Source: an optimization exercise on an open RTL-to-GDS flow (aim: small area and a short achievable clock period). Production flows keep margins and buffers that such runs may drop.
RTL that was checked went through simulation tests only; none was proved equivalent to the original.
Not every run is shown, and edits may drop behaviour that the tests do not exercise.
For runs 5 to 7, only the layout was checked, not whether the RTL still works.
Power figures rest on the tool's default switching activity, not on a simulated workload.

File: flow/config.mk
export PLATFORM = sky130hd
export DESIGN_NAME = fp_multiplier
export DESIGN_NICKNAME = fp_multiplier
export VERILOG_FILES = /design/flow/design.v
export SDC_FILE = /design/flow/constraint.sdc
export NUM_CORES = 4
export LEC_CHECK = 0
export CAP_MARGIN = 20
export CORE_MARGIN = 2
export CORE_UTILIZATION = 40
export CTS_BUF_LIST = sky130_fd_sc_hd__clkbuf_8
export CTS_CLUSTER_DIAMETER = 100
export CTS_CLUSTER_SIZE = 16
export SLEW_MARGIN = 20
File: flow/constraint.sdc
create_clock -name core_clock -period 2.5 [get_ports {clk}]
set_input_delay 0.5000 -clock core_clock [delete_from_list [all_inputs] [get_ports {clk}]]
set_output_delay 0.5000 -clock core_clock [all_outputs]
set_load 0.01 [all_outputs]
File: flow/design.v
module fp_multiplier(input [31:0] a, input [31:0] b, output [31:0] out, input clk,
	input rst, input in_valid, output out_valid);
	wire [7:0] ea = a[30:23], eb = b[30:23];
	wire za = ~|ea, zb = ~|eb, ia = &ea, ib = &eb;
	wire fn = (ia & zb) | (za & ib);            
	wire fo = ia | ib;                          
	wire fz = (za | zb) & ~fo;                  
	wire [1:0] cl_s0 = {fo, fz | fn};           
	wire sg_s0 = (a[31] ^ b[31]) & ~fz & ~fn;
	wire [7:0] e_s0 = ea + eb + 8'd129;         
	reg a1_r1, a0_r1, n255_r1, n260_r1, b2_r1, n259_r1, a2_r1, n225_r1, n261_r1, a3_r1, n226_r1, a4_r1, n227_r1, a5_r1, n228_r1, a6_r1, n229_r1, a7_r1, n230_r1, a8_r1, n231_r1, a9_r1, n232_r1, a10_r1, n233_r1, a11_r1, n234_r1, a12_r1, n235_r1, a13_r1, n236_r1, a14_r1, n237_r1, a15_r1, n238_r1, a16_r1, n239_r1, a17_r1, n240_r1, a18_r1, n241_r1, a19_r1, n242_r1, a20_r1, n243_r1, a21_r1, n244_r1, a22_r1, n245_r1, n246_r1, n247_r1, n223_r1, n301_r1, n306_r1, n292_r1, n305_r1, n307_r1, n347_r1, n352_r1, n338_r1, n351_r1, n353_r1, n393_r1, n398_r1, n384_r1, n397_r1, n399_r1, n439_r1, n444_r1, n430_r1, n443_r1, n445_r1, n485_r1, n490_r1, n476_r1, n489_r1, n491_r1, n531_r1, n536_r1, n522_r1, n535_r1, n537_r1, n576_r1, n581_r1, n567_r1, n580_r1, n582_r1, n625_r2, n627_r2, n631_r2, n637_r2, n642_r2, n643_r2, n650_r2, n654_r2, n649_r2, n656_r2, n651_r2, n662_r2, n657_r2, n664_r2, n672_r2, n665_r2, n674_r2, n682_r2, n675_r2, n684_r2, n692_r2, n685_r2, n694_r2, n704_r2, n695_r2, n706_r2, n703_r2, n714_r2, n705_r2, n716_r2, n707_r2, n715_r2, n726_r2, n717_r2, n728_r2, n727_r2, n740_r2, n729_r2, n742_r2, n741_r2, n754_r2, n743_r2, n756_r2, n764_r2, n753_r2, n755_r2, n766_r2, n768_r2, n757_r2, n767_r2, n769_r2, n782_r2, n784_r2, n798_r2, n785_r2, n800_r2, n799_r2, n812_r2, n801_r2, n814_r2, n820_r1, n811_r2, n826_r2, n813_r2, n828_r2, n815_r2, n821_r1, n827_r2, n842_r2, n829_r2, n844_r2, n852_r1, n591_r1, n858_r2, n843_r2, n845_r2, n860_r2, n853_r1, n874_r2, n861_r2, n876_r2, n873_r2, n886_r2, n875_r2, n888_r2, n877_r2, n887_r2, n900_r2, n889_r2, n902_r2, n897_r1, n914_r2, n903_r2, n916_r2, n926_r2, n917_r2, n928_r2, n938_r2, n929_r2, n940_r2, n948_r2, n939_r2, n950_r2, n941_r2, n958_r2, n951_r2, n960_r2, n968_r2, n961_r2, n970_r2, n967_r1, n971_r2, n980_r2, n981_r2, n988_r2, n989_r2, n996_r2, n995_r2, n1002_r2, n997_r2, n616_r2, n618_r2, n623_r2, n626_r2, n630_r2, n636_r2, n735_r3, n748_r3, n777_r3, n790_r3, n791_r3, n804_r3, n867_r3, n880_r3, n975_r3, n982_r3, n983_r3, n990_r3, n991_r3, n998_r3, n999_r3, n1004_r3, n1005_r3, n1010_r2, n1010_r3, n1011_r2, n1011_r3, n1016_r2, n1016_r3, n1017_r2, n1020_r2, n1021_r2, n1024_r2, n1124_r2, n1039_r2, n1038_r2, n1141_r3, n1139_r3, n1140_r3, n1142_r3, n1143_r3, n1069_r3, n1068_r3, n1070_r3, n1071_r3, n1077_r3, n1076_r3, n1081_r3, n1079_r3, n1082_r3, n1083_r3, n1089_r3, n1087_r3, n1093_r3, n1090_r3, n1092_r3, n1091_r3, n1097_r3, n1095_r3, n1101_r3, n1099_r3, n1117_r3, n1115_r3, n1153_r3, n1157_r3, n1161_r3, n1163_r3, n1114_r3, n1171_r3, n1078_r3, n1094_r3, n1185_r3, n1086_r3, n1119_r2, n1119_r3, n1305_r4, n1259_r4, n1257_r4, n1261_r4, n1263_r4, n1265_r4, n1267_r4, n1269_r4, n1271_r4, n1273_r4, n1275_r4, n1277_r4, n1279_r4, n1281_r4, n1283_r4, n1285_r4, n1287_r4, n1289_r4, n1291_r4, n1293_r4, n1295_r4, n1297_r4, n1299_r4, n1301_r4, n1303_r4, e_s00_r1, e_s00_r2, e_s00_r3, e_s01_r1, e_s01_r2, e_s01_r3, e_s02_r1, e_s02_r2, e_s02_r3, e_s03_r1, e_s03_r2, e_s03_r3, e_s04_r1, e_s04_r2, e_s04_r3, e_s05_r1, e_s05_r2, e_s05_r3, e_s06_r1, e_s06_r2, e_s06_r3, e_s07_r1, e_s07_r2, e_s07_r3, cl_s01_r1, cl_s01_r2, cl_s01_r3, cl_s00_r1, cl_s00_r2, cl_s00_r3, n1362_r4, n1346_r4, n1364_r4, n1348_r4, n1366_r4, n1350_r4, n1368_r4, n1352_r4, n1370_r4, n1354_r4, n1372_r4, n1356_r4, n1374_r4, n1358_r4, n1376_r4, n1360_r4, n1385_r4, n1386_r4, sg_s0_r1, sg_s0_r2, sg_s0_r3, sg_s0_r4;
	always @(posedge clk) begin
		a1_r1 <= a[1];
		a0_r1 <= a[0];
		n255_r1 <= n255;
		n260_r1 <= n260;
		b2_r1 <= b[2];
		n259_r1 <= n259;
		a2_r1 <= a[2];
		n225_r1 <= n225;
		n261_r1 <= n261;
		a3_r1 <= a[3];
		n226_r1 <= n226;
		a4_r1 <= a[4];
		n227_r1 <= n227;
		a5_r1 <= a[5];
		n228_r1 <= n228;
		a6_r1 <= a[6];
		n229_r1 <= n229;
		a7_r1 <= a[7];
		n230_r1 <= n230;
		a8_r1 <= a[8];
		n231_r1 <= n231;
		a9_r1 <= a[9];
		n232_r1 <= n232;
		a10_r1 <= a[10];
		n233_r1 <= n233;
		a11_r1 <= a[11];
		n234_r1 <= n234;
		a12_r1 <= a[12];
		n235_r1 <= n235;
		a13_r1 <= a[13];
		n236_r1 <= n236;
		a14_r1 <= a[14];
		n237_r1 <= n237;
		a15_r1 <= a[15];
		n238_r1 <= n238;
		a16_r1 <= a[16];
		n239_r1 <= n239;
		a17_r1 <= a[17];
		n240_r1 <= n240;
		a18_r1 <= a[18];
		n241_r1 <= n241;
		a19_r1 <= a[19];
		n242_r1 <= n242;
		a20_r1 <= a[20];
		n243_r1 <= n243;
		a21_r1 <= a[21];
		n244_r1 <= n244;
		a22_r1 <= a[22];
		n245_r1 <= n245;
		n246_r1 <= n246;
		n247_r1 <= n247;
		n223_r1 <= n223;
		n301_r1 <= n301;
		n306_r1 <= n306;
		n292_r1 <= n292;
		n305_r1 <= n305;
		n307_r1 <= n307;
		n347_r1 <= n347;
		n352_r1 <= n352;
		n338_r1 <= n338;
		n351_r1 <= n351;
		n353_r1 <= n353;
		n393_r1 <= n393;
		n398_r1 <= n398;
		n384_r1 <= n384;
		n397_r1 <= n397;
		n399_r1 <= n399;
		n439_r1 <= n439;
		n444_r1 <= n444;
		n430_r1 <= n430;
		n443_r1 <= n443;
		n445_r1 <= n445;
		n485_r1 <= n485;
		n490_r1 <= n490;
		n476_r1 <= n476;
		n489_r1 <= n489;
		n491_r1 <= n491;
		n531_r1 <= n531;
		n536_r1 <= n536;
		n522_r1 <= n522;
		n535_r1 <= n535;
		n537_r1 <= n537;
		n576_r1 <= n576;
		n581_r1 <= n581;
		n567_r1 <= n567;
		n580_r1 <= n580;
		n582_r1 <= n582;
		n625_r2 <= n625;
		n627_r2 <= n627;
		n631_r2 <= n631;
		n637_r2 <= n637;
		n642_r2 <= n642;
		n643_r2 <= n643;
		n650_r2 <= n650;
		n654_r2 <= n654;
		n649_r2 <= n649;
		n656_r2 <= n656;
		n651_r2 <= n651;
		n662_r2 <= n662;
		n657_r2 <= n657;
		n664_r2 <= n664;
		n672_r2 <= n672;
		n665_r2 <= n665;
		n674_r2 <= n674;
		n682_r2 <= n682;
		n675_r2 <= n675;
		n684_r2 <= n684;
		n692_r2 <= n692;
		n685_r2 <= n685;
		n694_r2 <= n694;
		n704_r2 <= n704;
		n695_r2 <= n695;
		n706_r2 <= n706;
		n703_r2 <= n703;
		n714_r2 <= n714;
		n705_r2 <= n705;
		n716_r2 <= n716;
		n707_r2 <= n707;
		n715_r2 <= n715;
		n726_r2 <= n726;
		n717_r2 <= n717;
		n728_r2 <= n728;
		n727_r2 <= n727;
		n740_r2 <= n740;
		n729_r2 <= n729;
		n742_r2 <= n742;
		n741_r2 <= n741;
		n754_r2 <= n754;
		n743_r2 <= n743;
		n756_r2 <= n756;
		n764_r2 <= n764;
		n753_r2 <= n753;
		n755_r2 <= n755;
		n766_r2 <= n766;
		n768_r2 <= n768;
		n757_r2 <= n757;
		n767_r2 <= n767;
		n769_r2 <= n769;
		n782_r2 <= n782;
		n784_r2 <= n784;
		n798_r2 <= n798;
		n785_r2 <= n785;
		n800_r2 <= n800;
		n799_r2 <= n799;
		n812_r2 <= n812;
		n801_r2 <= n801;
		n814_r2 <= n814;
		n820_r1 <= n820;
		n811_r2 <= n811;
		n826_r2 <= n826;
		n813_r2 <= n813;
		n828_r2 <= n828;
		n815_r2 <= n815;
		n821_r1 <= n821;
		n827_r2 <= n827;
		n842_r2 <= n842;
		n829_r2 <= n829;
		n844_r2 <= n844;
		n852_r1 <= n852;
		n591_r1 <= n591;
		n858_r2 <= n858;
		n843_r2 <= n843;
		n845_r2 <= n845;
		n860_r2 <= n860;
		n853_r1 <= n853;
		n874_r2 <= n874;
		n861_r2 <= n861;
		n876_r2 <= n876;
		n873_r2 <= n873;
		n886_r2 <= n886;
		n875_r2 <= n875;
		n888_r2 <= n888;
		n877_r2 <= n877;
		n887_r2 <= n887;
		n900_r2 <= n900;
		n889_r2 <= n889;
		n902_r2 <= n902;
		n897_r1 <= n897;
		n914_r2 <= n914;
		n903_r2 <= n903;
		n916_r2 <= n916;
		n926_r2 <= n926;
		n917_r2 <= n917;
		n928_r2 <= n928;
		n938_r2 <= n938;
		n929_r2 <= n929;
		n940_r2 <= n940;
		n948_r2 <= n948;
		n939_r2 <= n939;
		n950_r2 <= n950;
		n941_r2 <= n941;
		n958_r2 <= n958;
		n951_r2 <= n951;
		n960_r2 <= n960;
		n968_r2 <= n968;
		n961_r2 <= n961;
		n970_r2 <= n970;
		n967_r1 <= n967;
		n971_r2 <= n971;
		n980_r2 <= n980;
		n981_r2 <= n981;
		n988_r2 <= n988;
		n989_r2 <= n989;
		n996_r2 <= n996;
		n995_r2 <= n995;
		n1002_r2 <= n1002;
		n997_r2 <= n997;
		n616_r2 <= n616;
		n618_r2 <= n618;
		n623_r2 <= n623;
		n626_r2 <= n626;
		n630_r2 <= n630;
		n636_r2 <= n636;
		n735_r3 <= n735;
		n748_r3 <= n748;
		n777_r3 <= n777;
		n790_r3 <= n790;
		n791_r3 <= n791;
		n804_r3 <= n804;
		n867_r3 <= n867;
		n880_r3 <= n880;
		n975_r3 <= n975;
		n982_r3 <= n982;
		n983_r3 <= n983;
		n990_r3 <= n990;
		n991_r3 <= n991;
		n998_r3 <= n998;
		n999_r3 <= n999;
		n1004_r3 <= n1004;
		n1005_r3 <= n1005;
		n1010_r2 <= n1010;
		n1010_r3 <= n1010_r2;
		n1011_r2 <= n1011;
		n1011_r3 <= n1011_r2;
		n1016_r2 <= n1016;
		n1016_r3 <= n1016_r2;
		n1017_r2 <= n1017;
		n1020_r2 <= n1020;
		n1021_r2 <= n1021;
		n1024_r2 <= n1024;
		n1124_r2 <= n1124;
		n1039_r2 <= n1039;
		n1038_r2 <= n1038;
		n1141_r3 <= n1141;
		n1139_r3 <= n1139;
		n1140_r3 <= n1140;
		n1142_r3 <= n1142;
		n1143_r3 <= n1143;
		n1069_r3 <= n1069;
		n1068_r3 <= n1068;
		n1070_r3 <= n1070;
		n1071_r3 <= n1071;
		n1077_r3 <= n1077;
		n1076_r3 <= n1076;
		n1081_r3 <= n1081;
		n1079_r3 <= n1079;
		n1082_r3 <= n1082;
		n1083_r3 <= n1083;
		n1089_r3 <= n1089;
		n1087_r3 <= n1087;
		n1093_r3 <= n1093;
		n1090_r3 <= n1090;
		n1092_r3 <= n1092;
		n1091_r3 <= n1091;
		n1097_r3 <= n1097;
		n1095_r3 <= n1095;
		n1101_r3 <= n1101;
		n1099_r3 <= n1099;
		n1117_r3 <= n1117;
		n1115_r3 <= n1115;
		n1153_r3 <= n1153;
		n1157_r3 <= n1157;
		n1161_r3 <= n1161;
		n1163_r3 <= n1163;
		n1114_r3 <= n1114;
		n1171_r3 <= n1171;
		n1078_r3 <= n1078;
		n1094_r3 <= n1094;
		n1185_r3 <= n1185;
		n1086_r3 <= n1086;
		n1119_r2 <= n1119;
		n1119_r3 <= n1119_r2;
		n1305_r4 <= n1305;
		n1259_r4 <= n1259;
		n1257_r4 <= n1257;
		n1261_r4 <= n1261;
		n1263_r4 <= n1263;
		n1265_r4 <= n1265;
		n1267_r4 <= n1267;
		n1269_r4 <= n1269;
		n1271_r4 <= n1271;
		n1273_r4 <= n1273;
		n1275_r4 <= n1275;
		n1277_r4 <= n1277;
		n1279_r4 <= n1279;
		n1281_r4 <= n1281;
		n1283_r4 <= n1283;
		n1285_r4 <= n1285;
		n1287_r4 <= n1287;
		n1289_r4 <= n1289;
		n1291_r4 <= n1291;
		n1293_r4 <= n1293;
		n1295_r4 <= n1295;
		n1297_r4 <= n1297;
		n1299_r4 <= n1299;
		n1301_r4 <= n1301;
		n1303_r4 <= n1303;
		e_s00_r1 <= e_s0[0];
		e_s00_r2 <= e_s00_r1;
		e_s00_r3 <= e_s00_r2;
		e_s01_r1 <= e_s0[1];
		e_s01_r2 <= e_s01_r1;
		e_s01_r3 <= e_s01_r2;
		e_s02_r1 <= e_s0[2];
		e_s02_r2 <= e_s02_r1;
		e_s02_r3 <= e_s02_r2;
		e_s03_r1 <= e_s0[3];
		e_s03_r2 <= e_s03_r1;
		e_s03_r3 <= e_s03_r2;
		e_s04_r1 <= e_s0[4];
		e_s04_r2 <= e_s04_r1;
		e_s04_r3 <= e_s04_r2;
		e_s05_r1 <= e_s0[5];
		e_s05_r2 <= e_s05_r1;
		e_s05_r3 <= e_s05_r2;
		e_s06_r1 <= e_s0[6];
		e_s06_r2 <= e_s06_r1;
		e_s06_r3 <= e_s06_r2;
		e_s07_r1 <= e_s0[7];
		e_s07_r2 <= e_s07_r1;
		e_s07_r3 <= e_s07_r2;
		cl_s01_r1 <= cl_s0[1];
		cl_s01_r2 <= cl_s01_r1;
		cl_s01_r3 <= cl_s01_r2;
		cl_s00_r1 <= cl_s0[0];
		cl_s00_r2 <= cl_s00_r1;
		cl_s00_r3 <= cl_s00_r2;
		n1362_r4 <= n1362;
		n1346_r4 <= n1346;
		n1364_r4 <= n1364;
		n1348_r4 <= n1348;
		n1366_r4 <= n1366;
		n1350_r4 <= n1350;
		n1368_r4 <= n1368;
		n1352_r4 <= n1352;
		n1370_r4 <= n1370;
		n1354_r4 <= n1354;
		n1372_r4 <= n1372;
		n1356_r4 <= n1356;
		n1374_r4 <= n1374;
		n1358_r4 <= n1358;
		n1376_r4 <= n1376;
		n1360_r4 <= n1360;
		n1385_r4 <= n1385;
		n1386_r4 <= n1386;
		sg_s0_r1 <= sg_s0;
		sg_s0_r2 <= sg_s0_r1;
		sg_s0_r3 <= sg_s0_r2;
		sg_s0_r4 <= sg_s0_r3;
	end
	wire n75, n76, n77, n78, n79, n80, n81, n82, n83, n84, n85, n86, n87, n88, n89, n90;
	wire n91, n92, n93, n94, n95, n96, n97, n98, n99, n100, n101, n102, n103, n104, n105, n106;
	wire n107, n108, n109, n110, n111, n112, n113, n114, n115, n116, n117, n118, n119, n121, n122, n123;
	wire n124, n125, n126, n127, n128, n129, n130, n131, n132, n133, n134, n135, n136, n137, n138, n139;
	wire n140, n141, n142, n143, n145, n147, n148, n149, n150, n151, n152, n153, n154, n155, n156, n157;
	wire n158, n159, n160, n161, n162, n163, n164, n165, n166, n167, n169, n171, n173, n175, n176, n177;
	wire n178, n179, n180, n181, n182, n183, n184, n185, n186, n187, n188, n189, n190, n191, n193, n195;
	wire n197, n199, n201, n203, n205, n207, n209, n211, n213, n215, n217, n219, n221, n223, n225, n226;
	wire n227, n228, n229, n230, n231, n232, n233, n234, n235, n236, n237, n238, n239, n240, n241, n242;
	wire n243, n244, n245, n246, n247, n248, n249, n250, n251, n252, n253, n254, n255, n256, n257, n258;
	wire n259, n260, n261, n262, n263, n264, n265, n266, n267, n268, n269, n270, n271, n272, n273, n274;
	wire n275, n276, n277, n278, n279, n280, n281, n282, n283, n284, n285, n286, n287, n288, n289, n290;
	wire n291, n292, n293, n294, n295, n296, n297, n298, n299, n300, n301, n302, n303, n304, n305, n306;
	wire n307, n308, n309, n310, n311, n312, n313, n314, n315, n316, n317, n318, n319, n320, n321, n322;
	wire n323, n324, n325, n326, n327, n328, n329, n330, n331, n332, n333, n334, n335, n336, n337, n338;
	wire n339, n340, n341, n342, n343, n344, n345, n346, n347, n348, n349, n350, n351, n352, n353, n354;
	wire n355, n356, n357, n358, n359, n360, n361, n362, n363, n364, n365, n366, n367, n368, n369, n370;
	wire n371, n372, n373, n374, n375, n376, n377, n378, n379, n380, n381, n382, n383, n384, n385, n386;
	wire n387, n388, n389, n390, n391, n392, n393, n394, n395, n396, n397, n398, n399, n400, n401, n402;
	wire n403, n404, n405, n406, n407, n408, n409, n410, n411, n412, n413, n414, n415, n416, n417, n418;
	wire n419, n420, n421, n422, n423, n424, n425, n426, n427, n428, n429, n430, n431, n432, n433, n434;
	wire n435, n436, n437, n438, n439, n440, n441, n442, n443, n444, n445, n446, n447, n448, n449, n450;
	wire n451, n452, n453, n454, n455, n456, n457, n458, n459, n460, n461, n462, n463, n464, n465, n466;
	wire n467, n468, n469, n470, n471, n472, n473, n474, n475, n476, n477, n478, n479, n480, n481, n482;
	wire n483, n484, n485, n486, n487, n488, n489, n490, n491, n492, n493, n494, n495, n496, n497, n498;
	wire n499, n500, n501, n502, n503, n504, n505, n506, n507, n508, n509, n510, n511, n512, n513, n514;
	wire n515, n516, n517, n518, n519, n520, n521, n522, n523, n524, n525, n526, n527, n528, n529, n530;
	wire n531, n532, n533, n534, n535, n536, n537, n538, n539, n540, n541, n542, n543, n544, n545, n546;
	wire n547, n548, n549, n550, n551, n552, n553, n554, n555, n556, n557, n558, n559, n560, n561, n562;
	wire n563, n564, n565, n566, n567, n568, n569, n570, n571, n572, n573, n574, n575, n576, n577, n578;
	wire n579, n580, n581, n582, n583, n584, n585, n586, n587, n588, n589, n590, n591, n592, n593, n594;
	wire n595, n596, n597, n598, n599, n600, n601, n602, n603, n604, n605, n606, n607, n608, n610, n611;
	wire n612, n613, n614, n615, n616, n617, n618, n619, n620, n621, n622, n623, n624, n625, n626, n627;
	wire n628, n629, n630, n631, n632, n633, n634, n635, n636, n637, n638, n639, n640, n641, n642, n643;
	wire n644, n645, n646, n647, n648, n649, n650, n651, n652, n653, n654, n655, n656, n657, n658, n659;
	wire n660, n661, n662, n663, n664, n665, n666, n667, n668, n669, n670, n671, n672, n673, n674, n675;
	wire n676, n677, n678, n679, n680, n681, n682, n683, n684, n685, n686, n687, n688, n689, n690, n691;
	wire n692, n693, n694, n695, n696, n697, n698, n699, n700, n701, n702, n703, n704, n705, n706, n707;
	wire n708, n709, n710, n711, n712, n713, n714, n715, n716, n717, n718, n719, n720, n721, n722, n723;
	wire n724, n725, n726, n727, n728, n729, n730, n731, n732, n733, n734, n735, n736, n737, n738, n739;
	wire n740, n741, n742, n743, n744, n745, n746, n747, n748, n749, n750, n751, n752, n753, n754, n755;
	wire n756, n757, n758, n759, n760, n761, n762, n763, n764, n765, n766, n767, n768, n769, n770, n771;
	wire n772, n773, n774, n775, n776, n777, n778, n779, n780, n781, n782, n783, n784, n785, n786, n787;
	wire n788, n789, n790, n791, n792, n793, n794, n795, n796, n797, n798, n799, n800, n801, n802, n803;
	wire n804, n805, n806, n807, n808, n809, n810, n811, n812, n813, n814, n815, n816, n817, n818, n819;
	wire n820, n821, n822, n823, n824, n825, n826, n827, n828, n829, n830, n831, n832, n833, n834, n835;
	wire n836, n837, n838, n839, n840, n841, n842, n843, n844, n845, n846, n847, n848, n849, n850, n851;
	wire n852, n853, n854, n855, n856, n857, n858, n859, n860, n861, n862, n863, n864, n865, n866, n867;
	wire n868, n869, n870, n871, n872, n873, n874, n875, n876, n877, n878, n879, n880, n881, n882, n883;
	wire n884, n885, n886, n887, n888, n889, n890, n891, n892, n893, n894, n895, n896, n897, n898, n899;
	wire n900, n901, n902, n903, n904, n905, n906, n907, n908, n909, n910, n911, n912, n913, n914, n915;
	wire n916, n917, n918, n919, n920, n921, n922, n923, n924, n925, n926, n927, n928, n929, n930, n931;
	wire n932, n933, n934, n935, n936, n937, n938, n939, n940, n941, n942, n943, n944, n945, n946, n947;
	wire n948, n949, n950, n951, n952, n953, n954, n955, n956, n957, n958, n959, n960, n961, n962, n963;
	wire n964, n965, n966, n967, n968, n969, n970, n971, n972, n973, n974, n975, n976, n977, n978, n979;
	wire n980, n981, n982, n983, n984, n985, n986, n987, n988, n989, n990, n991, n992, n993, n994, n995;
	wire n996, n997, n998, n999, n1000, n1001, n1002, n1003, n1004, n1005, n1006, n1007, n1008, n1009, n1010, n1011;
	wire n1012, n1013, n1014, n1015, n1016, n1017, n1018, n1019, n1020, n1021, n1022, n1023, n1024, n1025, n1026, n1028;
	wire n1030, n1031, n1032, n1033, n1034, n1035, n1036, n1037, n1038, n1039, n1040, n1041, n1042, n1043, n1044, n1045;
	wire n1046, n1047, n1048, n1049, n1050, n1051, n1052, n1053, n1054, n1055, n1056, n1057, n1058, n1059, n1060, n1061;
	wire n1062, n1063, n1064, n1065, n1066, n1067, n1068, n1069, n1070, n1071, n1072, n1073, n1074, n1075, n1076, n1077;
	wire n1078, n1079, n1080, n1081, n1082, n1083, n1084, n1085, n1086, n1087, n1088, n1089, n1090, n1091, n1092, n1093;
	wire n1094, n1095, n1096, n1097, n1098, n1099, n1100, n1101, n1102, n1103, n1104, n1105, n1106, n1107, n1108, n1109;
	wire n1110, n1111, n1112, n1113, n1114, n1115, n1116, n1117, n1119, n1120, n1121, n1122, n1123, n1124, n1125, n1126;
	wire n1127, n1128, n1129, n1130, n1131, n1132, n1133, n1134, n1135, n1136, n1137, n1138, n1139, n1140, n1141, n1142;
	wire n1143, n1144, n1145, n1146, n1147, n1148, n1149, n1150, n1151, n1152, n1153, n1154, n1155, n1156, n1157, n1158;
	wire n1159, n1160, n1161, n1162, n1163, n1164, n1165, n1166, n1167, n1168, n1169, n1170, n1171, n1172, n1173, n1174;
	wire n1175, n1176, n1177, n1178, n1179, n1180, n1181, n1182, n1183, n1184, n1185, n1186, n1187, n1188, n1189, n1190;
	wire n1191, n1192, n1193, n1194, n1195, n1196, n1197, n1198, n1199, n1200, n1201, n1202, n1203, n1204, n1205, n1206;
	wire n1207, n1208, n1209, n1210, n1211, n1212, n1213, n1214, n1215, n1216, n1217, n1218, n1219, n1220, n1221, n1222;
	wire n1223, n1224, n1225, n1226, n1227, n1228, n1229, n1230, n1231, n1232, n1233, n1234, n1235, n1236, n1239, n1240;
	wire n1241, n1242, n1243, n1244, n1245, n1246, n1247, n1248, n1249, n1250, n1251, n1252, n1253, n1254, n1257, n1258;
	wire n1259, n1260, n1261, n1262, n1263, n1264, n1265, n1266, n1267, n1268, n1269, n1270, n1271, n1272, n1273, n1274;
	wire n1275, n1276, n1277, n1278, n1279, n1280, n1281, n1282, n1283, n1284, n1285, n1286, n1287, n1288, n1289, n1290;
	wire n1291, n1292, n1293, n1294, n1295, n1296, n1297, n1298, n1299, n1300, n1301, n1302, n1303, n1304, n1305, n1306;
	wire n1307, n1308, n1309, n1310, n1311, n1312, n1313, n1314, n1315, n1316, n1317, n1318, n1319, n1320, n1321, n1322;
	wire n1323, n1324, n1325, n1326, n1327, n1328, n1329, n1330, n1331, n1332, n1333, n1334, n1335, n1336, n1337, n1338;
	wire n1339, n1340, n1341, n1342, n1344, n1345, n1346, n1347, n1348, n1349, n1350, n1351, n1352, n1353, n1354, n1355;
	wire n1356, n1357, n1358, n1359, n1360, n1361, n1362, n1363, n1364, n1365, n1366, n1367, n1368, n1369, n1370, n1371;
	wire n1372, n1373, n1374, n1375, n1376, n1377, n1378, n1379, n1380, n1381, n1382, n1383, n1384, n1385, n1386, n1387;
	wire n1388, n1389, n1390, n1391, n1392, n1393, n1394, n1395, n1396, n1397, n1398, n1399, n1400, n1401, n1402, n1403;
	wire n1404, n1405, n1406, n1407, n1408, n1409, n1410, n1411, n1412, n1413, n1414, n1415, n1416, n1417, n1418, n1419;
	wire n1420, n1421, n1422, n1423, n1424, n1425, n1426, n1427, n1428, n1429, n1430, n1431, n1432;
	assign n75 = a[1] & a[0];
	assign n76 = a1_r1 ^ a0_r1;
	assign n77 = a[2] & a[1];
	assign n78 = a[2] ^ a[1];
	assign n79 = a[3] & a[2];
	assign n80 = a[3] ^ a[2];
	assign n81 = a[4] & a[3];
	assign n82 = a[4] ^ a[3];
	assign n83 = a[5] & a[4];
	assign n84 = a[5] ^ a[4];
	assign n85 = a[6] & a[5];
	assign n86 = a[6] ^ a[5];
	assign n87 = a[7] & a[6];
	assign n88 = a[7] ^ a[6];
	assign n89 = a[8] & a[7];
	assign n90 = a[8] ^ a[7];
	assign n91 = a[9] & a[8];
	assign n92 = a[9] ^ a[8];
	assign n93 = a[10] & a[9];
	assign n94 = a[10] ^ a[9];
	assign n95 = a[11] & a[10];
	assign n96 = a[11] ^ a[10];
	assign n97 = a[12] & a[11];
	assign n98 = a[12] ^ a[11];
	assign n99 = a[13] & a[12];
	assign n100 = a[13] ^ a[12];
	assign n101 = a[14] & a[13];
	assign n102 = a[14] ^ a[13];
	assign n103 = a[15] & a[14];
	assign n104 = a[15] ^ a[14];
	assign n105 = a[16] & a[15];
	assign n106 = a[16] ^ a[15];
	assign n107 = a[17] & a[16];
	assign n108 = a[17] ^ a[16];
	assign n109 = a[18] & a[17];
	assign n110 = a[18] ^ a[17];
	assign n111 = a[19] & a[18];
	assign n112 = a[19] ^ a[18];
	assign n113 = a[20] & a[19];
	assign n114 = a[20] ^ a[19];
	assign n115 = a[21] & a[20];
	assign n116 = a[21] ^ a[20];
	assign n117 = a[22] & a[21];
	assign n118 = a[22] ^ a[21];
	assign n119 = ~a[22];
	assign n121 = (n80 & n77) | n79;
	assign n122 = n80 & n78;
	assign n123 = (n84 & n81) | n83;
	assign n124 = n84 & n82;
	assign n125 = (n88 & n85) | n87;
	assign n126 = n88 & n86;
	assign n127 = (n92 & n89) | n91;
	assign n128 = n92 & n90;
	assign n129 = (n96 & n93) | n95;
	assign n130 = n96 & n94;
	assign n131 = (n100 & n97) | n99;
	assign n132 = n100 & n98;
	assign n133 = (n104 & n101) | n103;
	assign n134 = n104 & n102;
	assign n135 = (n108 & n105) | n107;
	assign n136 = n108 & n106;
	assign n137 = (n112 & n109) | n111;
	assign n138 = n112 & n110;
	assign n139 = (n116 & n113) | n115;
	assign n140 = n116 & n114;
	assign n141 = (n119 & n117) | a[22];
	assign n142 = n119 & n118;
	assign n143 = (n78 & n75) | n77;
	assign n145 = (n122 & n75) | n121;
	assign n147 = (n86 & n123) | n85;
	assign n148 = n86 & n124;
	assign n149 = (n126 & n123) | n125;
	assign n150 = n126 & n124;
	assign n151 = (n94 & n127) | n93;
	assign n152 = n94 & n128;
	assign n153 = (n130 & n127) | n129;
	assign n154 = n130 & n128;
	assign n155 = (n102 & n131) | n101;
	assign n156 = n102 & n132;
	assign n157 = (n134 & n131) | n133;
	assign n158 = n134 & n132;
	assign n159 = (n110 & n135) | n109;
	assign n160 = n110 & n136;
	assign n161 = (n138 & n135) | n137;
	assign n162 = n138 & n136;
	assign n163 = (n118 & n139) | n117;
	assign n164 = n118 & n140;
	assign n165 = (n142 & n139) | n141;
	assign n166 = n142 & n140;
	assign n167 = (n82 & n145) | n81;
	assign n169 = (n124 & n145) | n123;
	assign n171 = (n148 & n145) | n147;
	assign n173 = (n150 & n145) | n149;
	assign n175 = (n98 & n153) | n97;
	assign n176 = n98 & n154;
	assign n177 = (n132 & n153) | n131;
	assign n178 = n132 & n154;
	assign n179 = (n156 & n153) | n155;
	assign n180 = n156 & n154;
	assign n181 = (n158 & n153) | n157;
	assign n182 = n158 & n154;
	assign n183 = (n114 & n161) | n113;
	assign n184 = n114 & n162;
	assign n185 = (n140 & n161) | n139;
	assign n186 = n140 & n162;
	assign n187 = (n164 & n161) | n163;
	assign n188 = n164 & n162;
	assign n189 = (n166 & n161) | n165;
	assign n190 = n166 & n162;
	assign n191 = (n90 & n173) | n89;
	assign n193 = (n128 & n173) | n127;
	assign n195 = (n152 & n173) | n151;
	assign n197 = (n154 & n173) | n153;
	assign n199 = (n176 & n173) | n175;
	assign n201 = (n178 & n173) | n177;
	assign n203 = (n180 & n173) | n179;
	assign n205 = (n182 & n173) | n181;
	assign n207 = (n106 & n205) | n105;
	assign n209 = (n136 & n205) | n135;
	assign n211 = (n160 & n205) | n159;
	assign n213 = (n162 & n205) | n161;
	assign n215 = (n184 & n205) | n183;
	assign n217 = (n186 & n205) | n185;
	assign n219 = (n188 & n205) | n187;
	assign n221 = (n190 & n205) | n189;
	assign n223 = (n190 & n205) | n189;
	assign n225 = n78 ^ n75;
	assign n226 = n80 ^ n143;
	assign n227 = n82 ^ n145;
	assign n228 = n84 ^ n167;
	assign n229 = n86 ^ n169;
	assign n230 = n88 ^ n171;
	assign n231 = n90 ^ n173;
	assign n232 = n92 ^ n191;
	assign n233 = n94 ^ n193;
	assign n234 = n96 ^ n195;
	assign n235 = n98 ^ n197;
	assign n236 = n100 ^ n199;
	assign n237 = n102 ^ n201;
	assign n238 = n104 ^ n203;
	assign n239 = n106 ^ n205;
	assign n240 = n108 ^ n207;
	assign n241 = n110 ^ n209;
	assign n242 = n112 ^ n211;
	assign n243 = n114 ^ n213;
	assign n244 = n116 ^ n215;
	assign n245 = n118 ^ n217;
	assign n246 = n119 ^ n219;
	assign n247 = ~n221;
	assign n248 = b[1] ^ b[2];
	assign n249 = b[0] ^ b[2];
	assign n250 = n249 ^ b[2];
	assign n251 = n249 & b[2];
	assign n252 = n249 | b[2];
	assign n253 = ~n252;
	assign n254 = ~n248;
	assign n255 = n254 & n250;
	assign n256 = ~n248;
	assign n257 = n256 & n251;
	assign n258 = n248 & n253;
	assign n259 = n257 | n258;
	assign n260 = n248 & n250;
	assign n261 = n248 & n251;
	assign n262 = ((n255_r1 & a0_r1) | (n260_r1 & a0_r1)) ^ b2_r1;
	assign n263 = ((n255_r1 & a1_r1) | (n259_r1 & a0_r1) | (n260_r1 & n76)) ^ b2_r1;
	assign n264 = ((n255_r1 & a2_r1) | (n259_r1 & a1_r1) | (n260_r1 & n225_r1) | (n261_r1 & a0_r1)) ^ b2_r1;
	assign n265 = ((n255_r1 & a3_r1) | (n259_r1 & a2_r1) | (n260_r1 & n226_r1) | (n261_r1 & a1_r1)) ^ b2_r1;
	assign n266 = ((n255_r1 & a4_r1) | (n259_r1 & a3_r1) | (n260_r1 & n227_r1) | (n261_r1 & a2_r1)) ^ b2_r1;
	assign n267 = ((n255_r1 & a5_r1) | (n259_r1 & a4_r1) | (n260_r1 & n228_r1) | (n261_r1 & a3_r1)) ^ b2_r1;
	assign n268 = ((n255_r1 & a6_r1) | (n259_r1 & a5_r1) | (n260_r1 & n229_r1) | (n261_r1 & a4_r1)) ^ b2_r1;
	assign n269 = ((n255_r1 & a7_r1) | (n259_r1 & a6_r1) | (n260_r1 & n230_r1) | (n261_r1 & a5_r1)) ^ b2_r1;
	assign n270 = ((n255_r1 & a8_r1) | (n259_r1 & a7_r1) | (n260_r1 & n231_r1) | (n261_r1 & a6_r1)) ^ b2_r1;
	assign n271 = ((n255_r1 & a9_r1) | (n259_r1 & a8_r1) | (n260_r1 & n232_r1) | (n261_r1 & a7_r1)) ^ b2_r1;
	assign n272 = ((n255_r1 & a10_r1) | (n259_r1 & a9_r1) | (n260_r1 & n233_r1) | (n261_r1 & a8_r1)) ^ b2_r1;
	assign n273 = ((n255_r1 & a11_r1) | (n259_r1 & a10_r1) | (n260_r1 & n234_r1) | (n261_r1 & a9_r1)) ^ b2_r1;
	assign n274 = ((n255_r1 & a12_r1) | (n259_r1 & a11_r1) | (n260_r1 & n235_r1) | (n261_r1 & a10_r1)) ^ b2_r1;
	assign n275 = ((n255_r1 & a13_r1) | (n259_r1 & a12_r1) | (n260_r1 & n236_r1) | (n261_r1 & a11_r1)) ^ b2_r1;
	assign n276 = ((n255_r1 & a14_r1) | (n259_r1 & a13_r1) | (n260_r1 & n237_r1) | (n261_r1 & a12_r1)) ^ b2_r1;
	assign n277 = ((n255_r1 & a15_r1) | (n259_r1 & a14_r1) | (n260_r1 & n238_r1) | (n261_r1 & a13_r1)) ^ b2_r1;
	assign n278 = ((n255_r1 & a16_r1) | (n259_r1 & a15_r1) | (n260_r1 & n239_r1) | (n261_r1 & a14_r1)) ^ b2_r1;
	assign n279 = ((n255_r1 & a17_r1) | (n259_r1 & a16_r1) | (n260_r1 & n240_r1) | (n261_r1 & a15_r1)) ^ b2_r1;
	assign n280 = ((n255_r1 & a18_r1) | (n259_r1 & a17_r1) | (n260_r1 & n241_r1) | (n261_r1 & a16_r1)) ^ b2_r1;
	assign n281 = ((n255_r1 & a19_r1) | (n259_r1 & a18_r1) | (n260_r1 & n242_r1) | (n261_r1 & a17_r1)) ^ b2_r1;
	assign n282 = ((n255_r1 & a20_r1) | (n259_r1 & a19_r1) | (n260_r1 & n243_r1) | (n261_r1 & a18_r1)) ^ b2_r1;
	assign n283 = ((n255_r1 & a21_r1) | (n259_r1 & a20_r1) | (n260_r1 & n244_r1) | (n261_r1 & a19_r1)) ^ b2_r1;
	assign n284 = ((n255_r1 & a22_r1) | (n259_r1 & a21_r1) | (n260_r1 & n245_r1) | (n261_r1 & a20_r1)) ^ b2_r1;
	assign n285 = (n255_r1 | (n259_r1 & a22_r1) | (n260_r1 & n246_r1) | (n261_r1 & a21_r1)) ^ b2_r1;
	assign n286 = (n259_r1 | (n260_r1 & n247_r1) | (n261_r1 & a22_r1)) ^ b2_r1;
	assign n287 = ((n260_r1 & n223_r1) | n261_r1) ^ b2_r1;
	assign n288 = ~b[2];
	assign n289 = b[3] & b[2];
	assign n290 = b[4] & n289;
	assign n291 = ~n290;
	assign n292 = b[5] & n291;
	assign n293 = b[4] ^ b[5];
	assign n294 = b[3] ^ b[5];
	assign n295 = b[2] ^ b[5];
	assign n296 = n294 ^ n295;
	assign n297 = n294 & n295;
	assign n298 = n294 | n295;
	assign n299 = ~n298;
	assign n300 = ~n293;
	assign n301 = n300 & n296;
	assign n302 = ~n293;
	assign n303 = n302 & n297;
	assign n304 = n293 & n299;
	assign n305 = n303 | n304;
	assign n306 = n293 & n296;
	assign n307 = n293 & n297;
	assign n308 = ((n301_r1 & a0_r1) | (n306_r1 & a0_r1)) ^ n292_r1;
	assign n309 = ((n301_r1 & a1_r1) | (n305_r1 & a0_r1) | (n306_r1 & n76)) ^ n292_r1;
	assign n310 = ((n301_r1 & a2_r1) | (n305_r1 & a1_r1) | (n306_r1 & n225_r1) | (n307_r1 & a0_r1)) ^ n292_r1;
	assign n311 = ((n301_r1 & a3_r1) | (n305_r1 & a2_r1) | (n306_r1 & n226_r1) | (n307_r1 & a1_r1)) ^ n292_r1;
	assign n312 = ((n301_r1 & a4_r1) | (n305_r1 & a3_r1) | (n306_r1 & n227_r1) | (n307_r1 & a2_r1)) ^ n292_r1;
	assign n313 = ((n301_r1 & a5_r1) | (n305_r1 & a4_r1) | (n306_r1 & n228_r1) | (n307_r1 & a3_r1)) ^ n292_r1;
	assign n314 = ((n301_r1 & a6_r1) | (n305_r1 & a5_r1) | (n306_r1 & n229_r1) | (n307_r1 & a4_r1)) ^ n292_r1;
	assign n315 = ((n301_r1 & a7_r1) | (n305_r1 & a6_r1) | (n306_r1 & n230_r1) | (n307_r1 & a5_r1)) ^ n292_r1;
	assign n316 = ((n301_r1 & a8_r1) | (n305_r1 & a7_r1) | (n306_r1 & n231_r1) | (n307_r1 & a6_r1)) ^ n292_r1;
	assign n317 = ((n301_r1 & a9_r1) | (n305_r1 & a8_r1) | (n306_r1 & n232_r1) | (n307_r1 & a7_r1)) ^ n292_r1;
	assign n318 = ((n301_r1 & a10_r1) | (n305_r1 & a9_r1) | (n306_r1 & n233_r1) | (n307_r1 & a8_r1)) ^ n292_r1;
	assign n319 = ((n301_r1 & a11_r1) | (n305_r1 & a10_r1) | (n306_r1 & n234_r1) | (n307_r1 & a9_r1)) ^ n292_r1;
	assign n320 = ((n301_r1 & a12_r1) | (n305_r1 & a11_r1) | (n306_r1 & n235_r1) | (n307_r1 & a10_r1)) ^ n292_r1;
	assign n321 = ((n301_r1 & a13_r1) | (n305_r1 & a12_r1) | (n306_r1 & n236_r1) | (n307_r1 & a11_r1)) ^ n292_r1;
	assign n322 = ((n301_r1 & a14_r1) | (n305_r1 & a13_r1) | (n306_r1 & n237_r1) | (n307_r1 & a12_r1)) ^ n292_r1;
	assign n323 = ((n301_r1 & a15_r1) | (n305_r1 & a14_r1) | (n306_r1 & n238_r1) | (n307_r1 & a13_r1)) ^ n292_r1;
	assign n324 = ((n301_r1 & a16_r1) | (n305_r1 & a15_r1) | (n306_r1 & n239_r1) | (n307_r1 & a14_r1)) ^ n292_r1;
	assign n325 = ((n301_r1 & a17_r1) | (n305_r1 & a16_r1) | (n306_r1 & n240_r1) | (n307_r1 & a15_r1)) ^ n292_r1;
	assign n326 = ((n301_r1 & a18_r1) | (n305_r1 & a17_r1) | (n306_r1 & n241_r1) | (n307_r1 & a16_r1)) ^ n292_r1;
	assign n327 = ((n301_r1 & a19_r1) | (n305_r1 & a18_r1) | (n306_r1 & n242_r1) | (n307_r1 & a17_r1)) ^ n292_r1;
	assign n328 = ((n301_r1 & a20_r1) | (n305_r1 & a19_r1) | (n306_r1 & n243_r1) | (n307_r1 & a18_r1)) ^ n292_r1;
	assign n329 = ((n301_r1 & a21_r1) | (n305_r1 & a20_r1) | (n306_r1 & n244_r1) | (n307_r1 & a19_r1)) ^ n292_r1;
	assign n330 = ((n301_r1 & a22_r1) | (n305_r1 & a21_r1) | (n306_r1 & n245_r1) | (n307_r1 & a20_r1)) ^ n292_r1;
	assign n331 = (n301_r1 | (n305_r1 & a22_r1) | (n306_r1 & n246_r1) | (n307_r1 & a21_r1)) ^ n292_r1;
	assign n332 = (n305_r1 | (n306_r1 & n247_r1) | (n307_r1 & a22_r1)) ^ n292_r1;
	assign n333 = ((n306_r1 & n223_r1) | n307_r1) ^ n292_r1;
	assign n334 = ~n292_r1;
	assign n335 = b[6] & b[5];
	assign n336 = b[7] & n335;
	assign n337 = ~n336;
	assign n338 = b[8] & n337;
	assign n339 = b[7] ^ b[8];
	assign n340 = b[6] ^ b[8];
	assign n341 = b[5] ^ b[8];
	assign n342 = n340 ^ n341;
	assign n343 = n340 & n341;
	assign n344 = n340 | n341;
	assign n345 = ~n344;
	assign n346 = ~n339;
	assign n347 = n346 & n342;
	assign n348 = ~n339;
	assign n349 = n348 & n343;
	assign n350 = n339 & n345;
	assign n351 = n349 | n350;
	assign n352 = n339 & n342;
	assign n353 = n339 & n343;
	assign n354 = ((n347_r1 & a0_r1) | (n352_r1 & a0_r1)) ^ n338_r1;
	assign n355 = ((n347_r1 & a1_r1) | (n351_r1 & a0_r1) | (n352_r1 & n76)) ^ n338_r1;
	assign n356 = ((n347_r1 & a2_r1) | (n351_r1 & a1_r1) | (n352_r1 & n225_r1) | (n353_r1 & a0_r1)) ^ n338_r1;
	assign n357 = ((n347_r1 & a3_r1) | (n351_r1 & a2_r1) | (n352_r1 & n226_r1) | (n353_r1 & a1_r1)) ^ n338_r1;
	assign n358 = ((n347_r1 & a4_r1) | (n351_r1 & a3_r1) | (n352_r1 & n227_r1) | (n353_r1 & a2_r1)) ^ n338_r1;
	assign n359 = ((n347_r1 & a5_r1) | (n351_r1 & a4_r1) | (n352_r1 & n228_r1) | (n353_r1 & a3_r1)) ^ n338_r1;
	assign n360 = ((n347_r1 & a6_r1) | (n351_r1 & a5_r1) | (n352_r1 & n229_r1) | (n353_r1 & a4_r1)) ^ n338_r1;
	assign n361 = ((n347_r1 & a7_r1) | (n351_r1 & a6_r1) | (n352_r1 & n230_r1) | (n353_r1 & a5_r1)) ^ n338_r1;
	assign n362 = ((n347_r1 & a8_r1) | (n351_r1 & a7_r1) | (n352_r1 & n231_r1) | (n353_r1 & a6_r1)) ^ n338_r1;
	assign n363 = ((n347_r1 & a9_r1) | (n351_r1 & a8_r1) | (n352_r1 & n232_r1) | (n353_r1 & a7_r1)) ^ n338_r1;
	assign n364 = ((n347_r1 & a10_r1) | (n351_r1 & a9_r1) | (n352_r1 & n233_r1) | (n353_r1 & a8_r1)) ^ n338_r1;
	assign n365 = ((n347_r1 & a11_r1) | (n351_r1 & a10_r1) | (n352_r1 & n234_r1) | (n353_r1 & a9_r1)) ^ n338_r1;
	assign n366 = ((n347_r1 & a12_r1) | (n351_r1 & a11_r1) | (n352_r1 & n235_r1) | (n353_r1 & a10_r1)) ^ n338_r1;
	assign n367 = ((n347_r1 & a13_r1) | (n351_r1 & a12_r1) | (n352_r1 & n236_r1) | (n353_r1 & a11_r1)) ^ n338_r1;
	assign n368 = ((n347_r1 & a14_r1) | (n351_r1 & a13_r1) | (n352_r1 & n237_r1) | (n353_r1 & a12_r1)) ^ n338_r1;
	assign n369 = ((n347_r1 & a15_r1) | (n351_r1 & a14_r1) | (n352_r1 & n238_r1) | (n353_r1 & a13_r1)) ^ n338_r1;
	assign n370 = ((n347_r1 & a16_r1) | (n351_r1 & a15_r1) | (n352_r1 & n239_r1) | (n353_r1 & a14_r1)) ^ n338_r1;
	assign n371 = ((n347_r1 & a17_r1) | (n351_r1 & a16_r1) | (n352_r1 & n240_r1) | (n353_r1 & a15_r1)) ^ n338_r1;
	assign n372 = ((n347_r1 & a18_r1) | (n351_r1 & a17_r1) | (n352_r1 & n241_r1) | (n353_r1 & a16_r1)) ^ n338_r1;
	assign n373 = ((n347_r1 & a19_r1) | (n351_r1 & a18_r1) | (n352_r1 & n242_r1) | (n353_r1 & a17_r1)) ^ n338_r1;
	assign n374 = ((n347_r1 & a20_r1) | (n351_r1 & a19_r1) | (n352_r1 & n243_r1) | (n353_r1 & a18_r1)) ^ n338_r1;
	assign n375 = ((n347_r1 & a21_r1) | (n351_r1 & a20_r1) | (n352_r1 & n244_r1) | (n353_r1 & a19_r1)) ^ n338_r1;
	assign n376 = ((n347_r1 & a22_r1) | (n351_r1 & a21_r1) | (n352_r1 & n245_r1) | (n353_r1 & a20_r1)) ^ n338_r1;
	assign n377 = (n347_r1 | (n351_r1 & a22_r1) | (n352_r1 & n246_r1) | (n353_r1 & a21_r1)) ^ n338_r1;
	assign n378 = (n351_r1 | (n352_r1 & n247_r1) | (n353_r1 & a22_r1)) ^ n338_r1;
	assign n379 = ((n352_r1 & n223_r1) | n353_r1) ^ n338_r1;
	assign n380 = ~n338_r1;
	assign n381 = b[9] & b[8];
	assign n382 = b[10] & n381;
	assign n383 = ~n382;
	assign n384 = b[11] & n383;
	assign n385 = b[10] ^ b[11];
	assign n386 = b[9] ^ b[11];
	assign n387 = b[8] ^ b[11];
	assign n388 = n386 ^ n387;
	assign n389 = n386 & n387;
	assign n390 = n386 | n387;
	assign n391 = ~n390;
	assign n392 = ~n385;
	assign n393 = n392 & n388;
	assign n394 = ~n385;
	assign n395 = n394 & n389;
	assign n396 = n385 & n391;
	assign n397 = n395 | n396;
	assign n398 = n385 & n388;
	assign n399 = n385 & n389;
	assign n400 = ((n393_r1 & a0_r1) | (n398_r1 & a0_r1)) ^ n384_r1;
	assign n401 = ((n393_r1 & a1_r1) | (n397_r1 & a0_r1) | (n398_r1 & n76)) ^ n384_r1;
	assign n402 = ((n393_r1 & a2_r1) | (n397_r1 & a1_r1) | (n398_r1 & n225_r1) | (n399_r1 & a0_r1)) ^ n384_r1;
	assign n403 = ((n393_r1 & a3_r1) | (n397_r1 & a2_r1) | (n398_r1 & n226_r1) | (n399_r1 & a1_r1)) ^ n384_r1;
	assign n404 = ((n393_r1 & a4_r1) | (n397_r1 & a3_r1) | (n398_r1 & n227_r1) | (n399_r1 & a2_r1)) ^ n384_r1;
	assign n405 = ((n393_r1 & a5_r1) | (n397_r1 & a4_r1) | (n398_r1 & n228_r1) | (n399_r1 & a3_r1)) ^ n384_r1;
	assign n406 = ((n393_r1 & a6_r1) | (n397_r1 & a5_r1) | (n398_r1 & n229_r1) | (n399_r1 & a4_r1)) ^ n384_r1;
	assign n407 = ((n393_r1 & a7_r1) | (n397_r1 & a6_r1) | (n398_r1 & n230_r1) | (n399_r1 & a5_r1)) ^ n384_r1;
	assign n408 = ((n393_r1 & a8_r1) | (n397_r1 & a7_r1) | (n398_r1 & n231_r1) | (n399_r1 & a6_r1)) ^ n384_r1;
	assign n409 = ((n393_r1 & a9_r1) | (n397_r1 & a8_r1) | (n398_r1 & n232_r1) | (n399_r1 & a7_r1)) ^ n384_r1;
	assign n410 = ((n393_r1 & a10_r1) | (n397_r1 & a9_r1) | (n398_r1 & n233_r1) | (n399_r1 & a8_r1)) ^ n384_r1;
	assign n411 = ((n393_r1 & a11_r1) | (n397_r1 & a10_r1) | (n398_r1 & n234_r1) | (n399_r1 & a9_r1)) ^ n384_r1;
	assign n412 = ((n393_r1 & a12_r1) | (n397_r1 & a11_r1) | (n398_r1 & n235_r1) | (n399_r1 & a10_r1)) ^ n384_r1;
	assign n413 = ((n393_r1 & a13_r1) | (n397_r1 & a12_r1) | (n398_r1 & n236_r1) | (n399_r1 & a11_r1)) ^ n384_r1;
	assign n414 = ((n393_r1 & a14_r1) | (n397_r1 & a13_r1) | (n398_r1 & n237_r1) | (n399_r1 & a12_r1)) ^ n384_r1;
	assign n415 = ((n393_r1 & a15_r1) | (n397_r1 & a14_r1) | (n398_r1 & n238_r1) | (n399_r1 & a13_r1)) ^ n384_r1;
	assign n416 = ((n393_r1 & a16_r1) | (n397_r1 & a15_r1) | (n398_r1 & n239_r1) | (n399_r1 & a14_r1)) ^ n384_r1;
	assign n417 = ((n393_r1 & a17_r1) | (n397_r1 & a16_r1) | (n398_r1 & n240_r1) | (n399_r1 & a15_r1)) ^ n384_r1;
	assign n418 = ((n393_r1 & a18_r1) | (n397_r1 & a17_r1) | (n398_r1 & n241_r1) | (n399_r1 & a16_r1)) ^ n384_r1;
	assign n419 = ((n393_r1 & a19_r1) | (n397_r1 & a18_r1) | (n398_r1 & n242_r1) | (n399_r1 & a17_r1)) ^ n384_r1;
	assign n420 = ((n393_r1 & a20_r1) | (n397_r1 & a19_r1) | (n398_r1 & n243_r1) | (n399_r1 & a18_r1)) ^ n384_r1;
	assign n421 = ((n393_r1 & a21_r1) | (n397_r1 & a20_r1) | (n398_r1 & n244_r1) | (n399_r1 & a19_r1)) ^ n384_r1;
	assign n422 = ((n393_r1 & a22_r1) | (n397_r1 & a21_r1) | (n398_r1 & n245_r1) | (n399_r1 & a20_r1)) ^ n384_r1;
	assign n423 = (n393_r1 | (n397_r1 & a22_r1) | (n398_r1 & n246_r1) | (n399_r1 & a21_r1)) ^ n384_r1;
	assign n424 = (n397_r1 | (n398_r1 & n247_r1) | (n399_r1 & a22_r1)) ^ n384_r1;
	assign n425 = ((n398_r1 & n223_r1) | n399_r1) ^ n384_r1;
	assign n426 = ~n384_r1;
	assign n427 = b[12] & b[11];
	assign n428 = b[13] & n427;
	assign n429 = ~n428;
	assign n430 = b[14] & n429;
	assign n431 = b[13] ^ b[14];
	assign n432 = b[12] ^ b[14];
	assign n433 = b[11] ^ b[14];
	assign n434 = n432 ^ n433;
	assign n435 = n432 & n433;
	assign n436 = n432 | n433;
	assign n437 = ~n436;
	assign n438 = ~n431;
	assign n439 = n438 & n434;
	assign n440 = ~n431;
	assign n441 = n440 & n435;
	assign n442 = n431 & n437;
	assign n443 = n441 | n442;
	assign n444 = n431 & n434;
	assign n445 = n431 & n435;
	assign n446 = ((n439_r1 & a0_r1) | (n444_r1 & a0_r1)) ^ n430_r1;
	assign n447 = ((n439_r1 & a1_r1) | (n443_r1 & a0_r1) | (n444_r1 & n76)) ^ n430_r1;
	assign n448 = ((n439_r1 & a2_r1) | (n443_r1 & a1_r1) | (n444_r1 & n225_r1) | (n445_r1 & a0_r1)) ^ n430_r1;
	assign n449 = ((n439_r1 & a3_r1) | (n443_r1 & a2_r1) | (n444_r1 & n226_r1) | (n445_r1 & a1_r1)) ^ n430_r1;
	assign n450 = ((n439_r1 & a4_r1) | (n443_r1 & a3_r1) | (n444_r1 & n227_r1) | (n445_r1 & a2_r1)) ^ n430_r1;
	assign n451 = ((n439_r1 & a5_r1) | (n443_r1 & a4_r1) | (n444_r1 & n228_r1) | (n445_r1 & a3_r1)) ^ n430_r1;
	assign n452 = ((n439_r1 & a6_r1) | (n443_r1 & a5_r1) | (n444_r1 & n229_r1) | (n445_r1 & a4_r1)) ^ n430_r1;
	assign n453 = ((n439_r1 & a7_r1) | (n443_r1 & a6_r1) | (n444_r1 & n230_r1) | (n445_r1 & a5_r1)) ^ n430_r1;
	assign n454 = ((n439_r1 & a8_r1) | (n443_r1 & a7_r1) | (n444_r1 & n231_r1) | (n445_r1 & a6_r1)) ^ n430_r1;
	assign n455 = ((n439_r1 & a9_r1) | (n443_r1 & a8_r1) | (n444_r1 & n232_r1) | (n445_r1 & a7_r1)) ^ n430_r1;
	assign n456 = ((n439_r1 & a10_r1) | (n443_r1 & a9_r1) | (n444_r1 & n233_r1) | (n445_r1 & a8_r1)) ^ n430_r1;
	assign n457 = ((n439_r1 & a11_r1) | (n443_r1 & a10_r1) | (n444_r1 & n234_r1) | (n445_r1 & a9_r1)) ^ n430_r1;
	assign n458 = ((n439_r1 & a12_r1) | (n443_r1 & a11_r1) | (n444_r1 & n235_r1) | (n445_r1 & a10_r1)) ^ n430_r1;
	assign n459 = ((n439_r1 & a13_r1) | (n443_r1 & a12_r1) | (n444_r1 & n236_r1) | (n445_r1 & a11_r1)) ^ n430_r1;
	assign n460 = ((n439_r1 & a14_r1) | (n443_r1 & a13_r1) | (n444_r1 & n237_r1) | (n445_r1 & a12_r1)) ^ n430_r1;
	assign n461 = ((n439_r1 & a15_r1) | (n443_r1 & a14_r1) | (n444_r1 & n238_r1) | (n445_r1 & a13_r1)) ^ n430_r1;
	assign n462 = ((n439_r1 & a16_r1) | (n443_r1 & a15_r1) | (n444_r1 & n239_r1) | (n445_r1 & a14_r1)) ^ n430_r1;
	assign n463 = ((n439_r1 & a17_r1) | (n443_r1 & a16_r1) | (n444_r1 & n240_r1) | (n445_r1 & a15_r1)) ^ n430_r1;
	assign n464 = ((n439_r1 & a18_r1) | (n443_r1 & a17_r1) | (n444_r1 & n241_r1) | (n445_r1 & a16_r1)) ^ n430_r1;
	assign n465 = ((n439_r1 & a19_r1) | (n443_r1 & a18_r1) | (n444_r1 & n242_r1) | (n445_r1 & a17_r1)) ^ n430_r1;
	assign n466 = ((n439_r1 & a20_r1) | (n443_r1 & a19_r1) | (n444_r1 & n243_r1) | (n445_r1 & a18_r1)) ^ n430_r1;
	assign n467 = ((n439_r1 & a21_r1) | (n443_r1 & a20_r1) | (n444_r1 & n244_r1) | (n445_r1 & a19_r1)) ^ n430_r1;
	assign n468 = ((n439_r1 & a22_r1) | (n443_r1 & a21_r1) | (n444_r1 & n245_r1) | (n445_r1 & a20_r1)) ^ n430_r1;
	assign n469 = (n439_r1 | (n443_r1 & a22_r1) | (n444_r1 & n246_r1) | (n445_r1 & a21_r1)) ^ n430_r1;
	assign n470 = (n443_r1 | (n444_r1 & n247_r1) | (n445_r1 & a22_r1)) ^ n430_r1;
	assign n471 = ((n444_r1 & n223_r1) | n445_r1) ^ n430_r1;
	assign n472 = ~n430_r1;
	assign n473 = b[15] & b[14];
	assign n474 = b[16] & n473;
	assign n475 = ~n474;
	assign n476 = b[17] & n475;
	assign n477 = b[16] ^ b[17];
	assign n478 = b[15] ^ b[17];
	assign n479 = b[14] ^ b[17];
	assign n480 = n478 ^ n479;
	assign n481 = n478 & n479;
	assign n482 = n478 | n479;
	assign n483 = ~n482;
	assign n484 = ~n477;
	assign n485 = n484 & n480;
	assign n486 = ~n477;
	assign n487 = n486 & n481;
	assign n488 = n477 & n483;
	assign n489 = n487 | n488;
	assign n490 = n477 & n480;
	assign n491 = n477 & n481;
	assign n492 = ((n485_r1 & a0_r1) | (n490_r1 & a0_r1)) ^ n476_r1;
	assign n493 = ((n485_r1 & a1_r1) | (n489_r1 & a0_r1) | (n490_r1 & n76)) ^ n476_r1;
	assign n494 = ((n485_r1 & a2_r1) | (n489_r1 & a1_r1) | (n490_r1 & n225_r1) | (n491_r1 & a0_r1)) ^ n476_r1;
	assign n495 = ((n485_r1 & a3_r1) | (n489_r1 & a2_r1) | (n490_r1 & n226_r1) | (n491_r1 & a1_r1)) ^ n476_r1;
	assign n496 = ((n485_r1 & a4_r1) | (n489_r1 & a3_r1) | (n490_r1 & n227_r1) | (n491_r1 & a2_r1)) ^ n476_r1;
	assign n497 = ((n485_r1 & a5_r1) | (n489_r1 & a4_r1) | (n490_r1 & n228_r1) | (n491_r1 & a3_r1)) ^ n476_r1;
	assign n498 = ((n485_r1 & a6_r1) | (n489_r1 & a5_r1) | (n490_r1 & n229_r1) | (n491_r1 & a4_r1)) ^ n476_r1;
	assign n499 = ((n485_r1 & a7_r1) | (n489_r1 & a6_r1) | (n490_r1 & n230_r1) | (n491_r1 & a5_r1)) ^ n476_r1;
	assign n500 = ((n485_r1 & a8_r1) | (n489_r1 & a7_r1) | (n490_r1 & n231_r1) | (n491_r1 & a6_r1)) ^ n476_r1;
	assign n501 = ((n485_r1 & a9_r1) | (n489_r1 & a8_r1) | (n490_r1 & n232_r1) | (n491_r1 & a7_r1)) ^ n476_r1;
	assign n502 = ((n485_r1 & a10_r1) | (n489_r1 & a9_r1) | (n490_r1 & n233_r1) | (n491_r1 & a8_r1)) ^ n476_r1;
	assign n503 = ((n485_r1 & a11_r1) | (n489_r1 & a10_r1) | (n490_r1 & n234_r1) | (n491_r1 & a9_r1)) ^ n476_r1;
	assign n504 = ((n485_r1 & a12_r1) | (n489_r1 & a11_r1) | (n490_r1 & n235_r1) | (n491_r1 & a10_r1)) ^ n476_r1;
	assign n505 = ((n485_r1 & a13_r1) | (n489_r1 & a12_r1) | (n490_r1 & n236_r1) | (n491_r1 & a11_r1)) ^ n476_r1;
	assign n506 = ((n485_r1 & a14_r1) | (n489_r1 & a13_r1) | (n490_r1 & n237_r1) | (n491_r1 & a12_r1)) ^ n476_r1;
	assign n507 = ((n485_r1 & a15_r1) | (n489_r1 & a14_r1) | (n490_r1 & n238_r1) | (n491_r1 & a13_r1)) ^ n476_r1;
	assign n508 = ((n485_r1 & a16_r1) | (n489_r1 & a15_r1) | (n490_r1 & n239_r1) | (n491_r1 & a14_r1)) ^ n476_r1;
	assign n509 = ((n485_r1 & a17_r1) | (n489_r1 & a16_r1) | (n490_r1 & n240_r1) | (n491_r1 & a15_r1)) ^ n476_r1;
	assign n510 = ((n485_r1 & a18_r1) | (n489_r1 & a17_r1) | (n490_r1 & n241_r1) | (n491_r1 & a16_r1)) ^ n476_r1;
	assign n511 = ((n485_r1 & a19_r1) | (n489_r1 & a18_r1) | (n490_r1 & n242_r1) | (n491_r1 & a17_r1)) ^ n476_r1;
	assign n512 = ((n485_r1 & a20_r1) | (n489_r1 & a19_r1) | (n490_r1 & n243_r1) | (n491_r1 & a18_r1)) ^ n476_r1;
	assign n513 = ((n485_r1 & a21_r1) | (n489_r1 & a20_r1) | (n490_r1 & n244_r1) | (n491_r1 & a19_r1)) ^ n476_r1;
	assign n514 = ((n485_r1 & a22_r1) | (n489_r1 & a21_r1) | (n490_r1 & n245_r1) | (n491_r1 & a20_r1)) ^ n476_r1;
	assign n515 = (n485_r1 | (n489_r1 & a22_r1) | (n490_r1 & n246_r1) | (n491_r1 & a21_r1)) ^ n476_r1;
	assign n516 = (n489_r1 | (n490_r1 & n247_r1) | (n491_r1 & a22_r1)) ^ n476_r1;
	assign n517 = ((n490_r1 & n223_r1) | n491_r1) ^ n476_r1;
	assign n518 = ~n476_r1;
	assign n519 = b[18] & b[17];
	assign n520 = b[19] & n519;
	assign n521 = ~n520;
	assign n522 = b[20] & n521;
	assign n523 = b[19] ^ b[20];
	assign n524 = b[18] ^ b[20];
	assign n525 = b[17] ^ b[20];
	assign n526 = n524 ^ n525;
	assign n527 = n524 & n525;
	assign n528 = n524 | n525;
	assign n529 = ~n528;
	assign n530 = ~n523;
	assign n531 = n530 & n526;
	assign n532 = ~n523;
	assign n533 = n532 & n527;
	assign n534 = n523 & n529;
	assign n535 = n533 | n534;
	assign n536 = n523 & n526;
	assign n537 = n523 & n527;
	assign n538 = ((n531_r1 & a0_r1) | (n536_r1 & a0_r1)) ^ n522_r1;
	assign n539 = ((n531_r1 & a1_r1) | (n535_r1 & a0_r1) | (n536_r1 & n76)) ^ n522_r1;
	assign n540 = ((n531_r1 & a2_r1) | (n535_r1 & a1_r1) | (n536_r1 & n225_r1) | (n537_r1 & a0_r1)) ^ n522_r1;
	assign n541 = ((n531_r1 & a3_r1) | (n535_r1 & a2_r1) | (n536_r1 & n226_r1) | (n537_r1 & a1_r1)) ^ n522_r1;
	assign n542 = ((n531_r1 & a4_r1) | (n535_r1 & a3_r1) | (n536_r1 & n227_r1) | (n537_r1 & a2_r1)) ^ n522_r1;
	assign n543 = ((n531_r1 & a5_r1) | (n535_r1 & a4_r1) | (n536_r1 & n228_r1) | (n537_r1 & a3_r1)) ^ n522_r1;
	assign n544 = ((n531_r1 & a6_r1) | (n535_r1 & a5_r1) | (n536_r1 & n229_r1) | (n537_r1 & a4_r1)) ^ n522_r1;
	assign n545 = ((n531_r1 & a7_r1) | (n535_r1 & a6_r1) | (n536_r1 & n230_r1) | (n537_r1 & a5_r1)) ^ n522_r1;
	assign n546 = ((n531_r1 & a8_r1) | (n535_r1 & a7_r1) | (n536_r1 & n231_r1) | (n537_r1 & a6_r1)) ^ n522_r1;
	assign n547 = ((n531_r1 & a9_r1) | (n535_r1 & a8_r1) | (n536_r1 & n232_r1) | (n537_r1 & a7_r1)) ^ n522_r1;
	assign n548 = ((n531_r1 & a10_r1) | (n535_r1 & a9_r1) | (n536_r1 & n233_r1) | (n537_r1 & a8_r1)) ^ n522_r1;
	assign n549 = ((n531_r1 & a11_r1) | (n535_r1 & a10_r1) | (n536_r1 & n234_r1) | (n537_r1 & a9_r1)) ^ n522_r1;
	assign n550 = ((n531_r1 & a12_r1) | (n535_r1 & a11_r1) | (n536_r1 & n235_r1) | (n537_r1 & a10_r1)) ^ n522_r1;
	assign n551 = ((n531_r1 & a13_r1) | (n535_r1 & a12_r1) | (n536_r1 & n236_r1) | (n537_r1 & a11_r1)) ^ n522_r1;
	assign n552 = ((n531_r1 & a14_r1) | (n535_r1 & a13_r1) | (n536_r1 & n237_r1) | (n537_r1 & a12_r1)) ^ n522_r1;
	assign n553 = ((n531_r1 & a15_r1) | (n535_r1 & a14_r1) | (n536_r1 & n238_r1) | (n537_r1 & a13_r1)) ^ n522_r1;
	assign n554 = ((n531_r1 & a16_r1) | (n535_r1 & a15_r1) | (n536_r1 & n239_r1) | (n537_r1 & a14_r1)) ^ n522_r1;
	assign n555 = ((n531_r1 & a17_r1) | (n535_r1 & a16_r1) | (n536_r1 & n240_r1) | (n537_r1 & a15_r1)) ^ n522_r1;
	assign n556 = ((n531_r1 & a18_r1) | (n535_r1 & a17_r1) | (n536_r1 & n241_r1) | (n537_r1 & a16_r1)) ^ n522_r1;
	assign n557 = ((n531_r1 & a19_r1) | (n535_r1 & a18_r1) | (n536_r1 & n242_r1) | (n537_r1 & a17_r1)) ^ n522_r1;
	assign n558 = ((n531_r1 & a20_r1) | (n535_r1 & a19_r1) | (n536_r1 & n243_r1) | (n537_r1 & a18_r1)) ^ n522_r1;
	assign n559 = ((n531_r1 & a21_r1) | (n535_r1 & a20_r1) | (n536_r1 & n244_r1) | (n537_r1 & a19_r1)) ^ n522_r1;
	assign n560 = ((n531_r1 & a22_r1) | (n535_r1 & a21_r1) | (n536_r1 & n245_r1) | (n537_r1 & a20_r1)) ^ n522_r1;
	assign n561 = (n531_r1 | (n535_r1 & a22_r1) | (n536_r1 & n246_r1) | (n537_r1 & a21_r1)) ^ n522_r1;
	assign n562 = (n535_r1 | (n536_r1 & n247_r1) | (n537_r1 & a22_r1)) ^ n522_r1;
	assign n563 = ((n536_r1 & n223_r1) | n537_r1) ^ n522_r1;
	assign n564 = ~n522_r1;
	assign n565 = b[21] & b[20];
	assign n566 = b[22] & n565;
	assign n567 = ~n566;
	assign n568 = ~b[22];
	assign n569 = ~b[21];
	assign n570 = ~b[20];
	assign n571 = n569 ^ n570;
	assign n572 = n569 & n570;
	assign n573 = n569 | n570;
	assign n574 = ~n573;
	assign n575 = ~n568;
	assign n576 = n575 & n571;
	assign n577 = ~n568;
	assign n578 = n577 & n572;
	assign n579 = n568 & n574;
	assign n580 = n578 | n579;
	assign n581 = n568 & n571;
	assign n582 = n568 & n572;
	assign n583 = ((n576_r1 & a0_r1) | (n581_r1 & a0_r1)) ^ n567_r1;
	assign n584 = ((n576_r1 & a1_r1) | (n580_r1 & a0_r1) | (n581_r1 & n76)) ^ n567_r1;
	assign n585 = ((n576_r1 & a2_r1) | (n580_r1 & a1_r1) | (n581_r1 & n225_r1) | (n582_r1 & a0_r1)) ^ n567_r1;
	assign n586 = ((n576_r1 & a3_r1) | (n580_r1 & a2_r1) | (n581_r1 & n226_r1) | (n582_r1 & a1_r1)) ^ n567_r1;
	assign n587 = ((n576_r1 & a4_r1) | (n580_r1 & a3_r1) | (n581_r1 & n227_r1) | (n582_r1 & a2_r1)) ^ n567_r1;
	assign n588 = ((n576_r1 & a5_r1) | (n580_r1 & a4_r1) | (n581_r1 & n228_r1) | (n582_r1 & a3_r1)) ^ n567_r1;
	assign n589 = ((n576_r1 & a6_r1) | (n580_r1 & a5_r1) | (n581_r1 & n229_r1) | (n582_r1 & a4_r1)) ^ n567_r1;
	assign n590 = ((n576_r1 & a7_r1) | (n580_r1 & a6_r1) | (n581_r1 & n230_r1) | (n582_r1 & a5_r1)) ^ n567_r1;
	assign n591 = ((n576 & a[8]) | (n580 & a[7]) | (n581 & n231) | (n582 & a[6])) ^ n567;
	assign n592 = ((n576_r1 & a9_r1) | (n580_r1 & a8_r1) | (n581_r1 & n232_r1) | (n582_r1 & a7_r1)) ^ n567_r1;
	assign n593 = ((n576_r1 & a10_r1) | (n580_r1 & a9_r1) | (n581_r1 & n233_r1) | (n582_r1 & a8_r1)) ^ n567_r1;
	assign n594 = ((n576_r1 & a11_r1) | (n580_r1 & a10_r1) | (n581_r1 & n234_r1) | (n582_r1 & a9_r1)) ^ n567_r1;
	assign n595 = ((n576_r1 & a12_r1) | (n580_r1 & a11_r1) | (n581_r1 & n235_r1) | (n582_r1 & a10_r1)) ^ n567_r1;
	assign n596 = ((n576_r1 & a13_r1) | (n580_r1 & a12_r1) | (n581_r1 & n236_r1) | (n582_r1 & a11_r1)) ^ n567_r1;
	assign n597 = ((n576_r1 & a14_r1) | (n580_r1 & a13_r1) | (n581_r1 & n237_r1) | (n582_r1 & a12_r1)) ^ n567_r1;
	assign n598 = ((n576_r1 & a15_r1) | (n580_r1 & a14_r1) | (n581_r1 & n238_r1) | (n582_r1 & a13_r1)) ^ n567_r1;
	assign n599 = ((n576_r1 & a16_r1) | (n580_r1 & a15_r1) | (n581_r1 & n239_r1) | (n582_r1 & a14_r1)) ^ n567_r1;
	assign n600 = ((n576_r1 & a17_r1) | (n580_r1 & a16_r1) | (n581_r1 & n240_r1) | (n582_r1 & a15_r1)) ^ n567_r1;
	assign n601 = ((n576_r1 & a18_r1) | (n580_r1 & a17_r1) | (n581_r1 & n241_r1) | (n582_r1 & a16_r1)) ^ n567_r1;
	assign n602 = ((n576_r1 & a19_r1) | (n580_r1 & a18_r1) | (n581_r1 & n242_r1) | (n582_r1 & a17_r1)) ^ n567_r1;
	assign n603 = ((n576_r1 & a20_r1) | (n580_r1 & a19_r1) | (n581_r1 & n243_r1) | (n582_r1 & a18_r1)) ^ n567_r1;
	assign n604 = ((n576_r1 & a21_r1) | (n580_r1 & a20_r1) | (n581_r1 & n244_r1) | (n582_r1 & a19_r1)) ^ n567_r1;
	assign n605 = ((n576_r1 & a22_r1) | (n580_r1 & a21_r1) | (n581_r1 & n245_r1) | (n582_r1 & a20_r1)) ^ n567_r1;
	assign n606 = (n576_r1 | (n580_r1 & a22_r1) | (n581_r1 & n246_r1) | (n582_r1 & a21_r1)) ^ n567_r1;
	assign n607 = (n580_r1 | (n581_r1 & n247_r1) | (n582_r1 & a22_r1)) ^ n567_r1;
	assign n608 = ((n581_r1 & n223_r1) | n582_r1) ^ n567_r1;
	assign n610 = n292_r1 ^ n308;
	assign n611 = n292_r1 & n308;
	assign n612 = n266 ^ n309;
	assign n613 = n266 & n309;
	assign n614 = n310 ^ n267;
	assign n615 = n310 & n267;
	assign n616 = n338_r1 ^ n354 ^ n311;
	assign n617 = (n338_r1 & n354) | (n338_r1 & n311) | (n354 & n311);
	assign n618 = n268 ^ n615;
	assign n619 = n268 & n615;
	assign n620 = n312 ^ n355 ^ n269;
	assign n621 = (n312 & n355) | (n312 & n269) | (n355 & n269);
	assign n622 = n617 ^ n619;
	assign n623 = n617 & n619;
	assign n624 = n356 ^ n270 ^ n313;
	assign n625 = (n356 & n270) | (n356 & n313) | (n270 & n313);
	assign n626 = n621 ^ n624;
	assign n627 = n621 & n624;
	assign n628 = n384_r1 ^ n400 ^ n357;
	assign n629 = (n384_r1 & n400) | (n384_r1 & n357) | (n400 & n357);
	assign n630 = n314 ^ n271 ^ n628;
	assign n631 = (n314 & n271) | (n314 & n628) | (n271 & n628);
	assign n632 = n625_r2 ^ n627_r2;
	assign n633 = n625_r2 & n627_r2;
	assign n634 = n358 ^ n401 ^ n315;
	assign n635 = (n358 & n401) | (n358 & n315) | (n401 & n315);
	assign n636 = n272 ^ n629 ^ n634;
	assign n637 = (n272 & n629) | (n272 & n634) | (n629 & n634);
	assign n638 = n631_r2 ^ n633;
	assign n639 = n631_r2 & n633;
	assign n640 = n402 ^ n316 ^ n359;
	assign n641 = (n402 & n316) | (n402 & n359) | (n316 & n359);
	assign n642 = n273 ^ n635 ^ n640;
	assign n643 = (n273 & n635) | (n273 & n640) | (n635 & n640);
	assign n644 = n637_r2 ^ n642_r2;
	assign n645 = n637_r2 & n642_r2;
	assign n646 = n430_r1 ^ n446 ^ n403;
	assign n647 = (n430_r1 & n446) | (n430_r1 & n403) | (n446 & n403);
	assign n648 = n360 ^ n274 ^ n317;
	assign n649 = (n360 & n274) | (n360 & n317) | (n274 & n317);
	assign n650 = n646 ^ n641 ^ n648;
	assign n651 = (n646 & n641) | (n646 & n648) | (n641 & n648);
	assign n652 = n643_r2 ^ n650_r2;
	assign n653 = n643_r2 & n650_r2;
	assign n654 = n404 ^ n447 ^ n361;
	assign n655 = (n404 & n447) | (n404 & n361) | (n447 & n361);
	assign n656 = n275 ^ n318 ^ n647;
	assign n657 = (n275 & n318) | (n275 & n647) | (n318 & n647);
	assign n658 = n654_r2 ^ n649_r2 ^ n656_r2;
	assign n659 = (n654_r2 & n649_r2) | (n654_r2 & n656_r2) | (n649_r2 & n656_r2);
	assign n660 = n651_r2 ^ n658;
	assign n661 = n651_r2 & n658;
	assign n662 = n448 ^ n362 ^ n405;
	assign n663 = (n448 & n362) | (n448 & n405) | (n362 & n405);
	assign n664 = n276 ^ n319 ^ n655;
	assign n665 = (n276 & n319) | (n276 & n655) | (n319 & n655);
	assign n666 = n662_r2 ^ n657_r2 ^ n664_r2;
	assign n667 = (n662_r2 & n657_r2) | (n662_r2 & n664_r2) | (n657_r2 & n664_r2);
	assign n668 = n659 ^ n666;
	assign n669 = n659 & n666;
	assign n670 = n476_r1 ^ n492 ^ n449;
	assign n671 = (n476_r1 & n492) | (n476_r1 & n449) | (n492 & n449);
	assign n672 = n406 ^ n277 ^ n320;
	assign n673 = (n406 & n277) | (n406 & n320) | (n277 & n320);
	assign n674 = n363 ^ n670 ^ n663;
	assign n675 = (n363 & n670) | (n363 & n663) | (n670 & n663);
	assign n676 = n672_r2 ^ n665_r2 ^ n674_r2;
	assign n677 = (n672_r2 & n665_r2) | (n672_r2 & n674_r2) | (n665_r2 & n674_r2);
	assign n678 = n667 ^ n676;
	assign n679 = n667 & n676;
	assign n680 = n450 ^ n493 ^ n407;
	assign n681 = (n450 & n493) | (n450 & n407) | (n493 & n407);
	assign n682 = n278 ^ n321 ^ n364;
	assign n683 = (n278 & n321) | (n278 & n364) | (n321 & n364);
	assign n684 = n671 ^ n680 ^ n673;
	assign n685 = (n671 & n680) | (n671 & n673) | (n680 & n673);
	assign n686 = n682_r2 ^ n675_r2 ^ n684_r2;
	assign n687 = (n682_r2 & n675_r2) | (n682_r2 & n684_r2) | (n675_r2 & n684_r2);
	assign n688 = n677 ^ n686;
	assign n689 = n677 & n686;
	assign n690 = n494 ^ n408 ^ n451;
	assign n691 = (n494 & n408) | (n494 & n451) | (n408 & n451);
	assign n692 = n322 ^ n365 ^ n279;
	assign n693 = (n322 & n365) | (n322 & n279) | (n365 & n279);
	assign n694 = n681 ^ n690 ^ n683;
	assign n695 = (n681 & n690) | (n681 & n683) | (n690 & n683);
	assign n696 = n692_r2 ^ n685_r2 ^ n694_r2;
	assign n697 = (n692_r2 & n685_r2) | (n692_r2 & n694_r2) | (n685_r2 & n694_r2);
	assign n698 = n687 ^ n696;
	assign n699 = n687 & n696;
	assign n700 = n522_r1 ^ n538 ^ n495;
	assign n701 = (n522_r1 & n538) | (n522_r1 & n495) | (n538 & n495);
	assign n702 = n452 ^ n323 ^ n366;
	assign n703 = (n452 & n323) | (n452 & n366) | (n323 & n366);
	assign n704 = n409 ^ n700 ^ n280;
	assign n705 = (n409 & n700) | (n409 & n280) | (n700 & n280);
	assign n706 = n691 ^ n702 ^ n693;
	assign n707 = (n691 & n702) | (n691 & n693) | (n702 & n693);
	assign n708 = n704_r2 ^ n695_r2 ^ n706_r2;
	assign n709 = (n704_r2 & n695_r2) | (n704_r2 & n706_r2) | (n695_r2 & n706_r2);
	assign n710 = n697 ^ n708;
	assign n711 = n697 & n708;
	assign n712 = n496 ^ n539 ^ n453;
	assign n713 = (n496 & n539) | (n496 & n453) | (n539 & n453);
	assign n714 = n324 ^ n367 ^ n410;
	assign n715 = (n324 & n367) | (n324 & n410) | (n367 & n410);
	assign n716 = n701 ^ n281 ^ n712;
	assign n717 = (n701 & n281) | (n701 & n712) | (n281 & n712);
	assign n718 = n703_r2 ^ n714_r2 ^ n705_r2;
	assign n719 = (n703_r2 & n714_r2) | (n703_r2 & n705_r2) | (n714_r2 & n705_r2);
	assign n720 = n716_r2 ^ n707_r2 ^ n718;
	assign n721 = (n716_r2 & n707_r2) | (n716_r2 & n718) | (n707_r2 & n718);
	assign n722 = n709 ^ n720;
	assign n723 = n709 & n720;
	assign n724 = n540 ^ n454 ^ n497;
	assign n725 = (n540 & n454) | (n540 & n497) | (n454 & n497);
	assign n726 = n368 ^ n411 ^ n282;
	assign n727 = (n368 & n411) | (n368 & n282) | (n411 & n282);
	assign n728 = n325 ^ n713 ^ n724;
	assign n729 = (n325 & n713) | (n325 & n724) | (n713 & n724);
	assign n730 = n715_r2 ^ n726_r2 ^ n717_r2;
	assign n731 = (n715_r2 & n726_r2) | (n715_r2 & n717_r2) | (n726_r2 & n717_r2);
	assign n732 = n728_r2 ^ n719 ^ n730;
	assign n733 = (n728_r2 & n719) | (n728_r2 & n730) | (n719 & n730);
	assign n734 = n721 ^ n732;
	assign n735 = n721 & n732;
	assign n736 = n567_r1 ^ n583 ^ n541;
	assign n737 = (n567_r1 & n583) | (n567_r1 & n541) | (n583 & n541);
	assign n738 = n498 ^ n369 ^ n412;
	assign n739 = (n498 & n369) | (n498 & n412) | (n369 & n412);
	assign n740 = n455 ^ n736 ^ n283;
	assign n741 = (n455 & n736) | (n455 & n283) | (n736 & n283);
	assign n742 = n326 ^ n725 ^ n738;
	assign n743 = (n326 & n725) | (n326 & n738) | (n725 & n738);
	assign n744 = n727_r2 ^ n740_r2 ^ n729_r2;
	assign n745 = (n727_r2 & n740_r2) | (n727_r2 & n729_r2) | (n740_r2 & n729_r2);
	assign n746 = n742_r2 ^ n731 ^ n744;
	assign n747 = (n742_r2 & n731) | (n742_r2 & n744) | (n731 & n744);
	assign n748 = n733 ^ n746;
	assign n749 = n733 & n746;
	assign n750 = n584 ^ n542 ^ n499;
	assign n751 = (n584 & n542) | (n584 & n499) | (n542 & n499);
	assign n752 = n370 ^ n413 ^ n456;
	assign n753 = (n370 & n413) | (n370 & n456) | (n413 & n456);
	assign n754 = n737 ^ n284 ^ n327;
	assign n755 = (n737 & n284) | (n737 & n327) | (n284 & n327);
	assign n756 = n750 ^ n739 ^ n752;
	assign n757 = (n750 & n739) | (n750 & n752) | (n739 & n752);
	assign n758 = n741_r2 ^ n754_r2 ^ n743_r2;
	assign n759 = (n741_r2 & n754_r2) | (n741_r2 & n743_r2) | (n754_r2 & n743_r2);
	assign n760 = n756_r2 ^ n745 ^ n758;
	assign n761 = (n756_r2 & n745) | (n756_r2 & n758) | (n745 & n758);
	assign n762 = n747 ^ n760;
	assign n763 = n747 & n760;
	assign n764 = n585 ^ n500 ^ n543;
	assign n765 = (n585 & n500) | (n585 & n543) | (n500 & n543);
	assign n766 = n414 ^ n457 ^ n285;
	assign n767 = (n414 & n457) | (n414 & n285) | (n457 & n285);
	assign n768 = n328 ^ n371 ^ n751;
	assign n769 = (n328 & n371) | (n328 & n751) | (n371 & n751);
	assign n770 = n764_r2 ^ n753_r2 ^ n755_r2;
	assign n771 = (n764_r2 & n753_r2) | (n764_r2 & n755_r2) | (n753_r2 & n755_r2);
	assign n772 = n766_r2 ^ n768_r2 ^ n757_r2;
	assign n773 = (n766_r2 & n768_r2) | (n766_r2 & n757_r2) | (n768_r2 & n757_r2);
	assign n774 = n770 ^ n759 ^ n772;
	assign n775 = (n770 & n759) | (n770 & n772) | (n759 & n772);
	assign n776 = n761 ^ n774;
	assign n777 = n761 & n774;
	assign n778 = a0_r1 ^ n586 ^ n544;
	assign n779 = (a0_r1 & n586) | (a0_r1 & n544) | (n586 & n544);
	assign n780 = n415 ^ n458 ^ n501;
	assign n781 = (n415 & n458) | (n415 & n501) | (n458 & n501);
	assign n782 = n286 ^ n329 ^ n372;
	assign n783 = (n286 & n329) | (n286 & n372) | (n329 & n372);
	assign n784 = n765 ^ n778 ^ n780;
	assign n785 = (n765 & n778) | (n765 & n780) | (n778 & n780);
	assign n786 = n767_r2 ^ n769_r2 ^ n782_r2;
	assign n787 = (n767_r2 & n769_r2) | (n767_r2 & n782_r2) | (n769_r2 & n782_r2);
	assign n788 = n784_r2 ^ n771 ^ n786;
	assign n789 = (n784_r2 & n771) | (n784_r2 & n786) | (n771 & n786);
	assign n790 = n773 ^ n788 ^ n775;
	assign n791 = (n773 & n788) | (n773 & n775) | (n788 & n775);
	assign n792 = a1_r1 ^ n587 ^ n545;
	assign n793 = (a1_r1 & n587) | (a1_r1 & n545) | (n587 & n545);
	assign n794 = n287 ^ n416 ^ n459;
	assign n795 = (n287 & n416) | (n287 & n459) | (n416 & n459);
	assign n796 = n502 ^ n330 ^ n373;
	assign n797 = (n502 & n330) | (n502 & n373) | (n330 & n373);
	assign n798 = n779 ^ n792 ^ n781;
	assign n799 = (n779 & n792) | (n779 & n781) | (n792 & n781);
	assign n800 = n794 ^ n783 ^ n796;
	assign n801 = (n794 & n783) | (n794 & n796) | (n783 & n796);
	assign n802 = n798_r2 ^ n785_r2 ^ n787;
	assign n803 = (n798_r2 & n785_r2) | (n798_r2 & n787) | (n785_r2 & n787);
	assign n804 = n800_r2 ^ n789 ^ n802;
	assign n805 = (n800_r2 & n789) | (n800_r2 & n802) | (n789 & n802);
	assign n806 = b2_r1 ^ a2_r1 ^ n546;
	assign n807 = (b2_r1 & a2_r1) | (b2_r1 & n546) | (a2_r1 & n546);
	assign n808 = n588 ^ n460 ^ n503;
	assign n809 = (n588 & n460) | (n588 & n503) | (n460 & n503);
	assign n810 = n331 ^ n374 ^ n417;
	assign n811 = (n331 & n374) | (n331 & n417) | (n374 & n417);
	assign n812 = n793 ^ n806 ^ n795;
	assign n813 = (n793 & n806) | (n793 & n795) | (n806 & n795);
	assign n814 = n808 ^ n797 ^ n810;
	assign n815 = (n808 & n797) | (n808 & n810) | (n797 & n810);
	assign n816 = n799_r2 ^ n812_r2 ^ n801_r2;
	assign n817 = (n799_r2 & n812_r2) | (n799_r2 & n801_r2) | (n812_r2 & n801_r2);
	assign n818 = n814_r2 ^ n803 ^ n816;
	assign n819 = (n814_r2 & n803) | (n814_r2 & n816) | (n803 & n816);
	assign n820 = ~(a[3] ^ n288);
	assign n821 = a[3] | n288;
	assign n822 = n820_r1 ^ n589 ^ n461;
	assign n823 = (n820_r1 & n589) | (n820_r1 & n461) | (n589 & n461);
	assign n824 = n504 ^ n547 ^ n332;
	assign n825 = (n504 & n547) | (n504 & n332) | (n547 & n332);
	assign n826 = n375 ^ n418 ^ n807;
	assign n827 = (n375 & n418) | (n375 & n807) | (n418 & n807);
	assign n828 = n809 ^ n822 ^ n824;
	assign n829 = (n809 & n822) | (n809 & n824) | (n822 & n824);
	assign n830 = n811_r2 ^ n826_r2 ^ n813_r2;
	assign n831 = (n811_r2 & n826_r2) | (n811_r2 & n813_r2) | (n826_r2 & n813_r2);
	assign n832 = n828_r2 ^ n815_r2 ^ n830;
	assign n833 = (n828_r2 & n815_r2) | (n828_r2 & n830) | (n815_r2 & n830);
	assign n834 = n817 ^ n832;
	assign n835 = n817 & n832;
	assign n836 = ~(a4_r1 ^ n821_r1);
	assign n837 = a[4] | n821;
	assign n838 = n836 ^ n590 ^ n333;
	assign n839 = (n836 & n590) | (n836 & n333) | (n590 & n333);
	assign n840 = n462 ^ n505 ^ n548;
	assign n841 = (n462 & n505) | (n462 & n548) | (n505 & n548);
	assign n842 = n376 ^ n419 ^ n823;
	assign n843 = (n376 & n419) | (n376 & n823) | (n419 & n823);
	assign n844 = n838 ^ n825 ^ n840;
	assign n845 = (n838 & n825) | (n838 & n840) | (n825 & n840);
	assign n846 = n827_r2 ^ n842_r2 ^ n829_r2;
	assign n847 = (n827_r2 & n842_r2) | (n827_r2 & n829_r2) | (n842_r2 & n829_r2);
	assign n848 = n844_r2 ^ n831 ^ n846;
	assign n849 = (n844_r2 & n831) | (n844_r2 & n846) | (n831 & n846);
	assign n850 = n833 ^ n848;
	assign n851 = n833 & n848;
	assign n852 = ~(a[5] ^ n837);
	assign n853 = a[5] | n837;
	assign n854 = n292_r1 ^ n852_r1 ^ n591_r1;
	assign n855 = (n292_r1 & n852_r1) | (n292_r1 & n591_r1) | (n852_r1 & n591_r1);
	assign n856 = n506 ^ n549 ^ n377;
	assign n857 = (n506 & n549) | (n506 & n377) | (n549 & n377);
	assign n858 = n420 ^ n463 ^ n854;
	assign n859 = (n420 & n463) | (n420 & n854) | (n463 & n854);
	assign n860 = n839 ^ n841 ^ n856;
	assign n861 = (n839 & n841) | (n839 & n856) | (n841 & n856);
	assign n862 = n858_r2 ^ n843_r2 ^ n845_r2;
	assign n863 = (n858_r2 & n843_r2) | (n858_r2 & n845_r2) | (n843_r2 & n845_r2);
	assign n864 = n860_r2 ^ n847 ^ n862;
	assign n865 = (n860_r2 & n847) | (n860_r2 & n862) | (n847 & n862);
	assign n866 = n849 ^ n864;
	assign n867 = n849 & n864;
	assign n868 = a6_r1 ^ n853_r1 ^ n334;
	assign n869 = (a6_r1 & n853_r1) | (a6_r1 & n334) | (n853_r1 & n334);
	assign n870 = n868 ^ n507 ^ n550;
	assign n871 = (n868 & n507) | (n868 & n550) | (n507 & n550);
	assign n872 = n592 ^ n378 ^ n421;
	assign n873 = (n592 & n378) | (n592 & n421) | (n378 & n421);
	assign n874 = n464 ^ n855 ^ n870;
	assign n875 = (n464 & n855) | (n464 & n870) | (n855 & n870);
	assign n876 = n857 ^ n872 ^ n859;
	assign n877 = (n857 & n872) | (n857 & n859) | (n872 & n859);
	assign n878 = n874_r2 ^ n861_r2 ^ n876_r2;
	assign n879 = (n874_r2 & n861_r2) | (n874_r2 & n876_r2) | (n861_r2 & n876_r2);
	assign n880 = n863 ^ n878 ^ n865;
	assign n881 = (n863 & n878) | (n863 & n865) | (n878 & n865);
	assign n882 = ~(a7_r1 ^ n869);
	assign n883 = a7_r1 | n869;
	assign n884 = n882 ^ n379 ^ n508;
	assign n885 = (n882 & n379) | (n882 & n508) | (n379 & n508);
	assign n886 = n551 ^ n593 ^ n422;
	assign n887 = (n551 & n593) | (n551 & n422) | (n593 & n422);
	assign n888 = n465 ^ n871 ^ n884;
	assign n889 = (n465 & n871) | (n465 & n884) | (n871 & n884);
	assign n890 = n873_r2 ^ n886_r2 ^ n875_r2;
	assign n891 = (n873_r2 & n886_r2) | (n873_r2 & n875_r2) | (n886_r2 & n875_r2);
	assign n892 = n888_r2 ^ n877_r2 ^ n890;
	assign n893 = (n888_r2 & n877_r2) | (n888_r2 & n890) | (n877_r2 & n890);
	assign n894 = n879 ^ n892;
	assign n895 = n879 & n892;
	assign n896 = ~(a8_r1 ^ n338_r1);
	assign n897 = a[8] | n338;
	assign n898 = n896 ^ n883 ^ n552;
	assign n899 = (n896 & n883) | (n896 & n552) | (n883 & n552);
	assign n900 = n594 ^ n423 ^ n466;
	assign n901 = (n594 & n423) | (n594 & n466) | (n423 & n466);
	assign n902 = n509 ^ n885 ^ n898;
	assign n903 = (n509 & n885) | (n509 & n898) | (n885 & n898);
	assign n904 = n887_r2 ^ n900_r2 ^ n889_r2;
	assign n905 = (n887_r2 & n900_r2) | (n887_r2 & n889_r2) | (n900_r2 & n889_r2);
	assign n906 = n902_r2 ^ n891 ^ n904;
	assign n907 = (n902_r2 & n891) | (n902_r2 & n904) | (n891 & n904);
	assign n908 = n893 ^ n906;
	assign n909 = n893 & n906;
	assign n910 = a9_r1 ^ n380 ^ n897_r1;
	assign n911 = (a9_r1 & n380) | (a9_r1 & n897_r1) | (n380 & n897_r1);
	assign n912 = n910 ^ n553 ^ n595;
	assign n913 = (n910 & n553) | (n910 & n595) | (n553 & n595);
	assign n914 = n424 ^ n467 ^ n510;
	assign n915 = (n424 & n467) | (n424 & n510) | (n467 & n510);
	assign n916 = n899 ^ n912 ^ n901;
	assign n917 = (n899 & n912) | (n899 & n901) | (n912 & n901);
	assign n918 = n914_r2 ^ n903_r2 ^ n916_r2;
	assign n919 = (n914_r2 & n903_r2) | (n914_r2 & n916_r2) | (n903_r2 & n916_r2);
	assign n920 = n905 ^ n918 ^ n907;
	assign n921 = (n905 & n918) | (n905 & n907) | (n918 & n907);
	assign n922 = ~(a10_r1 ^ n911);
	assign n923 = a10_r1 | n911;
	assign n924 = n922 ^ n425 ^ n554;
	assign n925 = (n922 & n425) | (n922 & n554) | (n425 & n554);
	assign n926 = n596 ^ n468 ^ n511;
	assign n927 = (n596 & n468) | (n596 & n511) | (n468 & n511);
	assign n928 = n913 ^ n924 ^ n915;
	assign n929 = (n913 & n924) | (n913 & n915) | (n924 & n915);
	assign n930 = n926_r2 ^ n917_r2 ^ n928_r2;
	assign n931 = (n926_r2 & n917_r2) | (n926_r2 & n928_r2) | (n917_r2 & n928_r2);
	assign n932 = n919 ^ n930;
	assign n933 = n919 & n930;
	assign n934 = ~(a11_r1 ^ n384_r1);
	assign n935 = a11_r1 | n384_r1;
	assign n936 = n934 ^ n923 ^ n597;
	assign n937 = (n934 & n923) | (n934 & n597) | (n923 & n597);
	assign n938 = n469 ^ n512 ^ n555;
	assign n939 = (n469 & n512) | (n469 & n555) | (n512 & n555);
	assign n940 = n925 ^ n936 ^ n927;
	assign n941 = (n925 & n936) | (n925 & n927) | (n936 & n927);
	assign n942 = n938_r2 ^ n929_r2 ^ n940_r2;
	assign n943 = (n938_r2 & n929_r2) | (n938_r2 & n940_r2) | (n929_r2 & n940_r2);
	assign n944 = n931 ^ n942;
	assign n945 = n931 & n942;
	assign n946 = a12_r1 ^ n426 ^ n935;
	assign n947 = (a12_r1 & n426) | (a12_r1 & n935) | (n426 & n935);
	assign n948 = n946 ^ n598 ^ n470;
	assign n949 = (n946 & n598) | (n946 & n470) | (n598 & n470);
	assign n950 = n513 ^ n556 ^ n937;
	assign n951 = (n513 & n556) | (n513 & n937) | (n556 & n937);
	assign n952 = n948_r2 ^ n939_r2 ^ n950_r2;
	assign n953 = (n948_r2 & n939_r2) | (n948_r2 & n950_r2) | (n939_r2 & n950_r2);
	assign n954 = n941_r2 ^ n952 ^ n943;
	assign n955 = (n941_r2 & n952) | (n941_r2 & n943) | (n952 & n943);
	assign n956 = ~(a13_r1 ^ n947);
	assign n957 = a13_r1 | n947;
	assign n958 = n956 ^ n471 ^ n599;
	assign n959 = (n956 & n471) | (n956 & n599) | (n471 & n599);
	assign n960 = n514 ^ n557 ^ n949;
	assign n961 = (n514 & n557) | (n514 & n949) | (n557 & n949);
	assign n962 = n958_r2 ^ n951_r2 ^ n960_r2;
	assign n963 = (n958_r2 & n951_r2) | (n958_r2 & n960_r2) | (n951_r2 & n960_r2);
	assign n964 = n953 ^ n962;
	assign n965 = n953 & n962;
	assign n966 = ~(a14_r1 ^ n430_r1);
	assign n967 = a[14] | n430;
	assign n968 = n966 ^ n957 ^ n515;
	assign n969 = (n966 & n957) | (n966 & n515) | (n957 & n515);
	assign n970 = n558 ^ n600 ^ n959;
	assign n971 = (n558 & n600) | (n558 & n959) | (n600 & n959);
	assign n972 = n968_r2 ^ n961_r2 ^ n970_r2;
	assign n973 = (n968_r2 & n961_r2) | (n968_r2 & n970_r2) | (n961_r2 & n970_r2);
	assign n974 = n963 ^ n972;
	assign n975 = n963 & n972;
	assign n976 = a15_r1 ^ n472 ^ n967_r1;
	assign n977 = (a15_r1 & n472) | (a15_r1 & n967_r1) | (n472 & n967_r1);
	assign n978 = n976 ^ n516 ^ n559;
	assign n979 = (n976 & n516) | (n976 & n559) | (n516 & n559);
	assign n980 = n601 ^ n969 ^ n978;
	assign n981 = (n601 & n969) | (n601 & n978) | (n969 & n978);
	assign n982 = n971_r2 ^ n980_r2 ^ n973;
	assign n983 = (n971_r2 & n980_r2) | (n971_r2 & n973) | (n980_r2 & n973);
	assign n984 = ~(a16_r1 ^ n977);
	assign n985 = a16_r1 | n977;
	assign n986 = n984 ^ n517 ^ n560;
	assign n987 = (n984 & n517) | (n984 & n560) | (n517 & n560);
	assign n988 = n602 ^ n979 ^ n986;
	assign n989 = (n602 & n979) | (n602 & n986) | (n979 & n986);
	assign n990 = n981_r2 ^ n988_r2;
	assign n991 = n981_r2 & n988_r2;
	assign n992 = ~(a17_r1 ^ n476_r1);
	assign n993 = a17_r1 | n476_r1;
	assign n994 = n992 ^ n985 ^ n561;
	assign n995 = (n992 & n985) | (n992 & n561) | (n985 & n561);
	assign n996 = n603 ^ n987 ^ n994;
	assign n997 = (n603 & n987) | (n603 & n994) | (n987 & n994);
	assign n998 = n989_r2 ^ n996_r2;
	assign n999 = n989_r2 & n996_r2;
	assign n1000 = a18_r1 ^ n518 ^ n993;
	assign n1001 = (a18_r1 & n518) | (a18_r1 & n993) | (n518 & n993);
	assign n1002 = n1000 ^ n562 ^ n604;
	assign n1003 = (n1000 & n562) | (n1000 & n604) | (n562 & n604);
	assign n1004 = n995_r2 ^ n1002_r2 ^ n997_r2;
	assign n1005 = (n995_r2 & n1002_r2) | (n995_r2 & n997_r2) | (n1002_r2 & n997_r2);
	assign n1006 = ~(a19_r1 ^ n1001);
	assign n1007 = a19_r1 | n1001;
	assign n1008 = n1006 ^ n563 ^ n605;
	assign n1009 = (n1006 & n563) | (n1006 & n605) | (n563 & n605);
	assign n1010 = n1003 ^ n1008;
	assign n1011 = n1003 & n1008;
	assign n1012 = ~(a20_r1 ^ n522_r1);
	assign n1013 = a20_r1 | n522_r1;
	assign n1014 = n1012 ^ n1007 ^ n606;
	assign n1015 = (n1012 & n1007) | (n1012 & n606) | (n1007 & n606);
	assign n1016 = n1009 ^ n1014;
	assign n1017 = n1009 & n1014;
	assign n1018 = a21_r1 ^ n564 ^ n1013;
	assign n1019 = (a21_r1 & n564) | (a21_r1 & n1013) | (n564 & n1013);
	assign n1020 = n1018 ^ n607 ^ n1015;
	assign n1021 = (n1018 & n607) | (n1018 & n1015) | (n607 & n1015);
	assign n1022 = ~(a22_r1 ^ n1019);
	assign n1023 = a22_r1 | n1019;
	assign n1024 = n1022 ^ n608;
	assign n1025 = n1022 & n608;
	assign n1026 = n567_r1 ^ n1023;
	assign n1028 = n262 & b2_r1;
	assign n1030 = n265 & n610;
	assign n1031 = n265 ^ n610;
	assign n1032 = n611 & n612;
	assign n1033 = n611 ^ n612;
	assign n1034 = n613 & n614;
	assign n1035 = n613 ^ n614;
	assign n1036 = n616_r2 & n618_r2;
	assign n1037 = n616_r2 ^ n618_r2;
	assign n1038 = n620 & n622;
	assign n1039 = n620 ^ n622;
	assign n1040 = n623_r2 & n626_r2;
	assign n1041 = n623_r2 ^ n626_r2;
	assign n1042 = n630_r2 & n632;
	assign n1043 = n630_r2 ^ n632;
	assign n1044 = n636_r2 & n638;
	assign n1045 = n636_r2 ^ n638;
	assign n1046 = n639 & n644;
	assign n1047 = n639 ^ n644;
	assign n1048 = n645 & n652;
	assign n1049 = n645 ^ n652;
	assign n1050 = n653 & n660;
	assign n1051 = n653 ^ n660;
	assign n1052 = n661 & n668;
	assign n1053 = n661 ^ n668;
	assign n1054 = n669 & n678;
	assign n1055 = n669 ^ n678;
	assign n1056 = n679 & n688;
	assign n1057 = n679 ^ n688;
	assign n1058 = n689 & n698;
	assign n1059 = n689 ^ n698;
	assign n1060 = n699 & n710;
	assign n1061 = n699 ^ n710;
	assign n1062 = n711 & n722;
	assign n1063 = n711 ^ n722;
	assign n1064 = n723 & n734;
	assign n1065 = n723 ^ n734;
	assign n1066 = n735_r3 & n748_r3;
	assign n1067 = n735_r3 ^ n748_r3;
	assign n1068 = n749 & n762;
	assign n1069 = n749 ^ n762;
	assign n1070 = n763 & n776;
	assign n1071 = n763 ^ n776;
	assign n1072 = n777_r3 & n790_r3;
	assign n1073 = n777_r3 ^ n790_r3;
	assign n1074 = n791_r3 & n804_r3;
	assign n1075 = n791_r3 ^ n804_r3;
	assign n1076 = n805 & n818;
	assign n1077 = n805 ^ n818;
	assign n1078 = n819 & n834;
	assign n1079 = n819 ^ n834;
	assign n1080 = n835 & n850;
	assign n1081 = n835 ^ n850;
	assign n1082 = n851 & n866;
	assign n1083 = n851 ^ n866;
	assign n1084 = n867_r3 & n880_r3;
	assign n1085 = n867_r3 ^ n880_r3;
	assign n1086 = n881 & n894;
	assign n1087 = n881 ^ n894;
	assign n1088 = n895 & n908;
	assign n1089 = n895 ^ n908;
	assign n1090 = n909 & n920;
	assign n1091 = n909 ^ n920;
	assign n1092 = n921 & n932;
	assign n1093 = n921 ^ n932;
	assign n1094 = n933 & n944;
	assign n1095 = n933 ^ n944;
	assign n1096 = n945 & n954;
	assign n1097 = n945 ^ n954;
	assign n1098 = n955 & n964;
	assign n1099 = n955 ^ n964;
	assign n1100 = n965 & n974;
	assign n1101 = n965 ^ n974;
	assign n1102 = n975_r3 & n982_r3;
	assign n1103 = n975_r3 ^ n982_r3;
	assign n1104 = n983_r3 & n990_r3;
	assign n1105 = n983_r3 ^ n990_r3;
	assign n1106 = n991_r3 & n998_r3;
	assign n1107 = n991_r3 ^ n998_r3;
	assign n1108 = n999_r3 & n1004_r3;
	assign n1109 = n999_r3 ^ n1004_r3;
	assign n1110 = n1005_r3 & n1010_r3;
	assign n1111 = n1005_r3 ^ n1010_r3;
	assign n1112 = n1011_r3 & n1016_r3;
	assign n1113 = n1011_r3 ^ n1016_r3;
	assign n1114 = n1017_r2 & n1020_r2;
	assign n1115 = n1017_r2 ^ n1020_r2;
	assign n1116 = n1021_r2 & n1024_r2;
	assign n1117 = n1021_r2 ^ n1024_r2;
	assign n1119 = n1025 ^ n1026;
	assign n1120 = n263 & n1028;
	assign n1121 = n264 & n1120;
	assign n1122 = (n1031 & n1121) | n1030;
	assign n1123 = (n1033 & n1122) | n1032;
	assign n1124 = (n1035 & n1123) | n1034;
	assign n1125 = (n1037 & n1124_r2) | n1036;
	assign n1126 = (n1039_r2 & n1125) | n1038_r2;
	assign n1127 = (n1041 & n1126) | n1040;
	assign n1128 = (n1043 & n1127) | n1042;
	assign n1129 = (n1047 & n1044) | n1046;
	assign n1130 = n1047 & n1045;
	assign n1131 = (n1130 & n1128) | n1129;
	assign n1132 = (n1051 & n1048) | n1050;
	assign n1133 = n1051 & n1049;
	assign n1134 = (n1055 & n1052) | n1054;
	assign n1135 = n1055 & n1053;
	assign n1136 = (n1133 & n1131) | n1132;
	assign n1137 = (n1057 & n1134) | n1056;
	assign n1138 = n1057 & n1135;
	assign n1139 = (n1138 & n1136) | n1137;
	assign n1140 = (n1061 & n1058) | n1060;
	assign n1141 = n1061 & n1059;
	assign n1142 = (n1065 & n1062) | n1064;
	assign n1143 = n1065 & n1063;
	assign n1144 = (n1141_r3 & n1139_r3) | n1140_r3;
	assign n1145 = (n1067 & n1142_r3) | n1066;
	assign n1146 = n1067 & n1143_r3;
	assign n1147 = (n1146 & n1144) | n1145;
	assign n1148 = (n1069_r3 & n1147) | n1068_r3;
	assign n1149 = (n1073 & n1070_r3) | n1072;
	assign n1150 = n1073 & n1071_r3;
	assign n1151 = (n1077_r3 & n1074) | n1076_r3;
	assign n1152 = n1077_r3 & n1075;
	assign n1153 = (n1081 & n1078) | n1080;
	assign n1154 = n1081_r3 & n1079_r3;
	assign n1155 = (n1085 & n1082_r3) | n1084;
	assign n1156 = n1085 & n1083_r3;
	assign n1157 = (n1089 & n1086) | n1088;
	assign n1158 = n1089_r3 & n1087_r3;
	assign n1159 = (n1093_r3 & n1090_r3) | n1092_r3;
	assign n1160 = n1093_r3 & n1091_r3;
	assign n1161 = (n1097 & n1094) | n1096;
	assign n1162 = n1097_r3 & n1095_r3;
	assign n1163 = (n1101 & n1098) | n1100;
	assign n1164 = n1101_r3 & n1099_r3;
	assign n1165 = (n1105 & n1102) | n1104;
	assign n1166 = n1105 & n1103;
	assign n1167 = (n1109 & n1106) | n1108;
	assign n1168 = n1109 & n1107;
	assign n1169 = (n1113 & n1110) | n1112;
	assign n1170 = n1113 & n1111;
	assign n1171 = (n1117 & n1114) | n1116;
	assign n1172 = n1117_r3 & n1115_r3;
	assign n1173 = (n1075 & n1149) | n1074;
	assign n1174 = n1075 & n1150;
	assign n1175 = (n1152 & n1149) | n1151;
	assign n1176 = n1152 & n1150;
	assign n1177 = (n1083_r3 & n1153_r3) | n1082_r3;
	assign n1178 = n1083_r3 & n1154;
	assign n1179 = (n1156 & n1153_r3) | n1155;
	assign n1180 = n1156 & n1154;
	assign n1181 = (n1091_r3 & n1157_r3) | n1090_r3;
	assign n1182 = n1091_r3 & n1158;
	assign n1183 = (n1160 & n1157_r3) | n1159;
	assign n1184 = n1160 & n1158;
	assign n1185 = (n1099 & n1161) | n1098;
	assign n1186 = n1099_r3 & n1162;
	assign n1187 = (n1164 & n1161_r3) | n1163_r3;
	assign n1188 = n1164 & n1162;
	assign n1189 = (n1107 & n1165) | n1106;
	assign n1190 = n1107 & n1166;
	assign n1191 = (n1168 & n1165) | n1167;
	assign n1192 = n1168 & n1166;
	assign n1193 = (n1115_r3 & n1169) | n1114_r3;
	assign n1194 = n1115_r3 & n1170;
	assign n1195 = (n1172 & n1169) | n1171_r3;
	assign n1196 = n1172 & n1170;
	assign n1197 = (n1079_r3 & n1175) | n1078_r3;
	assign n1198 = n1079_r3 & n1176;
	assign n1199 = (n1154 & n1175) | n1153_r3;
	assign n1200 = n1154 & n1176;
	assign n1201 = (n1178 & n1175) | n1177;
	assign n1202 = n1178 & n1176;
	assign n1203 = (n1180 & n1175) | n1179;
	assign n1204 = n1180 & n1176;
	assign n1205 = (n1095_r3 & n1183) | n1094_r3;
	assign n1206 = n1095_r3 & n1184;
	assign n1207 = (n1162 & n1183) | n1161_r3;
	assign n1208 = n1162 & n1184;
	assign n1209 = (n1186 & n1183) | n1185_r3;
	assign n1210 = n1186 & n1184;
	assign n1211 = (n1188 & n1183) | n1187;
	assign n1212 = n1188 & n1184;
	assign n1213 = (n1111 & n1191) | n1110;
	assign n1214 = n1111 & n1192;
	assign n1215 = (n1170 & n1191) | n1169;
	assign n1216 = n1170 & n1192;
	assign n1217 = (n1194 & n1191) | n1193;
	assign n1218 = n1194 & n1192;
	assign n1219 = (n1196 & n1191) | n1195;
	assign n1220 = n1196 & n1192;
	assign n1221 = (n1087_r3 & n1203) | n1086_r3;
	assign n1222 = n1087_r3 & n1204;
	assign n1223 = (n1158 & n1203) | n1157_r3;
	assign n1224 = n1158 & n1204;
	assign n1225 = (n1182 & n1203) | n1181;
	assign n1226 = n1182 & n1204;
	assign n1227 = (n1184 & n1203) | n1183;
	assign n1228 = n1184 & n1204;
	assign n1229 = (n1206 & n1203) | n1205;
	assign n1230 = n1206 & n1204;
	assign n1231 = (n1208 & n1203) | n1207;
	assign n1232 = n1208 & n1204;
	assign n1233 = (n1210 & n1203) | n1209;
	assign n1234 = n1210 & n1204;
	assign n1235 = (n1212 & n1203) | n1211;
	assign n1236 = n1212 & n1204;
	assign n1239 = (n1103 & n1235) | n1102;
	assign n1240 = n1103 & n1236;
	assign n1241 = (n1166 & n1235) | n1165;
	assign n1242 = n1166 & n1236;
	assign n1243 = (n1190 & n1235) | n1189;
	assign n1244 = n1190 & n1236;
	assign n1245 = (n1192 & n1235) | n1191;
	assign n1246 = n1192 & n1236;
	assign n1247 = (n1214 & n1235) | n1213;
	assign n1248 = n1214 & n1236;
	assign n1249 = (n1216 & n1235) | n1215;
	assign n1250 = n1216 & n1236;
	assign n1251 = (n1218 & n1235) | n1217;
	assign n1252 = n1218 & n1236;
	assign n1253 = (n1220 & n1235) | n1219;
	assign n1254 = n1220 & n1236;
	assign n1257 = n1071_r3 ^ n1148;
	assign n1258 = (n1071_r3 & n1148) | n1070_r3;
	assign n1259 = n1073 ^ n1258;
	assign n1260 = (n1150 & n1148) | n1149;
	assign n1261 = n1075 ^ n1260;
	assign n1262 = (n1174 & n1148) | n1173;
	assign n1263 = n1077_r3 ^ n1262;
	assign n1264 = (n1176 & n1148) | n1175;
	assign n1265 = n1079_r3 ^ n1264;
	assign n1266 = (n1198 & n1148) | n1197;
	assign n1267 = n1081_r3 ^ n1266;
	assign n1268 = (n1200 & n1148) | n1199;
	assign n1269 = n1083_r3 ^ n1268;
	assign n1270 = (n1202 & n1148) | n1201;
	assign n1271 = n1085 ^ n1270;
	assign n1272 = (n1204 & n1148) | n1203;
	assign n1273 = n1087_r3 ^ n1272;
	assign n1274 = (n1222 & n1148) | n1221;
	assign n1275 = n1089_r3 ^ n1274;
	assign n1276 = (n1224 & n1148) | n1223;
	assign n1277 = n1091_r3 ^ n1276;
	assign n1278 = (n1226 & n1148) | n1225;
	assign n1279 = n1093_r3 ^ n1278;
	assign n1280 = (n1228 & n1148) | n1227;
	assign n1281 = n1095_r3 ^ n1280;
	assign n1282 = (n1230 & n1148) | n1229;
	assign n1283 = n1097_r3 ^ n1282;
	assign n1284 = (n1232 & n1148) | n1231;
	assign n1285 = n1099_r3 ^ n1284;
	assign n1286 = (n1234 & n1148) | n1233;
	assign n1287 = n1101_r3 ^ n1286;
	assign n1288 = (n1236 & n1148) | n1235;
	assign n1289 = n1103 ^ n1288;
	assign n1290 = (n1240 & n1148) | n1239;
	assign n1291 = n1105 ^ n1290;
	assign n1292 = (n1242 & n1148) | n1241;
	assign n1293 = n1107 ^ n1292;
	assign n1294 = (n1244 & n1148) | n1243;
	assign n1295 = n1109 ^ n1294;
	assign n1296 = (n1246 & n1148) | n1245;
	assign n1297 = n1111 ^ n1296;
	assign n1298 = (n1248 & n1148) | n1247;
	assign n1299 = n1113 ^ n1298;
	assign n1300 = (n1250 & n1148) | n1249;
	assign n1301 = n1115_r3 ^ n1300;
	assign n1302 = (n1252 & n1148) | n1251;
	assign n1303 = n1117_r3 ^ n1302;
	assign n1304 = (n1254 & n1148) | n1253;
	assign n1305 = n1119_r3 ^ n1304;
	assign n1306 = n1305_r4 ? n1259_r4 : n1257_r4;
	assign n1307 = n1305_r4 ? n1261_r4 : n1259_r4;
	assign n1308 = n1305_r4 ? n1263_r4 : n1261_r4;
	assign n1309 = n1305_r4 ? n1265_r4 : n1263_r4;
	assign n1310 = n1305_r4 ? n1267_r4 : n1265_r4;
	assign n1311 = n1305_r4 ? n1269_r4 : n1267_r4;
	assign n1312 = n1305_r4 ? n1271_r4 : n1269_r4;
	assign n1313 = n1305_r4 ? n1273_r4 : n1271_r4;
	assign n1314 = n1305_r4 ? n1275_r4 : n1273_r4;
	assign n1315 = n1305_r4 ? n1277_r4 : n1275_r4;
	assign n1316 = n1305_r4 ? n1279_r4 : n1277_r4;
	assign n1317 = n1305_r4 ? n1281_r4 : n1279_r4;
	assign n1318 = n1305_r4 ? n1283_r4 : n1281_r4;
	assign n1319 = n1305_r4 ? n1285_r4 : n1283_r4;
	assign n1320 = n1305_r4 ? n1287_r4 : n1285_r4;
	assign n1321 = n1305_r4 ? n1289_r4 : n1287_r4;
	assign n1322 = n1305_r4 ? n1291_r4 : n1289_r4;
	assign n1323 = n1305_r4 ? n1293_r4 : n1291_r4;
	assign n1324 = n1305_r4 ? n1295_r4 : n1293_r4;
	assign n1325 = n1305_r4 ? n1297_r4 : n1295_r4;
	assign n1326 = n1305_r4 ? n1299_r4 : n1297_r4;
	assign n1327 = n1305_r4 ? n1301_r4 : n1299_r4;
	assign n1328 = n1305_r4 ? n1303_r4 : n1301_r4;
	assign n1329 = ~e_s00_r3;
	assign n1330 = e_s01_r3 ^ e_s00_r3;
	assign n1331 = e_s01_r3 & e_s00_r3;
	assign n1332 = e_s02_r3 ^ n1331;
	assign n1333 = e_s02_r3 & n1331;
	assign n1334 = e_s03_r3 ^ n1333;
	assign n1335 = e_s03_r3 & n1333;
	assign n1336 = e_s04_r3 ^ n1335;
	assign n1337 = e_s04_r3 & n1335;
	assign n1338 = e_s05_r3 ^ n1337;
	assign n1339 = e_s05_r3 & n1337;
	assign n1340 = e_s06_r3 ^ n1339;
	assign n1341 = e_s06_r3 & n1339;
	assign n1342 = e_s07_r3 ^ n1341;
	assign n1344 = cl_s01_r3 | ~cl_s00_r3;
	assign n1345 = e_s00_r3 & n1344;
	assign n1346 = n1345 | cl_s01_r3;
	assign n1347 = e_s01_r3 & n1344;
	assign n1348 = n1347 | cl_s01_r3;
	assign n1349 = e_s02_r3 & n1344;
	assign n1350 = n1349 | cl_s01_r3;
	assign n1351 = e_s03_r3 & n1344;
	assign n1352 = n1351 | cl_s01_r3;
	assign n1353 = e_s04_r3 & n1344;
	assign n1354 = n1353 | cl_s01_r3;
	assign n1355 = e_s05_r3 & n1344;
	assign n1356 = n1355 | cl_s01_r3;
	assign n1357 = e_s06_r3 & n1344;
	assign n1358 = n1357 | cl_s01_r3;
	assign n1359 = e_s07_r3 & n1344;
	assign n1360 = n1359 | cl_s01_r3;
	assign n1361 = n1329 & n1344;
	assign n1362 = n1361 | cl_s01_r3;
	assign n1363 = n1330 & n1344;
	assign n1364 = n1363 | cl_s01_r3;
	assign n1365 = n1332 & n1344;
	assign n1366 = n1365 | cl_s01_r3;
	assign n1367 = n1334 & n1344;
	assign n1368 = n1367 | cl_s01_r3;
	assign n1369 = n1336 & n1344;
	assign n1370 = n1369 | cl_s01_r3;
	assign n1371 = n1338 & n1344;
	assign n1372 = n1371 | cl_s01_r3;
	assign n1373 = n1340 & n1344;
	assign n1374 = n1373 | cl_s01_r3;
	assign n1375 = n1342 & n1344;
	assign n1376 = n1375 | cl_s01_r3;
	assign n1377 = n1305_r4 ? n1362_r4 : n1346_r4;
	assign n1378 = n1305_r4 ? n1364_r4 : n1348_r4;
	assign n1379 = n1305_r4 ? n1366_r4 : n1350_r4;
	assign n1380 = n1305_r4 ? n1368_r4 : n1352_r4;
	assign n1381 = n1305_r4 ? n1370_r4 : n1354_r4;
	assign n1382 = n1305_r4 ? n1372_r4 : n1356_r4;
	assign n1383 = n1305_r4 ? n1374_r4 : n1358_r4;
	assign n1384 = n1305_r4 ? n1376_r4 : n1360_r4;
	assign n1385 = ~(cl_s01_r3 | cl_s00_r3);
	assign n1386 = cl_s01_r3 & cl_s00_r3;
	assign n1387 = n1306 & n1385_r4;
	assign n1388 = n1387 | n1386_r4;
	assign n1389 = n1307 & n1385_r4;
	assign n1390 = n1389 | n1386_r4;
	assign n1391 = n1308 & n1385_r4;
	assign n1392 = n1391 | n1386_r4;
	assign n1393 = n1309 & n1385_r4;
	assign n1394 = n1393 | n1386_r4;
	assign n1395 = n1310 & n1385_r4;
	assign n1396 = n1395 | n1386_r4;
	assign n1397 = n1311 & n1385_r4;
	assign n1398 = n1397 | n1386_r4;
	assign n1399 = n1312 & n1385_r4;
	assign n1400 = n1399 | n1386_r4;
	assign n1401 = n1313 & n1385_r4;
	assign n1402 = n1401 | n1386_r4;
	assign n1403 = n1314 & n1385_r4;
	assign n1404 = n1403 | n1386_r4;
	assign n1405 = n1315 & n1385_r4;
	assign n1406 = n1405 | n1386_r4;
	assign n1407 = n1316 & n1385_r4;
	assign n1408 = n1407 | n1386_r4;
	assign n1409 = n1317 & n1385_r4;
	assign n1410 = n1409 | n1386_r4;
	assign n1411 = n1318 & n1385_r4;
	assign n1412 = n1411 | n1386_r4;
	assign n1413 = n1319 & n1385_r4;
	assign n1414 = n1413 | n1386_r4;
	assign n1415 = n1320 & n1385_r4;
	assign n1416 = n1415 | n1386_r4;
	assign n1417 = n1321 & n1385_r4;
	assign n1418 = n1417 | n1386_r4;
	assign n1419 = n1322 & n1385_r4;
	assign n1420 = n1419 | n1386_r4;
	assign n1421 = n1323 & n1385_r4;
	assign n1422 = n1421 | n1386_r4;
	assign n1423 = n1324 & n1385_r4;
	assign n1424 = n1423 | n1386_r4;
	assign n1425 = n1325 & n1385_r4;
	assign n1426 = n1425 | n1386_r4;
	assign n1427 = n1326 & n1385_r4;
	assign n1428 = n1427 | n1386_r4;
	assign n1429 = n1327 & n1385_r4;
	assign n1430 = n1429 | n1386_r4;
	assign n1431 = n1328 & n1385_r4;
	assign n1432 = n1431 | n1386_r4;
	reg [3:0] valid;
	always @(posedge clk)
		if (rst) valid <= 4'b0;
		else valid <= {valid[2:0], in_valid};
	assign out_valid = valid[3];
	assign out = {sg_s0_r4, n1384, n1383, n1382, n1381, n1380, n1379, n1378, n1377, n1432, n1430, n1428, n1426, n1424, n1422, n1420, n1418, n1416, n1414, n1412, n1410, n1408, n1406, n1404, n1402, n1400, n1398, n1396, n1394, n1392, n1390, n1388};
endmodule
File: flow/run.sh
#!/bin/bash
# synth_recipe.tcl (not shown) runs the flow's synth.tcl, then flattens the netlist and writes it again
# the make line also repeats each setting of config.mk as NAME=value (left out here)
make -C /OpenROAD-flow-scripts/flow DESIGN_CONFIG=/design/flow/config.mk WORK_HOME=/design/flow/orfs CLKGATE_MAP_FILE= SYNTH_SCRIPT=/design/flow/synth_recipe.tcl finish
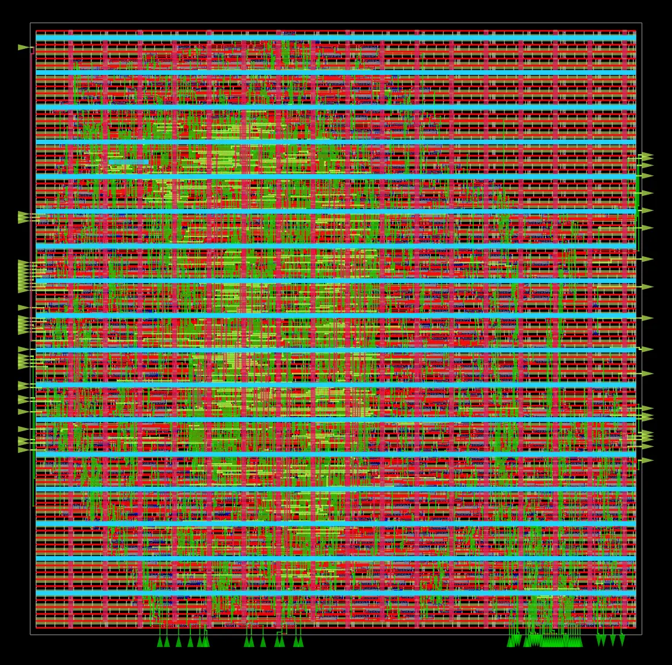
Figure 1: run 1, final layout.
non-filler cells in the finished layout: 3018
number of rows in the core area: 86
Final Util: 0.473
num ports: 100
overall routed net length: 62.1 mm

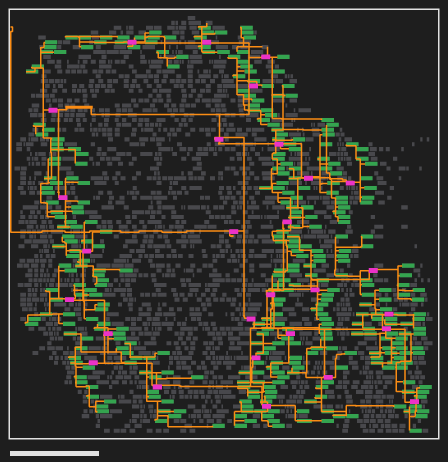
Figure 2: run 1, clock wires, drivers and flops.
Scale bar: 50 µm.
Key: flip-flops = green [count 363]; clock-net drivers = magenta [count 28]; clock wires = orange [length 4180 µm]
Position of the flops: spread over the die.
final worst clock skew: 0.0519 ns
power dissipated in the clock network: 0.00294 W
part of the power in the clock network: 0.109
Skew-Pair Late Insertion Delay: 0.67 ns

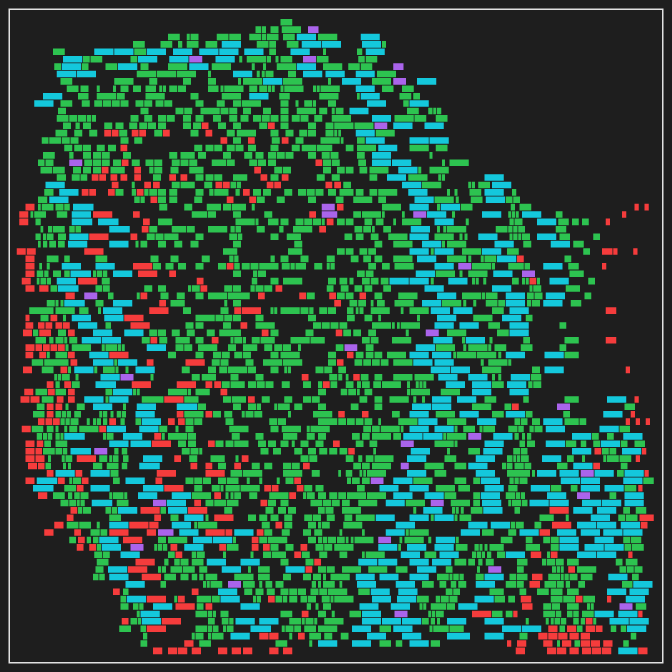
Figure 3: run 1, cell classes on the final placement.
Key: remaining buffers and delay cells = red [cells 316]; remaining logic cells = green [cells 1557]; registers = cyan [cells 363]; clock drivers and dummy loads = purple [cells 33]
area of the core: 0.0550 mm²
final cell area excluding filler cells: 0.0260 mm²

==> results.py, run 1 <==
metrics = {
    "clock_tree": {
        "cts_max_path_buffers": 3,
        "path_clk_slew_ns": 0.10,
        "tritoncts.num_buffers": 28,
        "cts_tree": "yes",
        "cts.root.buffer_cell": "sky130_fd_sc_hd__clkbuf_8",
        "tritoncts_num_sinks": 363,
        "htree_levels": 1,
    },
    "synthesis": {
        "main_synth_ff_type": "sky130_fd_sc_hd__dfxtp_1",
        "post_synth_fa_ha_maj_area_fraction": 0.223,
        "synthesis.instances": 2146,
        "synth.most_common_cell": "sky130_fd_sc_hd__dfxtp_1",
        "postSynth.asyncResetShare": 0,
        "post_synth_xor_area_fraction": 0.104,
        "synth_largest_area_cell": "sky130_fd_sc_hd__dfxtp_1",
        "synth_top_family_by_area": "adder cells",
        "ys_seq_area_frac": 0.327,
        "netlist_top_cells_count": "363 x sky130_fd_sc_hd__dfxtp_1, 197 x sky130_fd_sc_hd__inv_1, 197 x sky130_fd_sc_hd__xnor2_1",
        "synth_compound_area_frac": 0.206,
        "yosys_register_bits": 363,
        "synth_nets": 2516,
        "netlist-cell-type-count": 70,
        "synth.area.mux_share": 0.0216,
        "yosys.area_share.simple": 0.0422,
        "yosys.area.top_type_share": 0.327,
        "synthesis.area_mm2": 0.0222,
        "synth_top_cells_by_area": "sky130_fd_sc_hd__dfxtp_1 33%, sky130_fd_sc_hd__fa_1 14%, sky130_fd_sc_hd__ha_1 8.3%, sky130_fd_sc_hd__xnor2_1 7.8%, sky130_fd_sc_hd__a221oi_1 6.9%",
        "synth_enable_flop_cells": 0,
        "yosys_warnings": 1,
        "syn_area_per_cell_um2": 10.4,
    },
    "pwr": {
        "power_frac_comb": 0.543,
        "total_leakage_power_nw": 11.3,
        "p_sw_w": 0.0105,
        "netSwitchingFraction": 0.391,
        "internal_power_w": 0.0164,
        "worst_ir_drop_vdd_mv": 0.454,
        "power_density_mw_per_mm2": 1040,
        "part_of_the_power_in_registers": 0.348,
    },
    "global_routing": {
        "global_route_wire_length_before_repair_mm": 97.4,
        "number_of_antenna_violations_at_the_first_check_in_global_routing": 2,
        "grt_overflow_total": 0,
        "first_global_vias": 17000,
        "maximum_number_of_pins_on_one_net_before_global_route_repair": 29,
        "grtUsageTotal": 0.217,
    },
    "finish": {
        "fraction_of_final_layout_cells_sized_beyond_drive_strength_1": 0.183,
        "flip_flop_count_of_the_largest_register_all_copies_and_words_added": 4,
        "layout.cells.most_common_list": "343 x sky130_fd_sc_hd__dfxtp_1, 196 x sky130_fd_sc_hd__inv_1, 196 x sky130_fd_sc_hd__xnor2_1",
        "registers.top_by_ff_count": "valid",
        "number_of_nets_in_the_final_layout": 2636,
        "commonest_non_fill_non_tap_cell_in_the_layout": "sky130_fd_sc_hd__dfxtp_1",
        "areaGrowthSynthToFinish_pct": 16.9,
        "filler_cell_count": 5144,
    },
    "setup_path": {
        "cp-end-kind": "flop",
        "reg2regPathDepth": 7,
        "timing.critical_path.slowest_stage_cell": "sky130_fd_sc_hd__fa_2",
        "cpPeakStageDelay_ns": 0.58,
        "crit_buf_inv": 2,
        "cp_cell_sequence": "buf_12, a22o_1, a221oi_1, xnor2_1, fa_1, inv_1, fa_2",
        "critPathTopFamily": "adder cells",
        "critPathLaunchType": "flop",
        "cp_num_cells": 7,
        "worst-endpoint-arrival_ns": 3.02,
        "worst_ep_required_time_ns": 3.07,
        "worst-path-max-fanout": 19,
        "worst-setup-path-type": "flop to flop",
    },
    "place": {
        "port_buffers": 99,
        "gp_congestion": 0.935,
        "dpl.cell_count": 2974,
        "dpl.hpwl_mm": 46.6,
    },
    "timing": {
        "final.min_clock_period_ns": 2.45,
        "timing.setup.tns_ns": 0,
        "grt_setup_unrepaired": "true",
        "final-hold-violation-count": 0,
        "pin_slew_with_the_least_headroom_to_its_limit_ns": 0.597,
        "timing.final.crit_share": 0.979,
        "max_clock_freq_mhz": 409,
        "finalSetupViolations": 0,
        "timing.max_slew.rel_slack": 0.598,
        "finalMaxSlewViolations": 0,
    },
    "route": {
        "routed-via-count": 16600,
        "dr.pass1.iters": 5,
        "routed_wire_length_per_instance_um": 20.6,
        "drc": 0,
        "antenna_left": 0,
        "detailedRoute.firstIterationViolations": 1299,
        "via_per_inst": 5.51,
    },
    "worst_hold_path": {
        "hold-path-cell-count": 2,
        "hold_path_class": "input pin to flop",
    },
    "run": {
        "maxCapViolCount": 0,
    },
    "floorplan": {
        "initial_utilization": 0.404,
        "die-width_um": 240,
        "die_h_um": 240,
        "die_area_mm2": 0.0575,
    },
    "status": {
        "result_of_the_run": "finished clean",
    },
}
run 1: routing by layer:
metal | up-vias | global-route usage | share of wire
met1 | 8028 | 0.283 | 0.43
li1 | 7718 | - | -
met3 | 174 | 0.0394 | 0.078
met5 | - | 0 | 0.00021
met2 | 694 | 0.356 | 0.45
met4 | 2 | 0.0871 | 0.039
run 1: metrics by stage:
step                setup slack (ns)  hold WS, ns  power [W]  instance area (µm²)
floorplan                     -0.135        0.310     0.0195                22300
global placement              -0.795        0.312     0.0238                25200
detailed placement            -0.876        0.312     0.0242                25200
CTS                          -0.0339        0.216     0.0274                25800
global route                 -0.0136        0.150     0.0298                26000
finish                        0.0534        0.179     0.0270                26000
run 1: layout make-up:
cell class                      count  area (µm²)  share of cell area
Multi-Input combinational cell   1357       13600               0.522
Clock buffer                       28         385              0.0148
Clock inverter                      5        63.8             0.00245
Inverter                          200         754              0.0290
Timing Repair Buffer              316        2990               0.115
Antenna cell                        1        2.50           0.0000963
Tap cell                          748         936              0.0360
Sequential cell                   363        7290               0.281
run 1: worst paths after layout:
| path | start | endpoint | slack [ns] |
|---|---|---|---|
| setup / recovery | n490_r1$_DFF_P_ | n784_r2$_DFF_P_ | 0.05 |
| hold / removal | a[4] | a4_r1$_DFF_P_ | 0.18 |
| setup reg to reg | n490_r1$_DFF_P_ | n784_r2$_DFF_P_ | 0.05 |
| hold reg to reg | sg_s0_r2$_DFF_P_ | sg_s0_r3$_DFF_P_ | 0.32 |
run 1: worst reg2reg max path: cells and delay by family, from the launching register on:
kind | cells | cell delay (ns)
adders and majority gates | 2 | 1.13
buffers and inverters | 2 | 0.23
xor gates and xnor gates | 1 | 0.14
AOI/OAI and AO/OA | 2 | 0.51
DFF | 1 | 0.34
run 1: power groups by stage:
stage | combinational (W) | clock [W] | sequential (W)
2_1_floorplan | 0.0105 | 0 | 0.00899
3_3_place_gp | 0.0144 | 0 | 0.00944
3_5_place_dp | 0.0147 | 0 | 0.00949
4_1_cts | 0.0149 | 0.00309 | 0.00939
5_1_grt | 0.0169 | 0.00330 | 0.00960
6_report | 0.0146 | 0.00294 | 0.00938
run 1: repair_timing:
action / in CTS / in global routing
pin swaps: 20 / 15
resized for setup: 164 / 62
cloned: 2 / 0
hold buffers: 0 / 0
setup endpoints to repair: 47 / 60
setup buffers: 9 / 1
Figure 4. Logic cells by family (run 1).
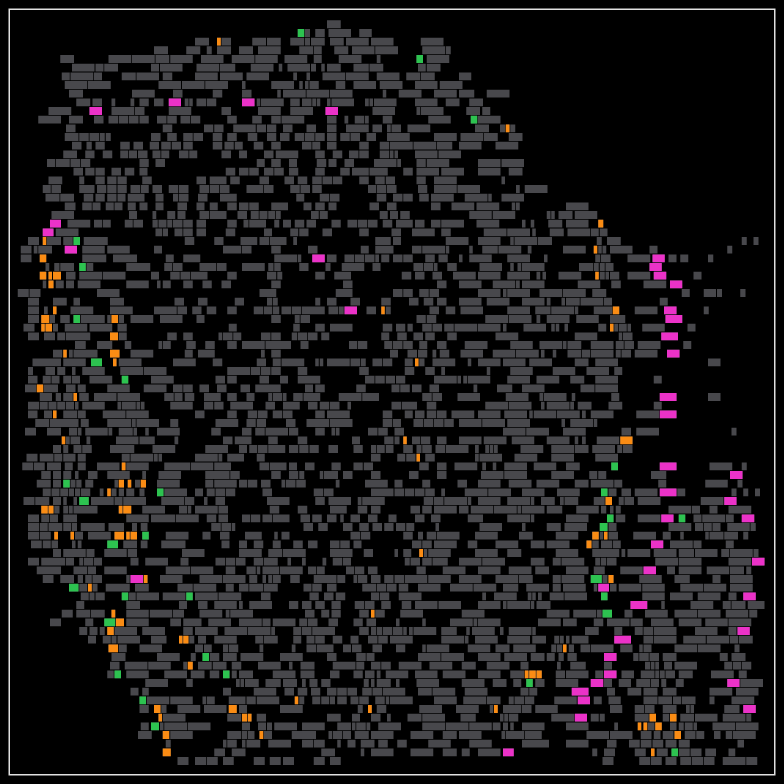

==> run 2, diff against run 1 <==
--- a/flow/config.mk
+++ b/flow/config.mk
@@ -13,2 +13,3 @@
 export CTS_CLUSTER_SIZE = 16
+export GPL_TIMING_DRIVEN = 0
 export SLEW_MARGIN = 20
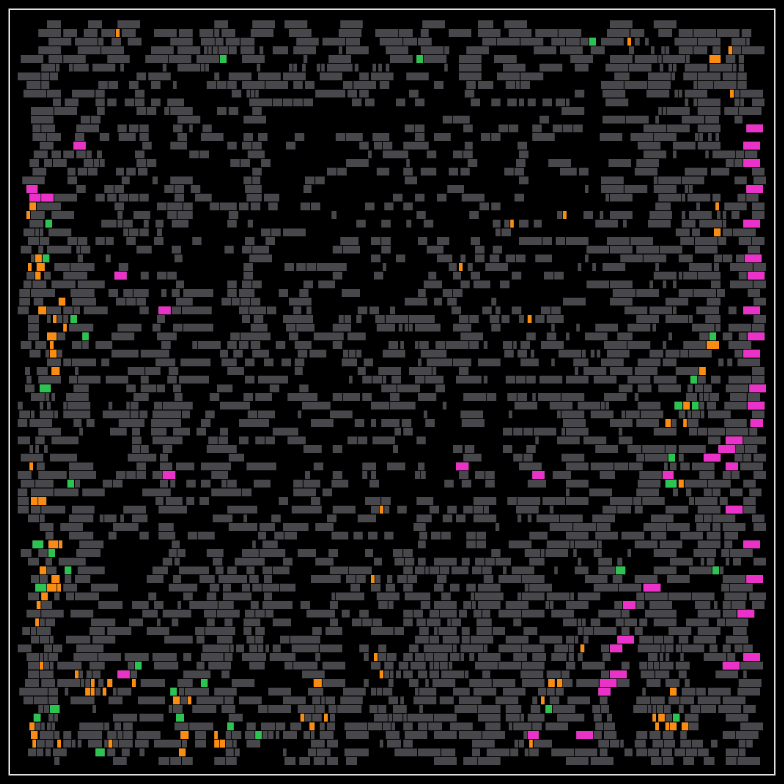
Figure 5: run 2, logic cells by family.
Key: mux cells = magenta [cells 43, where spread over the die]; and/or cells = green [cells 32, where spread over the die]; nand cells = orange [cells 83, where spread over the die]

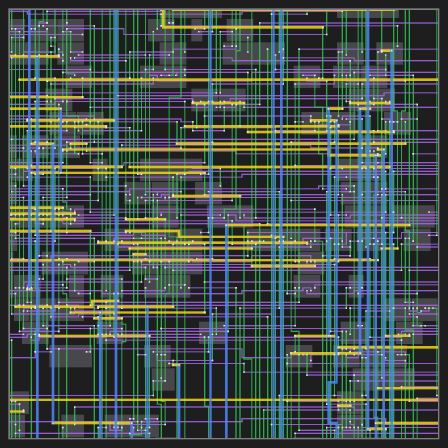
Figure 6: run 2, layout detail.
Window x 35 to 85, y 155 to 205 µm. Cells in gray, sequential cells in the stronger gray; small squares are vias.
Key: M4 = blue; M1 = purple; M2 = green; M3 = yellow
Sequential cells in the window: 0. 87 logic cells have their middle in the window. Most frequent: a22o_1 (26), a221oi_1 (17), xnor2_1 (10).

==> run 2 against run 1 <==
Compared with the run above:
- the layout now fails its checks (setup timing)
- first-iteration DRC count up 9.4%
- worst setup slack worse by 0.10 ns
- critical path type unchanged
- largest cell class unchanged
- hold slack worse by 0.097 ns
- combinational power up 15%
- final cell count up 0.73%
- clock-buffer cell count up 2
- clock power about the same
- largest power group unchanged
- synthesized cell count unchanged
- utilization up 2.8 points
- global-route usage up 9.6 points
- sequential power up 2.8%
==> results.py, run 2 <==
metrics = {
    "route": {
        "detail_route.wirelength.met1_mm": 38.0,
        "via_per_inst": 5.78,
        "detailedRoute.firstIterationViolations": 1421,
        "route.final.wire_length_mm": 89.8,
        "routed-via-count": 17600,
        "dr.pass1.iters": 5,
    },
    "setup_path": {
        "cp-end-kind": "flop",
        "worst-endpoint-arrival_ns": 3.08,
        "cp_cell_sequence": "clkbuf_8, a22o_1, a221oi_4, xnor2_2, fa_2, fa_2",
        "worst_ep_required_time_ns": 3.03,
        "critPathTopFamily": "adder cells",
        "cpPeakStageDelay_ns": 0.65,
        "crit_path_start": "n491_r1$_DFF_P_",
        "worst-setup-path-type": "flop to flop",
        "critPathLaunchType": "flop",
        "timing.critical_path.slowest_stage_cell": "sky130_fd_sc_hd__fa_2",
        "crit_buf_inv": 1,
        "critical_path.reg2reg.startpoint": "n491_r1$_DFF_P_",
    },
    "finish": {
        "fraction_of_final_layout_cells_sized_beyond_drive_strength_1": 0.252,
        "fin_cells": 3040,
        "final_util": 0.501,
        "registers.top_by_ff_count": "valid",
        "commonest_non_fill_non_tap_cell_in_the_layout": "sky130_fd_sc_hd__dfxtp_1",
        "flip_flop_count_of_the_largest_register_all_copies_and_words_added": 4,
        "areaGrowthSynthToFinish_pct": 23.9,
        "layout.cells.most_common_list": "302 x sky130_fd_sc_hd__dfxtp_1, 187 x sky130_fd_sc_hd__inv_1, 175 x sky130_fd_sc_hd__xnor2_1",
    },
    "synthesis": {
        "ys_seq_area_frac": 0.327,
        "synth_nets": 2516,
        "yosys_register_bits": 363,
        "main_synth_ff_type": "sky130_fd_sc_hd__dfxtp_1",
        "yosys.area.top_type_share": 0.327,
        "synthesis.area_mm2": 0.0222,
        "syn_area_per_cell_um2": 10.4,
        "synth.most_common_cell": "sky130_fd_sc_hd__dfxtp_1",
        "netlist-cell-type-count": 70,
        "netlist_top_cells_count": "363 x sky130_fd_sc_hd__dfxtp_1, 197 x sky130_fd_sc_hd__inv_1, 197 x sky130_fd_sc_hd__xnor2_1",
        "synth_top_cells_by_area": "sky130_fd_sc_hd__dfxtp_1 33%, sky130_fd_sc_hd__fa_1 14%, sky130_fd_sc_hd__ha_1 8.3%, sky130_fd_sc_hd__xnor2_1 7.8%, sky130_fd_sc_hd__a221oi_1 6.9%",
        "synthesis.instances": 2146,
        "synth_largest_area_cell": "sky130_fd_sc_hd__dfxtp_1",
        "postSynth.asyncResetShare": 0,
    },
    "clock_tree": {
        "tritoncts_num_sinks": 363,
        "clk_latency_ns": 0.66,
        "htree_levels": 1,
        "postCtsSetupRepairBufs": 55,
        "path_clk_slew_ns": 0.10,
        "cts_tree": "yes",
        "postCtsHoldBufs": 0,
        "post_cts.resized_instances": 747,
    },
    "status": {
        "failed_layout_checks": "setup timing",
        "result_of_the_run": "complete, but fails checks",
    },
    "global_routing": {
        "number_of_antenna_violations_at_the_first_check_in_global_routing": 3,
        "maximum_number_of_pins_on_one_net_before_global_route_repair": 17,
        "first_global_vias": 17900,
        "grt_overflow_total": 0,
        "grtUsageTotal": 0.314,
    },
    "floorplan": {
        "die-width_um": 240,
        "core-area_mm2": 0.0550,
        "die_h_um": 240,
        "ios": 100,
        "die_area_mm2": 0.0575,
    },
    "timing": {
        "pin_slew_with_the_least_headroom_to_its_limit_ns": 1.03,
        "finalSetupViolations": 7,
        "max_clock_freq_mhz": 392,
        "finalMaxSlewViolations": 0,
        "final.setup_skew_ns": 0.0313,
        "hold_slack_ns": 0.0816,
        "timing.final.crit_share": 1.02,
        "timing.max_slew.rel_slack": 0.306,
        "timing.final.ws_setup_ns": -0.0510,
        "final-hold-violation-count": 0,
    },
    "place": {
        "dpl.cell_count": 2993,
        "gp_congestion": 1.01,
        "port_buffers": 99,
        "dpl.hpwl_mm": 69.7,
    },
    "worst_hold_path": {
        "timing.hold.worst.start": "a[3]",
        "hold_path_class": "input pin to flop",
    },
    "run": {
        "maxCapViolCount": 0,
    },
    "pwr": {
        "worst_ir_drop_vdd_mv": 0.586,
    },
}
run 2: cell types whose count changed in the layout (fill, tap and decap cells not counted), sizes merged:
cell	previous run	this run
dlymetal6s2s	1	2
inv	202	201
dlygate4sd3	0	1
clkdlybuf4s15	0	1
dlygate4sd2	2	4
clkinvlp	1	0
clkbuf	29	138
clkdlybuf4s50	64	58
buf	248	164
run 2: kinds of logic (layout without fill, tap and decap cells):
group,after synthesis,count (layout),synth area share
buf+inv,426,571,0.0773
compound gates,576,576,0.206
simple gates,172,172,0.0422
other cells,0,1,0
xor+xnor,263,263,0.104
mux,43,43,0.0216
flops,363,363,0.327
fa+ha+maj,303,303,0.223
run 2: layer usage:
metal / track usage / vias up
met5: 0 / -
met4: 0.128 / 2
met3: 0.0564 / 209
met2: 0.518 / 733
met1: 0.405 / 8852
li1: - / 7778
run 2: metrics by stage:
stage                     setup TNS, ns  setup WS, ns  power [W]  instance area (µm²)
after floorplan                  -0.135        -0.135     0.0195                22300
after detailed placement        -123.13         -1.39     0.0252                24200
final                            -0.111       -0.0510     0.0294                27600
after CTS                         -2.00        -0.152     0.0295                27000
after global routing              -1.51        -0.144     0.0322                27600
after global placement          -127.41         -1.42     0.0250                24200
run 2: power breakdown:
part	total (W)	switching (W)	internal, W
sequential	0.00964	0.00150	0.00814
clock	0.00296	0.00187	0.00109
combinational	0.0168	0.00850	0.00827
total	0.0294	0.0119	0.0175
run 2: cell type report:
type / count / area [µm²]
fill: 4992 / 27400
multi-input combinational: 1357 / 14600
sequential: 363 / 7390
timing repair buffer: 179 / 1790
buffer: 159 / 1650
tap: 748 / 936
inverter: 200 / 771
clock buffer: 30 / 413
clock inverter: 3 / 31.3
antenna: 1 / 2.50
run 2: worst reg2reg max path, cell delays in order (launching register included):
cell and delay, ns:
sky130_fd_sc_hd__dfxtp_2 0.40, sky130_fd_sc_hd__clkbuf_8 0.21, sky130_fd_sc_hd__a22o_1 0.23, sky130_fd_sc_hd__a221oi_4 0.33
sky130_fd_sc_hd__xnor2_2 0.12, sky130_fd_sc_hd__fa_2 0.65, sky130_fd_sc_hd__fa_2 0.51
run 2: worst paths after layout:
path,end,slack [ns],depth (start not counted)
min reg2reg,sg_s0_r4$_DFF_P_,0.33,0
min,a3_r1$_DFF_P_,0.08,1
max reg2reg,n756_r2$_DFF_P_,-0.05,6
max,n756_r2$_DFF_P_,-0.05,6
==> run 3, diff against run 2 <==
--- a/flow/config.mk
+++ b/flow/config.mk
@@ -7,2 +7,3 @@
 export LEC_CHECK = 0
+export ABC_CLOCK_PERIOD_IN_PS = 3500
 export CAP_MARGIN = 20
@@ -13,3 +14,2 @@
 export CTS_CLUSTER_SIZE = 16
-export GPL_TIMING_DRIVEN = 0
 export SLEW_MARGIN = 20
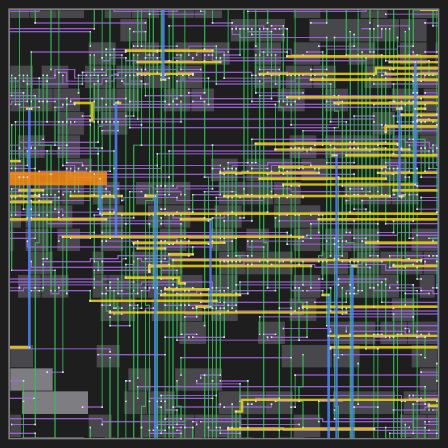
Figure 7: run 3, layout detail.
Window x 35 to 85, y 155 to 205 µm. Cells in gray, sequential cells in the stronger gray; small squares are vias.

==> run 3 against run 2 <==
Compared with the run above:
- now clean on timing, DRC and antenna
- largest cell class unchanged
- first-iteration DRC count fell by 8.6%
- synthesized area did not move
- worst setup slack improved by 0.10 ns
- utilization fell by 2.8 points
- design area fell by 5.7%
- critical endpoint is now n784_r2$_DFF_P_
==> results.py, run 3 <==
metrics = {
    "status": {
        "result_of_the_run": "finished clean",
    },
    "worst_hold_path": {
        "holdPathEnd": "a4_r1$_DFF_P_",
        "timing.hold.worst.start": "a[4]",
        "hold_path_class": "input pin to flop",
        "hold-path-cell-count": 2,
    },
    "timing": {
        "final.min_clock_period_ns": 2.45,
        "pin_slew_with_the_least_headroom_to_its_limit_ns": 0.597,
        "final-hold-violation-count": 0,
        "timing.final.ws_setup_ns": 0.0534,
        "grt_setup_unrepaired": "true",
        "final.setup_skew_ns": 0.0519,
        "finalMaxSlewViolations": 0,
        "finalSetupViolations": 0,
        "timing.final.crit_share": 0.979,
        "timing.max_slew.rel_slack": 0.598,
        "max_clock_freq_mhz": 409,
    },
    "clock_tree": {
        "tritoncts.num_buffers": 28,
        "cts.root.buffer_cell": "sky130_fd_sc_hd__clkbuf_8",
        "cts_tree": "yes",
        "cts_max_path_buffers": 3,
        "post_cts.resized_instances": 164,
        "tritoncts_num_sinks": 363,
        "path_clk_slew_ns": 0.10,
        "htree_levels": 1,
        "postCtsSetupRepairBufs": 9,
        "clk_latency_ns": 0.67,
        "postCtsHoldBufs": 0,
    },
    "synthesis": {
        "synth_compound_area_frac": 0.206,
        "netlist-cell-type-count": 70,
        "synth_nets": 2516,
        "synth.area.mux_share": 0.0216,
        "synthesis.area_mm2": 0.0222,
        "yosys.area.top_type_share": 0.327,
        "yosys_warnings": 1,
        "yosys.area_share.simple": 0.0422,
        "post_synth_xor_area_fraction": 0.104,
        "synth_largest_area_cell": "sky130_fd_sc_hd__dfxtp_1",
        "netlist_top_cells_count": "363 x sky130_fd_sc_hd__dfxtp_1, 197 x sky130_fd_sc_hd__inv_1, 197 x sky130_fd_sc_hd__xnor2_1",
        "main_synth_ff_type": "sky130_fd_sc_hd__dfxtp_1",
        "yosys_register_bits": 363,
        "syn_area_per_cell_um2": 10.4,
        "synth.most_common_cell": "sky130_fd_sc_hd__dfxtp_1",
        "synth_top_family_by_area": "adder cells",
        "synth_top_cells_by_area": "sky130_fd_sc_hd__dfxtp_1 33%, sky130_fd_sc_hd__fa_1 14%, sky130_fd_sc_hd__ha_1 8.3%, sky130_fd_sc_hd__xnor2_1 7.8%, sky130_fd_sc_hd__a221oi_1 6.9%",
        "synth_enable_flop_cells": 0,
        "postSynth.asyncResetShare": 0,
        "post_synth_fa_ha_maj_area_fraction": 0.223,
        "ys_seq_area_frac": 0.327,
    },
    "global_routing": {
        "number_of_antenna_violations_at_the_first_check_in_global_routing": 2,
        "grt_busiest_layer": "met2",
        "grt_overflow_total": 0,
        "first_global_vias": 17000,
        "gr-usage-met1": 0.283,
        "globalRouteMet3Util": 0.0394,
        "global_route_wire_length_before_repair_mm": 97.4,
        "maximum_number_of_pins_on_one_net_before_global_route_repair": 29,
        "grtUsageTotal": 0.217,
    },
    "place": {
        "port_buffers": 99,
        "detailedPlace.worstSlack_ns": -0.876,
        "dpl.cell_count": 2974,
        "gp_congestion": 0.935,
        "dpl.hpwl_mm": 46.6,
    },
    "finish": {
        "number_of_nets_in_the_final_layout": 2636,
        "fraction_of_final_layout_cells_sized_beyond_drive_strength_1": 0.183,
        "commonest_non_fill_non_tap_cell_in_the_layout": "sky130_fd_sc_hd__dfxtp_1",
        "registers.top_by_ff_count": "valid",
        "areaGrowthSynthToFinish_pct": 16.9,
        "layout.cells.most_common_list": "343 x sky130_fd_sc_hd__dfxtp_1, 196 x sky130_fd_sc_hd__inv_1, 196 x sky130_fd_sc_hd__xnor2_1",
        "fin_cells": 3018,
        "flip_flop_count_of_the_largest_register_all_copies_and_words_added": 4,
    },
    "floorplan": {
        "die_area_mm2": 0.0575,
        "initial_utilization": 0.404,
        "ios": 100,
        "number_of_rows_in_the_core_area": 86,
        "die_h_um": 240,
        "die-width_um": 240,
        "core-area_mm2": 0.0550,
    },
    "route": {
        "via_per_inst": 5.51,
        "met2WireLength_mm": 28.2,
        "route.top_layer_used": "met5",
        "detail_route.wirelength.met1_mm": 26.6,
        "routed_wire_length_per_instance_um": 20.6,
        "detailedRoute.firstIterationViolations": 1299,
        "antenna_left": 0,
        "dr_wl_met3_mm": 4.84,
        "route.final.wire_length_mm": 62.1,
        "dr.pass1.iters": 5,
        "routed-via-count": 16600,
    },
    "run": {
        "maxCapViolCount": 0,
    },
    "setup_path": {
        "critical_path.reg2reg.startpoint": "n490_r1$_DFF_P_",
        "worst_ep_required_time_ns": 3.07,
        "worst-setup-path-type": "flop to flop",
        "worst-path-max-fanout": 19,
        "critPathLaunchType": "flop",
        "reg2regPathDepth": 7,
        "destination_of_the_worst_register_to_register_timing_path": "n784_r2$_DFF_P_",
        "worst-endpoint-arrival_ns": 3.02,
        "cp-end-kind": "flop",
        "regToRegSetupSlack_ns": 0.05,
    },
    "pwr": {
        "total_leakage_power_nw": 11.3,
        "power_density_mw_per_mm2": 1040,
        "worst_ir_drop_vdd_mv": 0.454,
    },
}
==> run 3: stage by stage <==
stage	hold slack, ns	area [µm²]	util	power [W]	setup TNS [ns]
4_1_cts	0.216	25800	0.469	0.0274	-0.164
2_1_floorplan	0.310	22300	-	0.0195	-0.135
6_report	0.179	26000	0.473	0.0270	0
5_1_grt	0.150	26000	0.473	0.0298	-0.0191
3_3_place_gp	0.312	25200	0.458	0.0238	-7.05
3_5_place_dp	0.312	25200	0.458	0.0242	-8.26
==> run 3: cell type report <==
class	count	area, µm²
antenna	1	2.50
clock inverter	5	63.8
inverter	200	754
fill	5144	29000
multi-input combinational	1357	13600
tap	748	936
clock buffer	28	385
timing repair buffer	316	2990
sequential	363	7290
==> run 3: cell families (layout without fill, tap and decap cells) <==
group                    count (synthesis)  after routing
multiplexers                            43             43
buffers and inverters                  426            549
AO/OA/AOI/OAI                          576            576
AND/OR/NAND/NOR                        172            172
adder cells (fa/ha/maj)                303            303
other                                    0              1
flip-flops                             363            363
XOR/XNOR                               263            263
==> run 3: how the worst max path moves through the flow <==
| stage | depth (start not counted) | startpoint | to |
|---|---|---|---|
| after floorplan | 13 | a[1] | n591_r1$_DFF_P_ |
| after global placement | 14 | a[2] | n591_r1$_DFF_P_ |
| after detailed placement | 14 | a[2] | n591_r1$_DFF_P_ |
| after CTS | 5 | n1305_r4$_DFF_P_ | out[22] |
| after global routing | 14 | a[2] | n591_r1$_DFF_P_ |
| final | 7 | n490_r1$_DFF_P_ | n784_r2$_DFF_P_ |
==> run 3: critical path, stage by stage, from the launching register on <==
cell and delay [ns]:
sky130_fd_sc_hd__dfxtp_1 0.34, sky130_fd_sc_hd__buf_12 0.16, sky130_fd_sc_hd__a22o_1 0.23, sky130_fd_sc_hd__a221oi_1 0.26, sky130_fd_sc_hd__xnor2_1 0.14, sky130_fd_sc_hd__fa_1 0.55, sky130_fd_sc_hd__inv_1 0.07, sky130_fd_sc_hd__fa_2 0.58
==> run 3: where the power goes <==
| group | switching (W) | internal (W) | leakage [nW] | total [W] |
|---|---|---|---|---|
| clock network | 0.00188 | 0.00106 | 0.232 | 0.00294 |
| registers | 0.00125 | 0.00813 | 3.05 | 0.00938 |
| logic | 0.00742 | 0.00723 | 8.05 | 0.0146 |
| total | 0.0105 | 0.0164 | 11.3 | 0.0270 |
==> run 4, diff against run 3 <==
--- a/flow/config.mk
+++ b/flow/config.mk
@@ -7,6 +7,5 @@
 export LEC_CHECK = 0
-export ABC_CLOCK_PERIOD_IN_PS = 3500
 export CAP_MARGIN = 20
 export CORE_MARGIN = 2
-export CORE_UTILIZATION = 40
+export CORE_UTILIZATION = 60
 export CTS_BUF_LIST = sky130_fd_sc_hd__clkbuf_8
@@ -14,2 +13,3 @@
 export CTS_CLUSTER_SIZE = 16
+export PLACE_DENSITY = 0.75
 export SLEW_MARGIN = 20
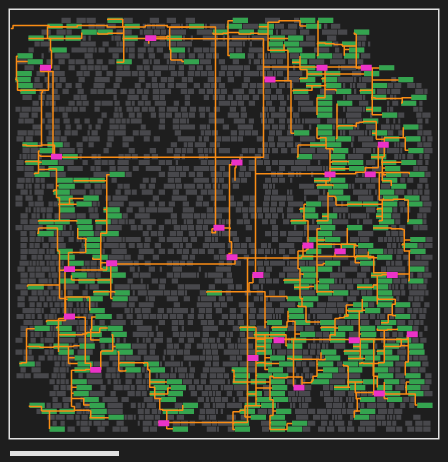
Figure 8: run 4, clock wires, drivers and flops.
Scale bar: 50 µm.
Key: clock wires = orange [length 3870 µm]; clock-net drivers = magenta [count 27]; flip-flops = green [count 363]
Position of the flops: spread over the die.
final worst clock skew: 0.0148 ns
part of the power in the clock network: 0.103
power dissipated in the clock network: 0.00282 W
Skew-Pair Late Insertion Delay: 0.63 ns

==> run 4 against run 3 <==
Compared with the run above:
- wire length decreased by 0.81%
- non-clock buffer count increased by 8
- first-iteration DRC count increased by 23%
- total power increased by 1.2%
- clock skew decreased by 0.037 ns
- sequential share of layout area increased by 0.33 points
- design area decreased by 1.2%
- maximum frequency decreased by 0.29%
- worst setup slack got worse by 0.0070 ns
- flip-flop and latch count unchanged
- clock power decreased by 4%
- die area decreased by 33%
- critical path type unchanged
- largest cell class unchanged
==> results.py, run 4 <==
metrics = {
    "pwr": {
        "power_w": 0.0273,
        "power_density_mw_per_mm2": 1060,
        "netSwitchingFraction": 0.397,
        "internal_power_w": 0.0165,
    },
    "route": {
        "drc": 0,
        "routed-via-count": 17100,
        "antenna_left": 0,
        "route.final.wire_length_mm": 61.6,
        "via_per_inst": 6.22,
    },
    "run": {
        "maxCapViolCount": 0,
    },
    "floorplan": {
        "ios": 100,
        "die_area_mm2": 0.0386,
        "initial_utilization": 0.609,
        "number_of_rows_in_the_core_area": 70,
        "die-width_um": 197,
    },
    "global_routing": {
        "grt_overflow_total": 0,
        "first_global_vias": 17500,
        "global_route_wire_length_before_repair_mm": 96.5,
        "grtUsageTotal": 0.319,
        "maximum_number_of_pins_on_one_net_before_global_route_repair": 29,
    },
    "worst_hold_path": {
        "hold_path_class": "input pin to flop",
        "hold-path-cell-count": 2,
    },
    "clock_tree": {
        "htree_levels": 1,
        "cts_tree": "yes",
        "path_clk_slew_ns": 0.10,
        "tritoncts_num_sinks": 363,
    },
    "synthesis": {
        "yosys_register_bits": 363,
        "synth_top_family_by_area": "adder cells",
        "synth_nets": 2516,
        "ys_seq_area_frac": 0.327,
        "synth_enable_flop_cells": 0,
        "syn_area_per_cell_um2": 10.4,
        "main_synth_ff_type": "sky130_fd_sc_hd__dfxtp_1",
        "synth.area.mux_share": 0.0216,
        "yosys.area_share.simple": 0.0422,
        "yosys.area.top_type_share": 0.327,
        "netlist_top_cells_count": "363 x sky130_fd_sc_hd__dfxtp_1, 197 x sky130_fd_sc_hd__inv_1, 197 x sky130_fd_sc_hd__xnor2_1",
        "netlist-cell-type-count": 70,
        "post_synth_xor_area_fraction": 0.104,
        "yosys_warnings": 1,
        "synth_compound_area_frac": 0.206,
        "synth_largest_area_cell": "sky130_fd_sc_hd__dfxtp_1",
        "synth.most_common_cell": "sky130_fd_sc_hd__dfxtp_1",
        "synth_top_cells_by_area": "sky130_fd_sc_hd__dfxtp_1 33%, sky130_fd_sc_hd__fa_1 14%, sky130_fd_sc_hd__ha_1 8.3%, sky130_fd_sc_hd__xnor2_1 7.8%, sky130_fd_sc_hd__a221oi_1 6.9%",
    },
    "setup_path": {
        "worst-endpoint-arrival_ns": 2.94,
        "critPathCapture": "n888_r2$_DFF_P_",
        "crit_path_start": "a6_r1$_DFF_P_",
        "reg2regPathDepth": 6,
        "worst_path_most_repeated_cell": "sky130_fd_sc_hd__fa_1",
        "worst-path-max-fanout": 2,
        "worst-setup-path-type": "flop to flop",
        "cpPeakStageDelay_ns": 0.58,
        "critPathLaunchType": "flop",
        "timing.critical_path.slowest_stage_cell": "sky130_fd_sc_hd__fa_1",
        "critical_path.reg2reg.startpoint": "a6_r1$_DFF_P_",
        "cp-end-kind": "flop",
    },
    "finish": {
        "area_of_the_multi_input_gates_mm2": 0.0136,
        "n_antenna_cell": 0,
        "registers.top_by_ff_count": "valid",
        "final_util": 0.703,
        "flip_flop_count_of_the_largest_register_all_copies_and_words_added": 4,
        "layout.cells.most_common_list": "347 x sky130_fd_sc_hd__dfxtp_1, 197 x sky130_fd_sc_hd__inv_1, 197 x sky130_fd_sc_hd__xnor2_1",
        "number_of_nets_in_the_final_layout": 2643,
    },
    "place": {
        "port_buffers": 99,
        "gp_congestion": 0.989,
    },
    "status": {
        "result_of_the_run": "finished clean",
    },
    "timing": {
        "grt_setup_unrepaired": "true",
        "finalSetupViolations": 0,
        "timing.final.crit_share": 0.981,
        "finalMaxSlewViolations": 0,
        "final.min_clock_period_ns": 2.45,
        "final-hold-violation-count": 0,
        "timing.setup.tns_ns": 0,
    },
}
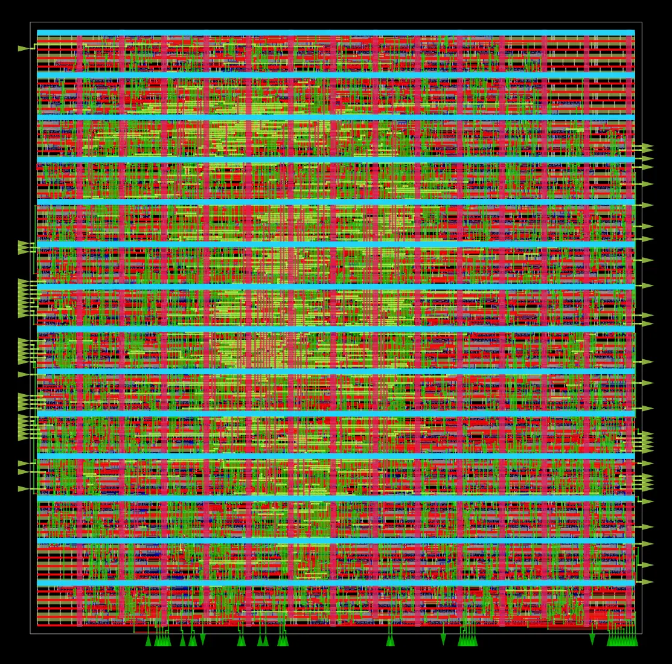
Figure 9: run 4, final layout.
non-filler cells in the finished layout: 2743
die extent in y: 197 µm
final cell area excluding filler cells: 0.0257 mm²

run 4: cell counts after synthesis:
Identical to the previous run, type by type.
run 4: worst min-delay path by stage:
stage / startpoint / end / slack (ns)
5_1_grt: a[1] / a1_r1$_DFF_P_ / 0.22
4_1_cts: a[1] / a1_r1$_DFF_P_ / 0.21
3_3_place_gp: sg_s0_r1$_DFF_P_ / sg_s0_r2$_DFF_P_ / 0.31
3_5_place_dp: e_s05_r1$_DFF_P_ / e_s05_r2$_DFF_P_ / 0.31
2_1_floorplan: cl_s00_r1$_DFF_P_ / cl_s00_r2$_DFF_P_ / 0.31
6_report: a[1] / a1_r1$_DFF_P_ / 0.26
run 4: kinds of logic after synthesis:
kind of cell | Yosys count
compound gates | 576
xor+xnor | 263
fa+ha+maj | 303
buf+inv | 426
flops | 363
mux | 43
simple gates | 172
run 4: worst max-delay path, delay by kind of cell, from the launching register on:
kind                       cells  cell delay, ns
buffers and inverters          2            0.12
adders and majority gates      4            1.82
DFF                            1            0.37
run 4: metal layers:
layer | global-route usage | vias up | routed length [µm]
li1 | - | 7715 | -
met1 | 0.418 | 8222 | 25200
met2 | 0.525 | 933 | 27900
met3 | 0.0654 | 194 | 6160
met4 | 0.115 | 0 | 2350
met5 | 0 | - | 0
run 4: cell type report:
cell class,instances,share of cell area
repair buffers,324,0.119
inverters,200,0.0294
well taps,468,0.0228
clock inverters,4,0.00156
clock buffers,27,0.0145
multi-input cells,1357,0.528
flip-flops and latches,363,0.284
run 4: timing repair:
| action | 4_1_cts | 5_1_grt |
|---|---|---|
| gates resized for setup | 85 | 84 |
| buffers inserted | 6 | 9 |
| cloned | 2 | 0 |
| pin swaps | 13 | 16 |
| endpoints found under the setup margin | 53 | 61 |
| hold buffers | 0 | 0 |
run 4: power by group through the flow:
stage	logic, W	registers [W]	clock network, W
floorplan	0.0105	0.00899	0
global placement	0.0141	0.00941	0
detailed placement	0.0149	0.00952	0
CTS	0.0151	0.00939	0.00292
global route	0.0171	0.00960	0.00309
finish	0.0151	0.00941	0.00282
run 4: per-stage QoR:
| stage | hold slack [ns] | setup slack [ns] | cells |
|---|---|---|---|
| after detailed placement | 0.312 | -0.899 | 2696 |
| after global routing | 0.217 | -0.0478 | 2743 |
| after global placement | 0.312 | -0.795 | 2696 |
| after CTS | 0.205 | -0.116 | 2735 |
| after floorplan | 0.310 | -0.135 | 2146 |
| final | 0.258 | 0.0464 | 2743 |
Figure 10. Layout detail (run 4).
Window x 24 to 74, y 122 to 172 µm. Cells in gray, sequential cells in the stronger gray; small squares are vias.
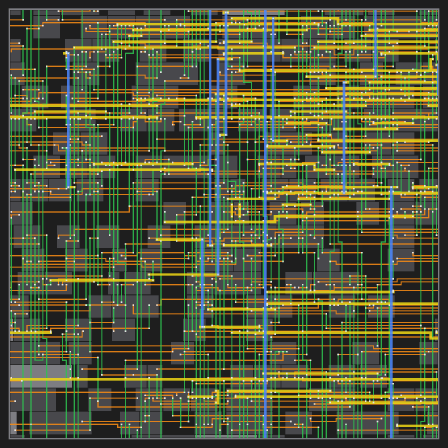

## Run 5: large edit since run 4, in outline
flow/design.v: 1787 -> 1774 lines; modules unchanged: 0
  fp_multiplier: edited, 1787 -> 1774 lines
--- a/flow/config.mk
+++ b/flow/config.mk
@@ -8,8 +8,7 @@
 export CAP_MARGIN = 20
 export CORE_MARGIN = 2
-export CORE_UTILIZATION = 60
+export CORE_UTILIZATION = 40
 export CTS_BUF_LIST = sky130_fd_sc_hd__clkbuf_8
 export CTS_CLUSTER_DIAMETER = 100
 export CTS_CLUSTER_SIZE = 16
-export PLACE_DENSITY = 0.75
 export SLEW_MARGIN = 20
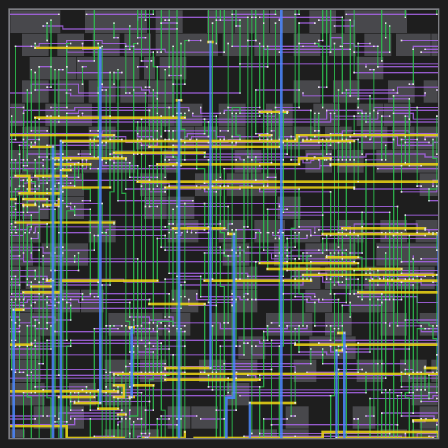
Figure 11: run 5, layout detail.
Window x 35 to 85, y 154 to 204 µm. Cells in gray, sequential cells in the stronger gray; small squares are vias.
Key: M2 = green; M3 = yellow; M4 = blue; M1 = purple
Sequential cells in the window: 0. Most frequent: a22o_1 (36), a221oi_1 (25), xnor2_1 (24). 139 logic cells have their middle in the window.

==> run 5 against run 4 <==
Compared with the run above:
- now fails the layout checks on setup timing
- sequential share of layout area down 1.3 points
- worst setup slack worse by 0.25 ns
- total power up 3.9%
- critical path depth up 2
- design area up 0.99%
- critical path type unchanged
- largest cell class unchanged
==> results.py, run 5 <==
metrics = {
    "finish": {
        "fin_cells": 2963,
        "number_of_nets_in_the_final_layout": 2636,
        "fraction_of_final_layout_cells_sized_beyond_drive_strength_1": 0.177,
        "layout.cell_area.non_filler_mm2": 0.0259,
        "commonest_non_fill_non_tap_cell_in_the_layout": "sky130_fd_sc_hd__dfxtp_1",
        "flip_flop_count_of_the_largest_register_all_copies_and_words_added": 4,
        "areaGrowthSynthToFinish_pct": 18.1,
        "layout.cells.most_common_list": "329 x sky130_fd_sc_hd__dfxtp_1, 219 x sky130_fd_sc_hd__xnor2_1, 210 x sky130_fd_sc_hd__buf_4",
    },
    "setup_path": {
        "regToRegSetupSlack_ns": -0.20,
        "critical_path.reg2reg.startpoint": "n1083_r3$_DFF_P_",
        "reg2regPathDepth": 8,
        "cp-end-kind": "flop",
        "worst-path-max-fanout": 7,
        "crit_path_start": "n1083_r3$_DFF_P_",
        "worst-endpoint-arrival_ns": 3.23,
        "worst_ep_required_time_ns": 3.03,
        "destination_of_the_worst_register_to_register_timing_path": "n1326_r4$_DFF_P_",
        "cp_cell_sequence": "and4_1, a221o_1, a311oi_2, a21oi_2, or4b_4, and3_4, o22a_1, o221a_2",
        "worst-setup-path-type": "flop to flop",
    },
    "timing": {
        "max_clock_freq_mhz": 370,
        "final-hold-violation-count": 0,
        "final.setup_skew_ns": 0.0303,
        "finalSetupViolations": 29,
        "timing.final.ws_setup_ns": -0.203,
    },
    "global_routing": {
        "maximum_number_of_pins_on_one_net_before_global_route_repair": 28,
        "global_route_wire_length_before_repair_mm": 98.8,
        "number_of_antenna_violations_at_the_first_check_in_global_routing": 2,
        "first_global_vias": 17500,
        "grtUsageTotal": 0.221,
    },
    "pwr": {
        "power_w": 0.0284,
        "total_leakage_power_nw": 11.1,
        "worst_ir_drop_vdd_mv": 0.513,
        "power_density_mw_per_mm2": 1090,
    },
    "clock_tree": {
        "cts_max_path_buffers": 3,
        "tritoncts.num_buffers": 26,
        "cts.root.buffer_cell": "sky130_fd_sc_hd__clkbuf_8",
        "clk_latency_ns": 0.63,
        "cts_tree": "yes",
    },
    "worst_hold_path": {
        "hold_path_class": "input pin to flop",
        "holdPathEnd": "a7_r1$_DFF_P_",
        "hold-path-cell-count": 1,
    },
    "synthesis": {
        "synth.most_common_cell": "sky130_fd_sc_hd__dfxtp_1",
        "yosys.area.top_type_share": 0.319,
        "netlist-cell-type-count": 64,
        "synthesis.instances": 2126,
        "synth_nets": 2498,
        "ys_seq_area_frac": 0.319,
        "synth_top_cells_by_area": "sky130_fd_sc_hd__dfxtp_1 32%, sky130_fd_sc_hd__fa_1 14%, sky130_fd_sc_hd__xnor2_1 8.8%, sky130_fd_sc_hd__ha_1 8.6%, sky130_fd_sc_hd__a221oi_1 6.9%",
        "postSynth.asyncResetShare": 0,
        "netlist_top_cells_count": "350 x sky130_fd_sc_hd__dfxtp_1, 220 x sky130_fd_sc_hd__xnor2_1, 184 x sky130_fd_sc_hd__clkbuf_1",
        "yosys_register_bits": 350,
    },
    "status": {
        "failed_layout_checks": "setup timing",
        "result_of_the_run": "complete, but fails checks",
    },
    "route": {
        "dr.pass1.iters": 7,
        "drc": 0,
        "via_per_inst": 5.68,
        "routed_wire_length_per_instance_um": 21.4,
    },
    "place": {
        "port_buffers": 99,
        "gp_congestion": 0.968,
    },
    "floorplan": {
        "die-width_um": 238,
        "die_area_mm2": 0.0568,
        "die_h_um": 238,
        "core-area_mm2": 0.0540,
        "ios": 100,
    },
    "run": {
        "maxCapViolCount": 0,
    },
}
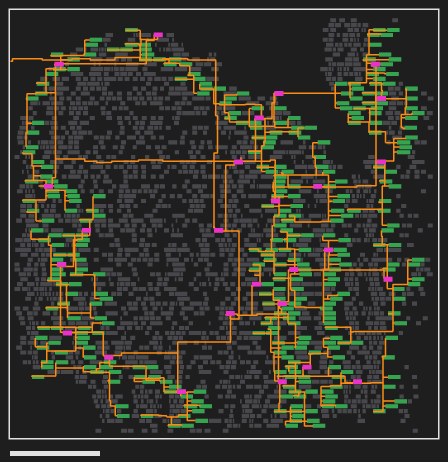
Figure 12: run 5, clock wires, drivers and flops.
Scale bar: 50 µm.
Key: clock-net drivers = magenta [count 26]; clock wires = orange [length 4110 µm]; flip-flops = green [count 350]
Position of the flops: spread over the die.
power dissipated in the clock network: 0.00277 W
part of the power in the clock network: 0.097

## run 5: area by class of cell
type / instances / area, µm²
multi-input cells: 1377 / 13700
fillers: 5082 / 28100
flip-flops and latches: 350 / 7040
clock inverters: 3 / 30.0
diodes: 1 / 2.50
well taps: 696 / 871
clock buffers: 27 / 372
repair buffers: 354 / 3390
inverters: 155 / 582
## run 5: report_power, final
part	switching, W	leakage, nW	internal (W)
combinational	0.00821	7.96	0.00822
clock	0.00178	0.209	0.000986
sequential	0.00131	2.94	0.00786
total	0.0113	11.1	0.0171
## run 5: per-layer routing
metal  vias to the layer above  GRT usage  routed length [µm]
met1                      8083      0.285               27300
met3                       186     0.0479                5190
met4                         2     0.0847                2410
li1                       7803          -                   -
met2                       765      0.362               28500
met5                         -          0                   9
## run 5: kinds of logic after synthesis
| kind of cell | Yosys count | synth area share |
|---|---|---|
| simple gates | 189 | 0.0462 |
| xor+xnor | 263 | 0.105 |
| compound gates | 595 | 0.216 |
| mux | 24 | 0.0116 |
| flops | 350 | 0.319 |
| buf+inv | 400 | 0.0753 |
| fa+ha+maj | 305 | 0.226 |
## run 5: worst max-delay path, delay by kind of cell (launching register included)
family | cells | cell delay (ns)
simple gates | 3 | 1.04
compound gates | 5 | 1.24
flops | 1 | 0.34
## run 5: through the flow
step	hold slack, ns	util
after global placement	0.311	0.463
after floorplan	0.310	-
after CTS	0.167	0.475
after global routing	0.111	0.480
after detailed placement	0.312	0.463
final	0.132	0.480
## run 5: repair_timing
item                       4_1_cts  5_1_grt
setup endpoints to repair       76       79
gates cloned                     5        0
buffers inserted                 7        2
pin swaps                       14       17
gates resized for setup         67       59
## run 5: worst max-delay path by stage
stage                             to  slack (ns)
global placement     n223_r1$_DFF_P_       -0.81
CTS                 n1326_r4$_DFF_P_       -0.15
global route        n1311_r4$_DFF_P_       -0.26
floorplan           n1318_r4$_DFF_P_       -0.23
detailed placement   n223_r1$_DFF_P_       -0.84
finish              n1326_r4$_DFF_P_       -0.20
Figure 13. Cell classes on the final placement (run 5).
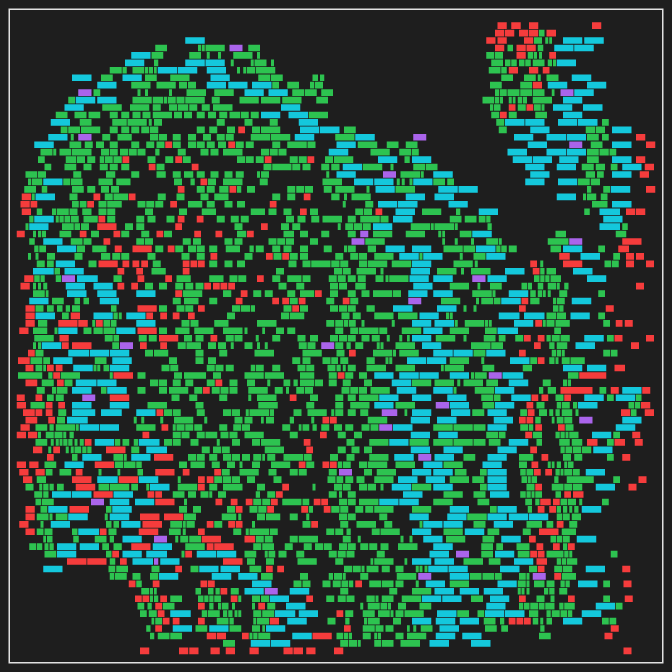

==> run 6: too many edits to list; what changed since run 5 <==
flow/design.v: 1774 -> 1821 lines; modules unchanged: 0
  fp_multiplier: edited, 1774 -> 1821 lines
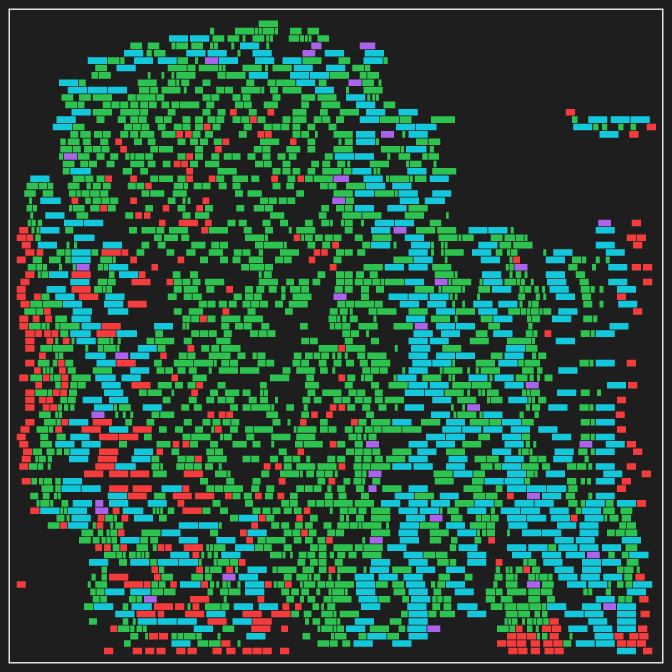
Figure 14: run 6, cell classes on the final placement.
Key: remaining buffers and delay cells = red [cells 296]; registers = cyan [cells 398]; clock drivers and dummy loads = purple [cells 35]; remaining logic cells = green [cells 1472]
final cell area excluding filler cells: 0.0261 mm²
Seq area share: 0.306
area of the core: 0.0552 mm²

==> run 6 against run 5 <==
Compared with the run above:
- now clean on timing, DRC and antenna
- hold slack improved by 0.19 ns
- global-route usage is 0.87 points lower
- first-iteration DRC count fell by 3.9%
- clock skew up 0.032 ns
- maximum frequency is 11% higher
- via count down 4.4%
- largest power group unchanged
==> results.py, run 6 <==
metrics = {
    "finish": {
        "final_util": 0.473,
        "area_of_the_multi_input_gates_mm2": 0.0131,
        "areaGrowthSynthToFinish_pct": 16.8,
        "number_of_nets_in_the_final_layout": 2566,
        "seq_area_mm2": 0.00799,
        "layout.cells.most_common_list": "378 x sky130_fd_sc_hd__dfxtp_1, 214 x sky130_fd_sc_hd__xnor2_1, 168 x sky130_fd_sc_hd__a22o_1",
        "fraction_of_final_layout_cells_sized_beyond_drive_strength_1": 0.147,
        "fin_cells": 2950,
        "flip_flop_count_of_the_largest_register_all_copies_and_words_added": 5,
        "registers.top_by_ff_count": "valid",
        "filler_cell_count": 5105,
        "commonest_non_fill_non_tap_cell_in_the_layout": "sky130_fd_sc_hd__dfxtp_1",
    },
    "pwr": {
        "power_density_mw_per_mm2": 1010,
        "worst_ir_drop_vdd_mv": 0.406,
        "power_w": 0.0264,
        "total_leakage_power_nw": 10.9,
    },
    "timing": {
        "finalMaxSlewViolations": 0,
        "grt_setup_unrepaired": "true",
        "final-hold-violation-count": 0,
        "timing.setup.tns_ns": 0,
        "timing.max_slew.rel_slack": 0.579,
        "pin_slew_with_the_least_headroom_to_its_limit_ns": 0.631,
        "final.min_clock_period_ns": 2.43,
        "timing.final.crit_share": 0.970,
        "final.setup_skew_ns": 0.0625,
        "max_clock_freq_mhz": 412,
        "finalSetupViolations": 0,
    },
    "synthesis": {
        "synth.most_common_cell": "sky130_fd_sc_hd__dfxtp_1",
        "yosys_register_bits": 398,
        "synth_enable_flop_cells": 0,
        "synth_largest_area_cell": "sky130_fd_sc_hd__dfxtp_1",
        "synthesis.area_mm2": 0.0223,
        "postSynth.asyncResetShare": 0,
        "yosys_warnings": 1,
        "netlist_top_cells_count": "398 x sky130_fd_sc_hd__dfxtp_1, 215 x sky130_fd_sc_hd__xnor2_1, 176 x sky130_fd_sc_hd__a221oi_1",
        "yosys.area.top_type_share": 0.357,
        "synth_top_cells_by_area": "sky130_fd_sc_hd__dfxtp_1 36%, sky130_fd_sc_hd__fa_1 14%, sky130_fd_sc_hd__xnor2_1 8.4%, sky130_fd_sc_hd__ha_1 8.2%, sky130_fd_sc_hd__a221oi_1 6.9%",
        "syn_area_per_cell_um2": 10.7,
        "synthesis.instances": 2096,
        "synth_nets": 2464,
        "netlist-cell-type-count": 62,
        "main_synth_ff_type": "sky130_fd_sc_hd__dfxtp_1",
        "ys_seq_area_frac": 0.357,
    },
    "route": {
        "via_per_inst": 5.46,
        "dr.pass1.iters": 7,
        "antenna_left": 0,
        "drc": 0,
        "route.final.wire_length_mm": 60.3,
        "routed_wire_length_per_instance_um": 20.5,
        "detailedRoute.firstIterationViolations": 1257,
        "routed-via-count": 16100,
    },
    "worst_hold_path": {
        "hold-path-cell-count": 1,
        "holdPathEnd": "a17_r1$_DFF_P_",
        "hold_path_class": "input pin to flop",
        "timing.hold.worst.start": "a[17]",
    },
    "setup_path": {
        "cp-end-kind": "flop",
        "cp_cell_sequence": "buf_4, a22o_1, a221oi_1, xnor2_1, fa_1, inv_1, fa_1",
        "worst-path-max-fanout": 8,
        "crit_path_start": "a8_r1$_DFF_P_",
        "destination_of_the_worst_register_to_register_timing_path": "n844_r2$_DFF_P_",
        "reg2regPathDepth": 7,
        "critPathTopFamily": "adder cells",
        "crit_buf_inv": 2,
        "critPathLaunchType": "flop",
        "critical_path.reg2reg.startpoint": "a8_r1$_DFF_P_",
        "worst_path_most_repeated_cell": "sky130_fd_sc_hd__fa_1",
        "cpPeakStageDelay_ns": 0.49,
        "timing.critical_path.slowest_stage_cell": "sky130_fd_sc_hd__fa_1",
        "worst-endpoint-arrival_ns": 2.95,
        "worst-setup-path-type": "flop to flop",
        "worst_ep_required_time_ns": 3.03,
        "regToRegSetupSlack_ns": 0.07,
    },
    "clock_tree": {
        "cts_max_path_buffers": 3,
        "tritoncts.num_buffers": 30,
        "clk_latency_ns": 0.68,
        "postCtsHoldBufs": 0,
        "tritoncts_num_sinks": 398,
        "htree_levels": 1,
        "cts.root.buffer_cell": "sky130_fd_sc_hd__clkbuf_8",
        "cts_tree": "yes",
        "path_clk_slew_ns": 0.10,
    },
    "status": {
        "result_of_the_run": "finished clean",
    },
    "global_routing": {
        "number_of_antenna_violations_at_the_first_check_in_global_routing": 1,
        "maximum_number_of_pins_on_one_net_before_global_route_repair": 28,
        "first_global_vias": 16700,
        "global_route_wire_length_before_repair_mm": 95.5,
        "grtUsageTotal": 0.212,
        "grt_overflow_total": 0,
    },
    "run": {
        "maxCapViolCount": 0,
    },
    "floorplan": {
        "die-width_um": 240,
        "ios": 100,
        "die_h_um": 240,
        "initial_utilization": 0.405,
        "die_area_mm2": 0.0578,
        "number_of_rows_in_the_core_area": 86,
    },
    "place": {
        "port_buffers": 99,
        "gp_congestion": 0.911,
        "dpl.hpwl_mm": 44.9,
        "placement.cell_area_mm2": 0.0253,
        "dpl.cell_count": 2912,
    },
}
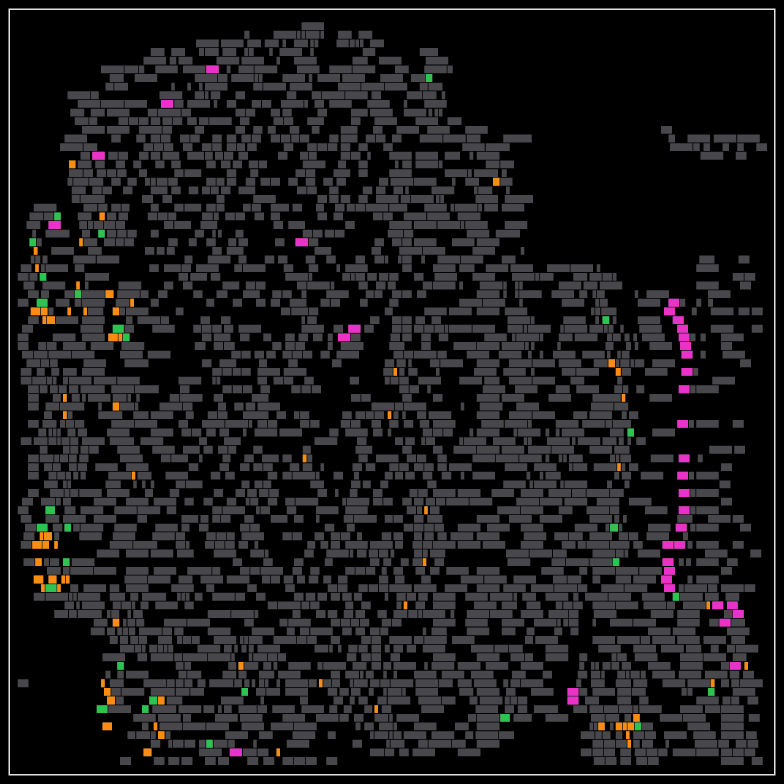
Figure 15: run 6, logic cells by family.
Key: and/or cells = green [cells 28, where spread over the die]; nand cells = orange [cells 67]; mux cells = magenta [cells 36]

[run 6: cell types whose count changed in the layout (fill, tap and decap cells not counted), sizes merged, moves of 6 or more]
cell,before,now
buf,254,197
a211oi,12,6
dfxtp,350,398
clkdlybuf4s50,69,99
and3,7,1
a21oi,66,48
o21ai,35,51
inv,155,171
mux2i,13,28
nor2,30,43
a21o,52,19
xor2,43,52
dlygate4sd2,26,0
nor3,16,7
[run 6: worst max path at each step]
stage	endpoint	slack (ns)	depth (start not counted)
2_1_floorplan	n814_r2$_DFF_P_	0.009	8
3_3_place_gp	n240_r1$_DFF_P_	-0.58	10
3_5_place_dp	n240_r1$_DFF_P_	-0.61	10
4_1_cts	n1303_r4$_DFF_P_	0.003	9
5_1_grt	n716_r2$_DFF_P_	-0.02	7
6_report	n844_r2$_DFF_P_	0.07	7
[run 6: layer usage]
metal / GRT usage / part of all wire / vias to the layer above
li1: - / - / 7506
met1: 0.285 / 0.44 / 7765
met2: 0.336 / 0.45 / 664
met3: 0.0371 / 0.076 / 163
met4: 0.0896 / 0.039 / 0
met5: 0 / 0 / -
[run 6: layout make-up]
type	instances	area share
sequential	398	0.306
inverter	168	0.0242
antenna	1	0.0000959
tap	748	0.0359
multi-input combinational	1304	0.501
timing repair buffer	296	0.114
clock buffer	30	0.0158
clock inverter	5	0.00235
[run 6: report_power, final]
part	internal (W)	switching [W]	leakage, nW
Sequential	0.00892	0.00135	3.35
Clock	0.00112	0.00200	0.245
Combinational	0.00636	0.00664	7.35
[run 6: logic make-up after synthesis]
family          count (synthesis)  share of synthesized area
compound gates                532                      0.191
flops                         398                      0.357
buf+inv                       394                     0.0716
fa+ha+maj                     301                      0.220
xor+xnor                      267                      0.105
simple gates                  168                     0.0396
mux                            36                     0.0166
[run 6: per-stage QoR]
| stage | setup slack [ns] | hold slack (ns) |
|---|---|---|
| after detailed placement | -0.611 | 0.312 |
| after CTS | 0.00344 | 0.281 |
| after global placement | -0.584 | 0.310 |
| final | 0.0743 | 0.325 |
| after floorplan | 0.00871 | 0.310 |
| after global routing | -0.0214 | 0.308 |
[run 6: what timing repair did]
action	4_1_cts	5_1_grt
setup buffers	0	2
setup endpoints to repair	22	49
cloned	0	0
gates resized for setup	6	60
pin swaps	3	14
Figure 16. Clock wires, drivers and flops (run 6).
Scale bar: 50 µm.
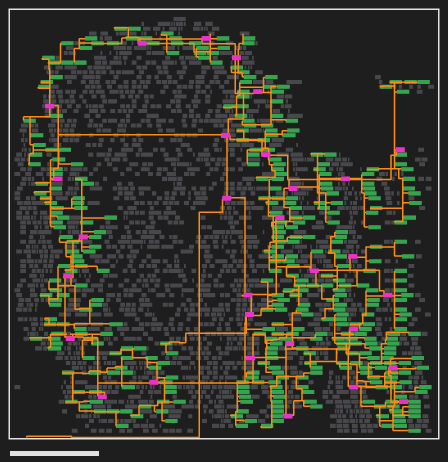

==> run 7: too many edits to list; what changed since run 6 <==
flow/design.v: 1821 -> 1892 lines; modules unchanged: 0
  fp_multiplier: edited, 1821 -> 1892 lines
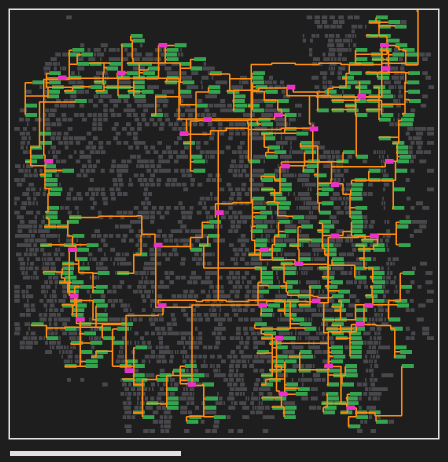
Figure 17: run 7, clock wires, drivers and flops.
Scale bar: 100 µm.
part of the power in the clock network: 0.123
power dissipated in the clock network: 0.00366 W
final worst clock skew: 0.0403 ns

==> run 7 against run 6 <==
Compared with the run above:
- register-to-register slack hardly changed
- hold slack worse by 0.24 ns
- sequential power is 16% higher
- clock-buffer cell count is 5 higher
- clock power is 17% higher
- largest cell class unchanged
==> results.py, run 7 <==
metrics = {
    "status": {
        "result_of_the_run": "finished clean",
    },
    "clock_tree": {
        "tritoncts_num_sinks": 469,
        "path_clk_slew_ns": 0.10,
        "cts_tree": "yes",
        "cts.root.buffer_cell": "sky130_fd_sc_hd__clkbuf_8",
        "postCtsHoldBufs": 0,
        "cts_max_path_buffers": 3,
    },
    "global_routing": {
        "maximum_number_of_pins_on_one_net_before_global_route_repair": 27,
        "number_of_antenna_violations_at_the_first_check_in_global_routing": 3,
        "global_route_wire_length_before_repair_mm": 103,
        "met2_resource_use_gr": 0.351,
        "first_global_vias": 17600,
        "grt_busiest_layer": "met2",
        "globalRouteMet3Util": 0.0325,
    },
    "timing": {
        "finalSetupViolations": 0,
        "final-hold-violation-count": 0,
        "max_clock_freq_mhz": 414,
        "finalMaxSlewViolations": 0,
        "final.min_clock_period_ns": 2.42,
    },
    "synthesis": {
        "synthesis.instances": 2257,
        "yosys.area.top_type_share": 0.386,
        "synth_largest_area_cell": "sky130_fd_sc_hd__dfxtp_1",
        "netlist-cell-type-count": 64,
        "main_synth_ff_type": "sky130_fd_sc_hd__dfxtp_1",
        "synth.most_common_cell": "sky130_fd_sc_hd__dfxtp_1",
        "yosys_register_bits": 469,
        "yosys_warnings": 1,
        "synth_enable_flop_cells": 0,
        "netlist_top_cells_count": "469 x sky130_fd_sc_hd__dfxtp_1, 239 x sky130_fd_sc_hd__xnor2_1, 208 x sky130_fd_sc_hd__inv_1",
        "synthesis.area_mm2": 0.0243,
    },
    "route": {
        "antenna_left": 0,
        "met2WireLength_mm": 30.7,
        "dr_wl_met3_mm": 3.99,
        "detailedRoute.firstIterationViolations": 1299,
        "dr.pass1.iters": 5,
        "routed_wire_length_per_instance_um": 20.7,
        "route.final.wire_length_mm": 65.2,
        "route.top_layer_used": "met5",
        "drc": 0,
    },
    "floorplan": {
        "ios": 100,
        "core-area_mm2": 0.0602,
        "initial_utilization": 0.403,
        "number_of_rows_in_the_core_area": 90,
        "die_area_mm2": 0.0627,
    },
    "setup_path": {
        "worst-path-max-fanout": 9,
        "regToRegSetupSlack_ns": 0.08,
        "worst_ep_required_time_ns": 3.00,
        "critical_path.reg2reg.startpoint": "a4_r1$_DFF_P_",
        "worst-setup-path-type": "flop to flop",
        "critPathLaunchType": "flop",
        "cp_num_cells": 6,
        "reg2regPathDepth": 6,
        "cp_cell_sequence": "inv_1, ha_1, ha_1, fa_1, inv_1, fa_1",
        "cp-end-kind": "flop",
        "worst-endpoint-arrival_ns": 2.91,
    },
    "worst_hold_path": {
        "hold-path-cell-count": 1,
    },
    "finish": {
        "fin_cells": 3143,
        "flip_flop_count_of_the_largest_register_all_copies_and_words_added": 5,
        "registers.top_by_ff_count": "valid",
        "filler_cell_count": 5652,
        "final_util": 0.456,
        "layout.cells.most_common_list": "466 x sky130_fd_sc_hd__dfxtp_1, 239 x sky130_fd_sc_hd__xnor2_1, 209 x sky130_fd_sc_hd__inv_1",
        "seq_area_mm2": 0.00939,
        "area_of_the_multi_input_gates_mm2": 0.0133,
        "number_of_nets_in_the_final_layout": 2731,
    },
    "pwr": {
        "total_leakage_power_nw": 12.0,
        "pwr.group.combinational_w": 0.0141,
        "netSwitchingFraction": 0.378,
        "seq_cell_power_w": 0.0119,
        "internal_power_w": 0.0184,
        "power_frac_comb": 0.474,
        "part_of_the_power_in_registers": 0.402,
    },
    "place": {
        "port_buffers": 99,
        "dpl.cell_count": 3096,
    },
}
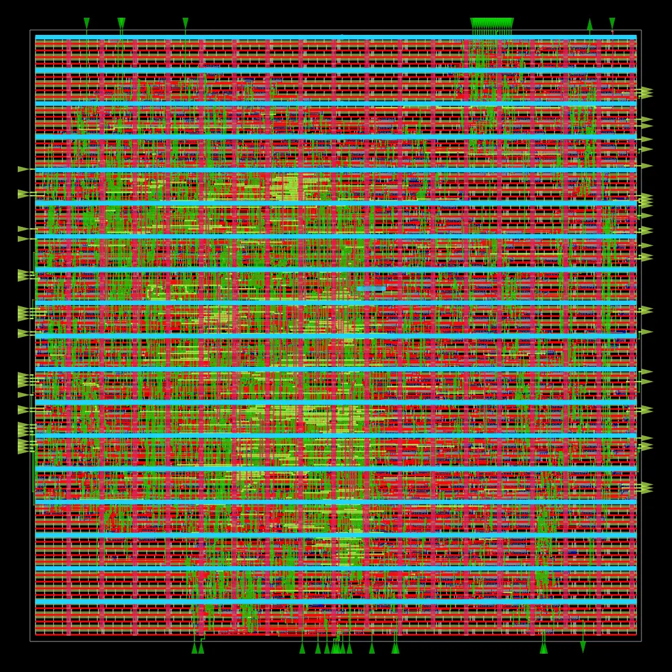
Figure 18: run 7, final layout.
final cell area excluding filler cells: 0.0275 mm²
horizontal die dimension: 250 µm

[run 7: cell count changes in the layout (fill, tap and decap cells not counted), sizes merged, moves of 13 or more]
cell and change:
nand2 +25, clkdlybuf4s50 -29, dfxtp +71, o21ai -18
inv +42, buf -16, mux2i -19, dlymetal6s2s +24
a21o +40, xor2 -25, xnor2 +25, nor2 -13
[run 7: area by class of cell]
| class | count | area share |
|---|---|---|
| diodes | 1 | 0.0000910 |
| clock buffers | 35 | 0.0175 |
| clock inverters | 5 | 0.00159 |
| inverters | 208 | 0.0284 |
| multi-input cells | 1362 | 0.484 |
| flip-flops and latches | 469 | 0.342 |
| well taps | 782 | 0.0356 |
| repair buffers | 281 | 0.0911 |
[run 7: stage by stage]
| stage | hold WS, ns | cell area [µm²] | TNS (ns) | total power (W) |
|---|---|---|---|---|
| 2_1_floorplan | 0.310 | 24400 | -0.112 | 0.0214 |
| 3_3_place_gp | 0.310 | 26700 | -10.55 | 0.0260 |
| 3_5_place_dp | 0.312 | 26700 | -12.13 | 0.0263 |
| 4_1_cts | 0.205 | 27300 | 0 | 0.0301 |
| 5_1_grt | 0.0527 | 27500 | -0.0270 | 0.0327 |
| 6_report | 0.0879 | 27500 | 0 | 0.0296 |
[run 7: cell families (layout without fill, tap and decap cells)]
| family | Yosys count | in the layout | share of synthesized area |
|---|---|---|---|
| flops | 469 | 469 | 0.386 |
| buf+inv | 426 | 529 | 0.0714 |
| xor+xnor | 267 | 267 | 0.0973 |
| other cells | 0 | 1 | 0 |
| fa+ha+maj | 307 | 307 | 0.206 |
| mux | 18 | 18 | 0.00788 |
| compound gates | 575 | 575 | 0.189 |
| simple gates | 195 | 195 | 0.0418 |
[run 7: repair_timing]
item,in CTS,in global routing
cloned,0,2
pin swaps,4,3
buffers inserted,2,2
resized for setup,15,46
setup endpoints to repair,32,32
[run 7: worst max-delay path by stage]
stage,to,start,slack [ns]
floorplan,n546_r1$_DFF_P_,a[1],-0.06
CTS,out[9],cl_s00_r5$_DFF_P_,0.0005
finish,n858_r2$_DFF_P_,a4_r1$_DFF_P_,0.08
global placement,n591_r1$_DFF_P_,a[2],-0.88
detailed placement,n591_r1$_DFF_P_,a[1],-0.90
global route,n1235_r4$_DFF_P_,n773_r3$_DFF_P_,-0.03

==> gallery <==
Logic cells by family.
picture 1
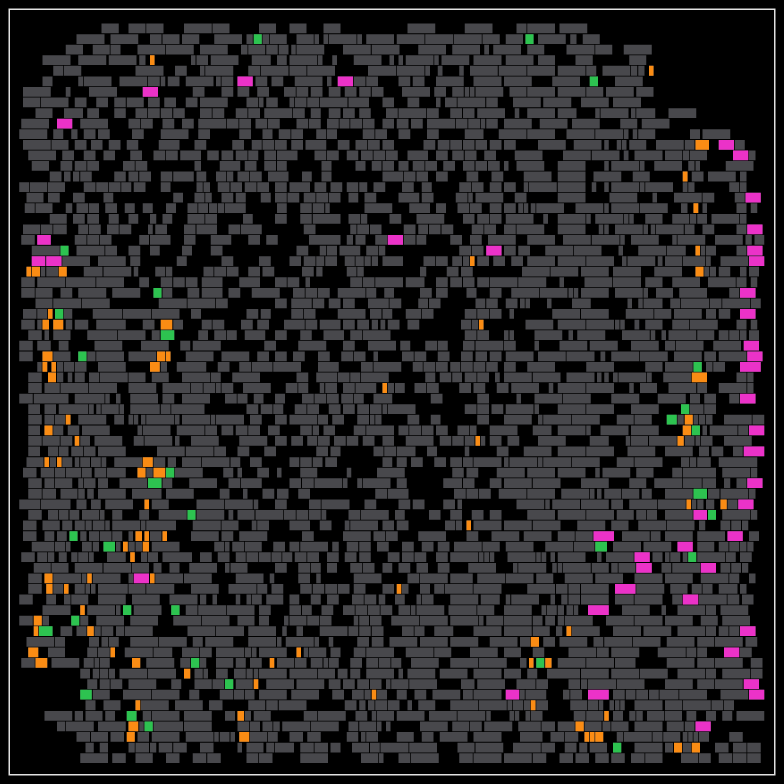
picture 2
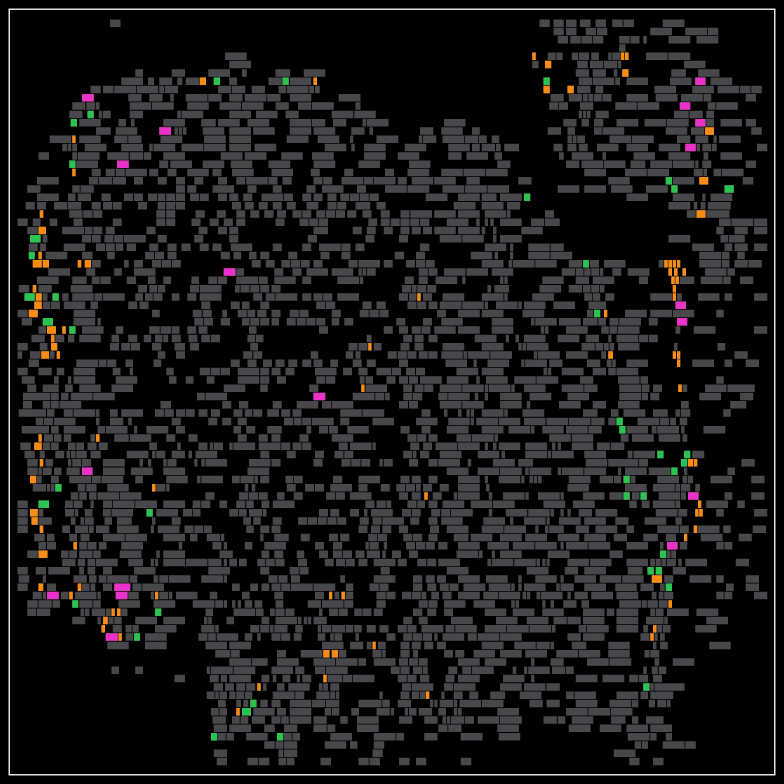
picture 3
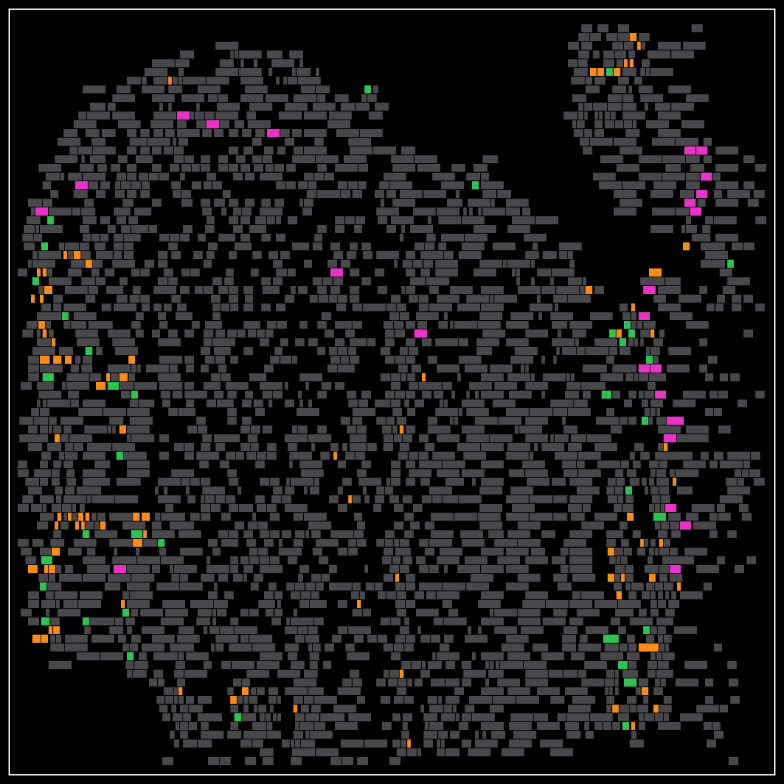
run 5: picture 3
run 4: picture 1
run 7: picture 2

Key to picture 1:
Key: mux cells = magenta [cells 43, where spread over the die]; and/or cells = green [cells 32]; nand cells = orange [cells 83]

port drivers added, routing unchanged:
In the flow no input, the clock included, has a driving cell. The finished layouts below were timed again as built, in two steps. Step 1 sets driving cells, clkbuf_16 on the clock port and buf_2 on the other inputs (assumed; they add their load-dependent delay and slew). Step 2 times the ports against the registers' clock, not the clock port: input delays grow and output delays shrink by t, the midpoint of the rising clock arrivals with the driver on. Slacks: ideal / step 1 / step 2; pairs: ideal / step 1.
run | shift t [ns] | slack for setup (ns) | latest minus earliest clock arrival (ns) | worst slew at a driven data input, ns | cell pins on the clock port's net
run 1 | 0.704 | 0.053 / 0.042 / -0.587 | 0.053 / 0.053 | 0.06 | 1
run 2 | 0.695 | -0.051 / -0.058 / -0.583 | 0.046 / 0.046 | 0.06 | 1
run 3 | 0.704 | 0.053 / 0.042 / -0.587 | 0.053 / 0.053 | 0.06 | 1
run 4 | 0.673 | 0.046 / 0.046 / -0.563 | 0.018 / 0.017 | 0.06 | 1
run 5 | 0.674 | -0.203 / -0.203 / -0.594 | 0.035 / 0.035 | 0.05 | 1
run 6 | 0.705 | 0.074 / 0.074 / -0.484 | 0.062 / 0.062 | 0.06 | 1
run 7 | 0.669 | 0.083 / 0.083 / -0.500 | 0.042 / 0.042 | 0.06 | 1
Met with ideal ports but missed after step 2: setup timing in 5 of these runs.
